This is an optimization exercise on Yosys and OpenROAD, whose aim is small area and a short achievable clock period, not a production implementation.
At most, simulation tests tie the RTL to the original design; equivalence was not proved.
The series may have gaps, and a smaller design here may also do less where the tests do not look.
Only the layout flow was run in runs 1 to 4; the RTL was not checked for function there.
Power and IR-drop figures of this design are not reliable: the tool's default activity estimate is inflated in some of its runs.

### design/flow/constraint.sdc
create_clock -name core_clock -period 6.5 [get_ports {clock}]
set_input_delay 1.3000 -clock core_clock [delete_from_list [all_inputs] [get_ports {clock}]]
set_output_delay 1.3000 -clock core_clock [all_outputs]
set_load 0.01 [all_outputs]
### design/flow/flow/run.sh
#!/bin/bash
# The standard layout, except that synthesis maps adders to plain gates
# (no full/half adder cells), so ABC can restructure the arithmetic.
set -euo pipefail
bash standard.sh ADDER_MAP_FILE= finish > standard_flow.log 2>&1
### design/flow/standard.sh
#!/bin/bash
# synth_recipe.tcl (not shown) runs the flow's synth.tcl, then flattens the netlist and writes it again
# the make line also repeats each setting of config.mk as NAME=value (left out here)
make -C /OpenROAD-flow-scripts/flow DESIGN_CONFIG=/design/flow/config.mk WORK_HOME=/design/flow/orfs CLKGATE_MAP_FILE= SYNTH_SCRIPT=/design/flow/synth_recipe.tcl "${@:-finish}"
### design/flow/config.mk
export PLATFORM = sky130hd
export DESIGN_NAME = part2
export DESIGN_NICKNAME = part2
export VERILOG_FILES = /design/flow/design.v
export SDC_FILE = /design/flow/constraint.sdc
export NUM_CORES = 4
export LEC_CHECK = 0
export ABC_AREA = 1
export CAP_MARGIN = 20
export CORE_MARGIN = 2
export CORE_UTILIZATION = 40
export SETUP_SLACK_MARGIN = 2.5
export SLEW_MARGIN = 20
### design/flow/design.v
module part2 (
    clear,
    clock,
    digit,
    digit_valid,
    end_of_line,
    total,
    line_result
);
    input clear;
    input clock;
    input [3:0] digit;
    input digit_valid;
    input end_of_line;
    output [63:0] total;
    output [47:0] line_result;
    reg [47:0] x;        
    reg [39:0] lr;       
    reg [63:0] tot;
    integer k;
    wire [51:0] ext = {x, digit};    
    reg  [11:1] shr;     
    wire [11:0] sh = {shr, shr[1] | (x[3:0] < digit)};
    reg  [11:1] ysh;
    always @(*) begin
        ysh[11] = y[47:44] < y[43:40];
        for (k = 10; k >= 1; k = k - 1)
            ysh[k] = ysh[k + 1] | (y[4 * k +: 4] < y[4 * k - 4 +: 4]);
    end
    reg  [47:0] y;       
    always @(*)
        for (k = 0; k < 12; k = k + 1)
            y[4 * k +: 4] = sh[k] ? ext[4 * k +: 4] : ext[4 * k + 4 +: 4];
    reg [3:0] r0;    
    always @(*) case (y[3:0]) 4'd0: r0 = 4'd0; 4'd1: r0 = 4'd1; 4'd2: r0 = 4'd2; 4'd3: r0 = 4'd3; 4'd4: r0 = 4'd4; 4'd5: r0 = 4'd5; 4'd6: r0 = 4'd6; 4'd7: r0 = 4'd7; 4'd8: r0 = 4'd8; 4'd9: r0 = 4'd9; 4'd10: r0 = 4'd8; 4'd11: r0 = 4'd9; 4'd12: r0 = 4'd8; 4'd13: r0 = 4'd9; 4'd14: r0 = 4'd8; 4'd15: r0 = 4'd9; endcase
    reg [5:0] r1;    
    always @(*) case (y[7:4]) 4'd0: r1 = 6'd0; 4'd1: r1 = 6'd5; 4'd2: r1 = 6'd10; 4'd3: r1 = 6'd15; 4'd4: r1 = 6'd20; 4'd5: r1 = 6'd25; 4'd6: r1 = 6'd30; 4'd7: r1 = 6'd35; 4'd8: r1 = 6'd40; 4'd9: r1 = 6'd45; 4'd10: r1 = 6'd40; 4'd11: r1 = 6'd45; 4'd12: r1 = 6'd40; 4'd13: r1 = 6'd45; 4'd14: r1 = 6'd40; 4'd15: r1 = 6'd45; endcase
    reg [7:0] r2;    
    always @(*) case (y[11:8]) 4'd0: r2 = 8'd0; 4'd1: r2 = 8'd25; 4'd2: r2 = 8'd50; 4'd3: r2 = 8'd75; 4'd4: r2 = 8'd100; 4'd5: r2 = 8'd125; 4'd6: r2 = 8'd150; 4'd7: r2 = 8'd175; 4'd8: r2 = 8'd200; 4'd9: r2 = 8'd225; 4'd10: r2 = 8'd200; 4'd11: r2 = 8'd225; 4'd12: r2 = 8'd200; 4'd13: r2 = 8'd225; 4'd14: r2 = 8'd200; 4'd15: r2 = 8'd225; endcase
    reg [10:0] r3;    
    always @(*) case (y[15:12]) 4'd0: r3 = 11'd0; 4'd1: r3 = 11'd125; 4'd2: r3 = 11'd250; 4'd3: r3 = 11'd375; 4'd4: r3 = 11'd500; 4'd5: r3 = 11'd625; 4'd6: r3 = 11'd750; 4'd7: r3 = 11'd875; 4'd8: r3 = 11'd1000; 4'd9: r3 = 11'd1125; 4'd10: r3 = 11'd1000; 4'd11: r3 = 11'd1125; 4'd12: r3 = 11'd1000; 4'd13: r3 = 11'd1125; 4'd14: r3 = 11'd1000; 4'd15: r3 = 11'd1125; endcase
    reg [12:0] r4;    
    always @(*) case (y[19:16]) 4'd0: r4 = 13'd0; 4'd1: r4 = 13'd625; 4'd2: r4 = 13'd1250; 4'd3: r4 = 13'd1875; 4'd4: r4 = 13'd2500; 4'd5: r4 = 13'd3125; 4'd6: r4 = 13'd3750; 4'd7: r4 = 13'd4375; 4'd8: r4 = 13'd5000; 4'd9: r4 = 13'd5625; 4'd10: r4 = 13'd5000; 4'd11: r4 = 13'd5625; 4'd12: r4 = 13'd5000; 4'd13: r4 = 13'd5625; 4'd14: r4 = 13'd5000; 4'd15: r4 = 13'd5625; endcase
    reg [14:0] r5;    
    always @(*) case (y[23:20]) 4'd0: r5 = 15'd0; 4'd1: r5 = 15'd3125; 4'd2: r5 = 15'd6250; 4'd3: r5 = 15'd9375; 4'd4: r5 = 15'd12500; 4'd5: r5 = 15'd15625; 4'd6: r5 = 15'd18750; 4'd7: r5 = 15'd21875; 4'd8: r5 = 15'd25000; 4'd9: r5 = 15'd28125; 4'd10: r5 = 15'd25000; 4'd11: r5 = 15'd28125; 4'd12: r5 = 15'd25000; 4'd13: r5 = 15'd28125; 4'd14: r5 = 15'd25000; 4'd15: r5 = 15'd28125; endcase
    reg [17:0] r6;    
    always @(*) case (y[27:24]) 4'd0: r6 = 18'd0; 4'd1: r6 = 18'd15625; 4'd2: r6 = 18'd31250; 4'd3: r6 = 18'd46875; 4'd4: r6 = 18'd62500; 4'd5: r6 = 18'd78125; 4'd6: r6 = 18'd93750; 4'd7: r6 = 18'd109375; 4'd8: r6 = 18'd125000; 4'd9: r6 = 18'd140625; 4'd10: r6 = 18'd125000; 4'd11: r6 = 18'd140625; 4'd12: r6 = 18'd125000; 4'd13: r6 = 18'd140625; 4'd14: r6 = 18'd125000; 4'd15: r6 = 18'd140625; endcase
    reg [19:0] r7;    
    always @(*) case (y[31:28]) 4'd0: r7 = 20'd0; 4'd1: r7 = 20'd78125; 4'd2: r7 = 20'd156250; 4'd3: r7 = 20'd234375; 4'd4: r7 = 20'd312500; 4'd5: r7 = 20'd390625; 4'd6: r7 = 20'd468750; 4'd7: r7 = 20'd546875; 4'd8: r7 = 20'd625000; 4'd9: r7 = 20'd703125; 4'd10: r7 = 20'd625000; 4'd11: r7 = 20'd703125; 4'd12: r7 = 20'd625000; 4'd13: r7 = 20'd703125; 4'd14: r7 = 20'd625000; 4'd15: r7 = 20'd703125; endcase
    reg [21:0] r8;    
    always @(*) case (y[35:32]) 4'd0: r8 = 22'd0; 4'd1: r8 = 22'd390625; 4'd2: r8 = 22'd781250; 4'd3: r8 = 22'd1171875; 4'd4: r8 = 22'd1562500; 4'd5: r8 = 22'd1953125; 4'd6: r8 = 22'd2343750; 4'd7: r8 = 22'd2734375; 4'd8: r8 = 22'd3125000; 4'd9: r8 = 22'd3515625; 4'd10: r8 = 22'd3125000; 4'd11: r8 = 22'd3515625; 4'd12: r8 = 22'd3125000; 4'd13: r8 = 22'd3515625; 4'd14: r8 = 22'd3125000; 4'd15: r8 = 22'd3515625; endcase
    reg [24:0] r9;    
    always @(*) case (y[39:36]) 4'd0: r9 = 25'd0; 4'd1: r9 = 25'd1953125; 4'd2: r9 = 25'd3906250; 4'd3: r9 = 25'd5859375; 4'd4: r9 = 25'd7812500; 4'd5: r9 = 25'd9765625; 4'd6: r9 = 25'd11718750; 4'd7: r9 = 25'd13671875; 4'd8: r9 = 25'd15625000; 4'd9: r9 = 25'd17578125; 4'd10: r9 = 25'd15625000; 4'd11: r9 = 25'd17578125; 4'd12: r9 = 25'd15625000; 4'd13: r9 = 25'd17578125; 4'd14: r9 = 25'd15625000; 4'd15: r9 = 25'd17578125; endcase
    reg [26:0] r10;    
    always @(*) case (y[43:40]) 4'd0: r10 = 27'd0; 4'd1: r10 = 27'd9765625; 4'd2: r10 = 27'd19531250; 4'd3: r10 = 27'd29296875; 4'd4: r10 = 27'd39062500; 4'd5: r10 = 27'd48828125; 4'd6: r10 = 27'd58593750; 4'd7: r10 = 27'd68359375; 4'd8: r10 = 27'd78125000; 4'd9: r10 = 27'd87890625; 4'd10: r10 = 27'd78125000; 4'd11: r10 = 27'd87890625; 4'd12: r10 = 27'd78125000; 4'd13: r10 = 27'd87890625; 4'd14: r10 = 27'd78125000; 4'd15: r10 = 27'd87890625; endcase
    reg [28:0] r11;    
    always @(*) case (y[47:44]) 4'd0: r11 = 29'd0; 4'd1: r11 = 29'd48828125; 4'd2: r11 = 29'd97656250; 4'd3: r11 = 29'd146484375; 4'd4: r11 = 29'd195312500; 4'd5: r11 = 29'd244140625; 4'd6: r11 = 29'd292968750; 4'd7: r11 = 29'd341796875; 4'd8: r11 = 29'd390625000; 4'd9: r11 = 29'd439453125; 4'd10: r11 = 29'd390625000; 4'd11: r11 = 29'd439453125; 4'd12: r11 = 29'd390625000; 4'd13: r11 = 29'd439453125; 4'd14: r11 = 29'd390625000; 4'd15: r11 = 29'd439453125; endcase
    wire s1 = r2[6] ^ r3[5];
    wire c2 = r2[6] & r3[5];
    wire s3 = r2[7] ^ r3[6] ^ r4[5];
    wire c4 = (r2[7] & r3[6]) | (r2[7] & r4[5]) | (r3[6] & r4[5]);
    wire s5 = r5[4] ^ r6[3];
    wire c6 = r5[4] & r6[3];
    wire s7 = r3[7] ^ r4[6] ^ r5[5];
    wire c8 = (r3[7] & r4[6]) | (r3[7] & r5[5]) | (r4[6] & r5[5]);
    wire s9 = r6[4] ^ r7[3] ^ r8[2];
    wire c10 = (r6[4] & r7[3]) | (r6[4] & r8[2]) | (r7[3] & r8[2]);
    wire s11 = r3[8] ^ r4[7] ^ r5[6];
    wire c12 = (r3[8] & r4[7]) | (r3[8] & r5[6]) | (r4[7] & r5[6]);
    wire s13 = r6[5] ^ r7[4] ^ r8[3];
    wire c14 = (r6[5] & r7[4]) | (r6[5] & r8[3]) | (r7[4] & r8[3]);
    wire s15 = r9[2] ^ r10[1];
    wire c16 = r9[2] & r10[1];
    wire s17 = r3[9] ^ r4[8] ^ r5[7];
    wire c18 = (r3[9] & r4[8]) | (r3[9] & r5[7]) | (r4[8] & r5[7]);
    wire s19 = r6[6] ^ r7[5] ^ r8[4];
    wire c20 = (r6[6] & r7[5]) | (r6[6] & r8[4]) | (r7[5] & r8[4]);
    wire s21 = r9[3] ^ r10[2] ^ r11[1];
    wire c22 = (r9[3] & r10[2]) | (r9[3] & r11[1]) | (r10[2] & r11[1]);
    wire s23 = r3[10] ^ r4[9] ^ r5[8];
    wire c24 = (r3[10] & r4[9]) | (r3[10] & r5[8]) | (r4[9] & r5[8]);
    wire s25 = r6[7] ^ r7[6] ^ r8[5];
    wire c26 = (r6[7] & r7[6]) | (r6[7] & r8[5]) | (r7[6] & r8[5]);
    wire s27 = r9[4] ^ r10[3] ^ r11[2];
    wire c28 = (r9[4] & r10[3]) | (r9[4] & r11[2]) | (r10[3] & r11[2]);
    wire s29 = r4[10] ^ r5[9] ^ r6[8];
    wire c30 = (r4[10] & r5[9]) | (r4[10] & r6[8]) | (r5[9] & r6[8]);
    wire s31 = r7[7] ^ r8[6] ^ r9[5];
    wire c32 = (r7[7] & r8[6]) | (r7[7] & r9[5]) | (r8[6] & r9[5]);
    wire s33 = r10[4] ^ r11[3];
    wire c34 = r10[4] & r11[3];
    wire s35 = r4[11] ^ r5[10] ^ r6[9];
    wire c36 = (r4[11] & r5[10]) | (r4[11] & r6[9]) | (r5[10] & r6[9]);
    wire s37 = r7[8] ^ r8[7] ^ r9[6];
    wire c38 = (r7[8] & r8[7]) | (r7[8] & r9[6]) | (r8[7] & r9[6]);
    wire s39 = r10[5] ^ r11[4];
    wire c40 = r10[5] & r11[4];
    wire s41 = r4[12] ^ r5[11] ^ r6[10];
    wire c42 = (r4[12] & r5[11]) | (r4[12] & r6[10]) | (r5[11] & r6[10]);
    wire s43 = r7[9] ^ r8[8] ^ r9[7];
    wire c44 = (r7[9] & r8[8]) | (r7[9] & r9[7]) | (r8[8] & r9[7]);
    wire s45 = r10[6] ^ r11[5];
    wire c46 = r10[6] & r11[5];
    wire s47 = r5[12] ^ r6[11] ^ r7[10];
    wire c48 = (r5[12] & r6[11]) | (r5[12] & r7[10]) | (r6[11] & r7[10]);
    wire s49 = r8[9] ^ r9[8] ^ r10[7];
    wire c50 = (r8[9] & r9[8]) | (r8[9] & r10[7]) | (r9[8] & r10[7]);
    wire s51 = r5[13] ^ r6[12] ^ r7[11];
    wire c52 = (r5[13] & r6[12]) | (r5[13] & r7[11]) | (r6[12] & r7[11]);
    wire s53 = r8[10] ^ r9[9];
    wire c54 = r8[10] & r9[9];
    wire s55 = r5[14] ^ r6[13] ^ r7[12];
    wire c56 = (r5[14] & r6[13]) | (r5[14] & r7[12]) | (r6[13] & r7[12]);
    wire s57 = r8[11] ^ r9[10];
    wire c58 = r8[11] & r9[10];
    wire s59 = r6[14] ^ r7[13] ^ r8[12];
    wire c60 = (r6[14] & r7[13]) | (r6[14] & r8[12]) | (r7[13] & r8[12]);
    wire s61 = r6[15] ^ r7[14];
    wire c62 = r6[15] & r7[14];
    wire s63 = r6[16] ^ r7[15];
    wire c64 = r6[16] & r7[15];
    wire s65 = r6[17] ^ r7[16];
    wire c66 = r6[17] & r7[16];
    wire s67 = r1[4] ^ r2[3];
    wire c68 = r1[4] & r2[3];
    wire s69 = r1[5] ^ r2[4] ^ r3[3];
    wire c70 = (r1[5] & r2[4]) | (r1[5] & r3[3]) | (r2[4] & r3[3]);
    wire s71 = r4[2] ^ r5[1];
    wire c72 = r4[2] & r5[1];
    wire s73 = r2[5] ^ r3[4] ^ r4[3];
    wire c74 = (r2[5] & r3[4]) | (r2[5] & r4[3]) | (r3[4] & r4[3]);
    wire s75 = r5[2] ^ r6[1] ^ r7[0];
    wire c76 = (r5[2] & r6[1]) | (r5[2] & r7[0]) | (r6[1] & r7[0]);
    wire s77 = s1 ^ r4[4] ^ r5[3];
    wire c78 = (s1 & r4[4]) | (s1 & r5[3]) | (r4[4] & r5[3]);
    wire s79 = r6[2] ^ r7[1] ^ r8[0];
    wire c80 = (r6[2] & r7[1]) | (r6[2] & r8[0]) | (r7[1] & r8[0]);
    wire s81 = c2 ^ s3 ^ s5;
    wire c82 = (c2 & s3) | (c2 & s5) | (s3 & s5);
    wire s83 = r7[2] ^ r8[1] ^ r9[0];
    wire c84 = (r7[2] & r8[1]) | (r7[2] & r9[0]) | (r8[1] & r9[0]);
    wire s85 = c4 ^ c6 ^ s7;
    wire c86 = (c4 & c6) | (c4 & s7) | (c6 & s7);
    wire s87 = s9 ^ r9[1] ^ r10[0];
    wire c88 = (s9 & r9[1]) | (s9 & r10[0]) | (r9[1] & r10[0]);
    wire s89 = c8 ^ c10 ^ s11;
    wire c90 = (c8 & c10) | (c8 & s11) | (c10 & s11);
    wire s91 = s13 ^ s15 ^ r11[0];
    wire c92 = (s13 & s15) | (s13 & r11[0]) | (s15 & r11[0]);
    wire s93 = c12 ^ c14 ^ c16;
    wire c94 = (c12 & c14) | (c12 & c16) | (c14 & c16);
    wire s95 = s17 ^ s19 ^ s21;
    wire c96 = (s17 & s19) | (s17 & s21) | (s19 & s21);
    wire s97 = c18 ^ c20 ^ c22;
    wire c98 = (c18 & c20) | (c18 & c22) | (c20 & c22);
    wire s99 = s23 ^ s25 ^ s27;
    wire c100 = (s23 & s25) | (s23 & s27) | (s25 & s27);
    wire s101 = c24 ^ c26 ^ c28;
    wire c102 = (c24 & c26) | (c24 & c28) | (c26 & c28);
    wire s103 = s29 ^ s31 ^ s33;
    wire c104 = (s29 & s31) | (s29 & s33) | (s31 & s33);
    wire s105 = c30 ^ c32 ^ c34;
    wire c106 = (c30 & c32) | (c30 & c34) | (c32 & c34);
    wire s107 = s35 ^ s37 ^ s39;
    wire c108 = (s35 & s37) | (s35 & s39) | (s37 & s39);
    wire s109 = c36 ^ c38 ^ c40;
    wire c110 = (c36 & c38) | (c36 & c40) | (c38 & c40);
    wire s111 = s41 ^ s43 ^ s45;
    wire c112 = (s41 & s43) | (s41 & s45) | (s43 & s45);
    wire s113 = c42 ^ c44 ^ c46;
    wire c114 = (c42 & c44) | (c42 & c46) | (c44 & c46);
    wire s115 = s47 ^ s49 ^ r11[6];
    wire c116 = (s47 & s49) | (s47 & r11[6]) | (s49 & r11[6]);
    wire s117 = c48 ^ c50 ^ s51;
    wire c118 = (c48 & c50) | (c48 & s51) | (c50 & s51);
    wire s119 = s53 ^ r10[8] ^ r11[7];
    wire c120 = (s53 & r10[8]) | (s53 & r11[7]) | (r10[8] & r11[7]);
    wire s121 = c52 ^ c54 ^ s55;
    wire c122 = (c52 & c54) | (c52 & s55) | (c54 & s55);
    wire s123 = s57 ^ r10[9] ^ r11[8];
    wire c124 = (s57 & r10[9]) | (s57 & r11[8]) | (r10[9] & r11[8]);
    wire s125 = c56 ^ c58 ^ s59;
    wire c126 = (c56 & c58) | (c56 & s59) | (c58 & s59);
    wire s127 = r9[11] ^ r10[10] ^ r11[9];
    wire c128 = (r9[11] & r10[10]) | (r9[11] & r11[9]) | (r10[10] & r11[9]);
    wire s129 = c60 ^ s61 ^ r8[13];
    wire c130 = (c60 & s61) | (c60 & r8[13]) | (s61 & r8[13]);
    wire s131 = r9[12] ^ r10[11] ^ r11[10];
    wire c132 = (r9[12] & r10[11]) | (r9[12] & r11[10]) | (r10[11] & r11[10]);
    wire s133 = c62 ^ s63 ^ r8[14];
    wire c134 = (c62 & s63) | (c62 & r8[14]) | (s63 & r8[14]);
    wire s135 = r9[13] ^ r10[12] ^ r11[11];
    wire c136 = (r9[13] & r10[12]) | (r9[13] & r11[11]) | (r10[12] & r11[11]);
    wire s137 = c64 ^ s65 ^ r8[15];
    wire c138 = (c64 & s65) | (c64 & r8[15]) | (s65 & r8[15]);
    wire s139 = r9[14] ^ r10[13] ^ r11[12];
    wire c140 = (r9[14] & r10[13]) | (r9[14] & r11[12]) | (r10[13] & r11[12]);
    wire s141 = c66 ^ r7[17] ^ r8[16];
    wire c142 = (c66 & r7[17]) | (c66 & r8[16]) | (r7[17] & r8[16]);
    wire s143 = r9[15] ^ r10[14] ^ r11[13];
    wire c144 = (r9[15] & r10[14]) | (r9[15] & r11[13]) | (r10[14] & r11[13]);
    wire s145 = r7[18] ^ r8[17] ^ r9[16];
    wire c146 = (r7[18] & r8[17]) | (r7[18] & r9[16]) | (r8[17] & r9[16]);
    wire s147 = r10[15] ^ r11[14];
    wire c148 = r10[15] & r11[14];
    wire s149 = r7[19] ^ r8[18] ^ r9[17];
    wire c150 = (r7[19] & r8[18]) | (r7[19] & r9[17]) | (r8[18] & r9[17]);
    wire s151 = r10[16] ^ r11[15];
    wire c152 = r10[16] & r11[15];
    wire s153 = r8[19] ^ r9[18] ^ r10[17];
    wire c154 = (r8[19] & r9[18]) | (r8[19] & r10[17]) | (r9[18] & r10[17]);
    wire s155 = r8[20] ^ r9[19];
    wire c156 = r8[20] & r9[19];
    wire s157 = r8[21] ^ r9[20];
    wire c158 = r8[21] & r9[20];
    wire s159 = r1[2] ^ r2[1];
    wire c160 = r1[2] & r2[1];
    wire s161 = r1[3] ^ r2[2] ^ r3[1];
    wire c162 = (r1[3] & r2[2]) | (r1[3] & r3[1]) | (r2[2] & r3[1]);
    wire s163 = s67 ^ r3[2] ^ r4[1];
    wire c164 = (s67 & r3[2]) | (s67 & r4[1]) | (r3[2] & r4[1]);
    wire s165 = c68 ^ s69 ^ s71;
    wire c166 = (c68 & s69) | (c68 & s71) | (s69 & s71);
    wire s167 = c70 ^ c72 ^ s73;
    wire c168 = (c70 & c72) | (c70 & s73) | (c72 & s73);
    wire s169 = c74 ^ c76 ^ s77;
    wire c170 = (c74 & c76) | (c74 & s77) | (c76 & s77);
    wire s171 = c78 ^ c80 ^ s81;
    wire c172 = (c78 & c80) | (c78 & s81) | (c80 & s81);
    wire s173 = c82 ^ c84 ^ s85;
    wire c174 = (c82 & c84) | (c82 & s85) | (c84 & s85);
    wire s175 = c86 ^ c88 ^ s89;
    wire c176 = (c86 & c88) | (c86 & s89) | (c88 & s89);
    wire s177 = c90 ^ c92 ^ s93;
    wire c178 = (c90 & c92) | (c90 & s93) | (c92 & s93);
    wire s179 = c94 ^ c96 ^ s97;
    wire c180 = (c94 & c96) | (c94 & s97) | (c96 & s97);
    wire s181 = c98 ^ c100 ^ s101;
    wire c182 = (c98 & c100) | (c98 & s101) | (c100 & s101);
    wire s183 = c102 ^ c104 ^ s105;
    wire c184 = (c102 & c104) | (c102 & s105) | (c104 & s105);
    wire s185 = c106 ^ c108 ^ s109;
    wire c186 = (c106 & c108) | (c106 & s109) | (c108 & s109);
    wire s187 = c110 ^ c112 ^ s113;
    wire c188 = (c110 & c112) | (c110 & s113) | (c112 & s113);
    wire s189 = c114 ^ c116 ^ s117;
    wire c190 = (c114 & c116) | (c114 & s117) | (c116 & s117);
    wire s191 = c118 ^ c120 ^ s121;
    wire c192 = (c118 & c120) | (c118 & s121) | (c120 & s121);
    wire s193 = c122 ^ c124 ^ s125;
    wire c194 = (c122 & c124) | (c122 & s125) | (c124 & s125);
    wire s195 = c126 ^ c128 ^ s129;
    wire c196 = (c126 & c128) | (c126 & s129) | (c128 & s129);
    wire s197 = c130 ^ c132 ^ s133;
    wire c198 = (c130 & c132) | (c130 & s133) | (c132 & s133);
    wire s199 = c134 ^ c136 ^ s137;
    wire c200 = (c134 & c136) | (c134 & s137) | (c136 & s137);
    wire s201 = c138 ^ c140 ^ s141;
    wire c202 = (c138 & c140) | (c138 & s141) | (c140 & s141);
    wire s203 = c142 ^ c144 ^ s145;
    wire c204 = (c142 & c144) | (c142 & s145) | (c144 & s145);
    wire s205 = c146 ^ c148 ^ s149;
    wire c206 = (c146 & c148) | (c146 & s149) | (c148 & s149);
    wire s207 = c150 ^ c152 ^ s153;
    wire c208 = (c150 & c152) | (c150 & s153) | (c152 & s153);
    wire s209 = c154 ^ s155 ^ r10[18];
    wire c210 = (c154 & s155) | (c154 & r10[18]) | (s155 & r10[18]);
    wire s211 = c156 ^ s157 ^ r10[19];
    wire c212 = (c156 & s157) | (c156 & r10[19]) | (s157 & r10[19]);
    wire s213 = c158 ^ r9[21] ^ r10[20];
    wire c214 = (c158 & r9[21]) | (c158 & r10[20]) | (r9[21] & r10[20]);
    wire s215 = r9[22] ^ r10[21];
    wire c216 = r9[22] & r10[21];
    wire s217 = r9[23] ^ r10[22];
    wire c218 = r9[23] & r10[22];
    wire s219 = r9[24] ^ r10[23];
    wire c220 = r9[24] & r10[23];
    wire s221 = r1[1] ^ r2[0];
    wire c222 = r1[1] & r2[0];
    wire s223 = s159 ^ r3[0] ^ r0[3];
    wire c224 = (s159 & r3[0]) | (s159 & r0[3]) | (r3[0] & r0[3]);
    wire s225 = c160 ^ s161 ^ r4[0];
    wire c226 = (c160 & s161) | (c160 & r4[0]) | (s161 & r4[0]);
    wire s227 = c162 ^ s163 ^ r5[0];
    wire c228 = (c162 & s163) | (c162 & r5[0]) | (s163 & r5[0]);
    wire s229 = c164 ^ s165 ^ r6[0];
    wire c230 = (c164 & s165) | (c164 & r6[0]) | (s165 & r6[0]);
    wire s231 = c166 ^ s167 ^ s75;
    wire c232 = (c166 & s167) | (c166 & s75) | (s167 & s75);
    wire s233 = c168 ^ s169 ^ s79;
    wire c234 = (c168 & s169) | (c168 & s79) | (s169 & s79);
    wire s235 = c170 ^ s171 ^ s83;
    wire c236 = (c170 & s171) | (c170 & s83) | (s171 & s83);
    wire s237 = c172 ^ s173 ^ s87;
    wire c238 = (c172 & s173) | (c172 & s87) | (s173 & s87);
    wire s239 = c174 ^ s175 ^ s91;
    wire c240 = (c174 & s175) | (c174 & s91) | (s175 & s91);
    wire s241 = c176 ^ s177 ^ s95;
    wire c242 = (c176 & s177) | (c176 & s95) | (s177 & s95);
    wire s243 = c178 ^ s179 ^ s99;
    wire c244 = (c178 & s179) | (c178 & s99) | (s179 & s99);
    wire s245 = c180 ^ s181 ^ s103;
    wire c246 = (c180 & s181) | (c180 & s103) | (s181 & s103);
    wire s247 = c182 ^ s183 ^ s107;
    wire c248 = (c182 & s183) | (c182 & s107) | (s183 & s107);
    wire s249 = c184 ^ s185 ^ s111;
    wire c250 = (c184 & s185) | (c184 & s111) | (s185 & s111);
    wire s251 = c186 ^ s187 ^ s115;
    wire c252 = (c186 & s187) | (c186 & s115) | (s187 & s115);
    wire s253 = c188 ^ s189 ^ s119;
    wire c254 = (c188 & s189) | (c188 & s119) | (s189 & s119);
    wire s255 = c190 ^ s191 ^ s123;
    wire c256 = (c190 & s191) | (c190 & s123) | (s191 & s123);
    wire s257 = c192 ^ s193 ^ s127;
    wire c258 = (c192 & s193) | (c192 & s127) | (s193 & s127);
    wire s259 = c194 ^ s195 ^ s131;
    wire c260 = (c194 & s195) | (c194 & s131) | (s195 & s131);
    wire s261 = c196 ^ s197 ^ s135;
    wire c262 = (c196 & s197) | (c196 & s135) | (s197 & s135);
    wire s263 = c198 ^ s199 ^ s139;
    wire c264 = (c198 & s199) | (c198 & s139) | (s199 & s139);
    wire s265 = c200 ^ s201 ^ s143;
    wire c266 = (c200 & s201) | (c200 & s143) | (s201 & s143);
    wire s267 = c202 ^ s203 ^ s147;
    wire c268 = (c202 & s203) | (c202 & s147) | (s203 & s147);
    wire s269 = c204 ^ s205 ^ s151;
    wire c270 = (c204 & s205) | (c204 & s151) | (s205 & s151);
    wire s271 = c206 ^ s207 ^ r11[16];
    wire c272 = (c206 & s207) | (c206 & r11[16]) | (s207 & r11[16]);
    wire s273 = c208 ^ s209 ^ r11[17];
    wire c274 = (c208 & s209) | (c208 & r11[17]) | (s209 & r11[17]);
    wire s275 = c210 ^ s211 ^ r11[18];
    wire c276 = (c210 & s211) | (c210 & r11[18]) | (s211 & r11[18]);
    wire s277 = c212 ^ s213 ^ r11[19];
    wire c278 = (c212 & s213) | (c212 & r11[19]) | (s213 & r11[19]);
    wire s279 = c214 ^ s215 ^ r11[20];
    wire c280 = (c214 & s215) | (c214 & r11[20]) | (s215 & r11[20]);
    wire s281 = c216 ^ s217 ^ r11[21];
    wire c282 = (c216 & s217) | (c216 & r11[21]) | (s217 & r11[21]);
    wire s283 = c218 ^ s219 ^ r11[22];
    wire c284 = (c218 & s219) | (c218 & r11[22]) | (s219 & r11[22]);
    wire s285 = c220 ^ r10[24] ^ r11[23];
    wire c286 = (c220 & r10[24]) | (c220 & r11[23]) | (r10[24] & r11[23]);
    wire s287 = r10[25] ^ r11[24];
    wire c288 = r10[25] & r11[24];
    wire s289 = r10[26] ^ r11[25];
    wire c290 = r10[26] & r11[25];
    wire [39:0] ya = {r11[28], r11[27], c290, c288, c286, c284, c282, c280, c278, c276, c274, c272, c270, c268, c266, c264, c262, c260, c258, c256, c254, c252, c250, c248, c246, c244, c242, c240, c238, c236, c234, c232, c230, c228, c226, c224, c222, s221, r1[0], r0[0]};
    wire [39:0] yb = {1'b0, 1'b0, r11[26], s289, s287, s285, s283, s281, s279, s277, s275, s273, s271, s269, s267, s265, s263, s261, s259, s257, s255, s253, s251, s249, s247, s245, s243, s241, s239, s237, s235, s233, s231, s229, s227, s225, s223, r0[2], r0[1], 1'b0};
    wire ag291 = r1[0] & r0[1];
    wire ap292 = r1[0] ^ r0[1];
    wire ag293 = s221 & r0[2];
    wire ap294 = s221 ^ r0[2];
    wire ag295 = c222 & s223;
    wire ap296 = c222 ^ s223;
    wire ag297 = c224 & s225;
    wire ap298 = c224 ^ s225;
    wire ag299 = c226 & s227;
    wire ap300 = c226 ^ s227;
    wire ag301 = c228 & s229;
    wire ap302 = c228 ^ s229;
    wire ag303 = c230 & s231;
    wire ap304 = c230 ^ s231;
    wire ag305 = c232 & s233;
    wire ap306 = c232 ^ s233;
    wire ag307 = c234 & s235;
    wire ap308 = c234 ^ s235;
    wire ag309 = c236 & s237;
    wire ap310 = c236 ^ s237;
    wire ag311 = c238 & s239;
    wire ap312 = c238 ^ s239;
    wire ag313 = c240 & s241;
    wire ap314 = c240 ^ s241;
    wire ag315 = c242 & s243;
    wire ap316 = c242 ^ s243;
    wire ag317 = c244 & s245;
    wire ap318 = c244 ^ s245;
    wire ag319 = c246 & s247;
    wire ap320 = c246 ^ s247;
    wire ag321 = c248 & s249;
    wire ap322 = c248 ^ s249;
    wire ag323 = c250 & s251;
    wire ap324 = c250 ^ s251;
    wire ag325 = c252 & s253;
    wire ap326 = c252 ^ s253;
    wire ag327 = c254 & s255;
    wire ap328 = c254 ^ s255;
    wire ag329 = c256 & s257;
    wire ap330 = c256 ^ s257;
    wire ag331 = c258 & s259;
    wire ap332 = c258 ^ s259;
    wire ag333 = c260 & s261;
    wire ap334 = c260 ^ s261;
    wire ag335 = c262 & s263;
    wire ap336 = c262 ^ s263;
    wire ag337 = c264 & s265;
    wire ap338 = c264 ^ s265;
    wire ag339 = c266 & s267;
    wire ap340 = c266 ^ s267;
    wire ag341 = c268 & s269;
    wire ap342 = c268 ^ s269;
    wire ag343 = c270 & s271;
    wire ap344 = c270 ^ s271;
    wire ag345 = c272 & s273;
    wire ap346 = c272 ^ s273;
    wire ag347 = c274 & s275;
    wire ap348 = c274 ^ s275;
    wire ag349 = c276 & s277;
    wire ap350 = c276 ^ s277;
    wire ag351 = c278 & s279;
    wire ap352 = c278 ^ s279;
    wire ag353 = c280 & s281;
    wire ap354 = c280 ^ s281;
    wire ag355 = c282 & s283;
    wire ap356 = c282 ^ s283;
    wire ag357 = c284 & s285;
    wire ap358 = c284 ^ s285;
    wire ag359 = c286 & s287;
    wire ap360 = c286 ^ s287;
    wire ag361 = c288 & s289;
    wire ap362 = c288 ^ s289;
    wire ag363 = c290 & r11[26];
    wire ap364 = c290 ^ r11[26];
    wire ag365 = r11[27] & 1'b0;
    wire ap366 = r11[27] ^ 1'b0;
    wire ag367 = r11[28] & 1'b0;
    wire ap368 = r11[28] ^ 1'b0;
    wire aG369 = ag293 | (ap294 & ag291);
    wire aP370 = ap294 & ap292;
    wire aG371 = ag297 | (ap298 & ag295);
    wire aP372 = ap298 & ap296;
    wire aG373 = ag301 | (ap302 & ag299);
    wire aP374 = ap302 & ap300;
    wire aG375 = ag305 | (ap306 & ag303);
    wire aP376 = ap306 & ap304;
    wire aG377 = ag309 | (ap310 & ag307);
    wire aP378 = ap310 & ap308;
    wire aG379 = ag313 | (ap314 & ag311);
    wire aP380 = ap314 & ap312;
    wire aG381 = ag317 | (ap318 & ag315);
    wire aP382 = ap318 & ap316;
    wire aG383 = ag321 | (ap322 & ag319);
    wire aP384 = ap322 & ap320;
    wire aG385 = ag325 | (ap326 & ag323);
    wire aP386 = ap326 & ap324;
    wire aG387 = ag329 | (ap330 & ag327);
    wire aP388 = ap330 & ap328;
    wire aG389 = ag333 | (ap334 & ag331);
    wire aP390 = ap334 & ap332;
    wire aG391 = ag337 | (ap338 & ag335);
    wire aP392 = ap338 & ap336;
    wire aG393 = ag341 | (ap342 & ag339);
    wire aP394 = ap342 & ap340;
    wire aG395 = ag345 | (ap346 & ag343);
    wire aP396 = ap346 & ap344;
    wire aG397 = ag349 | (ap350 & ag347);
    wire aP398 = ap350 & ap348;
    wire aG399 = ag353 | (ap354 & ag351);
    wire aP400 = ap354 & ap352;
    wire aG401 = ag357 | (ap358 & ag355);
    wire aP402 = ap358 & ap356;
    wire aG403 = ag361 | (ap362 & ag359);
    wire aP404 = ap362 & ap360;
    wire aG405 = ag365 | (ap366 & ag363);
    wire aP406 = ap366 & ap364;
    wire aG407 = ag295 | (ap296 & aG369);
    wire aP408 = ap296 & aP370;
    wire aG409 = aG371 | (aP372 & aG369);
    wire aP410 = aP372 & aP370;
    wire aG411 = ag303 | (ap304 & aG373);
    wire aP412 = ap304 & aP374;
    wire aG413 = aG375 | (aP376 & aG373);
    wire aP414 = aP376 & aP374;
    wire aG415 = ag311 | (ap312 & aG377);
    wire aP416 = ap312 & aP378;
    wire aG417 = aG379 | (aP380 & aG377);
    wire aP418 = aP380 & aP378;
    wire aG419 = ag319 | (ap320 & aG381);
    wire aP420 = ap320 & aP382;
    wire aG421 = aG383 | (aP384 & aG381);
    wire aP422 = aP384 & aP382;
    wire aG423 = ag327 | (ap328 & aG385);
    wire aP424 = ap328 & aP386;
    wire aG425 = aG387 | (aP388 & aG385);
    wire aP426 = aP388 & aP386;
    wire aG427 = ag335 | (ap336 & aG389);
    wire aP428 = ap336 & aP390;
    wire aG429 = aG391 | (aP392 & aG389);
    wire aP430 = aP392 & aP390;
    wire aG431 = ag343 | (ap344 & aG393);
    wire aP432 = ap344 & aP394;
    wire aG433 = aG395 | (aP396 & aG393);
    wire aP434 = aP396 & aP394;
    wire aG435 = ag351 | (ap352 & aG397);
    wire aP436 = ap352 & aP398;
    wire aG437 = aG399 | (aP400 & aG397);
    wire aP438 = aP400 & aP398;
    wire aG439 = ag359 | (ap360 & aG401);
    wire aP440 = ap360 & aP402;
    wire aG441 = aG403 | (aP404 & aG401);
    wire aP442 = aP404 & aP402;
    wire aG443 = ag367 | (ap368 & aG405);
    wire aP444 = ap368 & aP406;
    wire aG445 = ag299 | (ap300 & aG409);
    wire aP446 = ap300 & aP410;
    wire aG447 = aG373 | (aP374 & aG409);
    wire aP448 = aP374 & aP410;
    wire aG449 = aG411 | (aP412 & aG409);
    wire aP450 = aP412 & aP410;
    wire aG451 = aG413 | (aP414 & aG409);
    wire aP452 = aP414 & aP410;
    wire aG453 = ag315 | (ap316 & aG417);
    wire aP454 = ap316 & aP418;
    wire aG455 = aG381 | (aP382 & aG417);
    wire aP456 = aP382 & aP418;
    wire aG457 = aG419 | (aP420 & aG417);
    wire aP458 = aP420 & aP418;
    wire aG459 = aG421 | (aP422 & aG417);
    wire aP460 = aP422 & aP418;
    wire aG461 = ag331 | (ap332 & aG425);
    wire aP462 = ap332 & aP426;
    wire aG463 = aG389 | (aP390 & aG425);
    wire aP464 = aP390 & aP426;
    wire aG465 = aG427 | (aP428 & aG425);
    wire aP466 = aP428 & aP426;
    wire aG467 = aG429 | (aP430 & aG425);
    wire aP468 = aP430 & aP426;
    wire aG469 = ag347 | (ap348 & aG433);
    wire aP470 = ap348 & aP434;
    wire aG471 = aG397 | (aP398 & aG433);
    wire aP472 = aP398 & aP434;
    wire aG473 = aG435 | (aP436 & aG433);
    wire aP474 = aP436 & aP434;
    wire aG475 = aG437 | (aP438 & aG433);
    wire aP476 = aP438 & aP434;
    wire aG477 = ag363 | (ap364 & aG441);
    wire aP478 = ap364 & aP442;
    wire aG479 = aG405 | (aP406 & aG441);
    wire aP480 = aP406 & aP442;
    wire aG481 = aG443 | (aP444 & aG441);
    wire aP482 = aP444 & aP442;
    wire aG483 = ag307 | (ap308 & aG451);
    wire aP484 = ap308 & aP452;
    wire aG485 = aG377 | (aP378 & aG451);
    wire aP486 = aP378 & aP452;
    wire aG487 = aG415 | (aP416 & aG451);
    wire aP488 = aP416 & aP452;
    wire aG489 = aG417 | (aP418 & aG451);
    wire aP490 = aP418 & aP452;
    wire aG491 = aG453 | (aP454 & aG451);
    wire aP492 = aP454 & aP452;
    wire aG493 = aG455 | (aP456 & aG451);
    wire aP494 = aP456 & aP452;
    wire aG495 = aG457 | (aP458 & aG451);
    wire aP496 = aP458 & aP452;
    wire aG497 = aG459 | (aP460 & aG451);
    wire aP498 = aP460 & aP452;
    wire aG499 = ag339 | (ap340 & aG467);
    wire aP500 = ap340 & aP468;
    wire aG501 = aG393 | (aP394 & aG467);
    wire aP502 = aP394 & aP468;
    wire aG503 = aG431 | (aP432 & aG467);
    wire aP504 = aP432 & aP468;
    wire aG505 = aG433 | (aP434 & aG467);
    wire aP506 = aP434 & aP468;
    wire aG507 = aG469 | (aP470 & aG467);
    wire aP508 = aP470 & aP468;
    wire aG509 = aG471 | (aP472 & aG467);
    wire aP510 = aP472 & aP468;
    wire aG511 = aG473 | (aP474 & aG467);
    wire aP512 = aP474 & aP468;
    wire aG513 = aG475 | (aP476 & aG467);
    wire aP514 = aP476 & aP468;
    wire aG515 = ag323 | (ap324 & aG497);
    wire aP516 = ap324 & aP498;
    wire aG517 = aG385 | (aP386 & aG497);
    wire aP518 = aP386 & aP498;
    wire aG519 = aG423 | (aP424 & aG497);
    wire aP520 = aP424 & aP498;
    wire aG521 = aG425 | (aP426 & aG497);
    wire aP522 = aP426 & aP498;
    wire aG523 = aG461 | (aP462 & aG497);
    wire aP524 = aP462 & aP498;
    wire aG525 = aG463 | (aP464 & aG497);
    wire aP526 = aP464 & aP498;
    wire aG527 = aG465 | (aP466 & aG497);
    wire aP528 = aP466 & aP498;
    wire aG529 = aG467 | (aP468 & aG497);
    wire aP530 = aP468 & aP498;
    wire aG531 = aG499 | (aP500 & aG497);
    wire aP532 = aP500 & aP498;
    wire aG533 = aG501 | (aP502 & aG497);
    wire aP534 = aP502 & aP498;
    wire aG535 = aG503 | (aP504 & aG497);
    wire aP536 = aP504 & aP498;
    wire aG537 = aG505 | (aP506 & aG497);
    wire aP538 = aP506 & aP498;
    wire aG539 = aG507 | (aP508 & aG497);
    wire aP540 = aP508 & aP498;
    wire aG541 = aG509 | (aP510 & aG497);
    wire aP542 = aP510 & aP498;
    wire aG543 = aG511 | (aP512 & aG497);
    wire aP544 = aP512 & aP498;
    wire aG545 = aG513 | (aP514 & aG497);
    wire aP546 = aP514 & aP498;
    wire aG547 = ag355 | (ap356 & aG545);
    wire aP548 = ap356 & aP546;
    wire aG549 = aG401 | (aP402 & aG545);
    wire aP550 = aP402 & aP546;
    wire aG551 = aG439 | (aP440 & aG545);
    wire aP552 = aP440 & aP546;
    wire aG553 = aG441 | (aP442 & aG545);
    wire aP554 = aP442 & aP546;
    wire aG555 = aG477 | (aP478 & aG545);
    wire aP556 = aP478 & aP546;
    wire aG557 = aG479 | (aP480 & aG545);
    wire aP558 = aP480 & aP546;
    wire aG559 = aG481 | (aP482 & aG545);
    wire aP560 = aP482 & aP546;
    wire as561 = ap294 ^ ag291;
    wire as562 = ap296 ^ aG369;
    wire as563 = ap298 ^ aG407;
    wire as564 = ap300 ^ aG409;
    wire as565 = ap302 ^ aG445;
    wire as566 = ap304 ^ aG447;
    wire as567 = ap306 ^ aG449;
    wire as568 = ap308 ^ aG451;
    wire as569 = ap310 ^ aG483;
    wire as570 = ap312 ^ aG485;
    wire as571 = ap314 ^ aG487;
    wire as572 = ap316 ^ aG489;
    wire as573 = ap318 ^ aG491;
    wire as574 = ap320 ^ aG493;
    wire as575 = ap322 ^ aG495;
    wire as576 = ap324 ^ aG497;
    wire as577 = ap326 ^ aG515;
    wire as578 = ap328 ^ aG517;
    wire as579 = ap330 ^ aG519;
    wire as580 = ap332 ^ aG521;
    wire as581 = ap334 ^ aG523;
    wire as582 = ap336 ^ aG525;
    wire as583 = ap338 ^ aG527;
    wire as584 = ap340 ^ aG529;
    wire as585 = ap342 ^ aG531;
    wire as586 = ap344 ^ aG533;
    wire as587 = ap346 ^ aG535;
    wire as588 = ap348 ^ aG537;
    wire as589 = ap350 ^ aG539;
    wire as590 = ap352 ^ aG541;
    wire as591 = ap354 ^ aG543;
    wire as592 = ap356 ^ aG545;
    wire as593 = ap358 ^ aG547;
    wire as594 = ap360 ^ aG549;
    wire as595 = ap362 ^ aG551;
    wire as596 = ap364 ^ aG553;
    wire as597 = ap366 ^ aG555;
    wire as598 = ap368 ^ aG557;
    wire [39:0] yv = {as598, as597, as596, as595, as594, as593, as592, as591, as590, as589, as588, as587, as586, as585, as584, as583, as582, as581, as580, as579, as578, as577, as576, as575, as574, as573, as572, as571, as570, as569, as568, as567, as566, as565, as564, as563, as562, as561, ap292, r0[0]};
    wire tg599 = tot[0] & lr[0];
    wire tp600 = tot[0] ^ lr[0];
    wire tg601 = tot[1] & lr[1];
    wire tp602 = tot[1] ^ lr[1];
    wire tg603 = tot[2] & lr[2];
    wire tp604 = tot[2] ^ lr[2];
    wire tg605 = tot[3] & lr[3];
    wire tp606 = tot[3] ^ lr[3];
    wire tg607 = tot[4] & lr[4];
    wire tp608 = tot[4] ^ lr[4];
    wire tg609 = tot[5] & lr[5];
    wire tp610 = tot[5] ^ lr[5];
    wire tg611 = tot[6] & lr[6];
    wire tp612 = tot[6] ^ lr[6];
    wire tg613 = tot[7] & lr[7];
    wire tp614 = tot[7] ^ lr[7];
    wire tg615 = tot[8] & lr[8];
    wire tp616 = tot[8] ^ lr[8];
    wire tg617 = tot[9] & lr[9];
    wire tp618 = tot[9] ^ lr[9];
    wire tg619 = tot[10] & lr[10];
    wire tp620 = tot[10] ^ lr[10];
    wire tg621 = tot[11] & lr[11];
    wire tp622 = tot[11] ^ lr[11];
    wire tg623 = tot[12] & lr[12];
    wire tp624 = tot[12] ^ lr[12];
    wire tg625 = tot[13] & lr[13];
    wire tp626 = tot[13] ^ lr[13];
    wire tg627 = tot[14] & lr[14];
    wire tp628 = tot[14] ^ lr[14];
    wire tg629 = tot[15] & lr[15];
    wire tp630 = tot[15] ^ lr[15];
    wire tg631 = tot[16] & lr[16];
    wire tp632 = tot[16] ^ lr[16];
    wire tg633 = tot[17] & lr[17];
    wire tp634 = tot[17] ^ lr[17];
    wire tg635 = tot[18] & lr[18];
    wire tp636 = tot[18] ^ lr[18];
    wire tg637 = tot[19] & lr[19];
    wire tp638 = tot[19] ^ lr[19];
    wire tg639 = tot[20] & lr[20];
    wire tp640 = tot[20] ^ lr[20];
    wire tg641 = tot[21] & lr[21];
    wire tp642 = tot[21] ^ lr[21];
    wire tg643 = tot[22] & lr[22];
    wire tp644 = tot[22] ^ lr[22];
    wire tg645 = tot[23] & lr[23];
    wire tp646 = tot[23] ^ lr[23];
    wire tg647 = tot[24] & lr[24];
    wire tp648 = tot[24] ^ lr[24];
    wire tg649 = tot[25] & lr[25];
    wire tp650 = tot[25] ^ lr[25];
    wire tg651 = tot[26] & lr[26];
    wire tp652 = tot[26] ^ lr[26];
    wire tg653 = tot[27] & lr[27];
    wire tp654 = tot[27] ^ lr[27];
    wire tg655 = tot[28] & lr[28];
    wire tp656 = tot[28] ^ lr[28];
    wire tg657 = tot[29] & lr[29];
    wire tp658 = tot[29] ^ lr[29];
    wire tg659 = tot[30] & lr[30];
    wire tp660 = tot[30] ^ lr[30];
    wire tg661 = tot[31] & lr[31];
    wire tp662 = tot[31] ^ lr[31];
    wire tg663 = tot[32] & lr[32];
    wire tp664 = tot[32] ^ lr[32];
    wire tg665 = tot[33] & lr[33];
    wire tp666 = tot[33] ^ lr[33];
    wire tg667 = tot[34] & lr[34];
    wire tp668 = tot[34] ^ lr[34];
    wire tg669 = tot[35] & lr[35];
    wire tp670 = tot[35] ^ lr[35];
    wire tg671 = tot[36] & lr[36];
    wire tp672 = tot[36] ^ lr[36];
    wire tg673 = tot[37] & lr[37];
    wire tp674 = tot[37] ^ lr[37];
    wire tg675 = tot[38] & lr[38];
    wire tp676 = tot[38] ^ lr[38];
    wire tg677 = tot[39] & lr[39];
    wire tp678 = tot[39] ^ lr[39];
    wire tG679 = tg601 | (tp602 & tg599);
    wire tP680 = tp602 & tp600;
    wire tG681 = tg605 | (tp606 & tg603);
    wire tP682 = tp606 & tp604;
    wire tG683 = tg609 | (tp610 & tg607);
    wire tP684 = tp610 & tp608;
    wire tG685 = tg613 | (tp614 & tg611);
    wire tP686 = tp614 & tp612;
    wire tG687 = tg617 | (tp618 & tg615);
    wire tP688 = tp618 & tp616;
    wire tG689 = tg621 | (tp622 & tg619);
    wire tP690 = tp622 & tp620;
    wire tG691 = tg625 | (tp626 & tg623);
    wire tP692 = tp626 & tp624;
    wire tG693 = tg629 | (tp630 & tg627);
    wire tP694 = tp630 & tp628;
    wire tG695 = tg633 | (tp634 & tg631);
    wire tP696 = tp634 & tp632;
    wire tG697 = tg637 | (tp638 & tg635);
    wire tP698 = tp638 & tp636;
    wire tG699 = tg641 | (tp642 & tg639);
    wire tP700 = tp642 & tp640;
    wire tG701 = tg645 | (tp646 & tg643);
    wire tP702 = tp646 & tp644;
    wire tG703 = tg649 | (tp650 & tg647);
    wire tP704 = tp650 & tp648;
    wire tG705 = tg653 | (tp654 & tg651);
    wire tP706 = tp654 & tp652;
    wire tG707 = tg657 | (tp658 & tg655);
    wire tP708 = tp658 & tp656;
    wire tG709 = tg661 | (tp662 & tg659);
    wire tP710 = tp662 & tp660;
    wire tG711 = tg665 | (tp666 & tg663);
    wire tP712 = tp666 & tp664;
    wire tG713 = tg669 | (tp670 & tg667);
    wire tP714 = tp670 & tp668;
    wire tG715 = tg673 | (tp674 & tg671);
    wire tP716 = tp674 & tp672;
    wire tG717 = tg677 | (tp678 & tg675);
    wire tP718 = tp678 & tp676;
    wire tG719 = tg603 | (tp604 & tG679);
    wire tP720 = tp604 & tP680;
    wire tG721 = tG681 | (tP682 & tG679);
    wire tP722 = tP682 & tP680;
    wire tG723 = tg611 | (tp612 & tG683);
    wire tP724 = tp612 & tP684;
    wire tG725 = tG685 | (tP686 & tG683);
    wire tP726 = tP686 & tP684;
    wire tG727 = tg619 | (tp620 & tG687);
    wire tP728 = tp620 & tP688;
    wire tG729 = tG689 | (tP690 & tG687);
    wire tP730 = tP690 & tP688;
    wire tG731 = tg627 | (tp628 & tG691);
    wire tP732 = tp628 & tP692;
    wire tG733 = tG693 | (tP694 & tG691);
    wire tP734 = tP694 & tP692;
    wire tG735 = tg635 | (tp636 & tG695);
    wire tP736 = tp636 & tP696;
    wire tG737 = tG697 | (tP698 & tG695);
    wire tP738 = tP698 & tP696;
    wire tG739 = tg643 | (tp644 & tG699);
    wire tP740 = tp644 & tP700;
    wire tG741 = tG701 | (tP702 & tG699);
    wire tP742 = tP702 & tP700;
    wire tG743 = tg651 | (tp652 & tG703);
    wire tP744 = tp652 & tP704;
    wire tG745 = tG705 | (tP706 & tG703);
    wire tP746 = tP706 & tP704;
    wire tG747 = tg659 | (tp660 & tG707);
    wire tP748 = tp660 & tP708;
    wire tG749 = tG709 | (tP710 & tG707);
    wire tP750 = tP710 & tP708;
    wire tG751 = tg667 | (tp668 & tG711);
    wire tP752 = tp668 & tP712;
    wire tG753 = tG713 | (tP714 & tG711);
    wire tP754 = tP714 & tP712;
    wire tG755 = tg675 | (tp676 & tG715);
    wire tP756 = tp676 & tP716;
    wire tG757 = tG717 | (tP718 & tG715);
    wire tP758 = tP718 & tP716;
    wire tG759 = tg607 | (tp608 & tG721);
    wire tP760 = tp608 & tP722;
    wire tG761 = tG683 | (tP684 & tG721);
    wire tP762 = tP684 & tP722;
    wire tG763 = tG723 | (tP724 & tG721);
    wire tP764 = tP724 & tP722;
    wire tG765 = tG725 | (tP726 & tG721);
    wire tP766 = tP726 & tP722;
    wire tG767 = tg623 | (tp624 & tG729);
    wire tP768 = tp624 & tP730;
    wire tG769 = tG691 | (tP692 & tG729);
    wire tP770 = tP692 & tP730;
    wire tG771 = tG731 | (tP732 & tG729);
    wire tP772 = tP732 & tP730;
    wire tG773 = tG733 | (tP734 & tG729);
    wire tP774 = tP734 & tP730;
    wire tG775 = tg639 | (tp640 & tG737);
    wire tP776 = tp640 & tP738;
    wire tG777 = tG699 | (tP700 & tG737);
    wire tP778 = tP700 & tP738;
    wire tG779 = tG739 | (tP740 & tG737);
    wire tP780 = tP740 & tP738;
    wire tG781 = tG741 | (tP742 & tG737);
    wire tP782 = tP742 & tP738;
    wire tG783 = tg655 | (tp656 & tG745);
    wire tP784 = tp656 & tP746;
    wire tG785 = tG707 | (tP708 & tG745);
    wire tP786 = tP708 & tP746;
    wire tG787 = tG747 | (tP748 & tG745);
    wire tP788 = tP748 & tP746;
    wire tG789 = tG749 | (tP750 & tG745);
    wire tP790 = tP750 & tP746;
    wire tG791 = tg671 | (tp672 & tG753);
    wire tP792 = tp672 & tP754;
    wire tG793 = tG715 | (tP716 & tG753);
    wire tP794 = tP716 & tP754;
    wire tG795 = tG755 | (tP756 & tG753);
    wire tP796 = tP756 & tP754;
    wire tG797 = tG757 | (tP758 & tG753);
    wire tP798 = tP758 & tP754;
    wire tG799 = tg615 | (tp616 & tG765);
    wire tP800 = tp616 & tP766;
    wire tG801 = tG687 | (tP688 & tG765);
    wire tP802 = tP688 & tP766;
    wire tG803 = tG727 | (tP728 & tG765);
    wire tP804 = tP728 & tP766;
    wire tG805 = tG729 | (tP730 & tG765);
    wire tP806 = tP730 & tP766;
    wire tG807 = tG767 | (tP768 & tG765);
    wire tP808 = tP768 & tP766;
    wire tG809 = tG769 | (tP770 & tG765);
    wire tP810 = tP770 & tP766;
    wire tG811 = tG771 | (tP772 & tG765);
    wire tP812 = tP772 & tP766;
    wire tG813 = tG773 | (tP774 & tG765);
    wire tP814 = tP774 & tP766;
    wire tG815 = tg647 | (tp648 & tG781);
    wire tP816 = tp648 & tP782;
    wire tG817 = tG703 | (tP704 & tG781);
    wire tP818 = tP704 & tP782;
    wire tG819 = tG743 | (tP744 & tG781);
    wire tP820 = tP744 & tP782;
    wire tG821 = tG745 | (tP746 & tG781);
    wire tP822 = tP746 & tP782;
    wire tG823 = tG783 | (tP784 & tG781);
    wire tP824 = tP784 & tP782;
    wire tG825 = tG785 | (tP786 & tG781);
    wire tP826 = tP786 & tP782;
    wire tG827 = tG787 | (tP788 & tG781);
    wire tP828 = tP788 & tP782;
    wire tG829 = tG789 | (tP790 & tG781);
    wire tP830 = tP790 & tP782;
    wire tG831 = tg631 | (tp632 & tG813);
    wire tP832 = tp632 & tP814;
    wire tG833 = tG695 | (tP696 & tG813);
    wire tP834 = tP696 & tP814;
    wire tG835 = tG735 | (tP736 & tG813);
    wire tP836 = tP736 & tP814;
    wire tG837 = tG737 | (tP738 & tG813);
    wire tP838 = tP738 & tP814;
    wire tG839 = tG775 | (tP776 & tG813);
    wire tP840 = tP776 & tP814;
    wire tG841 = tG777 | (tP778 & tG813);
    wire tP842 = tP778 & tP814;
    wire tG843 = tG779 | (tP780 & tG813);
    wire tP844 = tP780 & tP814;
    wire tG845 = tG781 | (tP782 & tG813);
    wire tP846 = tP782 & tP814;
    wire tG847 = tG815 | (tP816 & tG813);
    wire tP848 = tP816 & tP814;
    wire tG849 = tG817 | (tP818 & tG813);
    wire tP850 = tP818 & tP814;
    wire tG851 = tG819 | (tP820 & tG813);
    wire tP852 = tP820 & tP814;
    wire tG853 = tG821 | (tP822 & tG813);
    wire tP854 = tP822 & tP814;
    wire tG855 = tG823 | (tP824 & tG813);
    wire tP856 = tP824 & tP814;
    wire tG857 = tG825 | (tP826 & tG813);
    wire tP858 = tP826 & tP814;
    wire tG859 = tG827 | (tP828 & tG813);
    wire tP860 = tP828 & tP814;
    wire tG861 = tG829 | (tP830 & tG813);
    wire tP862 = tP830 & tP814;
    wire tG863 = tg663 | (tp664 & tG861);
    wire tP864 = tp664 & tP862;
    wire tG865 = tG711 | (tP712 & tG861);
    wire tP866 = tP712 & tP862;
    wire tG867 = tG751 | (tP752 & tG861);
    wire tP868 = tP752 & tP862;
    wire tG869 = tG753 | (tP754 & tG861);
    wire tP870 = tP754 & tP862;
    wire tG871 = tG791 | (tP792 & tG861);
    wire tP872 = tP792 & tP862;
    wire tG873 = tG793 | (tP794 & tG861);
    wire tP874 = tP794 & tP862;
    wire tG875 = tG795 | (tP796 & tG861);
    wire tP876 = tP796 & tP862;
    wire tG877 = tG797 | (tP798 & tG861);
    wire tP878 = tP798 & tP862;
    wire ts879 = tp602 ^ tg599;
    wire ts880 = tp604 ^ tG679;
    wire ts881 = tp606 ^ tG719;
    wire ts882 = tp608 ^ tG721;
    wire ts883 = tp610 ^ tG759;
    wire ts884 = tp612 ^ tG761;
    wire ts885 = tp614 ^ tG763;
    wire ts886 = tp616 ^ tG765;
    wire ts887 = tp618 ^ tG799;
    wire ts888 = tp620 ^ tG801;
    wire ts889 = tp622 ^ tG803;
    wire ts890 = tp624 ^ tG805;
    wire ts891 = tp626 ^ tG807;
    wire ts892 = tp628 ^ tG809;
    wire ts893 = tp630 ^ tG811;
    wire ts894 = tp632 ^ tG813;
    wire ts895 = tp634 ^ tG831;
    wire ts896 = tp636 ^ tG833;
    wire ts897 = tp638 ^ tG835;
    wire ts898 = tp640 ^ tG837;
    wire ts899 = tp642 ^ tG839;
    wire ts900 = tp644 ^ tG841;
    wire ts901 = tp646 ^ tG843;
    wire ts902 = tp648 ^ tG845;
    wire ts903 = tp650 ^ tG847;
    wire ts904 = tp652 ^ tG849;
    wire ts905 = tp654 ^ tG851;
    wire ts906 = tp656 ^ tG853;
    wire ts907 = tp658 ^ tG855;
    wire ts908 = tp660 ^ tG857;
    wire ts909 = tp662 ^ tG859;
    wire ts910 = tp664 ^ tG861;
    wire ts911 = tp666 ^ tG863;
    wire ts912 = tp668 ^ tG865;
    wire ts913 = tp670 ^ tG867;
    wire ts914 = tp672 ^ tG869;
    wire ts915 = tp674 ^ tG871;
    wire ts916 = tp676 ^ tG873;
    wire ts917 = tp678 ^ tG875;
    wire tP918 = tot[41] & tot[40];
    wire tP919 = tot[43] & tot[42];
    wire tP920 = tot[45] & tot[44];
    wire tP921 = tot[47] & tot[46];
    wire tP922 = tot[49] & tot[48];
    wire tP923 = tot[51] & tot[50];
    wire tP924 = tot[53] & tot[52];
    wire tP925 = tot[55] & tot[54];
    wire tP926 = tot[57] & tot[56];
    wire tP927 = tot[59] & tot[58];
    wire tP928 = tot[61] & tot[60];
    wire tP929 = tot[63] & tot[62];
    wire tP930 = tot[42] & tP918;
    wire tP931 = tP919 & tP918;
    wire tP932 = tot[46] & tP920;
    wire tP933 = tP921 & tP920;
    wire tP934 = tot[50] & tP922;
    wire tP935 = tP923 & tP922;
    wire tP936 = tot[54] & tP924;
    wire tP937 = tP925 & tP924;
    wire tP938 = tot[58] & tP926;
    wire tP939 = tP927 & tP926;
    wire tP940 = tot[62] & tP928;
    wire tP941 = tP929 & tP928;
    wire tP942 = tot[44] & tP931;
    wire tP943 = tP920 & tP931;
    wire tP944 = tP932 & tP931;
    wire tP945 = tP933 & tP931;
    wire tP946 = tot[52] & tP935;
    wire tP947 = tP924 & tP935;
    wire tP948 = tP936 & tP935;
    wire tP949 = tP937 & tP935;
    wire tP950 = tot[60] & tP939;
    wire tP951 = tP928 & tP939;
    wire tP952 = tP940 & tP939;
    wire tP953 = tP941 & tP939;
    wire tP954 = tot[48] & tP945;
    wire tP955 = tP922 & tP945;
    wire tP956 = tP934 & tP945;
    wire tP957 = tP935 & tP945;
    wire tP958 = tP946 & tP945;
    wire tP959 = tP947 & tP945;
    wire tP960 = tP948 & tP945;
    wire tP961 = tP949 & tP945;
    wire tP962 = tot[56] & tP961;
    wire tP963 = tP926 & tP961;
    wire tP964 = tP938 & tP961;
    wire tP965 = tP939 & tP961;
    wire tP966 = tP950 & tP961;
    wire tP967 = tP951 & tP961;
    wire tP968 = tP952 & tP961;
    wire tP969 = tP953 & tP961;
    wire [63:0] tsum = {(tot[63] ^ (tG877 & tP968)), (tot[62] ^ (tG877 & tP967)), (tot[61] ^ (tG877 & tP966)), (tot[60] ^ (tG877 & tP965)), (tot[59] ^ (tG877 & tP964)), (tot[58] ^ (tG877 & tP963)), (tot[57] ^ (tG877 & tP962)), (tot[56] ^ (tG877 & tP961)), (tot[55] ^ (tG877 & tP960)), (tot[54] ^ (tG877 & tP959)), (tot[53] ^ (tG877 & tP958)), (tot[52] ^ (tG877 & tP957)), (tot[51] ^ (tG877 & tP956)), (tot[50] ^ (tG877 & tP955)), (tot[49] ^ (tG877 & tP954)), (tot[48] ^ (tG877 & tP945)), (tot[47] ^ (tG877 & tP944)), (tot[46] ^ (tG877 & tP943)), (tot[45] ^ (tG877 & tP942)), (tot[44] ^ (tG877 & tP931)), (tot[43] ^ (tG877 & tP930)), (tot[42] ^ (tG877 & tP918)), (tot[41] ^ (tG877 & tot[40])), (tot[40] ^ tG877), ts917, ts916, ts915, ts914, ts913, ts912, ts911, ts910, ts909, ts908, ts907, ts906, ts905, ts904, ts903, ts902, ts901, ts900, ts899, ts898, ts897, ts896, ts895, ts894, ts893, ts892, ts891, ts890, ts889, ts888, ts887, ts886, ts885, ts884, ts883, ts882, ts881, ts880, ts879, tp600};
    always @(posedge clock) begin
        if (clear | end_of_line) begin
            x  <= 48'd0;
            shr <= 11'd0;
            lr <= 40'd0;
        end else if (digit_valid) begin
            x  <= y;
            shr <= ysh;
            lr <= yv;
        end
        if (clear)
            tot <= 64'd0;
        else if (end_of_line)
            tot <= tsum;
    end
    assign total = tot;
    assign line_result = {8'd0, lr};
endmodule
### Local utilization, run 1

22 x 22 tiles, from white (low) to dark blue (high), 0 to 100% covered.
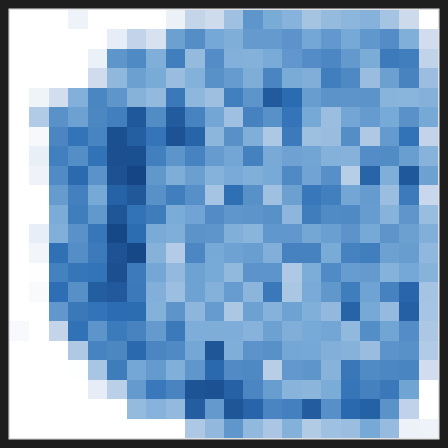
tiles over 75% full: 8.7%
fullest tile: 91%
nearly empty tiles: 14%

### Logic cells by family, run 1

Bar = 50 µm.
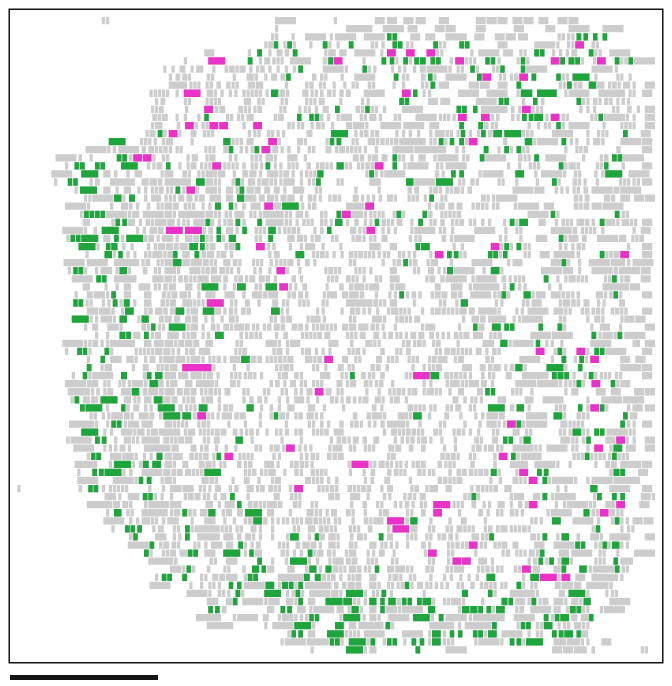
| family | colour | cells | most used | where |
|---|---|---|---|---|
| inverting AOI/OAI gates | green | 494 | a21oi_1 | widely spread |
| XOR/XNOR gates | magenta | 78 | xor2_1 | widely spread |

==> results.py, run 1 <==
metrics = {
    "cells_and_area": {
        "final_cells": 4398,
        "signal_buffers": 266,
        "multiInputGateArea_mm2": 0.0145,
        "n_fill_cell": 4892,
        "n_all_inverters": 533,
        "biggestRegsByFlops": "tot (64), x (47), lr (40)",
        "design_area_mm2": 0.0235,
        "antennaDiodeCount": 0,
        "count_of_multi_input_combinational_gates": 2798,
        "ff_latch_area_mm2": 0.00330,
        "largest-register": "tot",
        "fraction_of_area_in_registers": 0.140,
        "final_nets": 3786,
        "clkCellAreaFrac": 0.0252,
        "layout.cells.most_common_list": "sky130_fd_sc_hd__nand2_1 (1,239), sky130_fd_sc_hd__inv_1 (479), sky130_fd_sc_hd__nand3_1 (296)",
        "dominant_cells": "multi-input combinational cells",
        "multi_input_combinational_area_share": 0.617,
    },
    "setup_path": {
        "critical_path.startpoint_type": "input pin",
        "crit_slowest_cell": "sky130_fd_sc_hd__clkdlybuf4s50_1",
        "critical_path_peak_fanout": 7,
        "worstSetupPathType": "input pin to flop",
        "ff2ff_path_depth": 32,
        "critical_path.endpoint_type": "flop",
        "critPathRequiredTime_ns": 6.89,
        "worstSetupEndpoint": "lr[25]$_SDFFE_PP0P_",
        "slowest_delay_ns": 0.51,
        "path_delay_family": "simple AND/OR/NAND/NOR gates",
        "timing.critical_path.arrival_ns": 4.18,
    },
    "synthesis": {
        "synth-adder-area-share": 0.00215,
        "count_of_yosys_warnings_during_synthesis": 1,
        "postSynthAreaPerCell_um2": 5.22,
        "post_synth_xor_area_fraction": 0.0383,
        "share_of_cell_area_taken_by_muxes_after_synthesis": 0,
        "synthesis.instances": 3572,
        "postSynthRegisterBits": 162,
        "yosys-top-cells-count": "sky130_fd_sc_hd__nand2_1 (1,381), sky130_fd_sc_hd__inv_1 (493), sky130_fd_sc_hd__nand3_1 (351)",
        "area_share_of_the_largest_cell_type_after_synthesis": 0.278,
        "post_synth_num_cell_types": 60,
        "synth-compound-area-share": 0.157,
        "synth_top_area_cell": "sky130_fd_sc_hd__nand2_1",
        "yosys.area_share.simple": 0.495,
        "synth_seq_area_share": 0.174,
        "synth_async_sr_flop_share": 0,
    },
    "clock_network": {
        "clkSlewWorstSetupHoldPaths_ns": 0.07,
        "cts-resized-gates": 48,
        "post-cts-setup-buffers": 9,
        "cts.hold.buffers_added": 0,
        "ctsLongestPathBuffers": 2,
        "cts_tree": "yes",
        "clock_network_latency_to_the_later_pin_of_the_worst_skew_pair_ns": 0.50,
    },
    "detailed_routing": {
        "vias": 22100,
        "antenna_left": 0,
        "drt_pass1_iterations": 8,
        "vias_cell": 5.04,
        "average_routed_wire_per_standard_cell_um": 13.5,
        "top_layer": "met4",
        "dr_wl_met3_um": 2910,
        "wirelength_met1_um": 28800,
        "route.final.wire_length_um": 59400,
    },
    "floorplan": {
        "fp.dieW_um": 220,
        "rows": 79,
        "initial_utilization": 0.403,
        "io_pins": 120,
        "fp.dieH_um": 220,
    },
    "sta": {
        "finalClockSkew_ns": 0.0130,
        "finalHoldWorstSlack_ns": 0.484,
        "timing_hold_violations_final": 0,
        "achievable-frequency_mhz": 264,
        "final.setup.tns_ns": 0,
        "tightestPinTransition_ns": 1.02,
        "max_slew_margin": 0.314,
        "maxSlewViolCount": 0,
        "setup_viol_count_final": 0,
    },
    "hold_path": {
        "hold_end": "tot[41]$_SDFFE_PP0P_",
        "worst_hold_startpoint": "tot[41]$_SDFFE_PP0P_",
        "worstHoldPathType": "flop to flop",
    },
    "run_status": {
        "run_status": "complete, no violations",
    },
    "job": {
        "cap_violations": 0,
    },
    "placed_design": {
        "port_buffers": 111,
        "post_dp_cell_area_mm2": 0.0201,
        "post-place-cells": 4217,
        "hpwlAfterDp_um": 44100,
        "dp_worst_setup_slack_ns": 1.64,
    },
    "grt": {
        "gr-usage-met1": 0.323,
        "top_usage_layer": "met2",
        "grt_start_max_net_pins": 89,
        "grt_pass1_vias": 18300,
        "grt_pass1_wl_um": 91600,
    },
}
### The clock tree on the layout, run 1

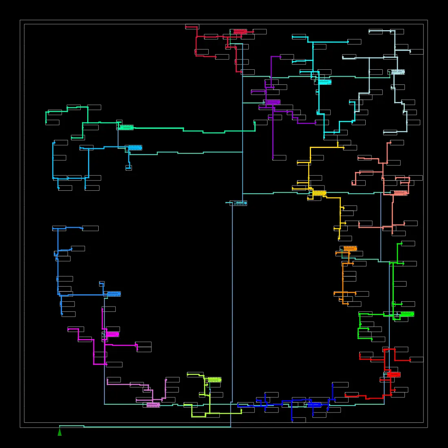
TritonCTS sink count: 162
clock buffer count from CTS: 17
sequential cells: 162
H-tree levels: 4
Clk Tree Root Cell: sky130_fd_sc_hd__clkbuf_16

## Run 2: files that changed since run 1, shown whole
removed: design/flow/flow/run.sh
removed: design/flow/standard.sh
==> design/flow/design.v <==
module part2 (
    clear,
    clock,
    digit,
    digit_valid,
    end_of_line,
    total,
    line_result
);
    input clear;
    input clock;
    input [3:0] digit;
    input digit_valid;
    input end_of_line;
    output [63:0] total;
    output [47:0] line_result;
    reg [47:0] x;        
    reg [39:0] la;       
    reg [37:1] lb;
    reg [63:0] tot;
    integer k;
    wire [51:0] ext = {x, digit};    
    reg  [11:1] shr;     
    wire [11:0] sh = {shr, shr[1] | (x[3:0] < digit)};
    reg  [11:1] ysh;
    always @(*) begin
        ysh[11] = y[47:44] < y[43:40];
        for (k = 10; k >= 1; k = k - 1)
            ysh[k] = ysh[k + 1] | (y[4 * k +: 4] < y[4 * k - 4 +: 4]);
    end
    reg  [47:0] y;       
    always @(*)
        for (k = 0; k < 12; k = k + 1)
            y[4 * k +: 4] = sh[k] ? ext[4 * k +: 4] : ext[4 * k + 4 +: 4];
    reg [3:0] r0;    
    always @(*) case (y[3:0]) 4'd0: r0 = 4'd0; 4'd1: r0 = 4'd1; 4'd2: r0 = 4'd2; 4'd3: r0 = 4'd3; 4'd4: r0 = 4'd4; 4'd5: r0 = 4'd5; 4'd6: r0 = 4'd6; 4'd7: r0 = 4'd7; 4'd8: r0 = 4'd8; 4'd9: r0 = 4'd9; 4'd10: r0 = 4'd8; 4'd11: r0 = 4'd9; 4'd12: r0 = 4'd8; 4'd13: r0 = 4'd9; 4'd14: r0 = 4'd8; 4'd15: r0 = 4'd9; endcase
    reg [5:0] r1;    
    always @(*) case (y[7:4]) 4'd0: r1 = 6'd0; 4'd1: r1 = 6'd5; 4'd2: r1 = 6'd10; 4'd3: r1 = 6'd15; 4'd4: r1 = 6'd20; 4'd5: r1 = 6'd25; 4'd6: r1 = 6'd30; 4'd7: r1 = 6'd35; 4'd8: r1 = 6'd40; 4'd9: r1 = 6'd45; 4'd10: r1 = 6'd40; 4'd11: r1 = 6'd45; 4'd12: r1 = 6'd40; 4'd13: r1 = 6'd45; 4'd14: r1 = 6'd40; 4'd15: r1 = 6'd45; endcase
    reg [7:0] r2;    
    always @(*) case (y[11:8]) 4'd0: r2 = 8'd0; 4'd1: r2 = 8'd25; 4'd2: r2 = 8'd50; 4'd3: r2 = 8'd75; 4'd4: r2 = 8'd100; 4'd5: r2 = 8'd125; 4'd6: r2 = 8'd150; 4'd7: r2 = 8'd175; 4'd8: r2 = 8'd200; 4'd9: r2 = 8'd225; 4'd10: r2 = 8'd200; 4'd11: r2 = 8'd225; 4'd12: r2 = 8'd200; 4'd13: r2 = 8'd225; 4'd14: r2 = 8'd200; 4'd15: r2 = 8'd225; endcase
    reg [10:0] r3;    
    always @(*) case (y[15:12]) 4'd0: r3 = 11'd0; 4'd1: r3 = 11'd125; 4'd2: r3 = 11'd250; 4'd3: r3 = 11'd375; 4'd4: r3 = 11'd500; 4'd5: r3 = 11'd625; 4'd6: r3 = 11'd750; 4'd7: r3 = 11'd875; 4'd8: r3 = 11'd1000; 4'd9: r3 = 11'd1125; 4'd10: r3 = 11'd1000; 4'd11: r3 = 11'd1125; 4'd12: r3 = 11'd1000; 4'd13: r3 = 11'd1125; 4'd14: r3 = 11'd1000; 4'd15: r3 = 11'd1125; endcase
    reg [12:0] r4;    
    always @(*) case (y[19:16]) 4'd0: r4 = 13'd0; 4'd1: r4 = 13'd625; 4'd2: r4 = 13'd1250; 4'd3: r4 = 13'd1875; 4'd4: r4 = 13'd2500; 4'd5: r4 = 13'd3125; 4'd6: r4 = 13'd3750; 4'd7: r4 = 13'd4375; 4'd8: r4 = 13'd5000; 4'd9: r4 = 13'd5625; 4'd10: r4 = 13'd5000; 4'd11: r4 = 13'd5625; 4'd12: r4 = 13'd5000; 4'd13: r4 = 13'd5625; 4'd14: r4 = 13'd5000; 4'd15: r4 = 13'd5625; endcase
    reg [14:0] r5;    
    always @(*) case (y[23:20]) 4'd0: r5 = 15'd0; 4'd1: r5 = 15'd3125; 4'd2: r5 = 15'd6250; 4'd3: r5 = 15'd9375; 4'd4: r5 = 15'd12500; 4'd5: r5 = 15'd15625; 4'd6: r5 = 15'd18750; 4'd7: r5 = 15'd21875; 4'd8: r5 = 15'd25000; 4'd9: r5 = 15'd28125; 4'd10: r5 = 15'd25000; 4'd11: r5 = 15'd28125; 4'd12: r5 = 15'd25000; 4'd13: r5 = 15'd28125; 4'd14: r5 = 15'd25000; 4'd15: r5 = 15'd28125; endcase
    reg [17:0] r6;    
    always @(*) case (y[27:24]) 4'd0: r6 = 18'd0; 4'd1: r6 = 18'd15625; 4'd2: r6 = 18'd31250; 4'd3: r6 = 18'd46875; 4'd4: r6 = 18'd62500; 4'd5: r6 = 18'd78125; 4'd6: r6 = 18'd93750; 4'd7: r6 = 18'd109375; 4'd8: r6 = 18'd125000; 4'd9: r6 = 18'd140625; 4'd10: r6 = 18'd125000; 4'd11: r6 = 18'd140625; 4'd12: r6 = 18'd125000; 4'd13: r6 = 18'd140625; 4'd14: r6 = 18'd125000; 4'd15: r6 = 18'd140625; endcase
    reg [19:0] r7;    
    always @(*) case (y[31:28]) 4'd0: r7 = 20'd0; 4'd1: r7 = 20'd78125; 4'd2: r7 = 20'd156250; 4'd3: r7 = 20'd234375; 4'd4: r7 = 20'd312500; 4'd5: r7 = 20'd390625; 4'd6: r7 = 20'd468750; 4'd7: r7 = 20'd546875; 4'd8: r7 = 20'd625000; 4'd9: r7 = 20'd703125; 4'd10: r7 = 20'd625000; 4'd11: r7 = 20'd703125; 4'd12: r7 = 20'd625000; 4'd13: r7 = 20'd703125; 4'd14: r7 = 20'd625000; 4'd15: r7 = 20'd703125; endcase
    reg [21:0] r8;    
    always @(*) case (y[35:32]) 4'd0: r8 = 22'd0; 4'd1: r8 = 22'd390625; 4'd2: r8 = 22'd781250; 4'd3: r8 = 22'd1171875; 4'd4: r8 = 22'd1562500; 4'd5: r8 = 22'd1953125; 4'd6: r8 = 22'd2343750; 4'd7: r8 = 22'd2734375; 4'd8: r8 = 22'd3125000; 4'd9: r8 = 22'd3515625; 4'd10: r8 = 22'd3125000; 4'd11: r8 = 22'd3515625; 4'd12: r8 = 22'd3125000; 4'd13: r8 = 22'd3515625; 4'd14: r8 = 22'd3125000; 4'd15: r8 = 22'd3515625; endcase
    reg [24:0] r9;    
    always @(*) case (y[39:36]) 4'd0: r9 = 25'd0; 4'd1: r9 = 25'd1953125; 4'd2: r9 = 25'd3906250; 4'd3: r9 = 25'd5859375; 4'd4: r9 = 25'd7812500; 4'd5: r9 = 25'd9765625; 4'd6: r9 = 25'd11718750; 4'd7: r9 = 25'd13671875; 4'd8: r9 = 25'd15625000; 4'd9: r9 = 25'd17578125; 4'd10: r9 = 25'd15625000; 4'd11: r9 = 25'd17578125; 4'd12: r9 = 25'd15625000; 4'd13: r9 = 25'd17578125; 4'd14: r9 = 25'd15625000; 4'd15: r9 = 25'd17578125; endcase
    reg [26:0] r10;    
    always @(*) case (y[43:40]) 4'd0: r10 = 27'd0; 4'd1: r10 = 27'd9765625; 4'd2: r10 = 27'd19531250; 4'd3: r10 = 27'd29296875; 4'd4: r10 = 27'd39062500; 4'd5: r10 = 27'd48828125; 4'd6: r10 = 27'd58593750; 4'd7: r10 = 27'd68359375; 4'd8: r10 = 27'd78125000; 4'd9: r10 = 27'd87890625; 4'd10: r10 = 27'd78125000; 4'd11: r10 = 27'd87890625; 4'd12: r10 = 27'd78125000; 4'd13: r10 = 27'd87890625; 4'd14: r10 = 27'd78125000; 4'd15: r10 = 27'd87890625; endcase
    reg [28:0] r11;    
    always @(*) case (y[47:44]) 4'd0: r11 = 29'd0; 4'd1: r11 = 29'd48828125; 4'd2: r11 = 29'd97656250; 4'd3: r11 = 29'd146484375; 4'd4: r11 = 29'd195312500; 4'd5: r11 = 29'd244140625; 4'd6: r11 = 29'd292968750; 4'd7: r11 = 29'd341796875; 4'd8: r11 = 29'd390625000; 4'd9: r11 = 29'd439453125; 4'd10: r11 = 29'd390625000; 4'd11: r11 = 29'd439453125; 4'd12: r11 = 29'd390625000; 4'd13: r11 = 29'd439453125; 4'd14: r11 = 29'd390625000; 4'd15: r11 = 29'd439453125; endcase
    wire s1 = r2[6] ^ r3[5];
    wire c2 = r2[6] & r3[5];
    wire s3 = r2[7] ^ r3[6] ^ r4[5];
    wire c4 = (r2[7] & r3[6]) | (r2[7] & r4[5]) | (r3[6] & r4[5]);
    wire s5 = r5[4] ^ r6[3];
    wire c6 = r5[4] & r6[3];
    wire s7 = r3[7] ^ r4[6] ^ r5[5];
    wire c8 = (r3[7] & r4[6]) | (r3[7] & r5[5]) | (r4[6] & r5[5]);
    wire s9 = r6[4] ^ r7[3] ^ r8[2];
    wire c10 = (r6[4] & r7[3]) | (r6[4] & r8[2]) | (r7[3] & r8[2]);
    wire s11 = r3[8] ^ r4[7] ^ r5[6];
    wire c12 = (r3[8] & r4[7]) | (r3[8] & r5[6]) | (r4[7] & r5[6]);
    wire s13 = r6[5] ^ r7[4] ^ r8[3];
    wire c14 = (r6[5] & r7[4]) | (r6[5] & r8[3]) | (r7[4] & r8[3]);
    wire s15 = r9[2] ^ r10[1];
    wire c16 = r9[2] & r10[1];
    wire s17 = r3[9] ^ r4[8] ^ r5[7];
    wire c18 = (r3[9] & r4[8]) | (r3[9] & r5[7]) | (r4[8] & r5[7]);
    wire s19 = r6[6] ^ r7[5] ^ r8[4];
    wire c20 = (r6[6] & r7[5]) | (r6[6] & r8[4]) | (r7[5] & r8[4]);
    wire s21 = r9[3] ^ r10[2] ^ r11[1];
    wire c22 = (r9[3] & r10[2]) | (r9[3] & r11[1]) | (r10[2] & r11[1]);
    wire s23 = r3[10] ^ r4[9] ^ r5[8];
    wire c24 = (r3[10] & r4[9]) | (r3[10] & r5[8]) | (r4[9] & r5[8]);
    wire s25 = r6[7] ^ r7[6] ^ r8[5];
    wire c26 = (r6[7] & r7[6]) | (r6[7] & r8[5]) | (r7[6] & r8[5]);
    wire s27 = r9[4] ^ r10[3] ^ r11[2];
    wire c28 = (r9[4] & r10[3]) | (r9[4] & r11[2]) | (r10[3] & r11[2]);
    wire s29 = r4[10] ^ r5[9] ^ r6[8];
    wire c30 = (r4[10] & r5[9]) | (r4[10] & r6[8]) | (r5[9] & r6[8]);
    wire s31 = r7[7] ^ r8[6] ^ r9[5];
    wire c32 = (r7[7] & r8[6]) | (r7[7] & r9[5]) | (r8[6] & r9[5]);
    wire s33 = r10[4] ^ r11[3];
    wire c34 = r10[4] & r11[3];
    wire s35 = r4[11] ^ r5[10] ^ r6[9];
    wire c36 = (r4[11] & r5[10]) | (r4[11] & r6[9]) | (r5[10] & r6[9]);
    wire s37 = r7[8] ^ r8[7] ^ r9[6];
    wire c38 = (r7[8] & r8[7]) | (r7[8] & r9[6]) | (r8[7] & r9[6]);
    wire s39 = r10[5] ^ r11[4];
    wire c40 = r10[5] & r11[4];
    wire s41 = r4[12] ^ r5[11] ^ r6[10];
    wire c42 = (r4[12] & r5[11]) | (r4[12] & r6[10]) | (r5[11] & r6[10]);
    wire s43 = r7[9] ^ r8[8] ^ r9[7];
    wire c44 = (r7[9] & r8[8]) | (r7[9] & r9[7]) | (r8[8] & r9[7]);
    wire s45 = r10[6] ^ r11[5];
    wire c46 = r10[6] & r11[5];
    wire s47 = r5[12] ^ r6[11] ^ r7[10];
    wire c48 = (r5[12] & r6[11]) | (r5[12] & r7[10]) | (r6[11] & r7[10]);
    wire s49 = r8[9] ^ r9[8] ^ r10[7];
    wire c50 = (r8[9] & r9[8]) | (r8[9] & r10[7]) | (r9[8] & r10[7]);
    wire s51 = r5[13] ^ r6[12] ^ r7[11];
    wire c52 = (r5[13] & r6[12]) | (r5[13] & r7[11]) | (r6[12] & r7[11]);
    wire s53 = r8[10] ^ r9[9];
    wire c54 = r8[10] & r9[9];
    wire s55 = r5[14] ^ r6[13] ^ r7[12];
    wire c56 = (r5[14] & r6[13]) | (r5[14] & r7[12]) | (r6[13] & r7[12]);
    wire s57 = r8[11] ^ r9[10];
    wire c58 = r8[11] & r9[10];
    wire s59 = r6[14] ^ r7[13] ^ r8[12];
    wire c60 = (r6[14] & r7[13]) | (r6[14] & r8[12]) | (r7[13] & r8[12]);
    wire s61 = r6[15] ^ r7[14];
    wire c62 = r6[15] & r7[14];
    wire s63 = r6[16] ^ r7[15];
    wire c64 = r6[16] & r7[15];
    wire s65 = r6[17] ^ r7[16];
    wire c66 = r6[17] & r7[16];
    wire s67 = r1[4] ^ r2[3];
    wire c68 = r1[4] & r2[3];
    wire s69 = r1[5] ^ r2[4] ^ r3[3];
    wire c70 = (r1[5] & r2[4]) | (r1[5] & r3[3]) | (r2[4] & r3[3]);
    wire s71 = r4[2] ^ r5[1];
    wire c72 = r4[2] & r5[1];
    wire s73 = r2[5] ^ r3[4] ^ r4[3];
    wire c74 = (r2[5] & r3[4]) | (r2[5] & r4[3]) | (r3[4] & r4[3]);
    wire s75 = r5[2] ^ r6[1] ^ r7[0];
    wire c76 = (r5[2] & r6[1]) | (r5[2] & r7[0]) | (r6[1] & r7[0]);
    wire s77 = s1 ^ r4[4] ^ r5[3];
    wire c78 = (s1 & r4[4]) | (s1 & r5[3]) | (r4[4] & r5[3]);
    wire s79 = r6[2] ^ r7[1] ^ r8[0];
    wire c80 = (r6[2] & r7[1]) | (r6[2] & r8[0]) | (r7[1] & r8[0]);
    wire s81 = c2 ^ s3 ^ s5;
    wire c82 = (c2 & s3) | (c2 & s5) | (s3 & s5);
    wire s83 = r7[2] ^ r8[1] ^ r9[0];
    wire c84 = (r7[2] & r8[1]) | (r7[2] & r9[0]) | (r8[1] & r9[0]);
    wire s85 = c4 ^ c6 ^ s7;
    wire c86 = (c4 & c6) | (c4 & s7) | (c6 & s7);
    wire s87 = s9 ^ r9[1] ^ r10[0];
    wire c88 = (s9 & r9[1]) | (s9 & r10[0]) | (r9[1] & r10[0]);
    wire s89 = c8 ^ c10 ^ s11;
    wire c90 = (c8 & c10) | (c8 & s11) | (c10 & s11);
    wire s91 = s13 ^ s15 ^ r11[0];
    wire c92 = (s13 & s15) | (s13 & r11[0]) | (s15 & r11[0]);
    wire s93 = c12 ^ c14 ^ c16;
    wire c94 = (c12 & c14) | (c12 & c16) | (c14 & c16);
    wire s95 = s17 ^ s19 ^ s21;
    wire c96 = (s17 & s19) | (s17 & s21) | (s19 & s21);
    wire s97 = c18 ^ c20 ^ c22;
    wire c98 = (c18 & c20) | (c18 & c22) | (c20 & c22);
    wire s99 = s23 ^ s25 ^ s27;
    wire c100 = (s23 & s25) | (s23 & s27) | (s25 & s27);
    wire s101 = c24 ^ c26 ^ c28;
    wire c102 = (c24 & c26) | (c24 & c28) | (c26 & c28);
    wire s103 = s29 ^ s31 ^ s33;
    wire c104 = (s29 & s31) | (s29 & s33) | (s31 & s33);
    wire s105 = c30 ^ c32 ^ c34;
    wire c106 = (c30 & c32) | (c30 & c34) | (c32 & c34);
    wire s107 = s35 ^ s37 ^ s39;
    wire c108 = (s35 & s37) | (s35 & s39) | (s37 & s39);
    wire s109 = c36 ^ c38 ^ c40;
    wire c110 = (c36 & c38) | (c36 & c40) | (c38 & c40);
    wire s111 = s41 ^ s43 ^ s45;
    wire c112 = (s41 & s43) | (s41 & s45) | (s43 & s45);
    wire s113 = c42 ^ c44 ^ c46;
    wire c114 = (c42 & c44) | (c42 & c46) | (c44 & c46);
    wire s115 = s47 ^ s49 ^ r11[6];
    wire c116 = (s47 & s49) | (s47 & r11[6]) | (s49 & r11[6]);
    wire s117 = c48 ^ c50 ^ s51;
    wire c118 = (c48 & c50) | (c48 & s51) | (c50 & s51);
    wire s119 = s53 ^ r10[8] ^ r11[7];
    wire c120 = (s53 & r10[8]) | (s53 & r11[7]) | (r10[8] & r11[7]);
    wire s121 = c52 ^ c54 ^ s55;
    wire c122 = (c52 & c54) | (c52 & s55) | (c54 & s55);
    wire s123 = s57 ^ r10[9] ^ r11[8];
    wire c124 = (s57 & r10[9]) | (s57 & r11[8]) | (r10[9] & r11[8]);
    wire s125 = c56 ^ c58 ^ s59;
    wire c126 = (c56 & c58) | (c56 & s59) | (c58 & s59);
    wire s127 = r9[11] ^ r10[10] ^ r11[9];
    wire c128 = (r9[11] & r10[10]) | (r9[11] & r11[9]) | (r10[10] & r11[9]);
    wire s129 = c60 ^ s61 ^ r8[13];
    wire c130 = (c60 & s61) | (c60 & r8[13]) | (s61 & r8[13]);
    wire s131 = r9[12] ^ r10[11] ^ r11[10];
    wire c132 = (r9[12] & r10[11]) | (r9[12] & r11[10]) | (r10[11] & r11[10]);
    wire s133 = c62 ^ s63 ^ r8[14];
    wire c134 = (c62 & s63) | (c62 & r8[14]) | (s63 & r8[14]);
    wire s135 = r9[13] ^ r10[12] ^ r11[11];
    wire c136 = (r9[13] & r10[12]) | (r9[13] & r11[11]) | (r10[12] & r11[11]);
    wire s137 = c64 ^ s65 ^ r8[15];
    wire c138 = (c64 & s65) | (c64 & r8[15]) | (s65 & r8[15]);
    wire s139 = r9[14] ^ r10[13] ^ r11[12];
    wire c140 = (r9[14] & r10[13]) | (r9[14] & r11[12]) | (r10[13] & r11[12]);
    wire s141 = c66 ^ r7[17] ^ r8[16];
    wire c142 = (c66 & r7[17]) | (c66 & r8[16]) | (r7[17] & r8[16]);
    wire s143 = r9[15] ^ r10[14] ^ r11[13];
    wire c144 = (r9[15] & r10[14]) | (r9[15] & r11[13]) | (r10[14] & r11[13]);
    wire s145 = r7[18] ^ r8[17] ^ r9[16];
    wire c146 = (r7[18] & r8[17]) | (r7[18] & r9[16]) | (r8[17] & r9[16]);
    wire s147 = r10[15] ^ r11[14];
    wire c148 = r10[15] & r11[14];
    wire s149 = r7[19] ^ r8[18] ^ r9[17];
    wire c150 = (r7[19] & r8[18]) | (r7[19] & r9[17]) | (r8[18] & r9[17]);
    wire s151 = r10[16] ^ r11[15];
    wire c152 = r10[16] & r11[15];
    wire s153 = r8[19] ^ r9[18] ^ r10[17];
    wire c154 = (r8[19] & r9[18]) | (r8[19] & r10[17]) | (r9[18] & r10[17]);
    wire s155 = r8[20] ^ r9[19];
    wire c156 = r8[20] & r9[19];
    wire s157 = r8[21] ^ r9[20];
    wire c158 = r8[21] & r9[20];
    wire s159 = r1[2] ^ r2[1];
    wire c160 = r1[2] & r2[1];
    wire s161 = r1[3] ^ r2[2] ^ r3[1];
    wire c162 = (r1[3] & r2[2]) | (r1[3] & r3[1]) | (r2[2] & r3[1]);
    wire s163 = s67 ^ r3[2] ^ r4[1];
    wire c164 = (s67 & r3[2]) | (s67 & r4[1]) | (r3[2] & r4[1]);
    wire s165 = c68 ^ s69 ^ s71;
    wire c166 = (c68 & s69) | (c68 & s71) | (s69 & s71);
    wire s167 = c70 ^ c72 ^ s73;
    wire c168 = (c70 & c72) | (c70 & s73) | (c72 & s73);
    wire s169 = c74 ^ c76 ^ s77;
    wire c170 = (c74 & c76) | (c74 & s77) | (c76 & s77);
    wire s171 = c78 ^ c80 ^ s81;
    wire c172 = (c78 & c80) | (c78 & s81) | (c80 & s81);
    wire s173 = c82 ^ c84 ^ s85;
    wire c174 = (c82 & c84) | (c82 & s85) | (c84 & s85);
    wire s175 = c86 ^ c88 ^ s89;
    wire c176 = (c86 & c88) | (c86 & s89) | (c88 & s89);
    wire s177 = c90 ^ c92 ^ s93;
    wire c178 = (c90 & c92) | (c90 & s93) | (c92 & s93);
    wire s179 = c94 ^ c96 ^ s97;
    wire c180 = (c94 & c96) | (c94 & s97) | (c96 & s97);
    wire s181 = c98 ^ c100 ^ s101;
    wire c182 = (c98 & c100) | (c98 & s101) | (c100 & s101);
    wire s183 = c102 ^ c104 ^ s105;
    wire c184 = (c102 & c104) | (c102 & s105) | (c104 & s105);
    wire s185 = c106 ^ c108 ^ s109;
    wire c186 = (c106 & c108) | (c106 & s109) | (c108 & s109);
    wire s187 = c110 ^ c112 ^ s113;
    wire c188 = (c110 & c112) | (c110 & s113) | (c112 & s113);
    wire s189 = c114 ^ c116 ^ s117;
    wire c190 = (c114 & c116) | (c114 & s117) | (c116 & s117);
    wire s191 = c118 ^ c120 ^ s121;
    wire c192 = (c118 & c120) | (c118 & s121) | (c120 & s121);
    wire s193 = c122 ^ c124 ^ s125;
    wire c194 = (c122 & c124) | (c122 & s125) | (c124 & s125);
    wire s195 = c126 ^ c128 ^ s129;
    wire c196 = (c126 & c128) | (c126 & s129) | (c128 & s129);
    wire s197 = c130 ^ c132 ^ s133;
    wire c198 = (c130 & c132) | (c130 & s133) | (c132 & s133);
    wire s199 = c134 ^ c136 ^ s137;
    wire c200 = (c134 & c136) | (c134 & s137) | (c136 & s137);
    wire s201 = c138 ^ c140 ^ s141;
    wire c202 = (c138 & c140) | (c138 & s141) | (c140 & s141);
    wire s203 = c142 ^ c144 ^ s145;
    wire c204 = (c142 & c144) | (c142 & s145) | (c144 & s145);
    wire s205 = c146 ^ c148 ^ s149;
    wire c206 = (c146 & c148) | (c146 & s149) | (c148 & s149);
    wire s207 = c150 ^ c152 ^ s153;
    wire c208 = (c150 & c152) | (c150 & s153) | (c152 & s153);
    wire s209 = c154 ^ s155 ^ r10[18];
    wire c210 = (c154 & s155) | (c154 & r10[18]) | (s155 & r10[18]);
    wire s211 = c156 ^ s157 ^ r10[19];
    wire c212 = (c156 & s157) | (c156 & r10[19]) | (s157 & r10[19]);
    wire s213 = c158 ^ r9[21] ^ r10[20];
    wire c214 = (c158 & r9[21]) | (c158 & r10[20]) | (r9[21] & r10[20]);
    wire s215 = r9[22] ^ r10[21];
    wire c216 = r9[22] & r10[21];
    wire s217 = r9[23] ^ r10[22];
    wire c218 = r9[23] & r10[22];
    wire s219 = r9[24] ^ r10[23];
    wire c220 = r9[24] & r10[23];
    wire s221 = r1[1] ^ r2[0];
    wire c222 = r1[1] & r2[0];
    wire s223 = s159 ^ r3[0] ^ r0[3];
    wire c224 = (s159 & r3[0]) | (s159 & r0[3]) | (r3[0] & r0[3]);
    wire s225 = c160 ^ s161 ^ r4[0];
    wire c226 = (c160 & s161) | (c160 & r4[0]) | (s161 & r4[0]);
    wire s227 = c162 ^ s163 ^ r5[0];
    wire c228 = (c162 & s163) | (c162 & r5[0]) | (s163 & r5[0]);
    wire s229 = c164 ^ s165 ^ r6[0];
    wire c230 = (c164 & s165) | (c164 & r6[0]) | (s165 & r6[0]);
    wire s231 = c166 ^ s167 ^ s75;
    wire c232 = (c166 & s167) | (c166 & s75) | (s167 & s75);
    wire s233 = c168 ^ s169 ^ s79;
    wire c234 = (c168 & s169) | (c168 & s79) | (s169 & s79);
    wire s235 = c170 ^ s171 ^ s83;
    wire c236 = (c170 & s171) | (c170 & s83) | (s171 & s83);
    wire s237 = c172 ^ s173 ^ s87;
    wire c238 = (c172 & s173) | (c172 & s87) | (s173 & s87);
    wire s239 = c174 ^ s175 ^ s91;
    wire c240 = (c174 & s175) | (c174 & s91) | (s175 & s91);
    wire s241 = c176 ^ s177 ^ s95;
    wire c242 = (c176 & s177) | (c176 & s95) | (s177 & s95);
    wire s243 = c178 ^ s179 ^ s99;
    wire c244 = (c178 & s179) | (c178 & s99) | (s179 & s99);
    wire s245 = c180 ^ s181 ^ s103;
    wire c246 = (c180 & s181) | (c180 & s103) | (s181 & s103);
    wire s247 = c182 ^ s183 ^ s107;
    wire c248 = (c182 & s183) | (c182 & s107) | (s183 & s107);
    wire s249 = c184 ^ s185 ^ s111;
    wire c250 = (c184 & s185) | (c184 & s111) | (s185 & s111);
    wire s251 = c186 ^ s187 ^ s115;
    wire c252 = (c186 & s187) | (c186 & s115) | (s187 & s115);
    wire s253 = c188 ^ s189 ^ s119;
    wire c254 = (c188 & s189) | (c188 & s119) | (s189 & s119);
    wire s255 = c190 ^ s191 ^ s123;
    wire c256 = (c190 & s191) | (c190 & s123) | (s191 & s123);
    wire s257 = c192 ^ s193 ^ s127;
    wire c258 = (c192 & s193) | (c192 & s127) | (s193 & s127);
    wire s259 = c194 ^ s195 ^ s131;
    wire c260 = (c194 & s195) | (c194 & s131) | (s195 & s131);
    wire s261 = c196 ^ s197 ^ s135;
    wire c262 = (c196 & s197) | (c196 & s135) | (s197 & s135);
    wire s263 = c198 ^ s199 ^ s139;
    wire c264 = (c198 & s199) | (c198 & s139) | (s199 & s139);
    wire s265 = c200 ^ s201 ^ s143;
    wire c266 = (c200 & s201) | (c200 & s143) | (s201 & s143);
    wire s267 = c202 ^ s203 ^ s147;
    wire c268 = (c202 & s203) | (c202 & s147) | (s203 & s147);
    wire s269 = c204 ^ s205 ^ s151;
    wire c270 = (c204 & s205) | (c204 & s151) | (s205 & s151);
    wire s271 = c206 ^ s207 ^ r11[16];
    wire c272 = (c206 & s207) | (c206 & r11[16]) | (s207 & r11[16]);
    wire s273 = c208 ^ s209 ^ r11[17];
    wire c274 = (c208 & s209) | (c208 & r11[17]) | (s209 & r11[17]);
    wire s275 = c210 ^ s211 ^ r11[18];
    wire c276 = (c210 & s211) | (c210 & r11[18]) | (s211 & r11[18]);
    wire s277 = c212 ^ s213 ^ r11[19];
    wire c278 = (c212 & s213) | (c212 & r11[19]) | (s213 & r11[19]);
    wire s279 = c214 ^ s215 ^ r11[20];
    wire c280 = (c214 & s215) | (c214 & r11[20]) | (s215 & r11[20]);
    wire s281 = c216 ^ s217 ^ r11[21];
    wire c282 = (c216 & s217) | (c216 & r11[21]) | (s217 & r11[21]);
    wire s283 = c218 ^ s219 ^ r11[22];
    wire c284 = (c218 & s219) | (c218 & r11[22]) | (s219 & r11[22]);
    wire s285 = c220 ^ r10[24] ^ r11[23];
    wire c286 = (c220 & r10[24]) | (c220 & r11[23]) | (r10[24] & r11[23]);
    wire s287 = r10[25] ^ r11[24];
    wire c288 = r10[25] & r11[24];
    wire s289 = r10[26] ^ r11[25];
    wire c290 = r10[26] & r11[25];
    wire [39:0] ya = {r11[28], r11[27], c290, c288, c286, c284, c282, c280, c278, c276, c274, c272, c270, c268, c266, c264, c262, c260, c258, c256, c254, c252, c250, c248, c246, c244, c242, c240, c238, c236, c234, c232, c230, c228, c226, c224, c222, s221, r1[0], r0[0]};
    wire [39:0] yb = {1'b0, 1'b0, r11[26], s289, s287, s285, s283, s281, s279, s277, s275, s273, s271, s269, s267, s265, s263, s261, s259, s257, s255, s253, s251, s249, s247, s245, s243, s241, s239, s237, s235, s233, s231, s229, s227, s225, s223, r0[2], r0[1], 1'b0};
    wire ag291 = la[1] & lb[1];
    wire ap292 = la[1] ^ lb[1];
    wire ag293 = la[2] & lb[2];
    wire ap294 = la[2] ^ lb[2];
    wire ag295 = la[3] & lb[3];
    wire ap296 = la[3] ^ lb[3];
    wire ag297 = la[4] & lb[4];
    wire ap298 = la[4] ^ lb[4];
    wire ag299 = la[5] & lb[5];
    wire ap300 = la[5] ^ lb[5];
    wire ag301 = la[6] & lb[6];
    wire ap302 = la[6] ^ lb[6];
    wire ag303 = la[7] & lb[7];
    wire ap304 = la[7] ^ lb[7];
    wire ag305 = la[8] & lb[8];
    wire ap306 = la[8] ^ lb[8];
    wire ag307 = la[9] & lb[9];
    wire ap308 = la[9] ^ lb[9];
    wire ag309 = la[10] & lb[10];
    wire ap310 = la[10] ^ lb[10];
    wire ag311 = la[11] & lb[11];
    wire ap312 = la[11] ^ lb[11];
    wire ag313 = la[12] & lb[12];
    wire ap314 = la[12] ^ lb[12];
    wire ag315 = la[13] & lb[13];
    wire ap316 = la[13] ^ lb[13];
    wire ag317 = la[14] & lb[14];
    wire ap318 = la[14] ^ lb[14];
    wire ag319 = la[15] & lb[15];
    wire ap320 = la[15] ^ lb[15];
    wire ag321 = la[16] & lb[16];
    wire ap322 = la[16] ^ lb[16];
    wire ag323 = la[17] & lb[17];
    wire ap324 = la[17] ^ lb[17];
    wire ag325 = la[18] & lb[18];
    wire ap326 = la[18] ^ lb[18];
    wire ag327 = la[19] & lb[19];
    wire ap328 = la[19] ^ lb[19];
    wire ag329 = la[20] & lb[20];
    wire ap330 = la[20] ^ lb[20];
    wire ag331 = la[21] & lb[21];
    wire ap332 = la[21] ^ lb[21];
    wire ag333 = la[22] & lb[22];
    wire ap334 = la[22] ^ lb[22];
    wire ag335 = la[23] & lb[23];
    wire ap336 = la[23] ^ lb[23];
    wire ag337 = la[24] & lb[24];
    wire ap338 = la[24] ^ lb[24];
    wire ag339 = la[25] & lb[25];
    wire ap340 = la[25] ^ lb[25];
    wire ag341 = la[26] & lb[26];
    wire ap342 = la[26] ^ lb[26];
    wire ag343 = la[27] & lb[27];
    wire ap344 = la[27] ^ lb[27];
    wire ag345 = la[28] & lb[28];
    wire ap346 = la[28] ^ lb[28];
    wire ag347 = la[29] & lb[29];
    wire ap348 = la[29] ^ lb[29];
    wire ag349 = la[30] & lb[30];
    wire ap350 = la[30] ^ lb[30];
    wire ag351 = la[31] & lb[31];
    wire ap352 = la[31] ^ lb[31];
    wire ag353 = la[32] & lb[32];
    wire ap354 = la[32] ^ lb[32];
    wire ag355 = la[33] & lb[33];
    wire ap356 = la[33] ^ lb[33];
    wire ag357 = la[34] & lb[34];
    wire ap358 = la[34] ^ lb[34];
    wire ag359 = la[35] & lb[35];
    wire ap360 = la[35] ^ lb[35];
    wire ag361 = la[36] & lb[36];
    wire ap362 = la[36] ^ lb[36];
    wire ag363 = la[37] & lb[37];
    wire ap364 = la[37] ^ lb[37];
    wire ag365 = la[38] & 1'b0;
    wire ap366 = la[38] ^ 1'b0;
    wire ag367 = la[39] & 1'b0;
    wire ap368 = la[39] ^ 1'b0;
    wire aG369 = ag293 | (ap294 & ag291);
    wire aP370 = ap294 & ap292;
    wire aG371 = ag295 | (ap296 & ag293);
    wire aP372 = ap296 & ap294;
    wire aG373 = ag297 | (ap298 & ag295);
    wire aP374 = ap298 & ap296;
    wire aG375 = ag299 | (ap300 & ag297);
    wire aP376 = ap300 & ap298;
    wire aG377 = ag301 | (ap302 & ag299);
    wire aP378 = ap302 & ap300;
    wire aG379 = ag303 | (ap304 & ag301);
    wire aP380 = ap304 & ap302;
    wire aG381 = ag305 | (ap306 & ag303);
    wire aP382 = ap306 & ap304;
    wire aG383 = ag307 | (ap308 & ag305);
    wire aP384 = ap308 & ap306;
    wire aG385 = ag309 | (ap310 & ag307);
    wire aP386 = ap310 & ap308;
    wire aG387 = ag311 | (ap312 & ag309);
    wire aP388 = ap312 & ap310;
    wire aG389 = ag313 | (ap314 & ag311);
    wire aP390 = ap314 & ap312;
    wire aG391 = ag315 | (ap316 & ag313);
    wire aP392 = ap316 & ap314;
    wire aG393 = ag317 | (ap318 & ag315);
    wire aP394 = ap318 & ap316;
    wire aG395 = ag319 | (ap320 & ag317);
    wire aP396 = ap320 & ap318;
    wire aG397 = ag321 | (ap322 & ag319);
    wire aP398 = ap322 & ap320;
    wire aG399 = ag323 | (ap324 & ag321);
    wire aP400 = ap324 & ap322;
    wire aG401 = ag325 | (ap326 & ag323);
    wire aP402 = ap326 & ap324;
    wire aG403 = ag327 | (ap328 & ag325);
    wire aP404 = ap328 & ap326;
    wire aG405 = ag329 | (ap330 & ag327);
    wire aP406 = ap330 & ap328;
    wire aG407 = ag331 | (ap332 & ag329);
    wire aP408 = ap332 & ap330;
    wire aG409 = ag333 | (ap334 & ag331);
    wire aP410 = ap334 & ap332;
    wire aG411 = ag335 | (ap336 & ag333);
    wire aP412 = ap336 & ap334;
    wire aG413 = ag337 | (ap338 & ag335);
    wire aP414 = ap338 & ap336;
    wire aG415 = ag339 | (ap340 & ag337);
    wire aP416 = ap340 & ap338;
    wire aG417 = ag341 | (ap342 & ag339);
    wire aP418 = ap342 & ap340;
    wire aG419 = ag343 | (ap344 & ag341);
    wire aP420 = ap344 & ap342;
    wire aG421 = ag345 | (ap346 & ag343);
    wire aP422 = ap346 & ap344;
    wire aG423 = ag347 | (ap348 & ag345);
    wire aP424 = ap348 & ap346;
    wire aG425 = ag349 | (ap350 & ag347);
    wire aP426 = ap350 & ap348;
    wire aG427 = ag351 | (ap352 & ag349);
    wire aP428 = ap352 & ap350;
    wire aG429 = ag353 | (ap354 & ag351);
    wire aP430 = ap354 & ap352;
    wire aG431 = ag355 | (ap356 & ag353);
    wire aP432 = ap356 & ap354;
    wire aG433 = ag357 | (ap358 & ag355);
    wire aP434 = ap358 & ap356;
    wire aG435 = ag359 | (ap360 & ag357);
    wire aP436 = ap360 & ap358;
    wire aG437 = ag361 | (ap362 & ag359);
    wire aP438 = ap362 & ap360;
    wire aG439 = ag363 | (ap364 & ag361);
    wire aP440 = ap364 & ap362;
    wire aG441 = ag365 | (ap366 & ag363);
    wire aP442 = ap366 & ap364;
    wire aG443 = ag367 | (ap368 & ag365);
    wire aP444 = ap368 & ap366;
    wire aG445 = aG371 | (aP372 & ag291);
    wire aP446 = aP372 & ap292;
    wire aG447 = aG373 | (aP374 & aG369);
    wire aP448 = aP374 & aP370;
    wire aG449 = aG375 | (aP376 & aG371);
    wire aP450 = aP376 & aP372;
    wire aG451 = aG377 | (aP378 & aG373);
    wire aP452 = aP378 & aP374;
    wire aG453 = aG379 | (aP380 & aG375);
    wire aP454 = aP380 & aP376;
    wire aG455 = aG381 | (aP382 & aG377);
    wire aP456 = aP382 & aP378;
    wire aG457 = aG383 | (aP384 & aG379);
    wire aP458 = aP384 & aP380;
    wire aG459 = aG385 | (aP386 & aG381);
    wire aP460 = aP386 & aP382;
    wire aG461 = aG387 | (aP388 & aG383);
    wire aP462 = aP388 & aP384;
    wire aG463 = aG389 | (aP390 & aG385);
    wire aP464 = aP390 & aP386;
    wire aG465 = aG391 | (aP392 & aG387);
    wire aP466 = aP392 & aP388;
    wire aG467 = aG393 | (aP394 & aG389);
    wire aP468 = aP394 & aP390;
    wire aG469 = aG395 | (aP396 & aG391);
    wire aP470 = aP396 & aP392;
    wire aG471 = aG397 | (aP398 & aG393);
    wire aP472 = aP398 & aP394;
    wire aG473 = aG399 | (aP400 & aG395);
    wire aP474 = aP400 & aP396;
    wire aG475 = aG401 | (aP402 & aG397);
    wire aP476 = aP402 & aP398;
    wire aG477 = aG403 | (aP404 & aG399);
    wire aP478 = aP404 & aP400;
    wire aG479 = aG405 | (aP406 & aG401);
    wire aP480 = aP406 & aP402;
    wire aG481 = aG407 | (aP408 & aG403);
    wire aP482 = aP408 & aP404;
    wire aG483 = aG409 | (aP410 & aG405);
    wire aP484 = aP410 & aP406;
    wire aG485 = aG411 | (aP412 & aG407);
    wire aP486 = aP412 & aP408;
    wire aG487 = aG413 | (aP414 & aG409);
    wire aP488 = aP414 & aP410;
    wire aG489 = aG415 | (aP416 & aG411);
    wire aP490 = aP416 & aP412;
    wire aG491 = aG417 | (aP418 & aG413);
    wire aP492 = aP418 & aP414;
    wire aG493 = aG419 | (aP420 & aG415);
    wire aP494 = aP420 & aP416;
    wire aG495 = aG421 | (aP422 & aG417);
    wire aP496 = aP422 & aP418;
    wire aG497 = aG423 | (aP424 & aG419);
    wire aP498 = aP424 & aP420;
    wire aG499 = aG425 | (aP426 & aG421);
    wire aP500 = aP426 & aP422;
    wire aG501 = aG427 | (aP428 & aG423);
    wire aP502 = aP428 & aP424;
    wire aG503 = aG429 | (aP430 & aG425);
    wire aP504 = aP430 & aP426;
    wire aG505 = aG431 | (aP432 & aG427);
    wire aP506 = aP432 & aP428;
    wire aG507 = aG433 | (aP434 & aG429);
    wire aP508 = aP434 & aP430;
    wire aG509 = aG435 | (aP436 & aG431);
    wire aP510 = aP436 & aP432;
    wire aG511 = aG437 | (aP438 & aG433);
    wire aP512 = aP438 & aP434;
    wire aG513 = aG439 | (aP440 & aG435);
    wire aP514 = aP440 & aP436;
    wire aG515 = aG441 | (aP442 & aG437);
    wire aP516 = aP442 & aP438;
    wire aG517 = aG443 | (aP444 & aG439);
    wire aP518 = aP444 & aP440;
    wire aG519 = aG449 | (aP450 & ag291);
    wire aP520 = aP450 & ap292;
    wire aG521 = aG451 | (aP452 & aG369);
    wire aP522 = aP452 & aP370;
    wire aG523 = aG453 | (aP454 & aG445);
    wire aP524 = aP454 & aP446;
    wire aG525 = aG455 | (aP456 & aG447);
    wire aP526 = aP456 & aP448;
    wire aG527 = aG457 | (aP458 & aG449);
    wire aP528 = aP458 & aP450;
    wire aG529 = aG459 | (aP460 & aG451);
    wire aP530 = aP460 & aP452;
    wire aG531 = aG461 | (aP462 & aG453);
    wire aP532 = aP462 & aP454;
    wire aG533 = aG463 | (aP464 & aG455);
    wire aP534 = aP464 & aP456;
    wire aG535 = aG465 | (aP466 & aG457);
    wire aP536 = aP466 & aP458;
    wire aG537 = aG467 | (aP468 & aG459);
    wire aP538 = aP468 & aP460;
    wire aG539 = aG469 | (aP470 & aG461);
    wire aP540 = aP470 & aP462;
    wire aG541 = aG471 | (aP472 & aG463);
    wire aP542 = aP472 & aP464;
    wire aG543 = aG473 | (aP474 & aG465);
    wire aP544 = aP474 & aP466;
    wire aG545 = aG475 | (aP476 & aG467);
    wire aP546 = aP476 & aP468;
    wire aG547 = aG477 | (aP478 & aG469);
    wire aP548 = aP478 & aP470;
    wire aG549 = aG479 | (aP480 & aG471);
    wire aP550 = aP480 & aP472;
    wire aG551 = aG481 | (aP482 & aG473);
    wire aP552 = aP482 & aP474;
    wire aG553 = aG483 | (aP484 & aG475);
    wire aP554 = aP484 & aP476;
    wire aG555 = aG485 | (aP486 & aG477);
    wire aP556 = aP486 & aP478;
    wire aG557 = aG487 | (aP488 & aG479);
    wire aP558 = aP488 & aP480;
    wire aG559 = aG489 | (aP490 & aG481);
    wire aP560 = aP490 & aP482;
    wire aG561 = aG491 | (aP492 & aG483);
    wire aP562 = aP492 & aP484;
    wire aG563 = aG493 | (aP494 & aG485);
    wire aP564 = aP494 & aP486;
    wire aG565 = aG495 | (aP496 & aG487);
    wire aP566 = aP496 & aP488;
    wire aG567 = aG497 | (aP498 & aG489);
    wire aP568 = aP498 & aP490;
    wire aG569 = aG499 | (aP500 & aG491);
    wire aP570 = aP500 & aP492;
    wire aG571 = aG501 | (aP502 & aG493);
    wire aP572 = aP502 & aP494;
    wire aG573 = aG503 | (aP504 & aG495);
    wire aP574 = aP504 & aP496;
    wire aG575 = aG505 | (aP506 & aG497);
    wire aP576 = aP506 & aP498;
    wire aG577 = aG507 | (aP508 & aG499);
    wire aP578 = aP508 & aP500;
    wire aG579 = aG509 | (aP510 & aG501);
    wire aP580 = aP510 & aP502;
    wire aG581 = aG511 | (aP512 & aG503);
    wire aP582 = aP512 & aP504;
    wire aG583 = aG513 | (aP514 & aG505);
    wire aP584 = aP514 & aP506;
    wire aG585 = aG515 | (aP516 & aG507);
    wire aP586 = aP516 & aP508;
    wire aG587 = aG517 | (aP518 & aG509);
    wire aP588 = aP518 & aP510;
    wire aG589 = aG527 | (aP528 & ag291);
    wire aP590 = aP528 & ap292;
    wire aG591 = aG529 | (aP530 & aG369);
    wire aP592 = aP530 & aP370;
    wire aG593 = aG531 | (aP532 & aG445);
    wire aP594 = aP532 & aP446;
    wire aG595 = aG533 | (aP534 & aG447);
    wire aP596 = aP534 & aP448;
    wire aG597 = aG535 | (aP536 & aG519);
    wire aP598 = aP536 & aP520;
    wire aG599 = aG537 | (aP538 & aG521);
    wire aP600 = aP538 & aP522;
    wire aG601 = aG539 | (aP540 & aG523);
    wire aP602 = aP540 & aP524;
    wire aG603 = aG541 | (aP542 & aG525);
    wire aP604 = aP542 & aP526;
    wire aG605 = aG543 | (aP544 & aG527);
    wire aP606 = aP544 & aP528;
    wire aG607 = aG545 | (aP546 & aG529);
    wire aP608 = aP546 & aP530;
    wire aG609 = aG547 | (aP548 & aG531);
    wire aP610 = aP548 & aP532;
    wire aG611 = aG549 | (aP550 & aG533);
    wire aP612 = aP550 & aP534;
    wire aG613 = aG551 | (aP552 & aG535);
    wire aP614 = aP552 & aP536;
    wire aG615 = aG553 | (aP554 & aG537);
    wire aP616 = aP554 & aP538;
    wire aG617 = aG555 | (aP556 & aG539);
    wire aP618 = aP556 & aP540;
    wire aG619 = aG557 | (aP558 & aG541);
    wire aP620 = aP558 & aP542;
    wire aG621 = aG559 | (aP560 & aG543);
    wire aP622 = aP560 & aP544;
    wire aG623 = aG561 | (aP562 & aG545);
    wire aP624 = aP562 & aP546;
    wire aG625 = aG563 | (aP564 & aG547);
    wire aP626 = aP564 & aP548;
    wire aG627 = aG565 | (aP566 & aG549);
    wire aP628 = aP566 & aP550;
    wire aG629 = aG567 | (aP568 & aG551);
    wire aP630 = aP568 & aP552;
    wire aG631 = aG569 | (aP570 & aG553);
    wire aP632 = aP570 & aP554;
    wire aG633 = aG571 | (aP572 & aG555);
    wire aP634 = aP572 & aP556;
    wire aG635 = aG573 | (aP574 & aG557);
    wire aP636 = aP574 & aP558;
    wire aG637 = aG575 | (aP576 & aG559);
    wire aP638 = aP576 & aP560;
    wire aG639 = aG577 | (aP578 & aG561);
    wire aP640 = aP578 & aP562;
    wire aG641 = aG579 | (aP580 & aG563);
    wire aP642 = aP580 & aP564;
    wire aG643 = aG581 | (aP582 & aG565);
    wire aP644 = aP582 & aP566;
    wire aG645 = aG583 | (aP584 & aG567);
    wire aP646 = aP584 & aP568;
    wire aG647 = aG585 | (aP586 & aG569);
    wire aP648 = aP586 & aP570;
    wire aG649 = aG587 | (aP588 & aG571);
    wire aP650 = aP588 & aP572;
    wire aG651 = aG605 | (aP606 & ag291);
    wire aP652 = aP606 & ap292;
    wire aG653 = aG607 | (aP608 & aG369);
    wire aP654 = aP608 & aP370;
    wire aG655 = aG609 | (aP610 & aG445);
    wire aP656 = aP610 & aP446;
    wire aG657 = aG611 | (aP612 & aG447);
    wire aP658 = aP612 & aP448;
    wire aG659 = aG613 | (aP614 & aG519);
    wire aP660 = aP614 & aP520;
    wire aG661 = aG615 | (aP616 & aG521);
    wire aP662 = aP616 & aP522;
    wire aG663 = aG617 | (aP618 & aG523);
    wire aP664 = aP618 & aP524;
    wire aG665 = aG619 | (aP620 & aG525);
    wire aP666 = aP620 & aP526;
    wire aG667 = aG621 | (aP622 & aG589);
    wire aP668 = aP622 & aP590;
    wire aG669 = aG623 | (aP624 & aG591);
    wire aP670 = aP624 & aP592;
    wire aG671 = aG625 | (aP626 & aG593);
    wire aP672 = aP626 & aP594;
    wire aG673 = aG627 | (aP628 & aG595);
    wire aP674 = aP628 & aP596;
    wire aG675 = aG629 | (aP630 & aG597);
    wire aP676 = aP630 & aP598;
    wire aG677 = aG631 | (aP632 & aG599);
    wire aP678 = aP632 & aP600;
    wire aG679 = aG633 | (aP634 & aG601);
    wire aP680 = aP634 & aP602;
    wire aG681 = aG635 | (aP636 & aG603);
    wire aP682 = aP636 & aP604;
    wire aG683 = aG637 | (aP638 & aG605);
    wire aP684 = aP638 & aP606;
    wire aG685 = aG639 | (aP640 & aG607);
    wire aP686 = aP640 & aP608;
    wire aG687 = aG641 | (aP642 & aG609);
    wire aP688 = aP642 & aP610;
    wire aG689 = aG643 | (aP644 & aG611);
    wire aP690 = aP644 & aP612;
    wire aG691 = aG645 | (aP646 & aG613);
    wire aP692 = aP646 & aP614;
    wire aG693 = aG647 | (aP648 & aG615);
    wire aP694 = aP648 & aP616;
    wire aG695 = aG649 | (aP650 & aG617);
    wire aP696 = aP650 & aP618;
    wire aG697 = aG683 | (aP684 & ag291);
    wire aP698 = aP684 & ap292;
    wire aG699 = aG685 | (aP686 & aG369);
    wire aP700 = aP686 & aP370;
    wire aG701 = aG687 | (aP688 & aG445);
    wire aP702 = aP688 & aP446;
    wire aG703 = aG689 | (aP690 & aG447);
    wire aP704 = aP690 & aP448;
    wire aG705 = aG691 | (aP692 & aG519);
    wire aP706 = aP692 & aP520;
    wire aG707 = aG693 | (aP694 & aG521);
    wire aP708 = aP694 & aP522;
    wire aG709 = aG695 | (aP696 & aG523);
    wire aP710 = aP696 & aP524;
    wire as711 = ap294 ^ ag291;
    wire as712 = ap296 ^ aG369;
    wire as713 = ap298 ^ aG445;
    wire as714 = ap300 ^ aG447;
    wire as715 = ap302 ^ aG519;
    wire as716 = ap304 ^ aG521;
    wire as717 = ap306 ^ aG523;
    wire as718 = ap308 ^ aG525;
    wire as719 = ap310 ^ aG589;
    wire as720 = ap312 ^ aG591;
    wire as721 = ap314 ^ aG593;
    wire as722 = ap316 ^ aG595;
    wire as723 = ap318 ^ aG597;
    wire as724 = ap320 ^ aG599;
    wire as725 = ap322 ^ aG601;
    wire as726 = ap324 ^ aG603;
    wire as727 = ap326 ^ aG651;
    wire as728 = ap328 ^ aG653;
    wire as729 = ap330 ^ aG655;
    wire as730 = ap332 ^ aG657;
    wire as731 = ap334 ^ aG659;
    wire as732 = ap336 ^ aG661;
    wire as733 = ap338 ^ aG663;
    wire as734 = ap340 ^ aG665;
    wire as735 = ap342 ^ aG667;
    wire as736 = ap344 ^ aG669;
    wire as737 = ap346 ^ aG671;
    wire as738 = ap348 ^ aG673;
    wire as739 = ap350 ^ aG675;
    wire as740 = ap352 ^ aG677;
    wire as741 = ap354 ^ aG679;
    wire as742 = ap356 ^ aG681;
    wire as743 = ap358 ^ aG697;
    wire as744 = ap360 ^ aG699;
    wire as745 = ap362 ^ aG701;
    wire as746 = ap364 ^ aG703;
    wire as747 = ap366 ^ aG705;
    wire as748 = ap368 ^ aG707;
    wire [39:0] lr = {as748, as747, as746, as745, as744, as743, as742, as741, as740, as739, as738, as737, as736, as735, as734, as733, as732, as731, as730, as729, as728, as727, as726, as725, as724, as723, as722, as721, as720, as719, as718, as717, as716, as715, as714, as713, as712, as711, ap292, la[0]};
    wire tg749 = tot[0] & lr[0];
    wire tp750 = tot[0] ^ lr[0];
    wire tg751 = tot[1] & lr[1];
    wire tp752 = tot[1] ^ lr[1];
    wire tg753 = tot[2] & lr[2];
    wire tp754 = tot[2] ^ lr[2];
    wire tg755 = tot[3] & lr[3];
    wire tp756 = tot[3] ^ lr[3];
    wire tg757 = tot[4] & lr[4];
    wire tp758 = tot[4] ^ lr[4];
    wire tg759 = tot[5] & lr[5];
    wire tp760 = tot[5] ^ lr[5];
    wire tg761 = tot[6] & lr[6];
    wire tp762 = tot[6] ^ lr[6];
    wire tg763 = tot[7] & lr[7];
    wire tp764 = tot[7] ^ lr[7];
    wire tg765 = tot[8] & lr[8];
    wire tp766 = tot[8] ^ lr[8];
    wire tg767 = tot[9] & lr[9];
    wire tp768 = tot[9] ^ lr[9];
    wire tg769 = tot[10] & lr[10];
    wire tp770 = tot[10] ^ lr[10];
    wire tg771 = tot[11] & lr[11];
    wire tp772 = tot[11] ^ lr[11];
    wire tg773 = tot[12] & lr[12];
    wire tp774 = tot[12] ^ lr[12];
    wire tg775 = tot[13] & lr[13];
    wire tp776 = tot[13] ^ lr[13];
    wire tg777 = tot[14] & lr[14];
    wire tp778 = tot[14] ^ lr[14];
    wire tg779 = tot[15] & lr[15];
    wire tp780 = tot[15] ^ lr[15];
    wire tg781 = tot[16] & lr[16];
    wire tp782 = tot[16] ^ lr[16];
    wire tg783 = tot[17] & lr[17];
    wire tp784 = tot[17] ^ lr[17];
    wire tg785 = tot[18] & lr[18];
    wire tp786 = tot[18] ^ lr[18];
    wire tg787 = tot[19] & lr[19];
    wire tp788 = tot[19] ^ lr[19];
    wire tg789 = tot[20] & lr[20];
    wire tp790 = tot[20] ^ lr[20];
    wire tg791 = tot[21] & lr[21];
    wire tp792 = tot[21] ^ lr[21];
    wire tg793 = tot[22] & lr[22];
    wire tp794 = tot[22] ^ lr[22];
    wire tg795 = tot[23] & lr[23];
    wire tp796 = tot[23] ^ lr[23];
    wire tg797 = tot[24] & lr[24];
    wire tp798 = tot[24] ^ lr[24];
    wire tg799 = tot[25] & lr[25];
    wire tp800 = tot[25] ^ lr[25];
    wire tg801 = tot[26] & lr[26];
    wire tp802 = tot[26] ^ lr[26];
    wire tg803 = tot[27] & lr[27];
    wire tp804 = tot[27] ^ lr[27];
    wire tg805 = tot[28] & lr[28];
    wire tp806 = tot[28] ^ lr[28];
    wire tg807 = tot[29] & lr[29];
    wire tp808 = tot[29] ^ lr[29];
    wire tg809 = tot[30] & lr[30];
    wire tp810 = tot[30] ^ lr[30];
    wire tg811 = tot[31] & lr[31];
    wire tp812 = tot[31] ^ lr[31];
    wire tg813 = tot[32] & lr[32];
    wire tp814 = tot[32] ^ lr[32];
    wire tg815 = tot[33] & lr[33];
    wire tp816 = tot[33] ^ lr[33];
    wire tg817 = tot[34] & lr[34];
    wire tp818 = tot[34] ^ lr[34];
    wire tg819 = tot[35] & lr[35];
    wire tp820 = tot[35] ^ lr[35];
    wire tg821 = tot[36] & lr[36];
    wire tp822 = tot[36] ^ lr[36];
    wire tg823 = tot[37] & lr[37];
    wire tp824 = tot[37] ^ lr[37];
    wire tg825 = tot[38] & lr[38];
    wire tp826 = tot[38] ^ lr[38];
    wire tg827 = tot[39] & lr[39];
    wire tp828 = tot[39] ^ lr[39];
    wire tG829 = tg751 | (tp752 & tg749);
    wire tP830 = tp752 & tp750;
    wire tG831 = tg755 | (tp756 & tg753);
    wire tP832 = tp756 & tp754;
    wire tG833 = tg759 | (tp760 & tg757);
    wire tP834 = tp760 & tp758;
    wire tG835 = tg763 | (tp764 & tg761);
    wire tP836 = tp764 & tp762;
    wire tG837 = tg767 | (tp768 & tg765);
    wire tP838 = tp768 & tp766;
    wire tG839 = tg771 | (tp772 & tg769);
    wire tP840 = tp772 & tp770;
    wire tG841 = tg775 | (tp776 & tg773);
    wire tP842 = tp776 & tp774;
    wire tG843 = tg779 | (tp780 & tg777);
    wire tP844 = tp780 & tp778;
    wire tG845 = tg783 | (tp784 & tg781);
    wire tP846 = tp784 & tp782;
    wire tG847 = tg787 | (tp788 & tg785);
    wire tP848 = tp788 & tp786;
    wire tG849 = tg791 | (tp792 & tg789);
    wire tP850 = tp792 & tp790;
    wire tG851 = tg795 | (tp796 & tg793);
    wire tP852 = tp796 & tp794;
    wire tG853 = tg799 | (tp800 & tg797);
    wire tP854 = tp800 & tp798;
    wire tG855 = tg803 | (tp804 & tg801);
    wire tP856 = tp804 & tp802;
    wire tG857 = tg807 | (tp808 & tg805);
    wire tP858 = tp808 & tp806;
    wire tG859 = tg811 | (tp812 & tg809);
    wire tP860 = tp812 & tp810;
    wire tG861 = tg815 | (tp816 & tg813);
    wire tP862 = tp816 & tp814;
    wire tG863 = tg819 | (tp820 & tg817);
    wire tP864 = tp820 & tp818;
    wire tG865 = tg823 | (tp824 & tg821);
    wire tP866 = tp824 & tp822;
    wire tG867 = tg827 | (tp828 & tg825);
    wire tP868 = tp828 & tp826;
    wire tG869 = tg753 | (tp754 & tG829);
    wire tP870 = tp754 & tP830;
    wire tG871 = tG831 | (tP832 & tG829);
    wire tP872 = tP832 & tP830;
    wire tG873 = tg761 | (tp762 & tG833);
    wire tP874 = tp762 & tP834;
    wire tG875 = tG835 | (tP836 & tG833);
    wire tP876 = tP836 & tP834;
    wire tG877 = tg769 | (tp770 & tG837);
    wire tP878 = tp770 & tP838;
    wire tG879 = tG839 | (tP840 & tG837);
    wire tP880 = tP840 & tP838;
    wire tG881 = tg777 | (tp778 & tG841);
    wire tP882 = tp778 & tP842;
    wire tG883 = tG843 | (tP844 & tG841);
    wire tP884 = tP844 & tP842;
    wire tG885 = tg785 | (tp786 & tG845);
    wire tP886 = tp786 & tP846;
    wire tG887 = tG847 | (tP848 & tG845);
    wire tP888 = tP848 & tP846;
    wire tG889 = tg793 | (tp794 & tG849);
    wire tP890 = tp794 & tP850;
    wire tG891 = tG851 | (tP852 & tG849);
    wire tP892 = tP852 & tP850;
    wire tG893 = tg801 | (tp802 & tG853);
    wire tP894 = tp802 & tP854;
    wire tG895 = tG855 | (tP856 & tG853);
    wire tP896 = tP856 & tP854;
    wire tG897 = tg809 | (tp810 & tG857);
    wire tP898 = tp810 & tP858;
    wire tG899 = tG859 | (tP860 & tG857);
    wire tP900 = tP860 & tP858;
    wire tG901 = tg817 | (tp818 & tG861);
    wire tP902 = tp818 & tP862;
    wire tG903 = tG863 | (tP864 & tG861);
    wire tP904 = tP864 & tP862;
    wire tG905 = tg825 | (tp826 & tG865);
    wire tP906 = tp826 & tP866;
    wire tG907 = tG867 | (tP868 & tG865);
    wire tP908 = tP868 & tP866;
    wire tG909 = tg757 | (tp758 & tG871);
    wire tP910 = tp758 & tP872;
    wire tG911 = tG833 | (tP834 & tG871);
    wire tP912 = tP834 & tP872;
    wire tG913 = tG873 | (tP874 & tG871);
    wire tP914 = tP874 & tP872;
    wire tG915 = tG875 | (tP876 & tG871);
    wire tP916 = tP876 & tP872;
    wire tG917 = tg773 | (tp774 & tG879);
    wire tP918 = tp774 & tP880;
    wire tG919 = tG841 | (tP842 & tG879);
    wire tP920 = tP842 & tP880;
    wire tG921 = tG881 | (tP882 & tG879);
    wire tP922 = tP882 & tP880;
    wire tG923 = tG883 | (tP884 & tG879);
    wire tP924 = tP884 & tP880;
    wire tG925 = tg789 | (tp790 & tG887);
    wire tP926 = tp790 & tP888;
    wire tG927 = tG849 | (tP850 & tG887);
    wire tP928 = tP850 & tP888;
    wire tG929 = tG889 | (tP890 & tG887);
    wire tP930 = tP890 & tP888;
    wire tG931 = tG891 | (tP892 & tG887);
    wire tP932 = tP892 & tP888;
    wire tG933 = tg805 | (tp806 & tG895);
    wire tP934 = tp806 & tP896;
    wire tG935 = tG857 | (tP858 & tG895);
    wire tP936 = tP858 & tP896;
    wire tG937 = tG897 | (tP898 & tG895);
    wire tP938 = tP898 & tP896;
    wire tG939 = tG899 | (tP900 & tG895);
    wire tP940 = tP900 & tP896;
    wire tG941 = tg821 | (tp822 & tG903);
    wire tP942 = tp822 & tP904;
    wire tG943 = tG865 | (tP866 & tG903);
    wire tP944 = tP866 & tP904;
    wire tG945 = tG905 | (tP906 & tG903);
    wire tP946 = tP906 & tP904;
    wire tG947 = tG907 | (tP908 & tG903);
    wire tP948 = tP908 & tP904;
    wire tG949 = tg765 | (tp766 & tG915);
    wire tP950 = tp766 & tP916;
    wire tG951 = tG837 | (tP838 & tG915);
    wire tP952 = tP838 & tP916;
    wire tG953 = tG877 | (tP878 & tG915);
    wire tP954 = tP878 & tP916;
    wire tG955 = tG879 | (tP880 & tG915);
    wire tP956 = tP880 & tP916;
    wire tG957 = tG917 | (tP918 & tG915);
    wire tP958 = tP918 & tP916;
    wire tG959 = tG919 | (tP920 & tG915);
    wire tP960 = tP920 & tP916;
    wire tG961 = tG921 | (tP922 & tG915);
    wire tP962 = tP922 & tP916;
    wire tG963 = tG923 | (tP924 & tG915);
    wire tP964 = tP924 & tP916;
    wire tG965 = tg797 | (tp798 & tG931);
    wire tP966 = tp798 & tP932;
    wire tG967 = tG853 | (tP854 & tG931);
    wire tP968 = tP854 & tP932;
    wire tG969 = tG893 | (tP894 & tG931);
    wire tP970 = tP894 & tP932;
    wire tG971 = tG895 | (tP896 & tG931);
    wire tP972 = tP896 & tP932;
    wire tG973 = tG933 | (tP934 & tG931);
    wire tP974 = tP934 & tP932;
    wire tG975 = tG935 | (tP936 & tG931);
    wire tP976 = tP936 & tP932;
    wire tG977 = tG937 | (tP938 & tG931);
    wire tP978 = tP938 & tP932;
    wire tG979 = tG939 | (tP940 & tG931);
    wire tP980 = tP940 & tP932;
    wire tG981 = tg781 | (tp782 & tG963);
    wire tP982 = tp782 & tP964;
    wire tG983 = tG845 | (tP846 & tG963);
    wire tP984 = tP846 & tP964;
    wire tG985 = tG885 | (tP886 & tG963);
    wire tP986 = tP886 & tP964;
    wire tG987 = tG887 | (tP888 & tG963);
    wire tP988 = tP888 & tP964;
    wire tG989 = tG925 | (tP926 & tG963);
    wire tP990 = tP926 & tP964;
    wire tG991 = tG927 | (tP928 & tG963);
    wire tP992 = tP928 & tP964;
    wire tG993 = tG929 | (tP930 & tG963);
    wire tP994 = tP930 & tP964;
    wire tG995 = tG931 | (tP932 & tG963);
    wire tP996 = tP932 & tP964;
    wire tG997 = tG965 | (tP966 & tG963);
    wire tP998 = tP966 & tP964;
    wire tG999 = tG967 | (tP968 & tG963);
    wire tP1000 = tP968 & tP964;
    wire tG1001 = tG969 | (tP970 & tG963);
    wire tP1002 = tP970 & tP964;
    wire tG1003 = tG971 | (tP972 & tG963);
    wire tP1004 = tP972 & tP964;
    wire tG1005 = tG973 | (tP974 & tG963);
    wire tP1006 = tP974 & tP964;
    wire tG1007 = tG975 | (tP976 & tG963);
    wire tP1008 = tP976 & tP964;
    wire tG1009 = tG977 | (tP978 & tG963);
    wire tP1010 = tP978 & tP964;
    wire tG1011 = tG979 | (tP980 & tG963);
    wire tP1012 = tP980 & tP964;
    wire tG1013 = tg813 | (tp814 & tG1011);
    wire tP1014 = tp814 & tP1012;
    wire tG1015 = tG861 | (tP862 & tG1011);
    wire tP1016 = tP862 & tP1012;
    wire tG1017 = tG901 | (tP902 & tG1011);
    wire tP1018 = tP902 & tP1012;
    wire tG1019 = tG903 | (tP904 & tG1011);
    wire tP1020 = tP904 & tP1012;
    wire tG1021 = tG941 | (tP942 & tG1011);
    wire tP1022 = tP942 & tP1012;
    wire tG1023 = tG943 | (tP944 & tG1011);
    wire tP1024 = tP944 & tP1012;
    wire tG1025 = tG945 | (tP946 & tG1011);
    wire tP1026 = tP946 & tP1012;
    wire tG1027 = tG947 | (tP948 & tG1011);
    wire tP1028 = tP948 & tP1012;
    wire ts1029 = tp752 ^ tg749;
    wire ts1030 = tp754 ^ tG829;
    wire ts1031 = tp756 ^ tG869;
    wire ts1032 = tp758 ^ tG871;
    wire ts1033 = tp760 ^ tG909;
    wire ts1034 = tp762 ^ tG911;
    wire ts1035 = tp764 ^ tG913;
    wire ts1036 = tp766 ^ tG915;
    wire ts1037 = tp768 ^ tG949;
    wire ts1038 = tp770 ^ tG951;
    wire ts1039 = tp772 ^ tG953;
    wire ts1040 = tp774 ^ tG955;
    wire ts1041 = tp776 ^ tG957;
    wire ts1042 = tp778 ^ tG959;
    wire ts1043 = tp780 ^ tG961;
    wire ts1044 = tp782 ^ tG963;
    wire ts1045 = tp784 ^ tG981;
    wire ts1046 = tp786 ^ tG983;
    wire ts1047 = tp788 ^ tG985;
    wire ts1048 = tp790 ^ tG987;
    wire ts1049 = tp792 ^ tG989;
    wire ts1050 = tp794 ^ tG991;
    wire ts1051 = tp796 ^ tG993;
    wire ts1052 = tp798 ^ tG995;
    wire ts1053 = tp800 ^ tG997;
    wire ts1054 = tp802 ^ tG999;
    wire ts1055 = tp804 ^ tG1001;
    wire ts1056 = tp806 ^ tG1003;
    wire ts1057 = tp808 ^ tG1005;
    wire ts1058 = tp810 ^ tG1007;
    wire ts1059 = tp812 ^ tG1009;
    wire ts1060 = tp814 ^ tG1011;
    wire ts1061 = tp816 ^ tG1013;
    wire ts1062 = tp818 ^ tG1015;
    wire ts1063 = tp820 ^ tG1017;
    wire ts1064 = tp822 ^ tG1019;
    wire ts1065 = tp824 ^ tG1021;
    wire ts1066 = tp826 ^ tG1023;
    wire ts1067 = tp828 ^ tG1025;
    wire tP1068 = tot[41] & tot[40];
    wire tP1069 = tot[43] & tot[42];
    wire tP1070 = tot[45] & tot[44];
    wire tP1071 = tot[47] & tot[46];
    wire tP1072 = tot[49] & tot[48];
    wire tP1073 = tot[51] & tot[50];
    wire tP1074 = tot[53] & tot[52];
    wire tP1075 = tot[55] & tot[54];
    wire tP1076 = tot[57] & tot[56];
    wire tP1077 = tot[59] & tot[58];
    wire tP1078 = tot[61] & tot[60];
    wire tP1079 = tot[63] & tot[62];
    wire tP1080 = tot[42] & tP1068;
    wire tP1081 = tP1069 & tP1068;
    wire tP1082 = tot[46] & tP1070;
    wire tP1083 = tP1071 & tP1070;
    wire tP1084 = tot[50] & tP1072;
    wire tP1085 = tP1073 & tP1072;
    wire tP1086 = tot[54] & tP1074;
    wire tP1087 = tP1075 & tP1074;
    wire tP1088 = tot[58] & tP1076;
    wire tP1089 = tP1077 & tP1076;
    wire tP1090 = tot[62] & tP1078;
    wire tP1091 = tP1079 & tP1078;
    wire tP1092 = tot[44] & tP1081;
    wire tP1093 = tP1070 & tP1081;
    wire tP1094 = tP1082 & tP1081;
    wire tP1095 = tP1083 & tP1081;
    wire tP1096 = tot[52] & tP1085;
    wire tP1097 = tP1074 & tP1085;
    wire tP1098 = tP1086 & tP1085;
    wire tP1099 = tP1087 & tP1085;
    wire tP1100 = tot[60] & tP1089;
    wire tP1101 = tP1078 & tP1089;
    wire tP1102 = tP1090 & tP1089;
    wire tP1103 = tP1091 & tP1089;
    wire tP1104 = tot[48] & tP1095;
    wire tP1105 = tP1072 & tP1095;
    wire tP1106 = tP1084 & tP1095;
    wire tP1107 = tP1085 & tP1095;
    wire tP1108 = tP1096 & tP1095;
    wire tP1109 = tP1097 & tP1095;
    wire tP1110 = tP1098 & tP1095;
    wire tP1111 = tP1099 & tP1095;
    wire tP1112 = tot[56] & tP1111;
    wire tP1113 = tP1076 & tP1111;
    wire tP1114 = tP1088 & tP1111;
    wire tP1115 = tP1089 & tP1111;
    wire tP1116 = tP1100 & tP1111;
    wire tP1117 = tP1101 & tP1111;
    wire tP1118 = tP1102 & tP1111;
    wire tP1119 = tP1103 & tP1111;
    wire [63:0] tsum = {(tot[63] ^ (tG1027 & tP1118)), (tot[62] ^ (tG1027 & tP1117)), (tot[61] ^ (tG1027 & tP1116)), (tot[60] ^ (tG1027 & tP1115)), (tot[59] ^ (tG1027 & tP1114)), (tot[58] ^ (tG1027 & tP1113)), (tot[57] ^ (tG1027 & tP1112)), (tot[56] ^ (tG1027 & tP1111)), (tot[55] ^ (tG1027 & tP1110)), (tot[54] ^ (tG1027 & tP1109)), (tot[53] ^ (tG1027 & tP1108)), (tot[52] ^ (tG1027 & tP1107)), (tot[51] ^ (tG1027 & tP1106)), (tot[50] ^ (tG1027 & tP1105)), (tot[49] ^ (tG1027 & tP1104)), (tot[48] ^ (tG1027 & tP1095)), (tot[47] ^ (tG1027 & tP1094)), (tot[46] ^ (tG1027 & tP1093)), (tot[45] ^ (tG1027 & tP1092)), (tot[44] ^ (tG1027 & tP1081)), (tot[43] ^ (tG1027 & tP1080)), (tot[42] ^ (tG1027 & tP1068)), (tot[41] ^ (tG1027 & tot[40])), (tot[40] ^ tG1027), ts1067, ts1066, ts1065, ts1064, ts1063, ts1062, ts1061, ts1060, ts1059, ts1058, ts1057, ts1056, ts1055, ts1054, ts1053, ts1052, ts1051, ts1050, ts1049, ts1048, ts1047, ts1046, ts1045, ts1044, ts1043, ts1042, ts1041, ts1040, ts1039, ts1038, ts1037, ts1036, ts1035, ts1034, ts1033, ts1032, ts1031, ts1030, ts1029, tp750};
    always @(posedge clock) begin
        if (clear | end_of_line) begin
            x  <= 48'd0;
            shr <= 11'd0;
            la <= 40'd0;
            lb <= 0;
        end else if (digit_valid) begin
            x  <= y;
            shr <= ysh;
            la <= ya;
            lb <= yb[37:1];
        end
        if (clear)
            tot <= 64'd0;
        else if (end_of_line)
            tot <= tsum;
    end
    assign total = tot;
    assign line_result = {8'd0, lr};
endmodule
==> design/flow/run.sh <==
#!/bin/bash
# synth_recipe.tcl (not shown) runs the flow's synth.tcl, then flattens the netlist and writes it again
# the make line also repeats each setting of config.mk as NAME=value (left out here)
make -C /OpenROAD-flow-scripts/flow DESIGN_CONFIG=/design/flow/config.mk WORK_HOME=/design/flow/orfs CLKGATE_MAP_FILE= SYNTH_SCRIPT=/design/flow/synth_recipe.tcl finish
### Metal 3, run 2

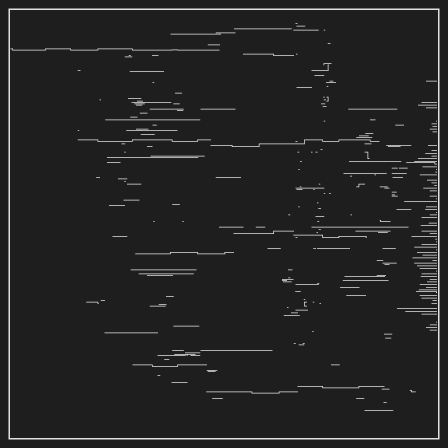
wire length on this layer: 2,180 µm
share of all routed wire: 4.1%
longest straight run: 49.0 µm

### The clock tree on the layout, run 2

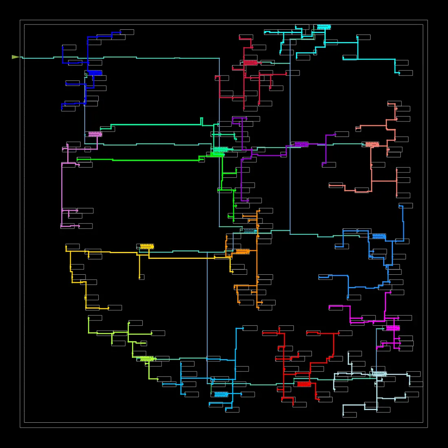
TritonCTS sink count: 198
sequential cells: 198

==> run 2 against run 1 <==
Still clean; via count is 24% lower; setup slack worse by 0.21 ns; wire length decreased by 11%; sequential cell count increased by 36; largest cell class unchanged; highest routed layer is now met5.
==> results.py, run 2 <==
metrics = {
    "synthesis": {
        "synthesis.instances": 2595,
        "area_share_of_the_largest_cell_type_after_synthesis": 0.218,
        "yosys.area_share.simple": 0.204,
        "postSynthRegisterBits": 198,
        "synth_async_sr_flop_share": 0,
        "synth-adder-area-share": 0.261,
        "count_of_yosys_warnings_during_synthesis": 1,
        "postSynthAreaPerCell_um2": 7.01,
        "synthMostInstantiatedCell": "sky130_fd_sc_hd__nand2_1",
        "synth_top_area_cell": "sky130_fd_sc_hd__dfxtp_1",
        "share_of_cell_area_taken_by_muxes_after_synthesis": 0.000619,
        "post_synth_num_cell_types": 52,
        "synth-compound-area-share": 0.164,
    },
    "setup_path": {
        "path_delay_family": "simple AND/OR/NAND/NOR gates",
        "worstSetupEndpoint": "line_result[23]",
        "critical_path.endpoint_type": "output pin",
        "critPathRequiredTime_ns": 5.20,
        "critical_path.startpoint_type": "flop",
        "rr_endpoint": "tot[33]$_SDFFE_PP0P_",
        "ff2ff_path_depth": 18,
        "crit_slowest_cell": "sky130_fd_sc_hd__dfxtp_2",
        "critical_path_peak_fanout": 5,
    },
    "cells_and_area": {
        "signal_buffers": 189,
        "design_area_mm2": 0.0222,
        "multiInputGateArea_mm2": 0.0135,
        "antennaDiodeCount": 0,
        "final_nets": 3005,
        "layout.cells.most_common_list": "sky130_fd_sc_hd__nand2_1 (535), sky130_fd_sc_hd__inv_1 (439), sky130_fd_sc_hd__a21oi_1 (217)",
        "biggestRegsByFlops": "tot (64), x (46), la (40)",
        "fraction_of_area_in_registers": 0.181,
        "multi_input_combinational_area_share": 0.605,
        "n_fill_cell": 4425,
        "dominant_cells": "multi-input combinational cells",
        "largest-register": "tot",
        "n_all_inverters": 469,
        "clkCellAreaFrac": 0.0253,
        "ff_latch_area_mm2": 0.00402,
        "final_cells": 3304,
        "count_of_multi_input_combinational_gates": 1816,
    },
    "sta": {
        "finalClockSkew_ns": 0.0115,
        "timing_hold_violations_final": 0,
        "setup_viol_count_final": 0,
        "tightestPinTransition_ns": 1.04,
        "maxSlewViolCount": 0,
        "max_slew_margin": 0.307,
        "final.setup.tns_ns": 0,
        "achievable-frequency_mhz": 250,
    },
    "floorplan": {
        "rows": 78,
        "fp.dieH_um": 217,
        "fp.dieW_um": 217,
        "io_pins": 120,
        "initial_utilization": 0.404,
    },
    "detailed_routing": {
        "drt_pass1_iterations": 5,
        "route.final.wire_length_um": 53100,
        "vias": 16800,
        "top_layer": "met5",
        "dr_wl_met3_um": 2180,
        "antenna_left": 0,
        "wirelength_met1_um": 24200,
        "vias_cell": 5.08,
    },
    "hold_path": {
        "hold_end": "tot[49]$_SDFFE_PP0P_",
        "worst_hold_startpoint": "tot[49]$_SDFFE_PP0P_",
        "worstHoldPathType": "flop to flop",
    },
    "clock_network": {
        "cts.hold.buffers_added": 0,
        "htree_num_levels": 4,
        "post-cts-setup-buffers": 29,
        "cts_tree": "yes",
        "clkSlewWorstSetupHoldPaths_ns": 0.08,
        "ctsRootBufferMaster": "sky130_fd_sc_hd__clkbuf_16",
        "ctsLongestPathBuffers": 2,
        "cts-resized-gates": 281,
        "clock_network_latency_to_the_later_pin_of_the_worst_skew_pair_ns": 0.50,
        "cts_buffers": 17,
    },
    "grt": {
        "top_usage_layer": "met2",
        "grt_pass1_vias": 16100,
        "grt_start_max_net_pins": 82,
        "grt_pass1_wl_um": 83200,
    },
    "placed_design": {
        "post-place-cells": 3202,
        "port_buffers": 111,
        "hpwlAfterDp_um": 40400,
        "post_dp_cell_area_mm2": 0.0195,
    },
    "run_status": {
        "run_status": "complete, no violations",
    },
    "job": {
        "cap_violations": 0,
    },
}
--- run 3: outline of the changes from run 2 ---
design/flow/design.v: 1201 -> 1156 lines; modules unchanged: 0
  part2: edited, 1201 -> 1156 lines
==> design/flow/flow/run.sh (new file) <==
#!/bin/bash
# The standard layout (standard.sh), with these changes:
#  - synthesis leaves adders to ABC as plain gates (ADDER_MAP_FILE empty: no
#    full or half adder cells), so ABC can restructure the arithmetic;
#  - ABC's area script maps for a delay target (flow/abc_area.script) instead
#    of the unreachable default, so it can recover area off the critical paths;
set -euo pipefail
here=$(pwd)
rm -rf "$here/synth_scripts"
cp -r "$FLOW_HOME/scripts" "$here/synth_scripts"
cp "$here/flow/abc_area.script" "$here/synth_scripts/abc_area.script"
bash standard.sh ADDER_MAP_FILE= SCRIPTS_DIR="$here/synth_scripts" synth > synth.log 2>&1
export BUFFER_PORTS_ARGS="-buffer_cell sky130_fd_sc_hd__buf_2"
bash standard.sh ADDER_MAP_FILE= "BUFFER_PORTS_ARGS=$BUFFER_PORTS_ARGS" finish > layout.log 2>&1
==> design/flow/flow/abc_area.script (new file) <==
strash
dch -f
map -D 2500 -A 0.9
topo
stime -c
buffer -c
upsize -c -D 2500
dnsize -c -D 2500
==> design/flow/standard.sh (new file) <==
#!/bin/bash
# synth_recipe.tcl (not shown) runs the flow's synth.tcl, then flattens the netlist and writes it again
# the make line also repeats each setting of config.mk as NAME=value (left out here)
make -C /OpenROAD-flow-scripts/flow DESIGN_CONFIG=/design/flow/config.mk WORK_HOME=/design/flow/orfs CLKGATE_MAP_FILE= SYNTH_SCRIPT=/design/flow/synth_recipe.tcl "${@:-finish}"
--- a/design/flow/config.mk
+++ b/design/flow/config.mk
@@ -10,4 +10,4 @@
 export CORE_MARGIN = 2
 export CORE_UTILIZATION = 40
-export SETUP_SLACK_MARGIN = 2.5
+export SETUP_SLACK_MARGIN = 2.6
 export SLEW_MARGIN = 20
removed: design/flow/run.sh
### Clock wires, drivers and flops, run 3

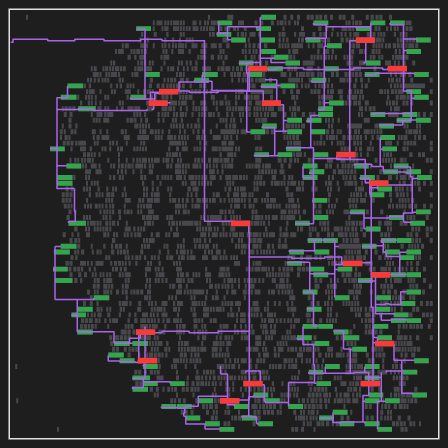
[clock wires] purple | length: 2,670 µm
[cells driving clock nets] red | count: 17
[flip-flops] green | count: 162
flops lie: widely spread
routed clock nets: 18

### Logic cells by family, run 3

Bar = 50 µm.
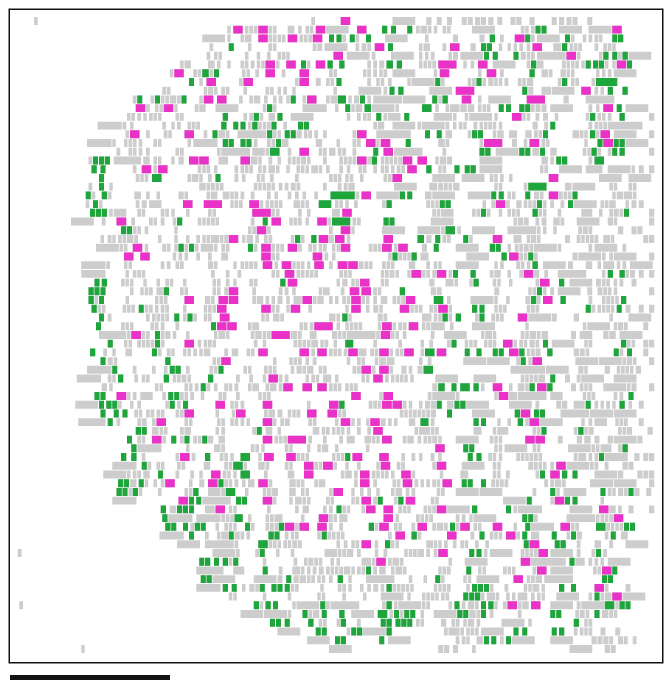
| family | colour | cells | most used |
|---|---|---|---|
| inverting AOI/OAI gates | green | 454 | a21oi_1 |
| XOR/XNOR gates | magenta | 236 | xor2_1 |

==> run 3 against run 2 <==
Setup slack improved by 0.33 ns; first-iteration DRC count increased by 17%; die area decreased by 12%; highest routed layer is now met4; area after synthesis decreased by 13%; wire length decreased by 16%.
==> results.py, run 3 <==
metrics = {
    "synthesis": {
        "mappedNetlistArea_mm2": 0.0159,
        "synth_top_area_cell": "sky130_fd_sc_hd__dfxtp_1",
        "postSynth.topFlopCell": "sky130_fd_sc_hd__dfxtp_1",
        "postSynthRegisterBits": 162,
        "yosys-top-cells-count": "sky130_fd_sc_hd__nand2_1 (821), sky130_fd_sc_hd__nor2_1 (490), sky130_fd_sc_hd__inv_1 (351)",
        "synth-compound-area-share": 0.152,
        "synthesis.instances": 2845,
        "share_of_cell_area_taken_by_muxes_after_synthesis": 0,
        "synthMostInstantiatedCell": "sky130_fd_sc_hd__nand2_1",
        "post_synth_num_cell_types": 52,
        "synth_async_sr_flop_share": 0,
        "postSynthAreaPerCell_um2": 5.59,
        "post_synth_xor_area_fraction": 0.133,
        "synth-adder-area-share": 0.00126,
        "count_of_yosys_warnings_during_synthesis": 1,
        "synth_seq_area_share": 0.204,
        "area_share_of_the_largest_cell_type_after_synthesis": 0.204,
        "synth_enable_flop_cells": 0,
        "post_synth_main_area_contributors": "sky130_fd_sc_hd__dfxtp_1 (20%), sky130_fd_sc_hd__nand2_1 (19%), sky130_fd_sc_hd__nor2_1 (12%)",
        "yosys.area_share.simple": 0.397,
        "synth_top_family_by_area": "simple AND/OR/NAND/NOR gates",
    },
    "grt": {
        "grt_antenna_before_repair": 0,
        "grt_overflow": 0,
        "grt_use_met2": 0.361,
        "groute.usage.overall": 0.218,
        "top_usage_layer": "met2",
        "grt_start_max_net_pins": 84,
        "gr-usage-met1": 0.297,
        "groute.layer.met3.usage": 0.0291,
        "grt_pass1_vias": 15100,
        "grt_pass1_wl_um": 73500,
    },
    "sta": {
        "finalHoldWorstSlack_ns": 0.465,
        "worst_path_setup_slack_after_routing_ns": 2.83,
        "achievable-frequency_mhz": 273,
        "maxSlewViolCount": 0,
        "final.setup.tns_ns": 0,
        "timing_hold_violations_final": 0,
        "tightestPinTransition_ns": 0.876,
        "rsz0062_at_grt": "true",
        "max_slew_margin": 0.412,
        "post-route-min-period_ns": 3.67,
        "setup_viol_count_final": 0,
        "final_worst_path_period_share": 0.564,
        "finalClockSkew_ns": 0.0149,
    },
    "setup_path": {
        "crit_slowest_cell": "sky130_fd_sc_hd__dfxtp_2",
        "critical_path.endpoint_type": "flop",
        "path_cells": "inv_1 -> nor2_1 -> a21oi_1 -> o21ai_0 -> nand2_1 -> xor2_1 -> nand2_1 -> nand2_1 -> nand2_1 -> nand2_1 -> nand3_1 -> and2_1 -> nand2_1 -> nand2_1 -> xor2_1 -> nand2_1 -> nand4_2 -> o21ai_2 -> nand3_1 -> a21o_1 -> nand3_1 -> a21oi_1",
        "critical_path.startpoint_type": "flop",
        "critPathMostFrequentCell": "sky130_fd_sc_hd__nand2_1",
        "path_delay_family": "simple AND/OR/NAND/NOR gates",
        "timing.critical_path.arrival_ns": 3.99,
        "worstSetupEndpoint": "ls[20]$_SDFFE_PP0P_",
        "worstSetupPathType": "flop to flop",
        "slowest_delay_ns": 0.41,
        "rr_endpoint": "ls[20]$_SDFFE_PP0P_",
        "critPathRequiredTime_ns": 6.83,
        "cp_num_cells": 22,
        "critical_path_buf_inv_count": 1,
        "ff2ff_path_depth": 22,
        "critical_path_peak_fanout": 13,
        "worstSetupStartpoint": "z[28]$_SDFFE_PP0P_",
        "setup_slack_reg_to_reg_ns": 2.83,
        "worstReg2RegStart": "z[28]$_SDFFE_PP0P_",
    },
    "cells_and_area": {
        "flow.area_growth_from_synthesis_pct": 10.9,
        "antennaDiodeCount": 0,
        "final_layout_size_suffix_gt1_frac": 0.105,
        "final_cells": 3456,
        "dominant_cells": "multi-input combinational cells",
        "largest-register": "tot",
        "numSequentialCells": 162,
        "final_common_cell": "sky130_fd_sc_hd__nand2_1",
        "layout.cells.most_common_list": "sky130_fd_sc_hd__nand2_1 (819), sky130_fd_sc_hd__nor2_1 (475), sky130_fd_sc_hd__inv_1 (350)",
        "nClkBuffers": 18,
        "final_nets": 2926,
        "multiInputGateArea_mm2": 0.0110,
        "design_area_mm2": 0.0176,
        "ff_latch_area_mm2": 0.00328,
        "fraction_of_area_in_registers": 0.186,
        "clkCellAreaFrac": 0.0366,
        "final_util": 0.447,
        "bufAreaShareNonClock": 0.0362,
        "signal_buffers": 122,
        "n_fill_cell": 4279,
        "multi_input_combinational_area_share": 0.624,
        "largest_register_ff_count": 64,
        "count_of_multi_input_combinational_gates": 2239,
        "n_all_inverters": 376,
        "biggestRegsByFlops": "tot (64), z (44), ls (40)",
    },
    "placed_design": {
        "post-place-cells": 3418,
        "place_congestion": 0.898,
        "dp_worst_setup_slack_ns": 2.24,
        "post_dp_cell_area_mm2": 0.0168,
        "port_buffers": 111,
        "hpwlAfterDp_um": 35400,
    },
    "floorplan": {
        "design.core.area_mm2": 0.0395,
        "initial_utilization": 0.403,
        "rows": 73,
        "fp.dieH_um": 203,
        "io_pins": 120,
        "fp.dieW_um": 203,
        "die_area_mm2": 0.0413,
        "tap-cell-count": 525,
    },
    "detailed_routing": {
        "wirelength_met1_um": 21900,
        "route.final.wire_length_um": 44700,
        "top_layer": "met4",
        "detail_route.iter0.violations": 1263,
        "drc": 0,
        "dr_wl_met3_um": 2080,
        "average_routed_wire_per_standard_cell_um": 12.9,
        "vias_cell": 4.82,
        "antenna_left": 0,
        "detailroute.wirelength.met2_um": 19900,
        "vias": 16700,
        "drt_pass1_iterations": 6,
    },
    "hold_path": {
        "worstHoldPathType": "flop to flop",
        "worst_hold_depth": 2,
        "hold_end": "lp[3]$_SDFFE_PP0P_",
        "worst_hold_startpoint": "lp[3]$_SDFFE_PP0P_",
    },
    "clock_network": {
        "post-cts-setup-buffers": 1,
        "cts_buffers": 17,
        "cts.hold.buffers_added": 0,
        "ctsRootBufferMaster": "sky130_fd_sc_hd__clkbuf_16",
        "cts-resized-gates": 5,
        "ctsLongestPathBuffers": 2,
        "clock_network_latency_to_the_later_pin_of_the_worst_skew_pair_ns": 0.47,
        "clkSlewWorstSetupHoldPaths_ns": 0.07,
        "htree_num_levels": 4,
        "tritoncts_sink_count": 162,
        "cts_tree": "yes",
    },
    "job": {
        "cap_violations": 0,
    },
    "run_status": {
        "run_status": "complete, no violations",
    },
}
--- run 4 (diff from run 3) ---
--- a/design/flow/config.mk
+++ b/design/flow/config.mk
@@ -9,5 +9,5 @@
 export CAP_MARGIN = 20
 export CORE_MARGIN = 2
 export CORE_UTILIZATION = 40
-export SETUP_SLACK_MARGIN = 2.6
+export SETUP_SLACK_MARGIN = 2.75
 export SLEW_MARGIN = 20
### Metal 3, run 4

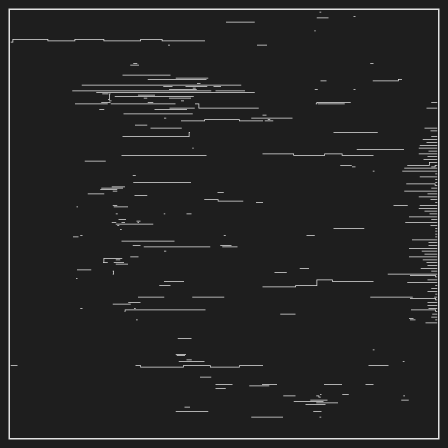
via count of the routed design: 16,600
GRT met3 Usage: 0.0360
Routed WL: 45,100 µm

### Local utilization, run 4

20 x 20 tiles, from white (low) to dark blue (high), 0 to 100% covered.
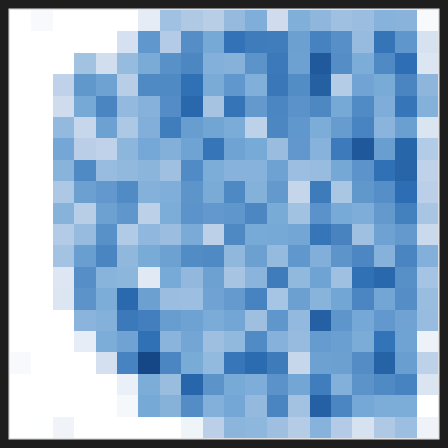
fullest tile: 91%
tiles over 75% full: 3.7%
emptiest ninth of the die: south-west
mean over tiles: 42%
nearly empty tiles: 16%

==> run 4 against run 3 <==
Still clean; non-clock buffer count increased by 14; sequential cell count is the same; global-route usage increased by 0.13 points; final cell count rose by 0.41%; area after synthesis stayed put; critical path type is now flop to output pin; largest cell class unchanged.
==> results.py, run 4 <==
metrics = {
    "run_status": {
        "run_status": "complete, no violations",
    },
    "synthesis": {
        "post_synth_num_cell_types": 52,
        "post_synth_main_area_contributors": "sky130_fd_sc_hd__dfxtp_1 (20%), sky130_fd_sc_hd__nand2_1 (19%), sky130_fd_sc_hd__nor2_1 (12%)",
        "count_of_yosys_warnings_during_synthesis": 1,
        "synth_async_sr_flop_share": 0,
        "synthMostInstantiatedCell": "sky130_fd_sc_hd__nand2_1",
        "synth_enable_flop_cells": 0,
        "area_share_of_the_largest_cell_type_after_synthesis": 0.204,
        "mappedNetlistArea_mm2": 0.0159,
        "synth_top_area_cell": "sky130_fd_sc_hd__dfxtp_1",
        "yosys.area_share.simple": 0.397,
        "share_of_cell_area_taken_by_muxes_after_synthesis": 0,
        "postSynthAreaPerCell_um2": 5.59,
        "postSynthRegisterBits": 162,
        "synthesis.instances": 2845,
        "post_synth_xor_area_fraction": 0.133,
        "synth_seq_area_share": 0.204,
        "synth-adder-area-share": 0.00126,
        "yosys-top-cells-count": "sky130_fd_sc_hd__nand2_1 (821), sky130_fd_sc_hd__nor2_1 (490), sky130_fd_sc_hd__inv_1 (351)",
        "synth_top_family_by_area": "simple AND/OR/NAND/NOR gates",
    },
    "clock_network": {
        "cts_tree": "yes",
        "ctsLongestPathBuffers": 2,
        "tritoncts_sink_count": 162,
        "ctsRootBufferMaster": "sky130_fd_sc_hd__clkbuf_16",
        "clock_network_latency_to_the_later_pin_of_the_worst_skew_pair_ns": 0.46,
        "cts.hold.buffers_added": 0,
        "cts-resized-gates": 10,
        "cts_buffers": 17,
        "clkSlewWorstSetupHoldPaths_ns": 0.07,
        "htree_num_levels": 4,
        "post-cts-setup-buffers": 1,
    },
    "setup_path": {
        "timing.critical_path.arrival_ns": 2.30,
        "path_cells": "a21oi_4 -> o21ai_4 -> a21oi_4 -> inv_2 -> a21oi_2 -> nor2_2 -> inv_2 -> nor2_4 -> buf_4 -> nor2_1 -> buf_2",
        "ff2ff_path_depth": 23,
        "worstSetupEndpoint": "line_result[36]",
        "critical_path_buf_inv_count": 4,
        "setup_slack_reg_to_reg_ns": 3.01,
        "path_delay_family": "compound AO/OA/AOI/OAI gates",
        "worstReg2RegStart": "ls[1]$_SDFFE_PP0P_",
        "critical_path_peak_fanout": 4,
        "critPathRequiredTime_ns": 5.20,
        "slowest_delay_ns": 0.37,
        "worstSetupStartpoint": "lg[0]$_SDFFE_PP0P_",
        "cp_num_cells": 11,
        "rr_endpoint": "tot[62]$_SDFFE_PP0P_",
        "crit_slowest_cell": "sky130_fd_sc_hd__dfxtp_4",
        "critical_path.startpoint_type": "flop",
        "critical_path.endpoint_type": "output pin",
        "worstSetupPathType": "flop to output pin",
    },
    "floorplan": {
        "fp.dieW_um": 203,
        "tap-cell-count": 525,
        "io_pins": 120,
        "fp.dieH_um": 203,
        "design.core.area_mm2": 0.0395,
        "die_area_mm2": 0.0413,
        "rows": 73,
        "initial_utilization": 0.403,
    },
    "cells_and_area": {
        "final_common_cell": "sky130_fd_sc_hd__nand2_1",
        "nClkBuffers": 18,
        "count_of_multi_input_combinational_gates": 2239,
        "clkCellAreaFrac": 0.0322,
        "n_all_inverters": 376,
        "numSequentialCells": 162,
        "layout.cells.most_common_list": "sky130_fd_sc_hd__nand2_1 (814), sky130_fd_sc_hd__nor2_1 (459), sky130_fd_sc_hd__inv_1 (345)",
        "signal_buffers": 136,
        "largest_register_ff_count": 64,
        "largest-register": "tot",
        "antennaDiodeCount": 0,
        "multiInputGateArea_mm2": 0.0112,
        "final_util": 0.456,
        "ff_latch_area_mm2": 0.00332,
        "multi_input_combinational_area_share": 0.624,
        "final_layout_size_suffix_gt1_frac": 0.129,
        "dominant_cells": "multi-input combinational cells",
        "design_area_mm2": 0.0180,
        "biggestRegsByFlops": "tot (64), z (44), ls (40)",
        "fraction_of_area_in_registers": 0.185,
        "final_nets": 2940,
        "bufAreaShareNonClock": 0.0432,
        "n_fill_cell": 4246,
        "final_cells": 3470,
        "flow.area_growth_from_synthesis_pct": 13.1,
    },
    "placed_design": {
        "place_congestion": 0.940,
        "post_dp_cell_area_mm2": 0.0168,
        "dp_worst_setup_slack_ns": 2.34,
        "port_buffers": 111,
        "hpwlAfterDp_um": 35400,
    },
    "job": {
        "cap_violations": 0,
    },
    "sta": {
        "post-route-min-period_ns": 3.60,
        "rsz0062_at_grt": "true",
        "finalHoldWorstSlack_ns": 0.471,
        "timing_hold_violations_final": 0,
        "final.setup.tns_ns": 0,
        "tightestPinTransition_ns": 0.700,
        "max_slew_margin": 0.531,
        "achievable-frequency_mhz": 278,
        "setup_viol_count_final": 0,
        "final_worst_path_period_share": 0.553,
    },
    "hold_path": {
        "hold_end": "lp[1]$_SDFFE_PP0P_",
        "worst_hold_startpoint": "lp[1]$_SDFFE_PP0P_",
        "worst_hold_depth": 2,
        "worstHoldPathType": "flop to flop",
    },
    "detailed_routing": {
        "detail_route.iter0.violations": 1090,
        "antenna_left": 0,
        "wirelength_met1_um": 22000,
        "dr_wl_met3_um": 2130,
        "drc": 0,
        "detailroute.wirelength.met2_um": 19800,
        "vias_cell": 4.79,
        "top_layer": "met4",
        "average_routed_wire_per_standard_cell_um": 13.0,
        "drt_pass1_iterations": 5,
    },
    "grt": {
        "grt_pass1_vias": 15000,
        "grt_overflow": 0,
        "grt_start_max_net_pins": 58,
        "grt_pass1_wl_um": 73500,
        "groute.usage.overall": 0.220,
        "gr-usage-met1": 0.295,
        "top_usage_layer": "met2",
        "grt_antenna_before_repair": 0,
        "grt_use_met2": 0.355,
    },
}
==> run 5: too many edits to list; what changed since run 4 <==
design/flow/design.v: 1156 -> 1166 lines; modules unchanged: 0
  part2: edited, 1156 -> 1166 lines
--- a/design/flow/config.mk
+++ b/design/flow/config.mk
@@ -10,4 +10,4 @@
 export CORE_MARGIN = 2
 export CORE_UTILIZATION = 40
-export SETUP_SLACK_MARGIN = 2.75
+export SETUP_SLACK_MARGIN = 2.6
 export SLEW_MARGIN = 20
### Logic cells by family, run 5

Bar = 50 µm.
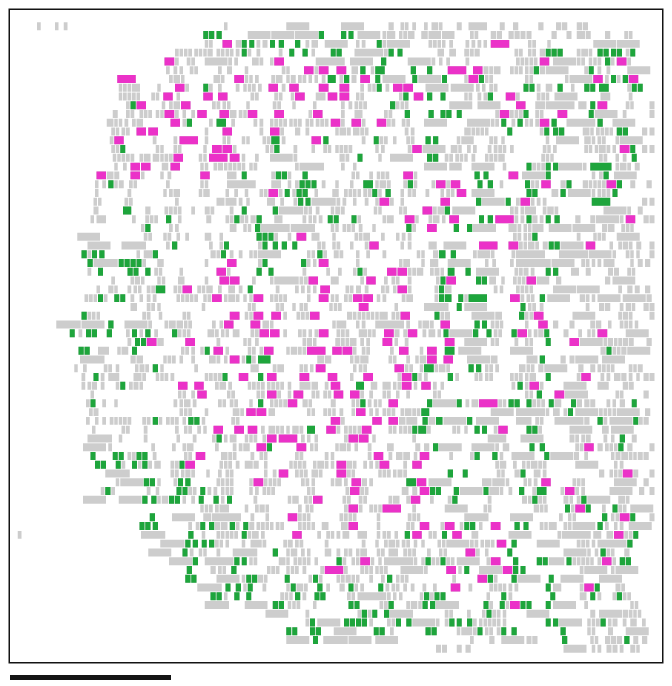
post-route insts no fill: 3,388
multi-input combinational area share: 0.630
most common cell after layout, fill and taps aside: sky130_fd_sc_hd__nand2_1

### The clock tree on the layout, run 5

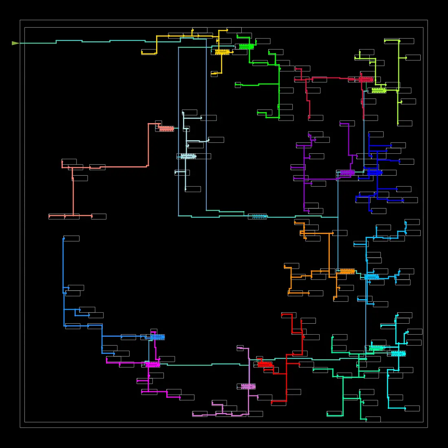
sequential cells: 161
TritonCTS sink count: 161

==> run 5 against run 4 <==
Still clean; global-route usage fell by 0.14 points; setup slack lost 0.11 ns.
==> results.py, run 5 <==
metrics = {
    "run_status": {
        "run_status": "complete, no violations",
    },
    "floorplan": {
        "fp.dieH_um": 202,
        "initial_utilization": 0.406,
        "die_area_mm2": 0.0409,
        "tap-cell-count": 518,
        "design.core.area_mm2": 0.0387,
        "io_pins": 120,
        "rows": 72,
        "fp.dieW_um": 202,
    },
    "synthesis": {
        "postSynthAreaPerCell_um2": 5.64,
        "synth-adder-area-share": 0.00127,
        "synth_seq_area_share": 0.205,
        "postSynth.topFlopCell": "sky130_fd_sc_hd__dfxtp_1",
        "postSynthRegisterBits": 161,
        "post_synth_xor_area_fraction": 0.133,
        "post_synth_num_cell_types": 54,
        "synth-compound-area-share": 0.151,
        "mappedNetlistArea_mm2": 0.0157,
        "synthesis.instances": 2790,
        "post_synth_main_area_contributors": "sky130_fd_sc_hd__dfxtp_1 (20%), sky130_fd_sc_hd__nand2_1 (18%), sky130_fd_sc_hd__nor2_1 (12%)",
        "yosys.area_share.simple": 0.400,
        "share_of_cell_area_taken_by_muxes_after_synthesis": 0,
        "synth_async_sr_flop_share": 0,
        "synthMostInstantiatedCell": "sky130_fd_sc_hd__nand2_1",
        "area_share_of_the_largest_cell_type_after_synthesis": 0.205,
        "count_of_yosys_warnings_during_synthesis": 1,
        "synth_top_family_by_area": "simple AND/OR/NAND/NOR gates",
        "synth_enable_flop_cells": 0,
        "synth_top_area_cell": "sky130_fd_sc_hd__dfxtp_1",
        "yosys-top-cells-count": "sky130_fd_sc_hd__nand2_1 (766), sky130_fd_sc_hd__nor2_1 (514), sky130_fd_sc_hd__inv_1 (319)",
    },
    "clock_network": {
        "clkSlewWorstSetupHoldPaths_ns": 0.07,
        "cts.hold.buffers_added": 0,
        "ctsLongestPathBuffers": 2,
        "post-cts-setup-buffers": 1,
        "cts-resized-gates": 4,
        "cts_tree": "yes",
        "htree_num_levels": 4,
        "ctsRootBufferMaster": "sky130_fd_sc_hd__clkbuf_16",
        "clock_network_latency_to_the_later_pin_of_the_worst_skew_pair_ns": 0.47,
        "cts_buffers": 17,
    },
    "sta": {
        "achievable-frequency_mhz": 269,
        "worst_path_setup_slack_after_routing_ns": 2.79,
        "post-route-min-period_ns": 3.71,
        "setup_viol_count_final": 0,
        "max_slew_margin": 0.310,
        "final_worst_path_period_share": 0.571,
        "final.setup.tns_ns": 0,
        "timing_hold_violations_final": 0,
        "tightestPinTransition_ns": 1.03,
        "rsz0062_at_grt": "true",
        "maxSlewViolCount": 0,
        "finalHoldWorstSlack_ns": 0.477,
        "finalClockSkew_ns": 0.0143,
    },
    "cells_and_area": {
        "layout.cells.most_common_list": "sky130_fd_sc_hd__nand2_1 (763), sky130_fd_sc_hd__nor2_1 (506), sky130_fd_sc_hd__inv_1 (316)",
        "n_fill_cell": 4208,
        "design_area_mm2": 0.0173,
        "clkCellAreaFrac": 0.0332,
        "count_of_multi_input_combinational_gates": 2213,
        "signal_buffers": 120,
        "biggestRegsByFlops": "tot (64), z (44), ls (40)",
        "nClkBuffers": 19,
        "fraction_of_area_in_registers": 0.188,
        "final_util": 0.446,
        "antennaDiodeCount": 0,
        "bufAreaShareNonClock": 0.0361,
        "flow.area_growth_from_synthesis_pct": 9.91,
        "final_layout_size_suffix_gt1_frac": 0.110,
        "n_all_inverters": 345,
        "largest_register_ff_count": 64,
        "multiInputGateArea_mm2": 0.0109,
        "final_nets": 2866,
        "ff_latch_area_mm2": 0.00325,
        "dominant_cells": "multi-input combinational cells",
        "largest-register": "tot",
    },
    "grt": {
        "grt_antenna_before_repair": 0,
        "grt_pass1_wl_um": 72400,
        "top_usage_layer": "met2",
        "groute.layer.met3.usage": 0.0366,
        "grt_pass1_vias": 14700,
        "grt_start_max_net_pins": 97,
        "groute.usage.overall": 0.218,
        "grt_use_met2": 0.348,
        "grt_overflow": 0,
        "gr-usage-met1": 0.297,
    },
    "setup_path": {
        "worstReg2RegStart": "z[28]$_SDFFE_PP0P_",
        "slowest_delay_ns": 0.34,
        "ff2ff_path_depth": 23,
        "path_cells": "nand2_1 -> nand2_2 -> a21oi_4 -> inv_2 -> nand2_1 -> nand2_2 -> a21oi_2 -> nor2_1 -> nand2_1 -> nor2_2 -> nand2_1 -> xor2_2 -> inv_1 -> buf_2",
        "setup_slack_reg_to_reg_ns": 2.90,
        "rr_endpoint": "ls[19]$_SDFFE_PP0P_",
        "worstSetupPathType": "flop to output pin",
        "worstSetupStartpoint": "lg[0]$_SDFFE_PP0P_",
        "cp_num_cells": 14,
        "critical_path_peak_fanout": 4,
        "critPathRequiredTime_ns": 5.20,
        "critPathMostFrequentCell": "sky130_fd_sc_hd__nand2_1",
        "path_delay_family": "simple AND/OR/NAND/NOR gates",
        "worstSetupEndpoint": "line_result[39]",
        "crit_slowest_cell": "sky130_fd_sc_hd__dfxtp_2",
        "critical_path.startpoint_type": "flop",
        "critical_path_buf_inv_count": 3,
        "critical_path.endpoint_type": "output pin",
        "timing.critical_path.arrival_ns": 2.41,
    },
    "detailed_routing": {
        "drc": 0,
        "average_routed_wire_per_standard_cell_um": 13.2,
        "vias_cell": 4.78,
        "dr_wl_met3_um": 1920,
        "route.final.wire_length_um": 44600,
        "wirelength_met1_um": 22300,
        "detailroute.wirelength.met2_um": 19200,
        "top_layer": "met4",
        "detail_route.iter0.violations": 1055,
        "vias": 16200,
        "drt_pass1_iterations": 5,
        "antenna_left": 0,
    },
    "hold_path": {
        "worst_hold_startpoint": "tot[63]$_SDFFE_PP0P_",
        "worst_hold_depth": 2,
        "worstHoldPathType": "flop to flop",
        "hold_end": "tot[63]$_SDFFE_PP0P_",
    },
    "placed_design": {
        "dp_worst_setup_slack_ns": 2.51,
        "place_congestion": 0.912,
        "hpwlAfterDp_um": 35500,
        "port_buffers": 111,
        "post-place-cells": 3353,
        "post_dp_cell_area_mm2": 0.0166,
    },
    "job": {
        "cap_violations": 0,
    },
}
--- run 6 (diff from run 5) ---
--- a/design/flow/config.mk
+++ b/design/flow/config.mk
@@ -9,5 +9,5 @@
 export CAP_MARGIN = 20
 export CORE_MARGIN = 2
 export CORE_UTILIZATION = 40
-export SETUP_SLACK_MARGIN = 2.6
+export SETUP_SLACK_MARGIN = 2.9
 export SLEW_MARGIN = 20
### Local utilization, run 6

20 x 20 tiles, from white (low) to dark blue (high), 0 to 100% covered.
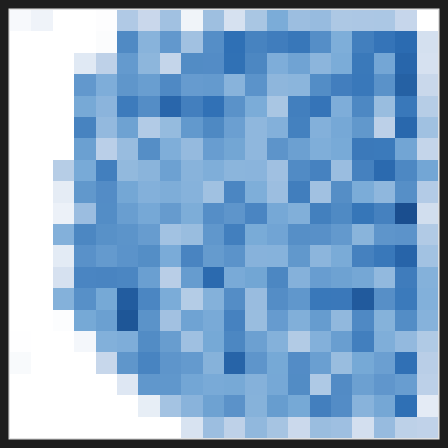
post-route core utilization: 0.465
initial core utilization: 0.406
Core Region: 0.0387 mm²

### Clock wires, drivers and flops, run 6

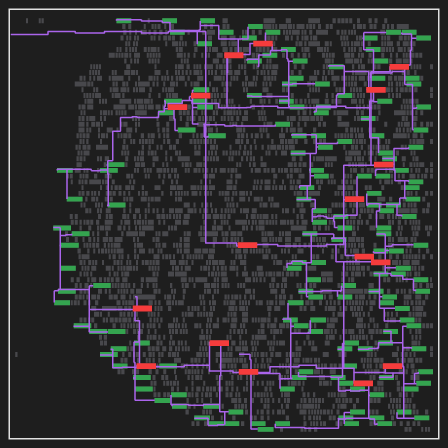
[flip-flops] green | count: 161
[cells driving clock nets] red | count: 17
[clock wires] purple | length: 2,630 µm
routed clock nets: 18

==> run 6 against run 5 <==
Still clean on timing, DRC and antenna; setup slack gained 0.18 ns; core utilization rose by 1.8 points; first-iteration DRC count increased by 14%; via count grew 2.9%; sequential share of layout area down 0.37 points; critical path depth stayed put; final area grew 4.1%; sequential cell count is the same; global-route usage fell by 0.092 points; highest routed layer unchanged.
==> results.py, run 6 <==
metrics = {
    "cells_and_area": {
        "multiInputGateArea_mm2": 0.0113,
        "antennaDiodeCount": 1,
        "dominant_cells": "multi-input combinational cells",
        "count_of_multi_input_combinational_gates": 2213,
        "bufAreaShareNonClock": 0.0490,
        "n_fill_cell": 4092,
        "nClkBuffers": 18,
        "flow.area_growth_from_synthesis_pct": 14.4,
        "final_layout_size_suffix_gt1_frac": 0.149,
        "largest_register_ff_count": 64,
        "layout.cells.most_common_list": "sky130_fd_sc_hd__nand2_1 (755), sky130_fd_sc_hd__nor2_1 (486), sky130_fd_sc_hd__inv_1 (311)",
        "final_common_cell": "sky130_fd_sc_hd__nand2_1",
        "design_area_mm2": 0.0180,
        "numSequentialCells": 161,
        "biggestRegsByFlops": "tot (64), z (44), ls (40)",
        "multi_input_combinational_area_share": 0.625,
        "final_nets": 2898,
        "signal_buffers": 152,
        "n_all_inverters": 345,
        "largest-register": "tot",
        "fraction_of_area_in_registers": 0.184,
    },
    "detailed_routing": {
        "drc": 0,
        "vias": 16700,
        "average_routed_wire_per_standard_cell_um": 13.2,
        "top_layer": "met4",
        "drt_pass1_iterations": 6,
        "wirelength_met1_um": 21900,
        "detailroute.wirelength.met2_um": 20100,
        "route.final.wire_length_um": 45000,
        "detail_route.iter0.violations": 1201,
        "vias_cell": 4.87,
    },
    "setup_path": {
        "critical_path.endpoint_type": "output pin",
        "rr_endpoint": "tot[47]$_SDFFE_PP0P_",
        "slowest_delay_ns": 0.33,
        "critPathRequiredTime_ns": 5.20,
        "critical_path.startpoint_type": "flop",
        "worstSetupStartpoint": "lg[0]$_SDFFE_PP0P_",
        "timing.critical_path.arrival_ns": 2.23,
        "setup_slack_reg_to_reg_ns": 3.09,
        "worstReg2RegStart": "lg[0]$_SDFFE_PP0P_",
        "critical_path_peak_fanout": 3,
        "worstSetupPathType": "flop to output pin",
        "critPathMostFrequentCell": "sky130_fd_sc_hd__nand2_2",
        "cp_num_cells": 14,
        "ff2ff_path_depth": 22,
        "crit_slowest_cell": "sky130_fd_sc_hd__dfxtp_2",
        "path_delay_family": "simple AND/OR/NAND/NOR gates",
        "critical_path_buf_inv_count": 3,
        "worstSetupEndpoint": "line_result[39]",
        "path_cells": "nand2_2 -> nand2_4 -> a21oi_4 -> inv_2 -> nand2_2 -> nand2_4 -> a21oi_4 -> nor2_4 -> nand2_2 -> nor2_4 -> nand2_2 -> xor2_2 -> inv_1 -> buf_6",
    },
    "grt": {
        "grt_overflow": 0,
        "groute.usage.overall": 0.217,
        "grt_pass1_vias": 14900,
        "grt_use_met2": 0.352,
        "grt_antenna_before_repair": 1,
        "grt_pass1_wl_um": 72600,
        "groute.layer.met3.usage": 0.0335,
        "gr-usage-met1": 0.297,
        "top_usage_layer": "met2",
    },
    "synthesis": {
        "synth_top_area_cell": "sky130_fd_sc_hd__dfxtp_1",
        "yosys.area_share.simple": 0.400,
        "post_synth_xor_area_fraction": 0.133,
        "synth_async_sr_flop_share": 0,
        "postSynthRegisterBits": 161,
        "post_synth_num_cell_types": 54,
        "postSynthAreaPerCell_um2": 5.64,
        "count_of_yosys_warnings_during_synthesis": 1,
        "synth-adder-area-share": 0.00127,
        "share_of_cell_area_taken_by_muxes_after_synthesis": 0,
        "synth_seq_area_share": 0.205,
        "synthMostInstantiatedCell": "sky130_fd_sc_hd__nand2_1",
        "area_share_of_the_largest_cell_type_after_synthesis": 0.205,
        "yosys-top-cells-count": "sky130_fd_sc_hd__nand2_1 (766), sky130_fd_sc_hd__nor2_1 (514), sky130_fd_sc_hd__inv_1 (319)",
        "synthesis.instances": 2790,
        "post_synth_main_area_contributors": "sky130_fd_sc_hd__dfxtp_1 (20%), sky130_fd_sc_hd__nand2_1 (18%), sky130_fd_sc_hd__nor2_1 (12%)",
        "postSynth.topFlopCell": "sky130_fd_sc_hd__dfxtp_1",
        "synth_enable_flop_cells": 0,
    },
    "hold_path": {
        "worstHoldPathType": "flop to flop",
        "worst_hold_depth": 2,
        "worst_hold_startpoint": "ls[14]$_SDFFE_PP0P_",
        "hold_end": "ls[14]$_SDFFE_PP0P_",
    },
    "clock_network": {
        "ctsLongestPathBuffers": 2,
        "ctsRootBufferMaster": "sky130_fd_sc_hd__clkbuf_16",
        "cts_buffers": 17,
        "clkSlewWorstSetupHoldPaths_ns": 0.07,
        "cts.hold.buffers_added": 0,
        "cts_tree": "yes",
        "clock_network_latency_to_the_later_pin_of_the_worst_skew_pair_ns": 0.47,
        "tritoncts_sink_count": 161,
        "htree_num_levels": 4,
    },
    "floorplan": {
        "rows": 72,
        "die_area_mm2": 0.0409,
        "tap-cell-count": 518,
        "io_pins": 120,
        "fp.dieH_um": 202,
        "fp.dieW_um": 202,
    },
    "sta": {
        "achievable-frequency_mhz": 283,
        "worst_path_setup_slack_after_routing_ns": 2.97,
        "finalClockSkew_ns": 0.0118,
        "setup_viol_count_final": 0,
        "final_worst_path_period_share": 0.543,
        "post-route-min-period_ns": 3.53,
        "max_slew_margin": 0.354,
        "timing_hold_violations_final": 0,
        "maxSlewViolCount": 0,
        "final.setup.tns_ns": 0,
        "finalHoldWorstSlack_ns": 0.488,
        "rsz0062_at_grt": "true",
        "tightestPinTransition_ns": 0.968,
    },
    "run_status": {
        "run_status": "complete, no violations",
    },
    "placed_design": {
        "post_dp_cell_area_mm2": 0.0166,
        "dp_worst_setup_slack_ns": 2.55,
        "hpwlAfterDp_um": 34900,
        "place_congestion": 0.935,
    },
}
--- run 7 (diff from run 6) ---
--- a/design/flow/config.mk
+++ b/design/flow/config.mk
@@ -9,5 +9,5 @@
 export CAP_MARGIN = 20
 export CORE_MARGIN = 2
 export CORE_UTILIZATION = 40
-export SETUP_SLACK_MARGIN = 2.9
+export SETUP_SLACK_MARGIN = 3.05
 export SLEW_MARGIN = 20
### Local utilization, run 7

20 x 20 tiles, from white (low) to dark blue (high), 0 to 100% covered.
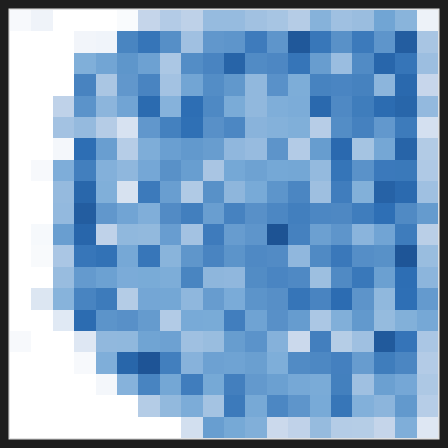
nearly empty tiles: 13%
fullest tile: 86%
tiles over 75% full: 6.0%

### Clock wires, drivers and flops, run 7

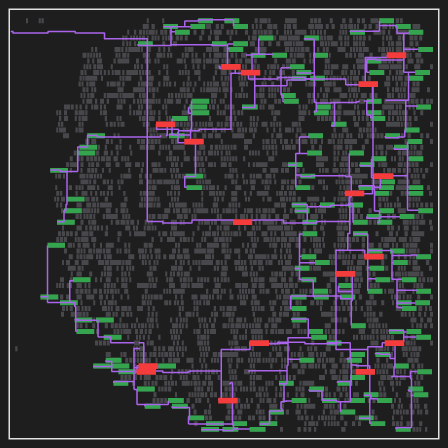
[clock wires] purple | length: 2,610 µm
[flip-flops] green | count: 161
[cells driving clock nets] red | count: 17
flops lie: widely spread

==> run 7 against run 6 <==
Die area unchanged; maximum frequency decreased by 1.2%; synthesized cell count is the same; clock skew down 0.00088 ns; core utilization increased by 2.6 points; register-to-register slack lost 0.02 ns; clock-buffer cell count down 1; still clean; non-clock buffer count is 41 higher; highest routed layer unchanged; final cell count up 1.3%; final area increased by 5.7%.
==> results.py, run 7 <==
metrics = {
    "sta": {
        "achievable-frequency_mhz": 280,
        "post-route-min-period_ns": 3.57,
        "setup_viol_count_final": 0,
        "timing_hold_violations_final": 0,
        "finalClockSkew_ns": 0.0110,
        "maxSlewViolCount": 0,
        "worst_path_setup_slack_after_routing_ns": 2.93,
    },
    "synthesis": {
        "yosys.area_share.simple": 0.400,
        "synth_top_family_by_area": "simple AND/OR/NAND/NOR gates",
        "postSynthRegisterBits": 161,
        "postSynthAreaPerCell_um2": 5.64,
        "post_synth_xor_area_fraction": 0.133,
        "synthesis.instances": 2790,
        "post_synth_num_cell_types": 54,
        "share_of_cell_area_taken_by_muxes_after_synthesis": 0,
        "post_synth_main_area_contributors": "sky130_fd_sc_hd__dfxtp_1 (20%), sky130_fd_sc_hd__nand2_1 (18%), sky130_fd_sc_hd__nor2_1 (12%)",
        "area_share_of_the_largest_cell_type_after_synthesis": 0.205,
        "postSynth.topFlopCell": "sky130_fd_sc_hd__dfxtp_1",
        "synth-compound-area-share": 0.151,
        "synth_top_area_cell": "sky130_fd_sc_hd__dfxtp_1",
        "count_of_yosys_warnings_during_synthesis": 1,
        "yosys-top-cells-count": "sky130_fd_sc_hd__nand2_1 (766), sky130_fd_sc_hd__nor2_1 (514), sky130_fd_sc_hd__inv_1 (319)",
        "synth_async_sr_flop_share": 0,
        "synthMostInstantiatedCell": "sky130_fd_sc_hd__nand2_1",
    },
    "setup_path": {
        "cp_num_cells": 14,
        "worstSetupPathType": "flop to output pin",
        "worstReg2RegStart": "lg[0]$_SDFFE_PP0P_",
        "slowest_delay_ns": 0.33,
        "worstSetupStartpoint": "lg[0]$_SDFFE_PP0P_",
        "worstSetupEndpoint": "line_result[39]",
        "critical_path_peak_fanout": 3,
        "critPathRequiredTime_ns": 5.20,
        "path_delay_family": "simple AND/OR/NAND/NOR gates",
        "setup_slack_reg_to_reg_ns": 3.07,
        "critical_path_buf_inv_count": 3,
        "timing.critical_path.arrival_ns": 2.27,
        "path_cells": "nand2_2 -> nand2_4 -> a21oi_4 -> inv_2 -> nand2_2 -> nand2_4 -> a21oi_4 -> nor2_4 -> nand2_4 -> nor2_4 -> nand2_2 -> xor2_2 -> inv_1 -> buf_2",
        "critical_path.endpoint_type": "output pin",
        "crit_slowest_cell": "sky130_fd_sc_hd__dfxtp_2",
    },
    "cells_and_area": {
        "final_cells": 3463,
        "antennaDiodeCount": 0,
        "multi_input_combinational_area_share": 0.623,
        "design_area_mm2": 0.0190,
        "nClkBuffers": 17,
        "largest_register_ff_count": 64,
        "multiInputGateArea_mm2": 0.0118,
        "final_util": 0.491,
        "flow.area_growth_from_synthesis_pct": 20.9,
        "final_common_cell": "sky130_fd_sc_hd__nand2_1",
        "n_all_inverters": 345,
        "numSequentialCells": 161,
        "count_of_multi_input_combinational_gates": 2214,
        "fraction_of_area_in_registers": 0.176,
        "signal_buffers": 193,
        "biggestRegsByFlops": "tot (64), z (44), ls (40)",
        "layout.cells.most_common_list": "sky130_fd_sc_hd__nand2_1 (723), sky130_fd_sc_hd__nor2_1 (450), sky130_fd_sc_hd__inv_1 (303)",
        "final_layout_size_suffix_gt1_frac": 0.203,
        "n_fill_cell": 3976,
        "bufAreaShareNonClock": 0.0640,
        "largest-register": "tot",
        "final_nets": 2940,
    },
    "clock_network": {
        "ctsLongestPathBuffers": 2,
        "post-cts-setup-buffers": 11,
        "clkSlewWorstSetupHoldPaths_ns": 0.07,
        "cts_buffers": 17,
        "cts_tree": "yes",
        "htree_num_levels": 4,
        "tritoncts_sink_count": 161,
        "ctsRootBufferMaster": "sky130_fd_sc_hd__clkbuf_16",
        "cts-resized-gates": 79,
        "cts.hold.buffers_added": 0,
    },
    "hold_path": {
        "worst_hold_depth": 2,
        "hold_end": "lp[0]$_SDFFE_PP0P_",
        "worst_hold_startpoint": "lp[0]$_SDFFE_PP0P_",
        "worstHoldPathType": "flop to flop",
    },
    "grt": {
        "top_usage_layer": "met2",
        "grt_use_met2": 0.364,
        "grt_start_max_net_pins": 98,
        "grt_pass1_wl_um": 73900,
        "grt_antenna_before_repair": 0,
        "grt_pass1_vias": 14800,
        "groute.layer.met3.usage": 0.0339,
    },
    "floorplan": {
        "io_pins": 120,
        "die_area_mm2": 0.0409,
        "fp.dieW_um": 202,
        "rows": 72,
        "design.core.area_mm2": 0.0387,
    },
    "detailed_routing": {
        "route.final.wire_length_um": 47200,
        "detailroute.wirelength.met2_um": 21400,
        "average_routed_wire_per_standard_cell_um": 13.6,
        "vias_cell": 4.83,
        "antenna_left": 0,
        "drc": 0,
        "dr_wl_met3_um": 1900,
        "detail_route.iter0.violations": 1007,
        "top_layer": "met4",
    },
    "run_status": {
        "run_status": "complete, no violations",
    },
    "placed_design": {
        "port_buffers": 111,
        "hpwlAfterDp_um": 35900,
        "place_congestion": 0.880,
        "post-place-cells": 3353,
    },
}
--- run 8 (diff from run 7) ---
--- a/design/flow/config.mk
+++ b/design/flow/config.mk
@@ -9,5 +9,5 @@
 export CAP_MARGIN = 20
 export CORE_MARGIN = 2
 export CORE_UTILIZATION = 40
-export SETUP_SLACK_MARGIN = 3.05
+export SETUP_SLACK_MARGIN = 2.75
 export SLEW_MARGIN = 20
### The clock tree on the layout, run 8

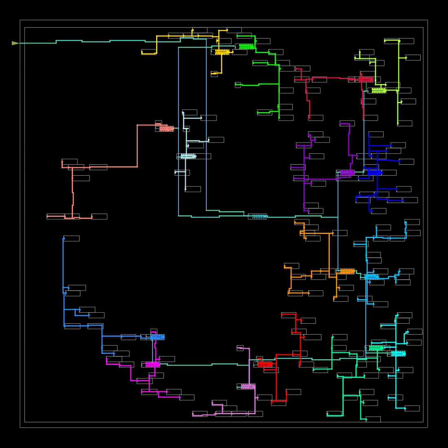

### Clock wires, drivers and flops, run 8

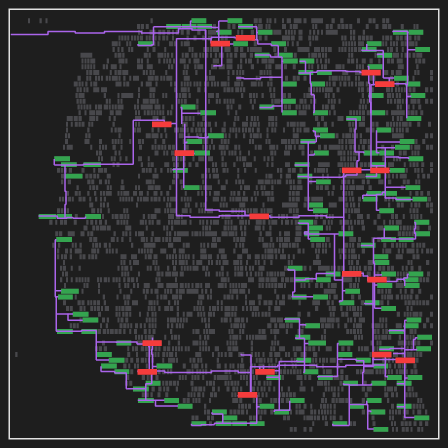
[clock wires] purple | length: 2,530 µm
[cells driving clock nets] red | count: 17
[flip-flops] green | count: 161
flops lie: widely spread

==> run 8 against run 7 <==
Synthesized cell count stayed put; maximum frequency is 1.9% lower; clock-buffer cell count is 2 higher; core utilization is 4.0 points lower; global-route usage is 0.38 points lower; clock skew is 0.0017 ns higher; die area stayed put; area after synthesis stayed put; critical endpoint unchanged; highest routed layer unchanged.
==> results.py, run 8 <==
metrics = {
    "detailed_routing": {
        "vias_cell": 4.78,
        "detailroute.wirelength.met2_um": 19300,
        "wirelength_met1_um": 22400,
        "detail_route.iter0.violations": 1001,
        "antenna_left": 0,
        "drt_pass1_iterations": 5,
        "route.final.wire_length_um": 44800,
        "drc": 0,
        "top_layer": "met4",
    },
    "sta": {
        "final_worst_path_period_share": 0.560,
        "max_slew_margin": 0.290,
        "tightestPinTransition_ns": 1.06,
        "finalHoldWorstSlack_ns": 0.477,
        "post-route-min-period_ns": 3.64,
        "setup_viol_count_final": 0,
        "maxSlewViolCount": 0,
        "final.setup.tns_ns": 0,
        "achievable-frequency_mhz": 275,
    },
    "grt": {
        "grt_pass1_wl_um": 72500,
        "grt_overflow": 0,
        "groute.usage.overall": 0.218,
        "grt_start_max_net_pins": 97,
        "groute.layer.met3.usage": 0.0366,
        "gr-usage-met1": 0.297,
    },
    "floorplan": {
        "fp.dieW_um": 202,
        "tap-cell-count": 518,
        "fp.dieH_um": 202,
        "rows": 72,
    },
    "cells_and_area": {
        "flow.area_growth_from_synthesis_pct": 11.0,
        "n_fill_cell": 4220,
        "multi_input_combinational_area_share": 0.631,
        "final_nets": 2869,
        "largest-register": "tot",
        "fraction_of_area_in_registers": 0.187,
        "layout.cells.most_common_list": "sky130_fd_sc_hd__nand2_1 (759), sky130_fd_sc_hd__nor2_1 (497), sky130_fd_sc_hd__inv_1 (315)",
        "final_layout_size_suffix_gt1_frac": 0.121,
        "design_area_mm2": 0.0175,
        "dominant_cells": "multi-input combinational cells",
        "clkCellAreaFrac": 0.0329,
        "nClkBuffers": 19,
        "final_common_cell": "sky130_fd_sc_hd__nand2_1",
        "signal_buffers": 123,
        "biggestRegsByFlops": "tot (64), z (44), ls (40)",
        "ff_latch_area_mm2": 0.00327,
        "final_cells": 3391,
        "bufAreaShareNonClock": 0.0370,
    },
    "setup_path": {
        "critPathRequiredTime_ns": 5.20,
        "critical_path_buf_inv_count": 3,
        "timing.critical_path.arrival_ns": 2.34,
        "critical_path_peak_fanout": 4,
        "worstReg2RegStart": "z[36]$_SDFFE_PP0P_",
        "path_delay_family": "simple AND/OR/NAND/NOR gates",
        "rr_endpoint": "ls[19]$_SDFFE_PP0P_",
        "worstSetupStartpoint": "lg[0]$_SDFFE_PP0P_",
        "path_cells": "nand2_4 -> nand2_4 -> a21oi_4 -> inv_2 -> nand2_2 -> nand2_4 -> a21oi_4 -> nor2_4 -> nand2_2 -> nor2_2 -> nand2_1 -> xor2_2 -> inv_2 -> buf_2",
        "crit_slowest_cell": "sky130_fd_sc_hd__dfxtp_4",
        "worstSetupPathType": "flop to output pin",
        "setup_slack_reg_to_reg_ns": 3.02,
    },
    "hold_path": {
        "worst_hold_startpoint": "tot[63]$_SDFFE_PP0P_",
        "worstHoldPathType": "flop to flop",
    },
    "placed_design": {
        "post-place-cells": 3353,
        "place_congestion": 0.912,
        "dp_worst_setup_slack_ns": 2.51,
        "hpwlAfterDp_um": 35500,
        "post_dp_cell_area_mm2": 0.0166,
    },
    "run_status": {
        "run_status": "complete, no violations",
    },
    "synthesis": {
        "synth-adder-area-share": 0.00127,
        "area_share_of_the_largest_cell_type_after_synthesis": 0.205,
        "share_of_cell_area_taken_by_muxes_after_synthesis": 0,
        "count_of_yosys_warnings_during_synthesis": 1,
        "mappedNetlistArea_mm2": 0.0157,
        "post_synth_num_cell_types": 54,
        "postSynthAreaPerCell_um2": 5.64,
        "synthesis.instances": 2790,
        "postSynth.topFlopCell": "sky130_fd_sc_hd__dfxtp_1",
        "synth_enable_flop_cells": 0,
        "synthMostInstantiatedCell": "sky130_fd_sc_hd__nand2_1",
    },
    "clock_network": {
        "cts-resized-gates": 9,
        "cts_buffers": 17,
        "post-cts-setup-buffers": 3,
        "clock_network_latency_to_the_later_pin_of_the_worst_skew_pair_ns": 0.46,
        "htree_num_levels": 4,
    },
    "job": {
        "cap_violations": 0,
    },
}
--- run 9 (diff from run 8) ---
--- a/design/flow/config.mk
+++ b/design/flow/config.mk
@@ -9,5 +9,7 @@
 export CAP_MARGIN = 20
 export CORE_MARGIN = 2
 export CORE_UTILIZATION = 40
+export CTS_CLUSTER_DIAMETER = 100
+export CTS_CLUSTER_SIZE = 40
 export SETUP_SLACK_MARGIN = 2.75
 export SLEW_MARGIN = 20
### Logic cells by family, run 9

Bar = 50 µm.
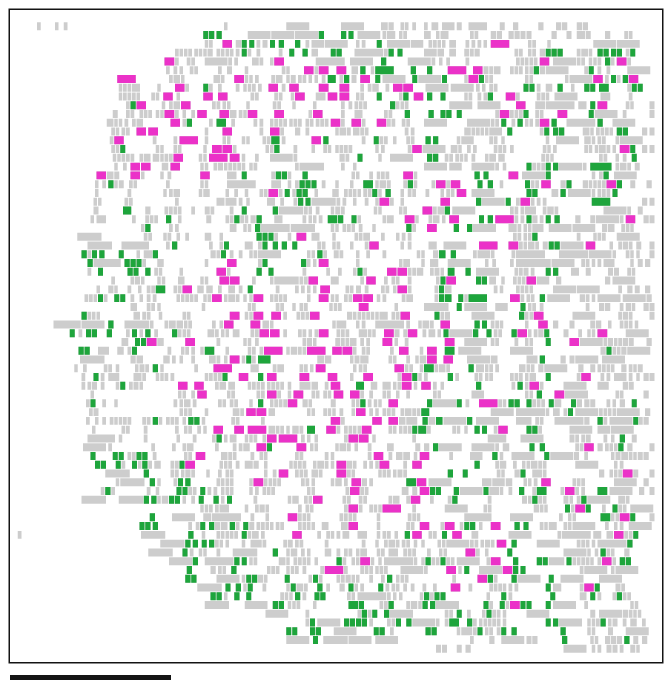
| family | colour | cells | most used |
|---|---|---|---|
| inverting AOI/OAI gates | green | 450 | a21oi_1 |
| XOR/XNOR gates | magenta | 231 | xor2_1 |

### Metal 3, run 9

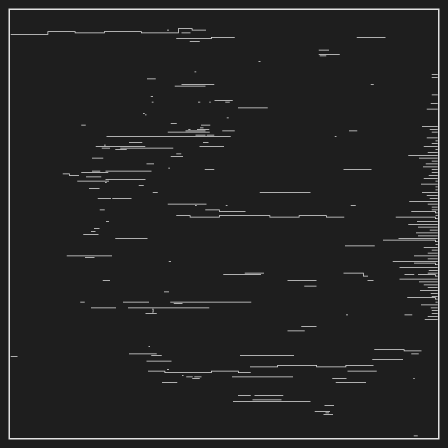
main direction: horizontal
wire length on this layer: 1,830 µm

==> run 9 against run 8 <==
Core utilization unchanged; first-iteration DRC count unchanged; highest routed layer unchanged; largest cell class unchanged; via count unchanged; clock skew stayed put; worst hold slack unchanged; area after synthesis unchanged; maximum frequency unchanged.
==> results.py, run 9 <==
metrics = {
    "clock_network": {
        "cts.hold.buffers_added": 0,
        "ctsRootBufferMaster": "sky130_fd_sc_hd__clkbuf_16",
        "clkSlewWorstSetupHoldPaths_ns": 0.07,
        "post-cts-setup-buffers": 3,
        "cts-resized-gates": 9,
        "clock_network_latency_to_the_later_pin_of_the_worst_skew_pair_ns": 0.46,
        "cts_buffers": 17,
    },
    "setup_path": {
        "rr_endpoint": "ls[19]$_SDFFE_PP0P_",
        "worstSetupEndpoint": "line_result[39]",
        "critical_path.endpoint_type": "output pin",
        "ff2ff_path_depth": 24,
        "critical_path_buf_inv_count": 3,
        "cp_num_cells": 14,
        "crit_slowest_cell": "sky130_fd_sc_hd__dfxtp_4",
        "worstSetupPathType": "flop to output pin",
        "path_cells": "nand2_4 -> nand2_4 -> a21oi_4 -> inv_2 -> nand2_2 -> nand2_4 -> a21oi_4 -> nor2_4 -> nand2_2 -> nor2_2 -> nand2_1 -> xor2_2 -> inv_2 -> buf_2",
        "worstReg2RegStart": "z[36]$_SDFFE_PP0P_",
        "critical_path_peak_fanout": 4,
        "path_delay_family": "simple AND/OR/NAND/NOR gates",
        "slowest_delay_ns": 0.36,
        "critical_path.startpoint_type": "flop",
    },
    "sta": {
        "maxSlewViolCount": 0,
        "final.setup.tns_ns": 0,
        "finalHoldWorstSlack_ns": 0.477,
        "post-route-min-period_ns": 3.64,
        "worst_path_setup_slack_after_routing_ns": 2.86,
        "finalClockSkew_ns": 0.0126,
        "rsz0062_at_grt": "true",
        "max_slew_margin": 0.290,
    },
    "cells_and_area": {
        "final_layout_size_suffix_gt1_frac": 0.121,
        "n_fill_cell": 4220,
        "signal_buffers": 123,
        "antennaDiodeCount": 0,
        "final_nets": 2869,
        "fraction_of_area_in_registers": 0.187,
        "multiInputGateArea_mm2": 0.0110,
        "numSequentialCells": 161,
        "bufAreaShareNonClock": 0.0370,
        "ff_latch_area_mm2": 0.00327,
        "largest_register_ff_count": 64,
        "layout.cells.most_common_list": "sky130_fd_sc_hd__nand2_1 (759), sky130_fd_sc_hd__nor2_1 (497), sky130_fd_sc_hd__inv_1 (315)",
        "flow.area_growth_from_synthesis_pct": 11.0,
        "multi_input_combinational_area_share": 0.631,
    },
    "grt": {
        "top_usage_layer": "met2",
        "grt_pass1_wl_um": 72500,
        "grt_pass1_vias": 14700,
        "grt_start_max_net_pins": 97,
        "groute.layer.met3.usage": 0.0366,
        "grt_use_met2": 0.349,
        "grt_overflow": 0,
        "grt_antenna_before_repair": 0,
        "groute.usage.overall": 0.218,
    },
    "floorplan": {
        "fp.dieW_um": 202,
        "die_area_mm2": 0.0409,
        "rows": 72,
        "tap-cell-count": 518,
        "io_pins": 120,
        "fp.dieH_um": 202,
        "design.core.area_mm2": 0.0387,
        "initial_utilization": 0.406,
    },
    "placed_design": {
        "post_dp_cell_area_mm2": 0.0166,
        "dp_worst_setup_slack_ns": 2.51,
        "port_buffers": 111,
        "post-place-cells": 3353,
    },
    "hold_path": {
        "hold_end": "tot[63]$_SDFFE_PP0P_",
        "worst_hold_depth": 2,
        "worst_hold_startpoint": "tot[63]$_SDFFE_PP0P_",
    },
    "detailed_routing": {
        "drt_pass1_iterations": 5,
        "vias_cell": 4.78,
        "wirelength_met1_um": 22400,
        "detail_route.iter0.violations": 1001,
        "top_layer": "met4",
        "antenna_left": 0,
    },
    "synthesis": {
        "synth-adder-area-share": 0.00127,
        "postSynthRegisterBits": 161,
        "yosys.area_share.simple": 0.400,
        "yosys-top-cells-count": "sky130_fd_sc_hd__nand2_1 (766), sky130_fd_sc_hd__nor2_1 (514), sky130_fd_sc_hd__inv_1 (319)",
        "synth-compound-area-share": 0.151,
        "synth_top_family_by_area": "simple AND/OR/NAND/NOR gates",
        "synthMostInstantiatedCell": "sky130_fd_sc_hd__nand2_1",
        "post_synth_num_cell_types": 54,
        "synth_top_area_cell": "sky130_fd_sc_hd__dfxtp_1",
        "postSynth.topFlopCell": "sky130_fd_sc_hd__dfxtp_1",
        "post_synth_xor_area_fraction": 0.133,
        "synth_seq_area_share": 0.205,
    },
    "run_status": {
        "run_status": "complete, no violations",
    },
    "job": {
        "cap_violations": 0,
    },
}
--- run 10 (diff from run 9) ---
--- a/design/flow/config.mk
+++ b/design/flow/config.mk
@@ -9,7 +9,6 @@
 export CAP_MARGIN = 20
 export CORE_MARGIN = 2
 export CORE_UTILIZATION = 40
-export CTS_CLUSTER_DIAMETER = 100
-export CTS_CLUSTER_SIZE = 40
+export CTS_BUF_LIST = sky130_fd_sc_hd__clkbuf_4 sky130_fd_sc_hd__clkbuf_8
 export SETUP_SLACK_MARGIN = 2.75
 export SLEW_MARGIN = 20
### Logic cells by family, run 10

Bar = 50 µm.
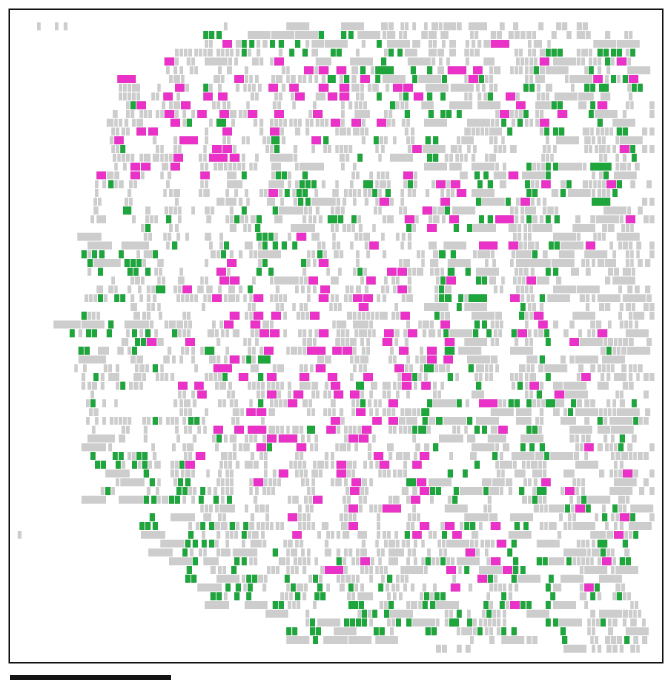
| family | colour | cells | most used |
|---|---|---|---|
| XOR/XNOR gates | magenta | 231 | xor2_1 |
| inverting AOI/OAI gates | green | 450 | a21oi_1 |

### The clock tree on the layout, run 10

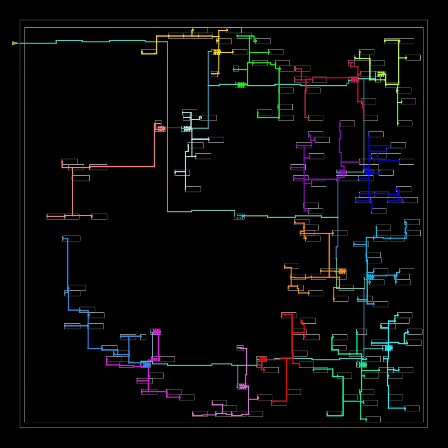
Clk Tree Root Cell: sky130_fd_sc_hd__clkbuf_8

==> run 10 against run 9 <==
Wire length rose by 0.28%; worst hold slack improved by 0.0032 ns; sequential share of layout area rose by 0.10 points; critical path depth did not move; non-clock buffer count rose by 10; maximum frequency rose by 1.1%; first-iteration DRC count fell by 4.1%; critical path type unchanged; critical endpoint is now line_result[34]; largest cell class unchanged.
==> results.py, run 10 <==
metrics = {
    "detailed_routing": {
        "top_layer": "met4",
        "average_routed_wire_per_standard_cell_um": 13.2,
        "dr_wl_met3_um": 1750,
        "drt_pass1_iterations": 5,
        "detail_route.iter0.violations": 960,
        "antenna_left": 0,
        "route.final.wire_length_um": 44900,
    },
    "synthesis": {
        "synth-adder-area-share": 0.00127,
        "yosys.area_share.simple": 0.400,
        "synth_top_family_by_area": "simple AND/OR/NAND/NOR gates",
        "synth_enable_flop_cells": 0,
        "share_of_cell_area_taken_by_muxes_after_synthesis": 0,
        "yosys-top-cells-count": "sky130_fd_sc_hd__nand2_1 (766), sky130_fd_sc_hd__nor2_1 (514), sky130_fd_sc_hd__inv_1 (319)",
        "mappedNetlistArea_mm2": 0.0157,
        "post_synth_xor_area_fraction": 0.133,
        "synth_top_area_cell": "sky130_fd_sc_hd__dfxtp_1",
    },
    "setup_path": {
        "worstReg2RegStart": "z[36]$_SDFFE_PP0P_",
        "critical_path_buf_inv_count": 2,
        "rr_endpoint": "ls[19]$_SDFFE_PP0P_",
        "critical_path_peak_fanout": 3,
    },
    "clock_network": {
        "cts.hold.buffers_added": 0,
        "clkSlewWorstSetupHoldPaths_ns": 0.09,
        "post-cts-setup-buffers": 8,
        "ctsLongestPathBuffers": 2,
        "cts_buffers": 17,
        "tritoncts_sink_count": 161,
    },
    "floorplan": {
        "die_area_mm2": 0.0409,
        "tap-cell-count": 518,
        "fp.dieH_um": 202,
        "io_pins": 120,
        "initial_utilization": 0.406,
        "rows": 72,
    },
    "sta": {
        "finalClockSkew_ns": 0.0142,
        "finalHoldWorstSlack_ns": 0.480,
        "post-route-min-period_ns": 3.60,
        "max_slew_margin": 0.298,
        "final.setup.tns_ns": 0,
        "tightestPinTransition_ns": 1.05,
    },
    "cells_and_area": {
        "design_area_mm2": 0.0174,
        "fraction_of_area_in_registers": 0.188,
        "signal_buffers": 133,
        "dominant_cells": "multi-input combinational cells",
        "multi_input_combinational_area_share": 0.636,
        "n_all_inverters": 345,
        "antennaDiodeCount": 0,
        "ff_latch_area_mm2": 0.00327,
        "flow.area_growth_from_synthesis_pct": 10.5,
        "bufAreaShareNonClock": 0.0415,
        "largest-register": "tot",
        "clkCellAreaFrac": 0.0220,
        "numSequentialCells": 161,
        "final_util": 0.449,
        "largest_register_ff_count": 64,
        "final_common_cell": "sky130_fd_sc_hd__nand2_1",
    },
    "grt": {
        "top_usage_layer": "met2",
        "groute.layer.met3.usage": 0.0331,
        "grt_start_max_net_pins": 97,
        "grt_pass1_wl_um": 73000,
        "grt_overflow": 0,
    },
    "placed_design": {
        "dp_worst_setup_slack_ns": 2.51,
        "post-place-cells": 3353,
        "hpwlAfterDp_um": 35500,
        "place_congestion": 0.912,
        "post_dp_cell_area_mm2": 0.0166,
        "port_buffers": 111,
    },
    "hold_path": {
        "worst_hold_depth": 2,
        "worstHoldPathType": "flop to flop",
    },
    "run_status": {
        "run_status": "complete, no violations",
    },
    "job": {
        "cap_violations": 0,
    },
}
--- run 11 (diff from run 10) ---
--- a/design/flow/config.mk
+++ b/design/flow/config.mk
@@ -9,6 +9,6 @@
 export CAP_MARGIN = 20
 export CORE_MARGIN = 2
 export CORE_UTILIZATION = 40
-export CTS_BUF_LIST = sky130_fd_sc_hd__clkbuf_4 sky130_fd_sc_hd__clkbuf_8
-export SETUP_SLACK_MARGIN = 2.75
+export CTS_BUF_LIST = sky130_fd_sc_hd__clkbuf_8
+export SETUP_SLACK_MARGIN = 2.9
 export SLEW_MARGIN = 20
### Logic cells by family, run 11

Bar = 50 µm.
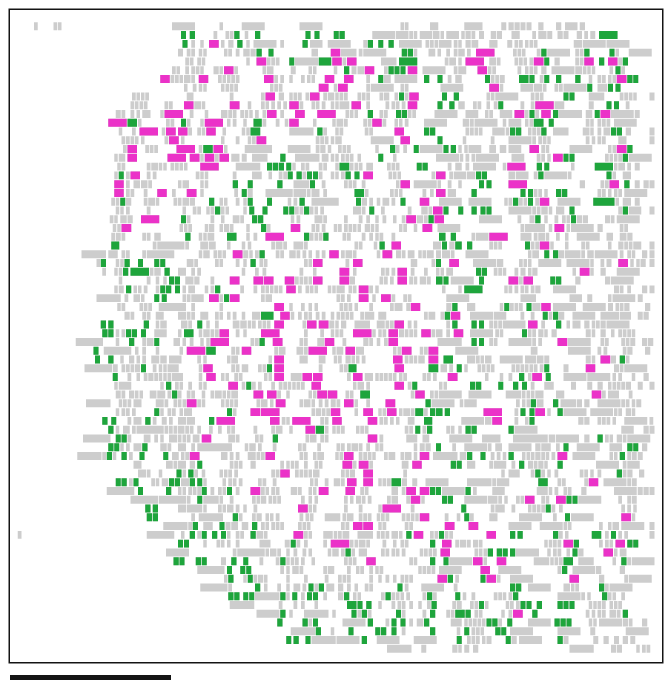
post-route insts no fill: 3,429
multi-input combinational area share: 0.631

### Metal 3, run 11

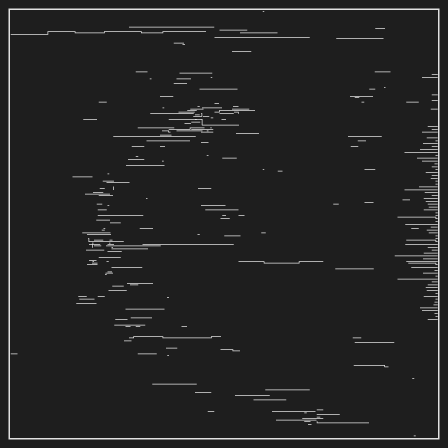
main direction: horizontal
longest straight run: 44.6 µm

==> run 11 against run 10 <==
Register-to-register slack better by 0.08 ns; final cell count is 0.82% higher; first-iteration DRC count is 33% higher; sequential cell count stayed put; sequential share of layout area is 0.30 points lower; global-route usage is 0.24 points lower.
==> results.py, run 11 <==
metrics = {
    "placed_design": {
        "post_dp_cell_area_mm2": 0.0166,
        "post-place-cells": 3352,
        "dp_worst_setup_slack_ns": 2.55,
    },
    "grt": {
        "grt_antenna_before_repair": 1,
        "grt_start_max_net_pins": 98,
        "grt_use_met2": 0.350,
        "top_usage_layer": "met2",
        "gr-usage-met1": 0.297,
    },
    "cells_and_area": {
        "nClkBuffers": 17,
        "multiInputGateArea_mm2": 0.0113,
        "antennaDiodeCount": 1,
        "largest_register_ff_count": 64,
        "final_layout_size_suffix_gt1_frac": 0.152,
        "count_of_multi_input_combinational_gates": 2213,
        "bufAreaShareNonClock": 0.0529,
        "final_nets": 2907,
        "design_area_mm2": 0.0179,
        "largest-register": "tot",
        "final_util": 0.462,
        "fraction_of_area_in_registers": 0.185,
        "signal_buffers": 161,
        "final_common_cell": "sky130_fd_sc_hd__nand2_1",
        "clkCellAreaFrac": 0.0210,
    },
    "setup_path": {
        "worstSetupPathType": "flop to output pin",
        "path_delay_family": "simple AND/OR/NAND/NOR gates",
        "critical_path.endpoint_type": "output pin",
        "cp_num_cells": 14,
        "crit_slowest_cell": "sky130_fd_sc_hd__dfxtp_2",
        "worstSetupEndpoint": "line_result[39]",
        "critical_path_buf_inv_count": 3,
        "critPathRequiredTime_ns": 5.20,
        "slowest_delay_ns": 0.34,
        "worstSetupStartpoint": "lg[0]$_SDFFE_PP0P_",
    },
    "detailed_routing": {
        "drc": 0,
        "antenna_left": 0,
        "dr_wl_met3_um": 1920,
        "detailroute.wirelength.met2_um": 20200,
        "wirelength_met1_um": 22100,
        "vias": 16700,
        "detail_route.iter0.violations": 1279,
        "vias_cell": 4.87,
        "route.final.wire_length_um": 45300,
        "drt_pass1_iterations": 6,
    },
    "clock_network": {
        "post-cts-setup-buffers": 9,
        "cts.hold.buffers_added": 0,
        "ctsRootBufferMaster": "sky130_fd_sc_hd__clkbuf_8",
        "cts-resized-gates": 43,
        "cts_buffers": 17,
        "tritoncts_sink_count": 161,
    },
    "sta": {
        "maxSlewViolCount": 0,
        "rsz0062_at_grt": "true",
        "final_worst_path_period_share": 0.554,
        "finalHoldWorstSlack_ns": 0.479,
        "timing_hold_violations_final": 0,
        "worst_path_setup_slack_after_routing_ns": 2.90,
        "final.setup.tns_ns": 0,
        "setup_viol_count_final": 0,
        "finalClockSkew_ns": 0.0190,
        "achievable-frequency_mhz": 278,
    },
    "floorplan": {
        "rows": 72,
        "initial_utilization": 0.406,
        "fp.dieH_um": 202,
        "die_area_mm2": 0.0409,
        "fp.dieW_um": 202,
    },
    "synthesis": {
        "post_synth_xor_area_fraction": 0.133,
        "synth_seq_area_share": 0.205,
        "mappedNetlistArea_mm2": 0.0157,
        "synth-compound-area-share": 0.151,
        "share_of_cell_area_taken_by_muxes_after_synthesis": 0,
        "synth_top_area_cell": "sky130_fd_sc_hd__dfxtp_1",
        "synth_top_family_by_area": "simple AND/OR/NAND/NOR gates",
        "synth_enable_flop_cells": 0,
        "area_share_of_the_largest_cell_type_after_synthesis": 0.205,
    },
    "run_status": {
        "run_status": "complete, no violations",
    },
    "hold_path": {
        "worst_hold_depth": 2,
    },
    "job": {
        "cap_violations": 0,
    },
}
--- run 12 (diff from run 11) ---
--- a/design/flow/config.mk
+++ b/design/flow/config.mk
@@ -10,5 +10,6 @@
 export CORE_MARGIN = 2
 export CORE_UTILIZATION = 40
 export CTS_BUF_LIST = sky130_fd_sc_hd__clkbuf_8
-export SETUP_SLACK_MARGIN = 2.9
+export SETUP_SLACK_MARGIN = 2.75
 export SLEW_MARGIN = 20
+export TNS_END_PERCENT = 20
### Clock wires, drivers and flops, run 12

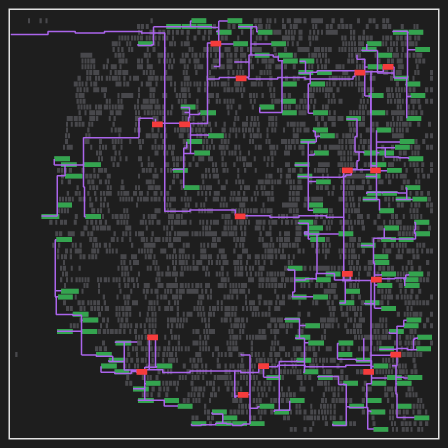
worst clock skew on the final layout: 0.0132 ns

### IR drop map, run 12

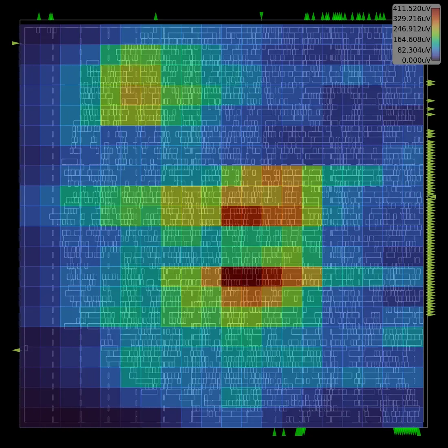

==> run 12 against run 11 <==
Global-route usage rose by 0.18 points; core utilization fell by 1.8 points; synthesized cell count did not move; still clean on timing, DRC and antenna; area after synthesis did not move; clock-buffer cell count rose by 2.
==> results.py, run 12 <==
metrics = {
    "floorplan": {
        "fp.dieH_um": 202,
        "die_area_mm2": 0.0409,
        "tap-cell-count": 518,
    },
    "grt": {
        "grt_pass1_vias": 14700,
        "top_usage_layer": "met2",
        "grt_pass1_wl_um": 72800,
        "grt_antenna_before_repair": 0,
        "grt_overflow": 0,
        "grt_start_max_net_pins": 97,
    },
    "placed_design": {
        "dp_worst_setup_slack_ns": 2.51,
        "hpwlAfterDp_um": 35500,
        "post-place-cells": 3353,
        "post_dp_cell_area_mm2": 0.0166,
        "port_buffers": 111,
        "place_congestion": 0.912,
    },
    "detailed_routing": {
        "detailroute.wirelength.met2_um": 19900,
        "drt_pass1_iterations": 5,
        "wirelength_met1_um": 22400,
    },
    "run_status": {
        "run_status": "complete, no violations",
    },
    "clock_network": {
        "ctsLongestPathBuffers": 2,
        "clock_network_latency_to_the_later_pin_of_the_worst_skew_pair_ns": 0.52,
        "clkSlewWorstSetupHoldPaths_ns": 0.09,
        "post-cts-setup-buffers": 2,
    },
    "sta": {
        "finalHoldWorstSlack_ns": 0.480,
        "setup_viol_count_final": 0,
        "final.setup.tns_ns": 0,
        "maxSlewViolCount": 0,
        "final_worst_path_period_share": 0.569,
    },
    "setup_path": {
        "worstSetupPathType": "flop to output pin",
        "setup_slack_reg_to_reg_ns": 3.02,
        "critical_path.startpoint_type": "flop",
        "rr_endpoint": "ls[19]$_SDFFE_PP0P_",
        "critPathMostFrequentCell": "sky130_fd_sc_hd__nand2_2",
        "worstSetupStartpoint": "lg[0]$_SDFFE_PP0P_",
        "worstReg2RegStart": "z[36]$_SDFFE_PP0P_",
    },
    "cells_and_area": {
        "n_fill_cell": 4242,
        "final_layout_size_suffix_gt1_frac": 0.119,
        "biggestRegsByFlops": "tot (64), z (44), ls (40)",
        "count_of_multi_input_combinational_gates": 2213,
        "ff_latch_area_mm2": 0.00327,
        "final_util": 0.444,
        "fraction_of_area_in_registers": 0.190,
        "signal_buffers": 123,
        "dominant_cells": "multi-input combinational cells",
        "multi_input_combinational_area_share": 0.637,
    },
    "hold_path": {
        "worst_hold_depth": 2,
        "hold_end": "tot[63]$_SDFFE_PP0P_",
    },
    "synthesis": {
        "synthMostInstantiatedCell": "sky130_fd_sc_hd__nand2_1",
        "post_synth_xor_area_fraction": 0.133,
        "share_of_cell_area_taken_by_muxes_after_synthesis": 0,
        "synth_top_family_by_area": "simple AND/OR/NAND/NOR gates",
        "mappedNetlistArea_mm2": 0.0157,
        "count_of_yosys_warnings_during_synthesis": 1,
        "postSynthRegisterBits": 161,
        "postSynth.topFlopCell": "sky130_fd_sc_hd__dfxtp_1",
        "synth_async_sr_flop_share": 0,
        "post_synth_num_cell_types": 54,
    },
}
--- run 13 (diff from run 12) ---
--- a/design/flow/config.mk
+++ b/design/flow/config.mk
@@ -6,10 +6,9 @@
 export NUM_CORES = 4
 export LEC_CHECK = 0
 export ABC_AREA = 1
-export CAP_MARGIN = 20
+export CAP_MARGIN = 10
 export CORE_MARGIN = 2
 export CORE_UTILIZATION = 40
 export CTS_BUF_LIST = sky130_fd_sc_hd__clkbuf_8
 export SETUP_SLACK_MARGIN = 2.75
-export SLEW_MARGIN = 20
-export TNS_END_PERCENT = 20
+export SLEW_MARGIN = 10
### Metal 3, run 13

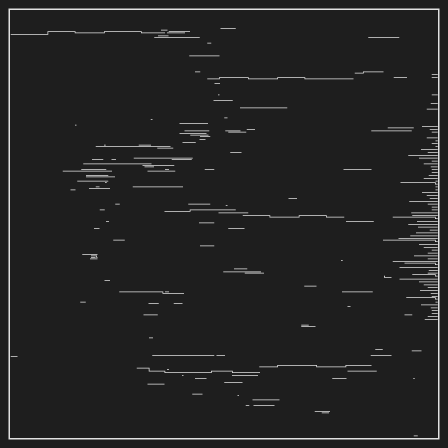
nets with wire on the layer: 155
longest straight run: 35.0 µm
share of all routed wire: 3.9%
wire length on this layer: 1,750 µm
main direction: horizontal

### Local utilization, run 13

20 x 20 tiles, from white (low) to dark blue (high), 0 to 100% covered.
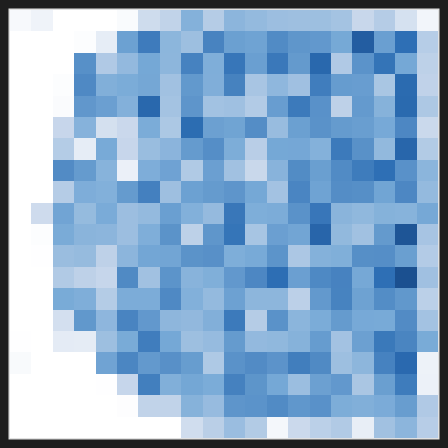
densest ninth of the die: east
fullest tile: 87%
emptiest ninth of the die: south-west
mean over tiles: 41%
nearly empty tiles: 14%

==> run 13 against run 12 <==
Still clean on timing, DRC and antenna; sequential cell count stayed put; final cell count increased by 0.29%; area after synthesis unchanged; first-iteration DRC count increased by 0.10%; via count grew 0.30%; maximum frequency rose by 2.7%; global-route usage up 0.058 points; largest cell class unchanged.
==> results.py, run 13 <==
metrics = {
    "cells_and_area": {
        "n_fill_cell": 4228,
        "count_of_multi_input_combinational_gates": 2213,
        "bufAreaShareNonClock": 0.0415,
        "clkCellAreaFrac": 0.0220,
        "design_area_mm2": 0.0174,
        "fraction_of_area_in_registers": 0.188,
        "nClkBuffers": 19,
        "signal_buffers": 133,
        "dominant_cells": "multi-input combinational cells",
        "final_common_cell": "sky130_fd_sc_hd__nand2_1",
        "numSequentialCells": 161,
        "largest-register": "tot",
    },
    "synthesis": {
        "synth_top_area_cell": "sky130_fd_sc_hd__dfxtp_1",
        "count_of_yosys_warnings_during_synthesis": 1,
        "postSynthAreaPerCell_um2": 5.64,
        "post_synth_num_cell_types": 54,
        "postSynth.topFlopCell": "sky130_fd_sc_hd__dfxtp_1",
        "yosys-top-cells-count": "sky130_fd_sc_hd__nand2_1 (766), sky130_fd_sc_hd__nor2_1 (514), sky130_fd_sc_hd__inv_1 (319)",
        "synthesis.instances": 2790,
        "synth-adder-area-share": 0.00127,
    },
    "clock_network": {
        "cts_tree": "yes",
        "clkSlewWorstSetupHoldPaths_ns": 0.09,
        "cts_buffers": 17,
        "clock_network_latency_to_the_later_pin_of_the_worst_skew_pair_ns": 0.52,
        "ctsRootBufferMaster": "sky130_fd_sc_hd__clkbuf_8",
        "cts.hold.buffers_added": 0,
        "tritoncts_sink_count": 161,
        "cts-resized-gates": 16,
    },
    "setup_path": {
        "worstSetupStartpoint": "lg[0]$_SDFFE_PP0P_",
        "slowest_delay_ns": 0.35,
        "rr_endpoint": "ls[19]$_SDFFE_PP0P_",
        "path_cells": "nand2_2 -> nand2_4 -> a21oi_4 -> inv_2 -> nand2_2 -> nand2_4 -> nand2_2 -> nor2_4 -> nand2_2 -> nor2_4 -> nand2_2 -> nor2_4 -> xor2_2 -> buf_2",
        "critPathMostFrequentCell": "sky130_fd_sc_hd__nand2_2",
        "worstSetupPathType": "flop to output pin",
        "critical_path.endpoint_type": "output pin",
        "setup_slack_reg_to_reg_ns": 3.02,
    },
    "floorplan": {
        "io_pins": 120,
        "design.core.area_mm2": 0.0387,
        "tap-cell-count": 518,
        "rows": 72,
    },
    "detailed_routing": {
        "drc": 0,
        "vias": 16300,
        "antenna_left": 0,
        "route.final.wire_length_um": 44900,
        "dr_wl_met3_um": 1750,
    },
    "sta": {
        "post-route-min-period_ns": 3.60,
        "rsz0062_at_grt": "true",
        "setup_viol_count_final": 0,
        "timing_hold_violations_final": 0,
        "finalHoldWorstSlack_ns": 0.480,
        "final.setup.tns_ns": 0,
        "max_slew_margin": 0.298,
        "final_worst_path_period_share": 0.554,
        "worst_path_setup_slack_after_routing_ns": 2.90,
    },
    "grt": {
        "gr-usage-met1": 0.301,
        "grt_start_max_net_pins": 97,
        "groute.usage.overall": 0.219,
        "grt_use_met2": 0.362,
        "grt_antenna_before_repair": 0,
        "grt_overflow": 0,
    },
    "placed_design": {
        "post-place-cells": 3353,
        "place_congestion": 0.912,
    },
    "hold_path": {
        "hold_end": "tot[63]$_SDFFE_PP0P_",
    },
    "run_status": {
        "run_status": "complete, no violations",
    },
}
--- run 14 (diff from run 13) ---
--- a/design/flow/config.mk
+++ b/design/flow/config.mk
@@ -6,9 +6,9 @@
 export NUM_CORES = 4
 export LEC_CHECK = 0
 export ABC_AREA = 1
-export CAP_MARGIN = 10
+export CAP_MARGIN = 20
 export CORE_MARGIN = 2
 export CORE_UTILIZATION = 40
 export CTS_BUF_LIST = sky130_fd_sc_hd__clkbuf_8
 export SETUP_SLACK_MARGIN = 2.75
-export SLEW_MARGIN = 10
+export SLEW_MARGIN = 20
### Clock wires, drivers and flops, run 14

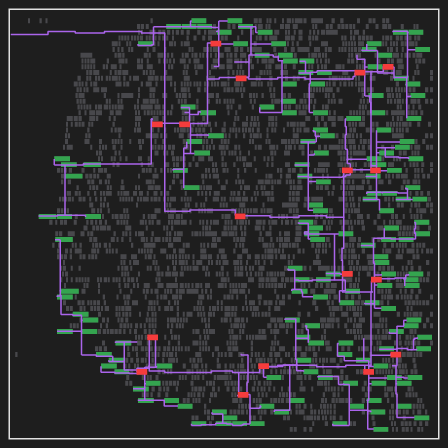
clock network latency to the later pin of the worst-skew pair: 0.52 ns
worst clock skew on the final layout: 0.0142 ns

### IR drop map, run 14

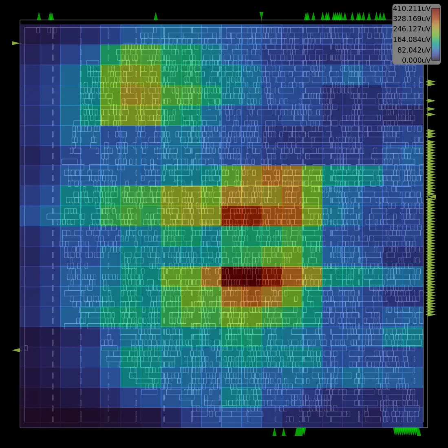

==> run 14 against run 13 <==
Non-clock buffer count stayed put; critical path type unchanged; global-route usage did not move; sequential share of layout area unchanged; still clean; critical path depth did not move; setup slack unchanged; clock skew is the same; via count did not move; clock-buffer cell count unchanged.
==> results.py, run 14 <==
metrics = {
    "sta": {
        "post-route-min-period_ns": 3.60,
        "final_worst_path_period_share": 0.554,
        "worst_path_setup_slack_after_routing_ns": 2.90,
        "maxSlewViolCount": 0,
        "max_slew_margin": 0.298,
        "timing_hold_violations_final": 0,
        "tightestPinTransition_ns": 1.05,
    },
    "grt": {
        "grt_overflow": 0,
        "grt_pass1_vias": 14700,
        "grt_use_met2": 0.362,
        "grt_pass1_wl_um": 73000,
        "top_usage_layer": "met2",
        "groute.usage.overall": 0.219,
        "grt_start_max_net_pins": 97,
    },
    "synthesis": {
        "synthMostInstantiatedCell": "sky130_fd_sc_hd__nand2_1",
        "postSynthRegisterBits": 161,
        "post_synth_main_area_contributors": "sky130_fd_sc_hd__dfxtp_1 (20%), sky130_fd_sc_hd__nand2_1 (18%), sky130_fd_sc_hd__nor2_1 (12%)",
        "count_of_yosys_warnings_during_synthesis": 1,
        "synth-compound-area-share": 0.151,
        "synth-adder-area-share": 0.00127,
        "mappedNetlistArea_mm2": 0.0157,
        "synth_enable_flop_cells": 0,
        "synthesis.instances": 2790,
        "post_synth_xor_area_fraction": 0.133,
    },
    "job": {
        "cap_violations": 0,
    },
    "cells_and_area": {
        "numSequentialCells": 161,
        "layout.cells.most_common_list": "sky130_fd_sc_hd__nand2_1 (756), sky130_fd_sc_hd__nor2_1 (493), sky130_fd_sc_hd__inv_1 (314)",
        "bufAreaShareNonClock": 0.0415,
        "largest-register": "tot",
        "ff_latch_area_mm2": 0.00327,
        "multi_input_combinational_area_share": 0.636,
        "count_of_multi_input_combinational_gates": 2213,
        "design_area_mm2": 0.0174,
        "biggestRegsByFlops": "tot (64), z (44), ls (40)",
        "n_fill_cell": 4228,
        "clkCellAreaFrac": 0.0220,
        "n_all_inverters": 345,
        "antennaDiodeCount": 0,
    },
    "setup_path": {
        "critical_path_peak_fanout": 3,
        "worstSetupPathType": "flop to output pin",
        "path_delay_family": "simple AND/OR/NAND/NOR gates",
        "setup_slack_reg_to_reg_ns": 3.02,
        "critPathMostFrequentCell": "sky130_fd_sc_hd__nand2_2",
        "worstSetupEndpoint": "line_result[34]",
        "critical_path_buf_inv_count": 2,
        "slowest_delay_ns": 0.35,
    },
    "detailed_routing": {
        "route.final.wire_length_um": 44900,
        "drt_pass1_iterations": 5,
        "dr_wl_met3_um": 1750,
        "drc": 0,
        "detail_route.iter0.violations": 960,
        "vias": 16300,
        "vias_cell": 4.80,
    },
    "run_status": {
        "run_status": "complete, no violations",
    },
    "floorplan": {
        "rows": 72,
        "die_area_mm2": 0.0409,
        "io_pins": 120,
    },
    "clock_network": {
        "cts_buffers": 17,
        "ctsLongestPathBuffers": 2,
        "tritoncts_sink_count": 161,
        "clkSlewWorstSetupHoldPaths_ns": 0.09,
    },
    "hold_path": {
        "worst_hold_startpoint": "tot[63]$_SDFFE_PP0P_",
    },
    "placed_design": {
        "place_congestion": 0.912,
        "post_dp_cell_area_mm2": 0.0166,
    },
}
--- run 15 (diff from run 14) ---
==> design/flow/flow/abc_area.script (replaced) <==
strash
dch -f
map -D 2300 -A 0.9
topo
stime -c
buffer -c
upsize -c -D 2300
dnsize -c -D 2300
### Local utilization, run 15

20 x 20 tiles, from white (low) to dark blue (high), 0 to 100% covered.
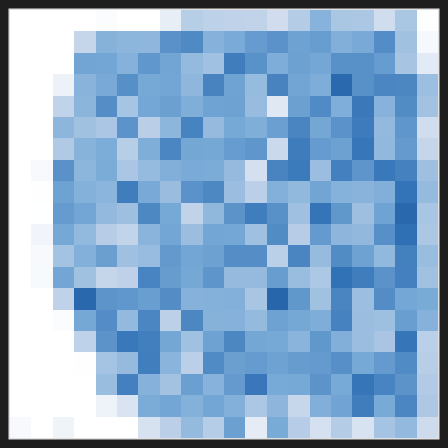
initial core utilization: 0.406
post-route core utilization: 0.449
Core Region: 0.0397 mm²

### IR drop map, run 15

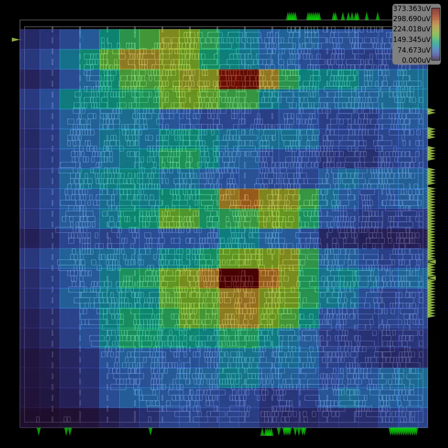

==> run 15 against run 14 <==
Still clean on timing, DRC and antenna; via count rose by 4.8%; wire length rose by 5.0%; die area rose by 2.4%; clock skew rose by 0.0081 ns; core utilization barely moved; first-iteration DRC count rose by 9.3%; setup slack got worse by 0.047 ns; synthesized cell count rose by 3.2%; sequential cell count did not move; area after synthesis rose by 2.5%; critical path type unchanged.
==> results.py, run 15 <==
metrics = {
    "placed_design": {
        "post_dp_cell_area_mm2": 0.0170,
        "dp_worst_setup_slack_ns": 2.41,
        "hpwlAfterDp_um": 37500,
        "port_buffers": 111,
        "post-place-cells": 3449,
        "place_congestion": 0.893,
    },
    "cells_and_area": {
        "final_common_cell": "sky130_fd_sc_hd__nand2_1",
        "layout.cells.most_common_list": "sky130_fd_sc_hd__nand2_1 (789), sky130_fd_sc_hd__nor2_1 (491), sky130_fd_sc_hd__inv_1 (339)",
        "n_all_inverters": 367,
        "antennaDiodeCount": 0,
        "final_cells": 3500,
        "dominant_cells": "multi-input combinational cells",
        "design_area_mm2": 0.0178,
        "signal_buffers": 135,
        "largest-register": "tot",
        "largest_register_ff_count": 64,
        "nClkBuffers": 19,
        "biggestRegsByFlops": "tot (64), z (44), ls (40)",
        "numSequentialCells": 161,
        "count_of_multi_input_combinational_gates": 2280,
        "final_layout_size_suffix_gt1_frac": 0.122,
        "multiInputGateArea_mm2": 0.0113,
        "flow.area_growth_from_synthesis_pct": 10.7,
        "bufAreaShareNonClock": 0.0427,
        "fraction_of_area_in_registers": 0.184,
        "final_nets": 2970,
        "n_fill_cell": 4260,
        "multi_input_combinational_area_share": 0.634,
        "ff_latch_area_mm2": 0.00329,
        "clkCellAreaFrac": 0.0238,
    },
    "grt": {
        "groute.usage.overall": 0.228,
        "grt_start_max_net_pins": 70,
        "groute.layer.met3.usage": 0.0336,
        "gr-usage-met1": 0.303,
        "top_usage_layer": "met2",
        "grt_pass1_wl_um": 77300,
        "grt_pass1_vias": 15600,
        "grt_use_met2": 0.379,
        "grt_overflow": 0,
        "grt_antenna_before_repair": 0,
    },
    "sta": {
        "setup_viol_count_final": 0,
        "final_worst_path_period_share": 0.561,
        "maxSlewViolCount": 0,
        "worst_path_setup_slack_after_routing_ns": 2.85,
        "rsz0062_at_grt": "true",
        "post-route-min-period_ns": 3.65,
        "timing_hold_violations_final": 0,
        "finalClockSkew_ns": 0.0223,
        "finalHoldWorstSlack_ns": 0.475,
        "max_slew_margin": 0.294,
        "tightestPinTransition_ns": 1.06,
        "achievable-frequency_mhz": 274,
        "final.setup.tns_ns": 0,
    },
    "detailed_routing": {
        "detail_route.iter0.violations": 1049,
        "wirelength_met1_um": 22900,
        "average_routed_wire_per_standard_cell_um": 13.5,
        "vias_cell": 4.88,
        "dr_wl_met3_um": 2160,
        "vias": 17100,
        "drc": 0,
        "detailroute.wirelength.met2_um": 21100,
        "drt_pass1_iterations": 5,
        "route.final.wire_length_um": 47100,
        "antenna_left": 0,
        "top_layer": "met4",
    },
    "clock_network": {
        "clock_network_latency_to_the_later_pin_of_the_worst_skew_pair_ns": 0.53,
        "tritoncts_sink_count": 161,
        "htree_num_levels": 4,
        "cts_tree": "yes",
        "clkSlewWorstSetupHoldPaths_ns": 0.10,
        "cts_buffers": 17,
        "post-cts-setup-buffers": 11,
        "ctsLongestPathBuffers": 2,
        "cts-resized-gates": 15,
        "ctsRootBufferMaster": "sky130_fd_sc_hd__clkbuf_8",
        "cts.hold.buffers_added": 0,
    },
    "setup_path": {
        "critPathRequiredTime_ns": 5.20,
        "rr_endpoint": "ls[18]$_SDFFE_PP0P_",
        "setup_slack_reg_to_reg_ns": 3.02,
        "ff2ff_path_depth": 18,
        "critical_path_buf_inv_count": 1,
        "critical_path.endpoint_type": "output pin",
        "path_delay_family": "simple AND/OR/NAND/NOR gates",
        "critical_path_peak_fanout": 4,
        "critical_path.startpoint_type": "flop",
        "timing.critical_path.arrival_ns": 2.35,
        "critPathMostFrequentCell": "sky130_fd_sc_hd__nand2_2",
        "path_cells": "a21oi_2 -> o21ai_2 -> nand2_1 -> nand2_4 -> nand2_2 -> nor2_2 -> nand2_2 -> nor2_4 -> nand2_2 -> nor2_4 -> xor2_2 -> buf_2",
        "slowest_delay_ns": 0.38,
        "worstSetupStartpoint": "lg[0]$_SDFFE_PP0P_",
        "worstSetupPathType": "flop to output pin",
        "crit_slowest_cell": "sky130_fd_sc_hd__dfxtp_4",
        "cp_num_cells": 12,
        "worstReg2RegStart": "z[16]$_SDFFE_PP0P_",
        "worstSetupEndpoint": "line_result[34]",
    },
    "synthesis": {
        "yosys.area_share.simple": 0.406,
        "synth_enable_flop_cells": 0,
        "synth_async_sr_flop_share": 0,
        "post_synth_xor_area_fraction": 0.115,
        "post_synth_num_cell_types": 59,
        "postSynth.topFlopCell": "sky130_fd_sc_hd__dfxtp_1",
        "postSynthAreaPerCell_um2": 5.60,
        "post_synth_main_area_contributors": "sky130_fd_sc_hd__dfxtp_1 (20%), sky130_fd_sc_hd__nand2_1 (19%), sky130_fd_sc_hd__nor2_1 (12%)",
        "share_of_cell_area_taken_by_muxes_after_synthesis": 0,
        "postSynthRegisterBits": 161,
        "synth-adder-area-share": 0.00186,
        "synthesis.instances": 2879,
        "count_of_yosys_warnings_during_synthesis": 1,
        "synth_seq_area_share": 0.200,
        "yosys-top-cells-count": "sky130_fd_sc_hd__nand2_1 (796), sky130_fd_sc_hd__nor2_1 (502), sky130_fd_sc_hd__inv_1 (343)",
        "area_share_of_the_largest_cell_type_after_synthesis": 0.200,
        "synth-compound-area-share": 0.166,
        "synth_top_area_cell": "sky130_fd_sc_hd__dfxtp_1",
        "synth_top_family_by_area": "simple AND/OR/NAND/NOR gates",
        "mappedNetlistArea_mm2": 0.0161,
        "synthMostInstantiatedCell": "sky130_fd_sc_hd__nand2_1",
    },
    "floorplan": {
        "rows": 73,
        "io_pins": 120,
        "fp.dieW_um": 205,
        "die_area_mm2": 0.0419,
        "fp.dieH_um": 205,
        "tap-cell-count": 525,
    },
    "run_status": {
        "run_status": "complete, no violations",
    },
    "hold_path": {
        "hold_end": "tot[63]$_SDFFE_PP0P_",
        "worst_hold_depth": 2,
        "worst_hold_startpoint": "tot[63]$_SDFFE_PP0P_",
        "worstHoldPathType": "flop to flop",
    },
    "job": {
        "cap_violations": 0,
    },
}
--- run 16 (diff from run 15) ---
==> design/flow/flow/abc_area.script (replaced) <==
strash
dch -f
map -D 2700 -A 0.9
topo
stime -c
buffer -c
upsize -c -D 2700
dnsize -c -D 2700
### Local utilization, run 16

20 x 20 tiles, from white (low) to dark blue (high), 0 to 100% covered.
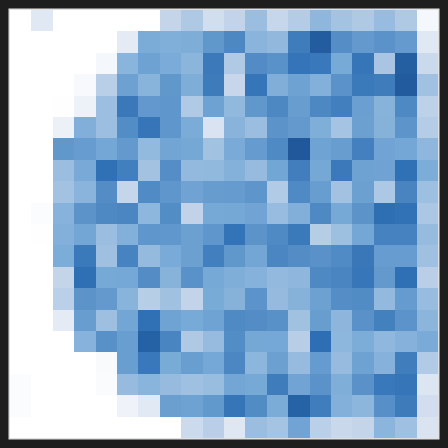
fullest tile: 84%
mean over tiles: 42%
tiles over 75% full: 1.5%
nearly empty tiles: 16%

### IR drop map, run 16

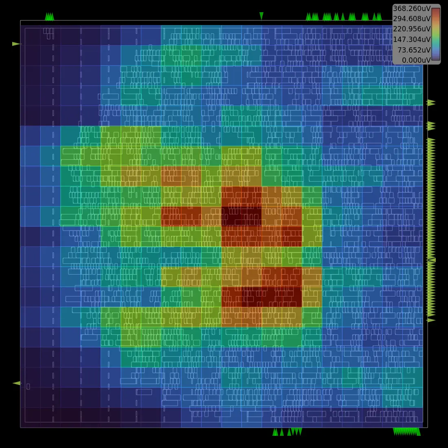

==> run 16 against run 15 <==
Final area shrank 0.67%; via count shrank 5.2%; still clean on timing, DRC and antenna; first-iteration DRC count shrank 4.3%.
==> results.py, run 16 <==
metrics = {
    "run_status": {
        "run_status": "complete, no violations",
    },
    "detailed_routing": {
        "vias": 16200,
        "detail_route.iter0.violations": 1004,
        "detailroute.wirelength.met2_um": 19500,
        "drc": 0,
        "dr_wl_met3_um": 2270,
        "drt_pass1_iterations": 5,
        "wirelength_met1_um": 21600,
        "top_layer": "met4",
    },
    "setup_path": {
        "path_cells": "a21oi_4 -> inv_2 -> a21oi_4 -> inv_2 -> nand2_4 -> nand2_4 -> a21oi_4 -> nor2_2 -> nand2_2 -> nor2_4 -> nand2_2 -> xor2_2 -> inv_1 -> buf_2",
        "timing.critical_path.arrival_ns": 2.30,
        "crit_slowest_cell": "sky130_fd_sc_hd__dfxtp_4",
        "critPathRequiredTime_ns": 5.20,
        "worstSetupEndpoint": "line_result[39]",
        "cp_num_cells": 14,
        "setup_slack_reg_to_reg_ns": 2.98,
        "critPathMostFrequentCell": "sky130_fd_sc_hd__a21oi_4",
        "critical_path.startpoint_type": "flop",
        "rr_endpoint": "tot[59]$_SDFFE_PP0P_",
        "worstReg2RegStart": "lg[0]$_SDFFE_PP0P_",
        "slowest_delay_ns": 0.37,
        "critical_path_peak_fanout": 4,
        "worstSetupStartpoint": "lg[0]$_SDFFE_PP0P_",
    },
    "cells_and_area": {
        "largest-register": "tot",
        "n_fill_cell": 4143,
        "ff_latch_area_mm2": 0.00330,
        "biggestRegsByFlops": "tot (64), z (44), ls (40)",
        "final_common_cell": "sky130_fd_sc_hd__nand2_1",
        "layout.cells.most_common_list": "sky130_fd_sc_hd__nand2_1 (705), sky130_fd_sc_hd__nor2_1 (530), sky130_fd_sc_hd__inv_1 (337)",
        "final_layout_size_suffix_gt1_frac": 0.146,
        "multiInputGateArea_mm2": 0.0111,
        "numSequentialCells": 161,
        "multi_input_combinational_area_share": 0.627,
        "largest_register_ff_count": 64,
        "clkCellAreaFrac": 0.0238,
        "final_util": 0.457,
        "n_all_inverters": 374,
        "signal_buffers": 145,
        "bufAreaShareNonClock": 0.0460,
    },
    "sta": {
        "max_slew_margin": 0.267,
        "rsz0062_at_grt": "true",
        "final.setup.tns_ns": 0,
        "maxSlewViolCount": 0,
        "post-route-min-period_ns": 3.60,
        "setup_viol_count_final": 0,
        "worst_path_setup_slack_after_routing_ns": 2.90,
        "timing_hold_violations_final": 0,
        "finalClockSkew_ns": 0.0199,
    },
    "placed_design": {
        "hpwlAfterDp_um": 34900,
        "post-place-cells": 3351,
        "dp_worst_setup_slack_ns": 2.51,
        "place_congestion": 0.971,
    },
    "grt": {
        "grt_overflow": 0,
        "grt_use_met2": 0.350,
        "groute.layer.met3.usage": 0.0351,
        "grt_antenna_before_repair": 0,
        "top_usage_layer": "met2",
        "grt_start_max_net_pins": 82,
        "grt_pass1_vias": 14500,
        "grt_pass1_wl_um": 72100,
        "groute.usage.overall": 0.215,
    },
    "synthesis": {
        "yosys-top-cells-count": "sky130_fd_sc_hd__nand2_1 (718), sky130_fd_sc_hd__nor2_1 (549), sky130_fd_sc_hd__inv_1 (338)",
        "yosys.area_share.simple": 0.397,
        "synth-compound-area-share": 0.145,
        "post_synth_main_area_contributors": "sky130_fd_sc_hd__dfxtp_1 (20%), sky130_fd_sc_hd__nand2_1 (17%), sky130_fd_sc_hd__nor2_1 (13%)",
        "synth-adder-area-share": 0.000635,
        "synth_enable_flop_cells": 0,
        "synth_async_sr_flop_share": 0,
        "synthMostInstantiatedCell": "sky130_fd_sc_hd__nand2_1",
        "count_of_yosys_warnings_during_synthesis": 1,
        "postSynthRegisterBits": 161,
        "mappedNetlistArea_mm2": 0.0158,
        "share_of_cell_area_taken_by_muxes_after_synthesis": 0,
        "post_synth_num_cell_types": 52,
        "area_share_of_the_largest_cell_type_after_synthesis": 0.205,
        "synth_seq_area_share": 0.205,
    },
    "floorplan": {
        "io_pins": 120,
        "fp.dieH_um": 202,
        "die_area_mm2": 0.0410,
        "fp.dieW_um": 202,
        "design.core.area_mm2": 0.0387,
        "tap-cell-count": 518,
        "rows": 72,
        "initial_utilization": 0.407,
    },
    "clock_network": {
        "ctsLongestPathBuffers": 2,
        "htree_num_levels": 4,
        "cts.hold.buffers_added": 0,
        "clkSlewWorstSetupHoldPaths_ns": 0.09,
        "cts-resized-gates": 8,
        "post-cts-setup-buffers": 4,
        "tritoncts_sink_count": 161,
        "clock_network_latency_to_the_later_pin_of_the_worst_skew_pair_ns": 0.51,
    },
    "job": {
        "cap_violations": 0,
    },
    "hold_path": {
        "worst_hold_depth": 2,
        "worstHoldPathType": "flop to flop",
        "hold_end": "lp[0]$_SDFFE_PP0P_",
    },
}
--- run 17 (diff from run 16) ---
==> design/flow/flow/abc_area.script (replaced) <==
strash
dch -f
map -D 2500 -A 0.9
topo
stime -c
buffer -c
upsize -c -D 2500
dnsize -c -D 2500
--- a/design/flow/config.mk
+++ b/design/flow/config.mk
@@ -8,7 +8,7 @@
 export ABC_AREA = 1
 export CAP_MARGIN = 20
 export CORE_MARGIN = 2
-export CORE_UTILIZATION = 40
+export CORE_UTILIZATION = 45
 export CTS_BUF_LIST = sky130_fd_sc_hd__clkbuf_8
 export SETUP_SLACK_MARGIN = 2.75
 export SLEW_MARGIN = 20
### Metal 3, run 17

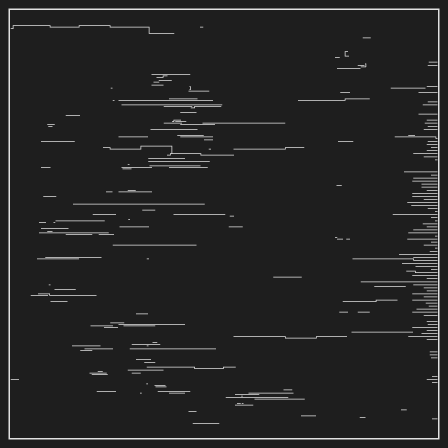
GRT met3 Usage: 0.0338
via count of the routed design: 16,300

### Local utilization, run 17

19 x 19 tiles, from white (low) to dark blue (high), 0 to 100% covered.
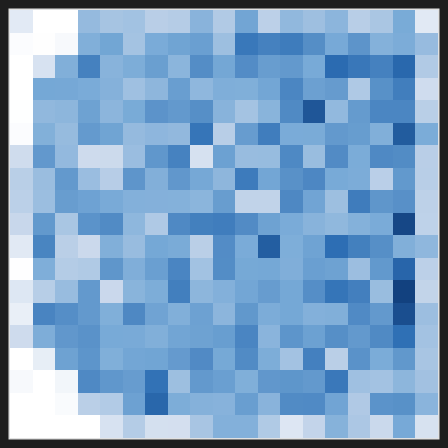
initial core utilization: 0.456
Core Region: 0.0345 mm²

==> run 17 against run 16 <==
Sequential cell count did not move; core utilization rose by 4.7 points; wire length increased by 0.75%; synthesized cell count is essentially flat; setup slack improved by 0.0061 ns.
==> results.py, run 17 <==
metrics = {
    "run_status": {
        "run_status": "complete, no violations",
    },
    "floorplan": {
        "fp.dieW_um": 191,
        "io_pins": 120,
        "rows": 68,
        "tap-cell-count": 455,
        "fp.dieH_um": 191,
        "die_area_mm2": 0.0365,
    },
    "grt": {
        "grt_use_met2": 0.390,
        "top_usage_layer": "met2",
        "grt_pass1_wl_um": 71500,
        "grt_pass1_vias": 14400,
        "grt_antenna_before_repair": 0,
        "groute.usage.overall": 0.244,
        "grt_overflow": 0,
    },
    "placed_design": {
        "port_buffers": 111,
        "post-place-cells": 3291,
        "dp_worst_setup_slack_ns": 2.45,
        "post_dp_cell_area_mm2": 0.0165,
        "hpwlAfterDp_um": 35100,
    },
    "synthesis": {
        "synth-adder-area-share": 0.00127,
        "synthMostInstantiatedCell": "sky130_fd_sc_hd__nand2_1",
        "post_synth_main_area_contributors": "sky130_fd_sc_hd__dfxtp_1 (20%), sky130_fd_sc_hd__nand2_1 (18%), sky130_fd_sc_hd__nor2_1 (12%)",
        "yosys-top-cells-count": "sky130_fd_sc_hd__nand2_1 (766), sky130_fd_sc_hd__nor2_1 (514), sky130_fd_sc_hd__inv_1 (319)",
        "count_of_yosys_warnings_during_synthesis": 1,
        "synth_top_family_by_area": "simple AND/OR/NAND/NOR gates",
        "post_synth_xor_area_fraction": 0.133,
        "mappedNetlistArea_mm2": 0.0157,
        "synthesis.instances": 2790,
        "synth_seq_area_share": 0.205,
        "synth_enable_flop_cells": 0,
        "synth_async_sr_flop_share": 0,
        "post_synth_num_cell_types": 54,
        "postSynthRegisterBits": 161,
        "synth-compound-area-share": 0.151,
        "share_of_cell_area_taken_by_muxes_after_synthesis": 0,
        "area_share_of_the_largest_cell_type_after_synthesis": 0.205,
        "postSynth.topFlopCell": "sky130_fd_sc_hd__dfxtp_1",
        "postSynthAreaPerCell_um2": 5.64,
    },
    "cells_and_area": {
        "multi_input_combinational_area_share": 0.639,
        "signal_buffers": 135,
        "fraction_of_area_in_registers": 0.189,
        "layout.cells.most_common_list": "sky130_fd_sc_hd__nand2_1 (757), sky130_fd_sc_hd__nor2_1 (499), sky130_fd_sc_hd__inv_1 (314)",
        "antennaDiodeCount": 0,
        "final_util": 0.504,
        "final_cells": 3340,
        "ff_latch_area_mm2": 0.00328,
        "final_nets": 2881,
        "count_of_multi_input_combinational_gates": 2213,
        "design_area_mm2": 0.0174,
        "n_fill_cell": 3652,
        "numSequentialCells": 161,
        "nClkBuffers": 18,
        "clkCellAreaFrac": 0.0218,
        "bufAreaShareNonClock": 0.0427,
        "final_common_cell": "sky130_fd_sc_hd__nand2_1",
        "n_all_inverters": 345,
        "biggestRegsByFlops": "tot (64), z (44), ls (40)",
        "largest-register": "tot",
        "dominant_cells": "multi-input combinational cells",
        "largest_register_ff_count": 64,
        "final_layout_size_suffix_gt1_frac": 0.132,
    },
    "setup_path": {
        "worstSetupEndpoint": "line_result[34]",
        "worstSetupPathType": "flop to output pin",
        "critical_path.endpoint_type": "output pin",
        "setup_slack_reg_to_reg_ns": 2.95,
        "cp_num_cells": 14,
        "path_delay_family": "simple AND/OR/NAND/NOR gates",
        "crit_slowest_cell": "sky130_fd_sc_hd__dfxtp_2",
        "timing.critical_path.arrival_ns": 2.29,
        "path_cells": "nand2_1 -> nand2_2 -> a21oi_4 -> inv_2 -> nand2_2 -> nand2_4 -> nand2_4 -> nor2_4 -> nand2_2 -> nor2_4 -> nand2_2 -> nor2_4 -> xor2_2 -> buf_2",
        "ff2ff_path_depth": 23,
        "worstSetupStartpoint": "lg[0]$_SDFFE_PP0P_",
        "critPathRequiredTime_ns": 5.20,
        "slowest_delay_ns": 0.35,
        "critical_path.startpoint_type": "flop",
        "critPathMostFrequentCell": "sky130_fd_sc_hd__nand2_2",
        "critical_path_peak_fanout": 3,
    },
    "detailed_routing": {
        "wirelength_met1_um": 22400,
        "average_routed_wire_per_standard_cell_um": 13.3,
        "antenna_left": 0,
        "vias_cell": 4.89,
        "top_layer": "met4",
        "route.final.wire_length_um": 44500,
        "dr_wl_met3_um": 2230,
    },
    "sta": {
        "rsz0062_at_grt": "true",
        "worst_path_setup_slack_after_routing_ns": 2.91,
        "tightestPinTransition_ns": 0.975,
        "finalClockSkew_ns": 0.0146,
        "maxSlewViolCount": 0,
        "achievable-frequency_mhz": 278,
        "post-route-min-period_ns": 3.59,
        "final.setup.tns_ns": 0,
        "timing_hold_violations_final": 0,
        "finalHoldWorstSlack_ns": 0.475,
        "max_slew_margin": 0.349,
    },
    "clock_network": {
        "cts_buffers": 17,
        "tritoncts_sink_count": 161,
        "clkSlewWorstSetupHoldPaths_ns": 0.09,
        "ctsRootBufferMaster": "sky130_fd_sc_hd__clkbuf_8",
        "clock_network_latency_to_the_later_pin_of_the_worst_skew_pair_ns": 0.49,
        "htree_num_levels": 4,
        "cts-resized-gates": 13,
        "post-cts-setup-buffers": 6,
        "ctsLongestPathBuffers": 2,
        "cts.hold.buffers_added": 0,
    },
    "hold_path": {
        "worst_hold_startpoint": "tot[63]$_SDFFE_PP0P_",
        "hold_end": "tot[63]$_SDFFE_PP0P_",
        "worstHoldPathType": "flop to flop",
    },
    "job": {
        "cap_violations": 0,
    },
}
--- run 18 (diff from run 17) ---
--- a/design/flow/config.mk
+++ b/design/flow/config.mk
@@ -8,7 +8,8 @@
 export ABC_AREA = 1
 export CAP_MARGIN = 20
 export CORE_MARGIN = 2
-export CORE_UTILIZATION = 45
+export CORE_UTILIZATION = 40
 export CTS_BUF_LIST = sky130_fd_sc_hd__clkbuf_8
+export GPL_ROUTABILITY_DRIVEN = 0
 export SETUP_SLACK_MARGIN = 2.75
 export SLEW_MARGIN = 20
### Logic cells by family, run 18

Bar = 50 µm.
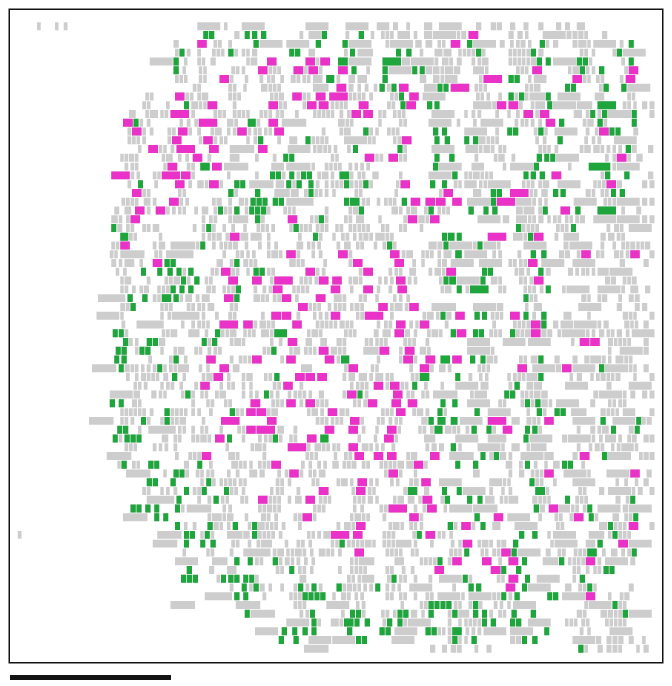
post-route insts no fill: 3,403
multi-input combinational area share: 0.636

### IR drop map, run 18

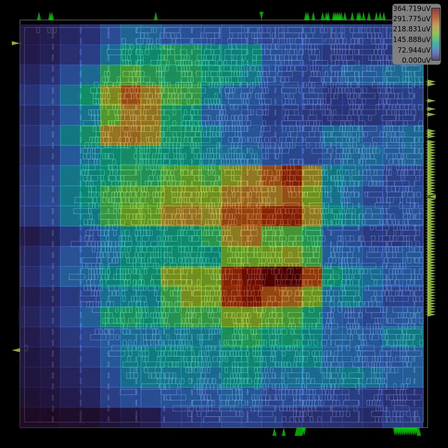

==> run 18 against run 17 <==
Setup slack worse by 0.0014 ns; critical endpoint is now line_result[39]; core utilization down 5.5 points; maximum frequency about the same; area after synthesis unchanged; final cell count up 1.9%; clock skew up 0.0013 ns; critical path depth unchanged; wire length down 1.0%.
==> results.py, run 18 <==
metrics = {
    "detailed_routing": {
        "vias_cell": 4.83,
        "wirelength_met1_um": 21400,
        "top_layer": "met4",
        "route.final.wire_length_um": 44000,
        "detailroute.wirelength.met2_um": 19200,
        "detail_route.iter0.violations": 1242,
        "dr_wl_met3_um": 2340,
        "average_routed_wire_per_standard_cell_um": 12.9,
    },
    "placed_design": {
        "port_buffers": 111,
        "post-place-cells": 3353,
        "dp_worst_setup_slack_ns": 2.49,
        "hpwlAfterDp_um": 34500,
        "post_dp_cell_area_mm2": 0.0166,
    },
    "synthesis": {
        "mappedNetlistArea_mm2": 0.0157,
        "synth_top_area_cell": "sky130_fd_sc_hd__dfxtp_1",
        "share_of_cell_area_taken_by_muxes_after_synthesis": 0,
        "synth_enable_flop_cells": 0,
        "synthesis.instances": 2790,
        "postSynthRegisterBits": 161,
        "yosys-top-cells-count": "sky130_fd_sc_hd__nand2_1 (766), sky130_fd_sc_hd__nor2_1 (514), sky130_fd_sc_hd__inv_1 (319)",
        "synth_seq_area_share": 0.205,
        "post_synth_xor_area_fraction": 0.133,
        "post_synth_main_area_contributors": "sky130_fd_sc_hd__dfxtp_1 (20%), sky130_fd_sc_hd__nand2_1 (18%), sky130_fd_sc_hd__nor2_1 (12%)",
        "area_share_of_the_largest_cell_type_after_synthesis": 0.205,
        "postSynthAreaPerCell_um2": 5.64,
        "synth_async_sr_flop_share": 0,
        "post_synth_num_cell_types": 54,
        "synthMostInstantiatedCell": "sky130_fd_sc_hd__nand2_1",
        "count_of_yosys_warnings_during_synthesis": 1,
        "synth_top_family_by_area": "simple AND/OR/NAND/NOR gates",
        "synth-compound-area-share": 0.151,
    },
    "cells_and_area": {
        "design_area_mm2": 0.0174,
        "nClkBuffers": 17,
        "biggestRegsByFlops": "tot (64), z (44), ls (40)",
        "multiInputGateArea_mm2": 0.0111,
        "largest_register_ff_count": 64,
        "final_common_cell": "sky130_fd_sc_hd__nand2_1",
        "layout.cells.most_common_list": "sky130_fd_sc_hd__nand2_1 (757), sky130_fd_sc_hd__nor2_1 (499), sky130_fd_sc_hd__inv_1 (312)",
        "clkCellAreaFrac": 0.0206,
        "flow.area_growth_from_synthesis_pct": 10.6,
        "signal_buffers": 134,
        "final_nets": 2880,
        "n_fill_cell": 4153,
        "antennaDiodeCount": 0,
        "final_layout_size_suffix_gt1_frac": 0.131,
        "dominant_cells": "multi-input combinational cells",
        "fraction_of_area_in_registers": 0.189,
        "ff_latch_area_mm2": 0.00328,
        "count_of_multi_input_combinational_gates": 2213,
        "bufAreaShareNonClock": 0.0419,
        "largest-register": "tot",
    },
    "clock_network": {
        "ctsLongestPathBuffers": 2,
        "cts.hold.buffers_added": 0,
        "clkSlewWorstSetupHoldPaths_ns": 0.10,
        "ctsRootBufferMaster": "sky130_fd_sc_hd__clkbuf_8",
        "tritoncts_sink_count": 161,
        "htree_num_levels": 4,
        "cts_buffers": 17,
        "cts-resized-gates": 18,
        "clock_network_latency_to_the_later_pin_of_the_worst_skew_pair_ns": 0.53,
        "post-cts-setup-buffers": 8,
    },
    "grt": {
        "grt_antenna_before_repair": 0,
        "grt_pass1_vias": 14700,
        "grt_overflow": 0,
        "groute.layer.met3.usage": 0.0395,
        "grt_use_met2": 0.345,
        "grt_start_max_net_pins": 98,
        "gr-usage-met1": 0.287,
        "top_usage_layer": "met2",
    },
    "sta": {
        "achievable-frequency_mhz": 278,
        "finalHoldWorstSlack_ns": 0.477,
        "post-route-min-period_ns": 3.59,
        "maxSlewViolCount": 0,
        "rsz0062_at_grt": "true",
        "setup_viol_count_final": 0,
        "tightestPinTransition_ns": 1.10,
        "finalClockSkew_ns": 0.0159,
        "worst_path_setup_slack_after_routing_ns": 2.91,
        "final.setup.tns_ns": 0,
        "final_worst_path_period_share": 0.553,
        "max_slew_margin": 0.265,
        "timing_hold_violations_final": 0,
    },
    "floorplan": {
        "design.core.area_mm2": 0.0387,
        "die_area_mm2": 0.0409,
        "tap-cell-count": 518,
        "rows": 72,
        "fp.dieW_um": 202,
        "io_pins": 120,
        "initial_utilization": 0.406,
        "fp.dieH_um": 202,
    },
    "setup_path": {
        "critical_path_buf_inv_count": 3,
        "critPathMostFrequentCell": "sky130_fd_sc_hd__nand2_2",
        "worstReg2RegStart": "lg[0]$_SDFFE_PP0P_",
        "path_cells": "nand2_2 -> nand2_4 -> a21oi_4 -> inv_2 -> nand2_2 -> nand2_4 -> a21oi_4 -> nor2_4 -> nand2_2 -> nor2_2 -> nand2_2 -> xor2_2 -> inv_2 -> buf_2",
        "worstSetupStartpoint": "lg[0]$_SDFFE_PP0P_",
        "rr_endpoint": "tot[42]$_SDFFE_PP0P_",
        "crit_slowest_cell": "sky130_fd_sc_hd__dfxtp_2",
        "timing.critical_path.arrival_ns": 2.29,
        "slowest_delay_ns": 0.35,
        "worstSetupEndpoint": "line_result[39]",
        "critPathRequiredTime_ns": 5.20,
        "cp_num_cells": 14,
        "critical_path_peak_fanout": 3,
        "critical_path.endpoint_type": "output pin",
        "worstSetupPathType": "flop to output pin",
        "setup_slack_reg_to_reg_ns": 3.02,
        "path_delay_family": "simple AND/OR/NAND/NOR gates",
    },
    "run_status": {
        "run_status": "complete, no violations",
    },
    "hold_path": {
        "worst_hold_depth": 2,
        "worstHoldPathType": "flop to flop",
    },
    "job": {
        "cap_violations": 0,
    },
}

==> layout pictures side by side <==
IR drop map.
panel A
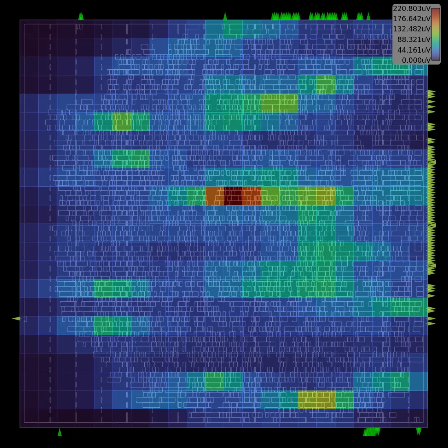
panel B
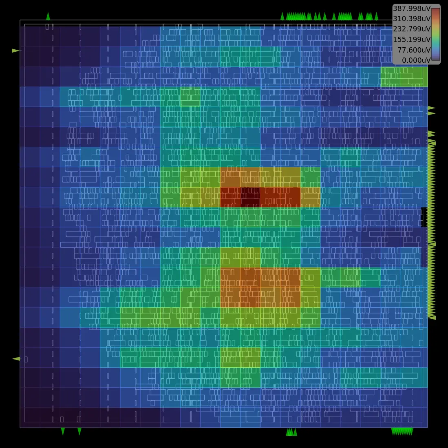
panel C
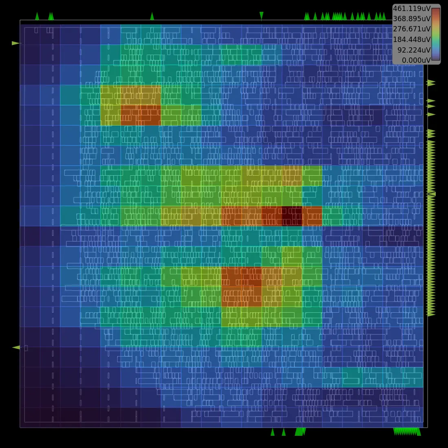
panel D
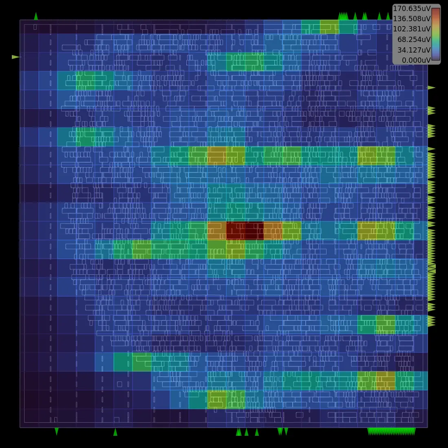
run 1 -> panel A
run 4 -> panel B
run 11 -> panel C
run 2 -> panel D

==> afterwards: timing with drivers on the ports <==
How much do the figures lean on ideal ports? The routed layouts below were timed once more, with nothing changed but the port constraints.
Step 1, drivers: a clkbuf_16 drives clock and a buf_2 each remaining input, both assumed.
Step 2 also shifts input and output timing later by t, the mid clock arrival at the registers, as if the neighbouring blocks saw the same clock.
Slacks: ideal / step 1 / step 2; pairs: ideal / step 1.
run | t, ns | setup WS [ns] | worst setup path at the end | clock arrival spread, ns | worst slew at a driven data input, ns
run 1 | 0.550 | 2.707 / 2.723 / 2.190 | input to register | 0.013 / 0.013 | 0.03
run 2 | 0.556 | 2.502 / 2.443 / 2.532 | register to register | 0.012 / 0.012 | 0.03
run 3 | 0.519 | 2.835 / 2.781 / 2.375 | input to register | 0.016 / 0.016 | 0.03
run 4 | 0.513 | 2.903 / 2.850 / 2.520 | input to register | 0.011 / 0.010 | 0.03
run 5 | 0.516 | 2.789 / 2.733 / 2.480 | input to register | 0.014 / 0.015 | 0.03
run 6 | 0.520 | 2.971 / 2.912 / 2.662 | input to register | 0.012 / 0.012 | 0.08
run 7 | 0.520 | 2.929 / 2.872 / 2.751 | input to register | 0.011 / 0.011 | 0.03
run 8 | 0.514 | 2.861 / 2.805 / 2.688 | input to register | 0.012 / 0.012 | 0.03
run 9 | 0.514 | 2.861 / 2.805 / 2.688 | input to register | 0.012 / 0.012 | 0.03
run 10 | 0.565 | 2.899 / 2.848 / 2.621 | input to register | 0.014 / 0.015 | 0.03
run 11 | 0.561 | 2.898 / 2.846 / 2.625 | input to register | 0.019 / 0.019 | 0.08
run 12 | 0.565 | 2.801 / 2.749 / 2.484 | input to register | 0.013 / 0.014 | 0.03
run 13 | 0.565 | 2.899 / 2.848 / 2.621 | input to register | 0.014 / 0.015 | 0.03
run 14 | 0.565 | 2.899 / 2.848 / 2.621 | input to register | 0.014 / 0.015 | 0.03
run 15 | 0.566 | 2.852 / 2.801 / 2.522 | input to register | 0.023 / 0.023 | 0.03
run 16 | 0.557 | 2.903 / 2.851 / 2.556 | input to register | 0.020 / 0.020 | 0.03
run 17 | 0.536 | 2.909 / 2.858 / 2.535 | input to register | 0.016 / 0.015 | 0.03
run 18 | 0.575 | 2.908 / 2.852 / 2.650 | input to register | 0.018 / 0.018 | 0.03
After both steps setup and hold are still met in every run listed. For run 1, which loses most, drivers alone change the setup slack by +0.016 ns; drivers and shift together by -0.517 ns.
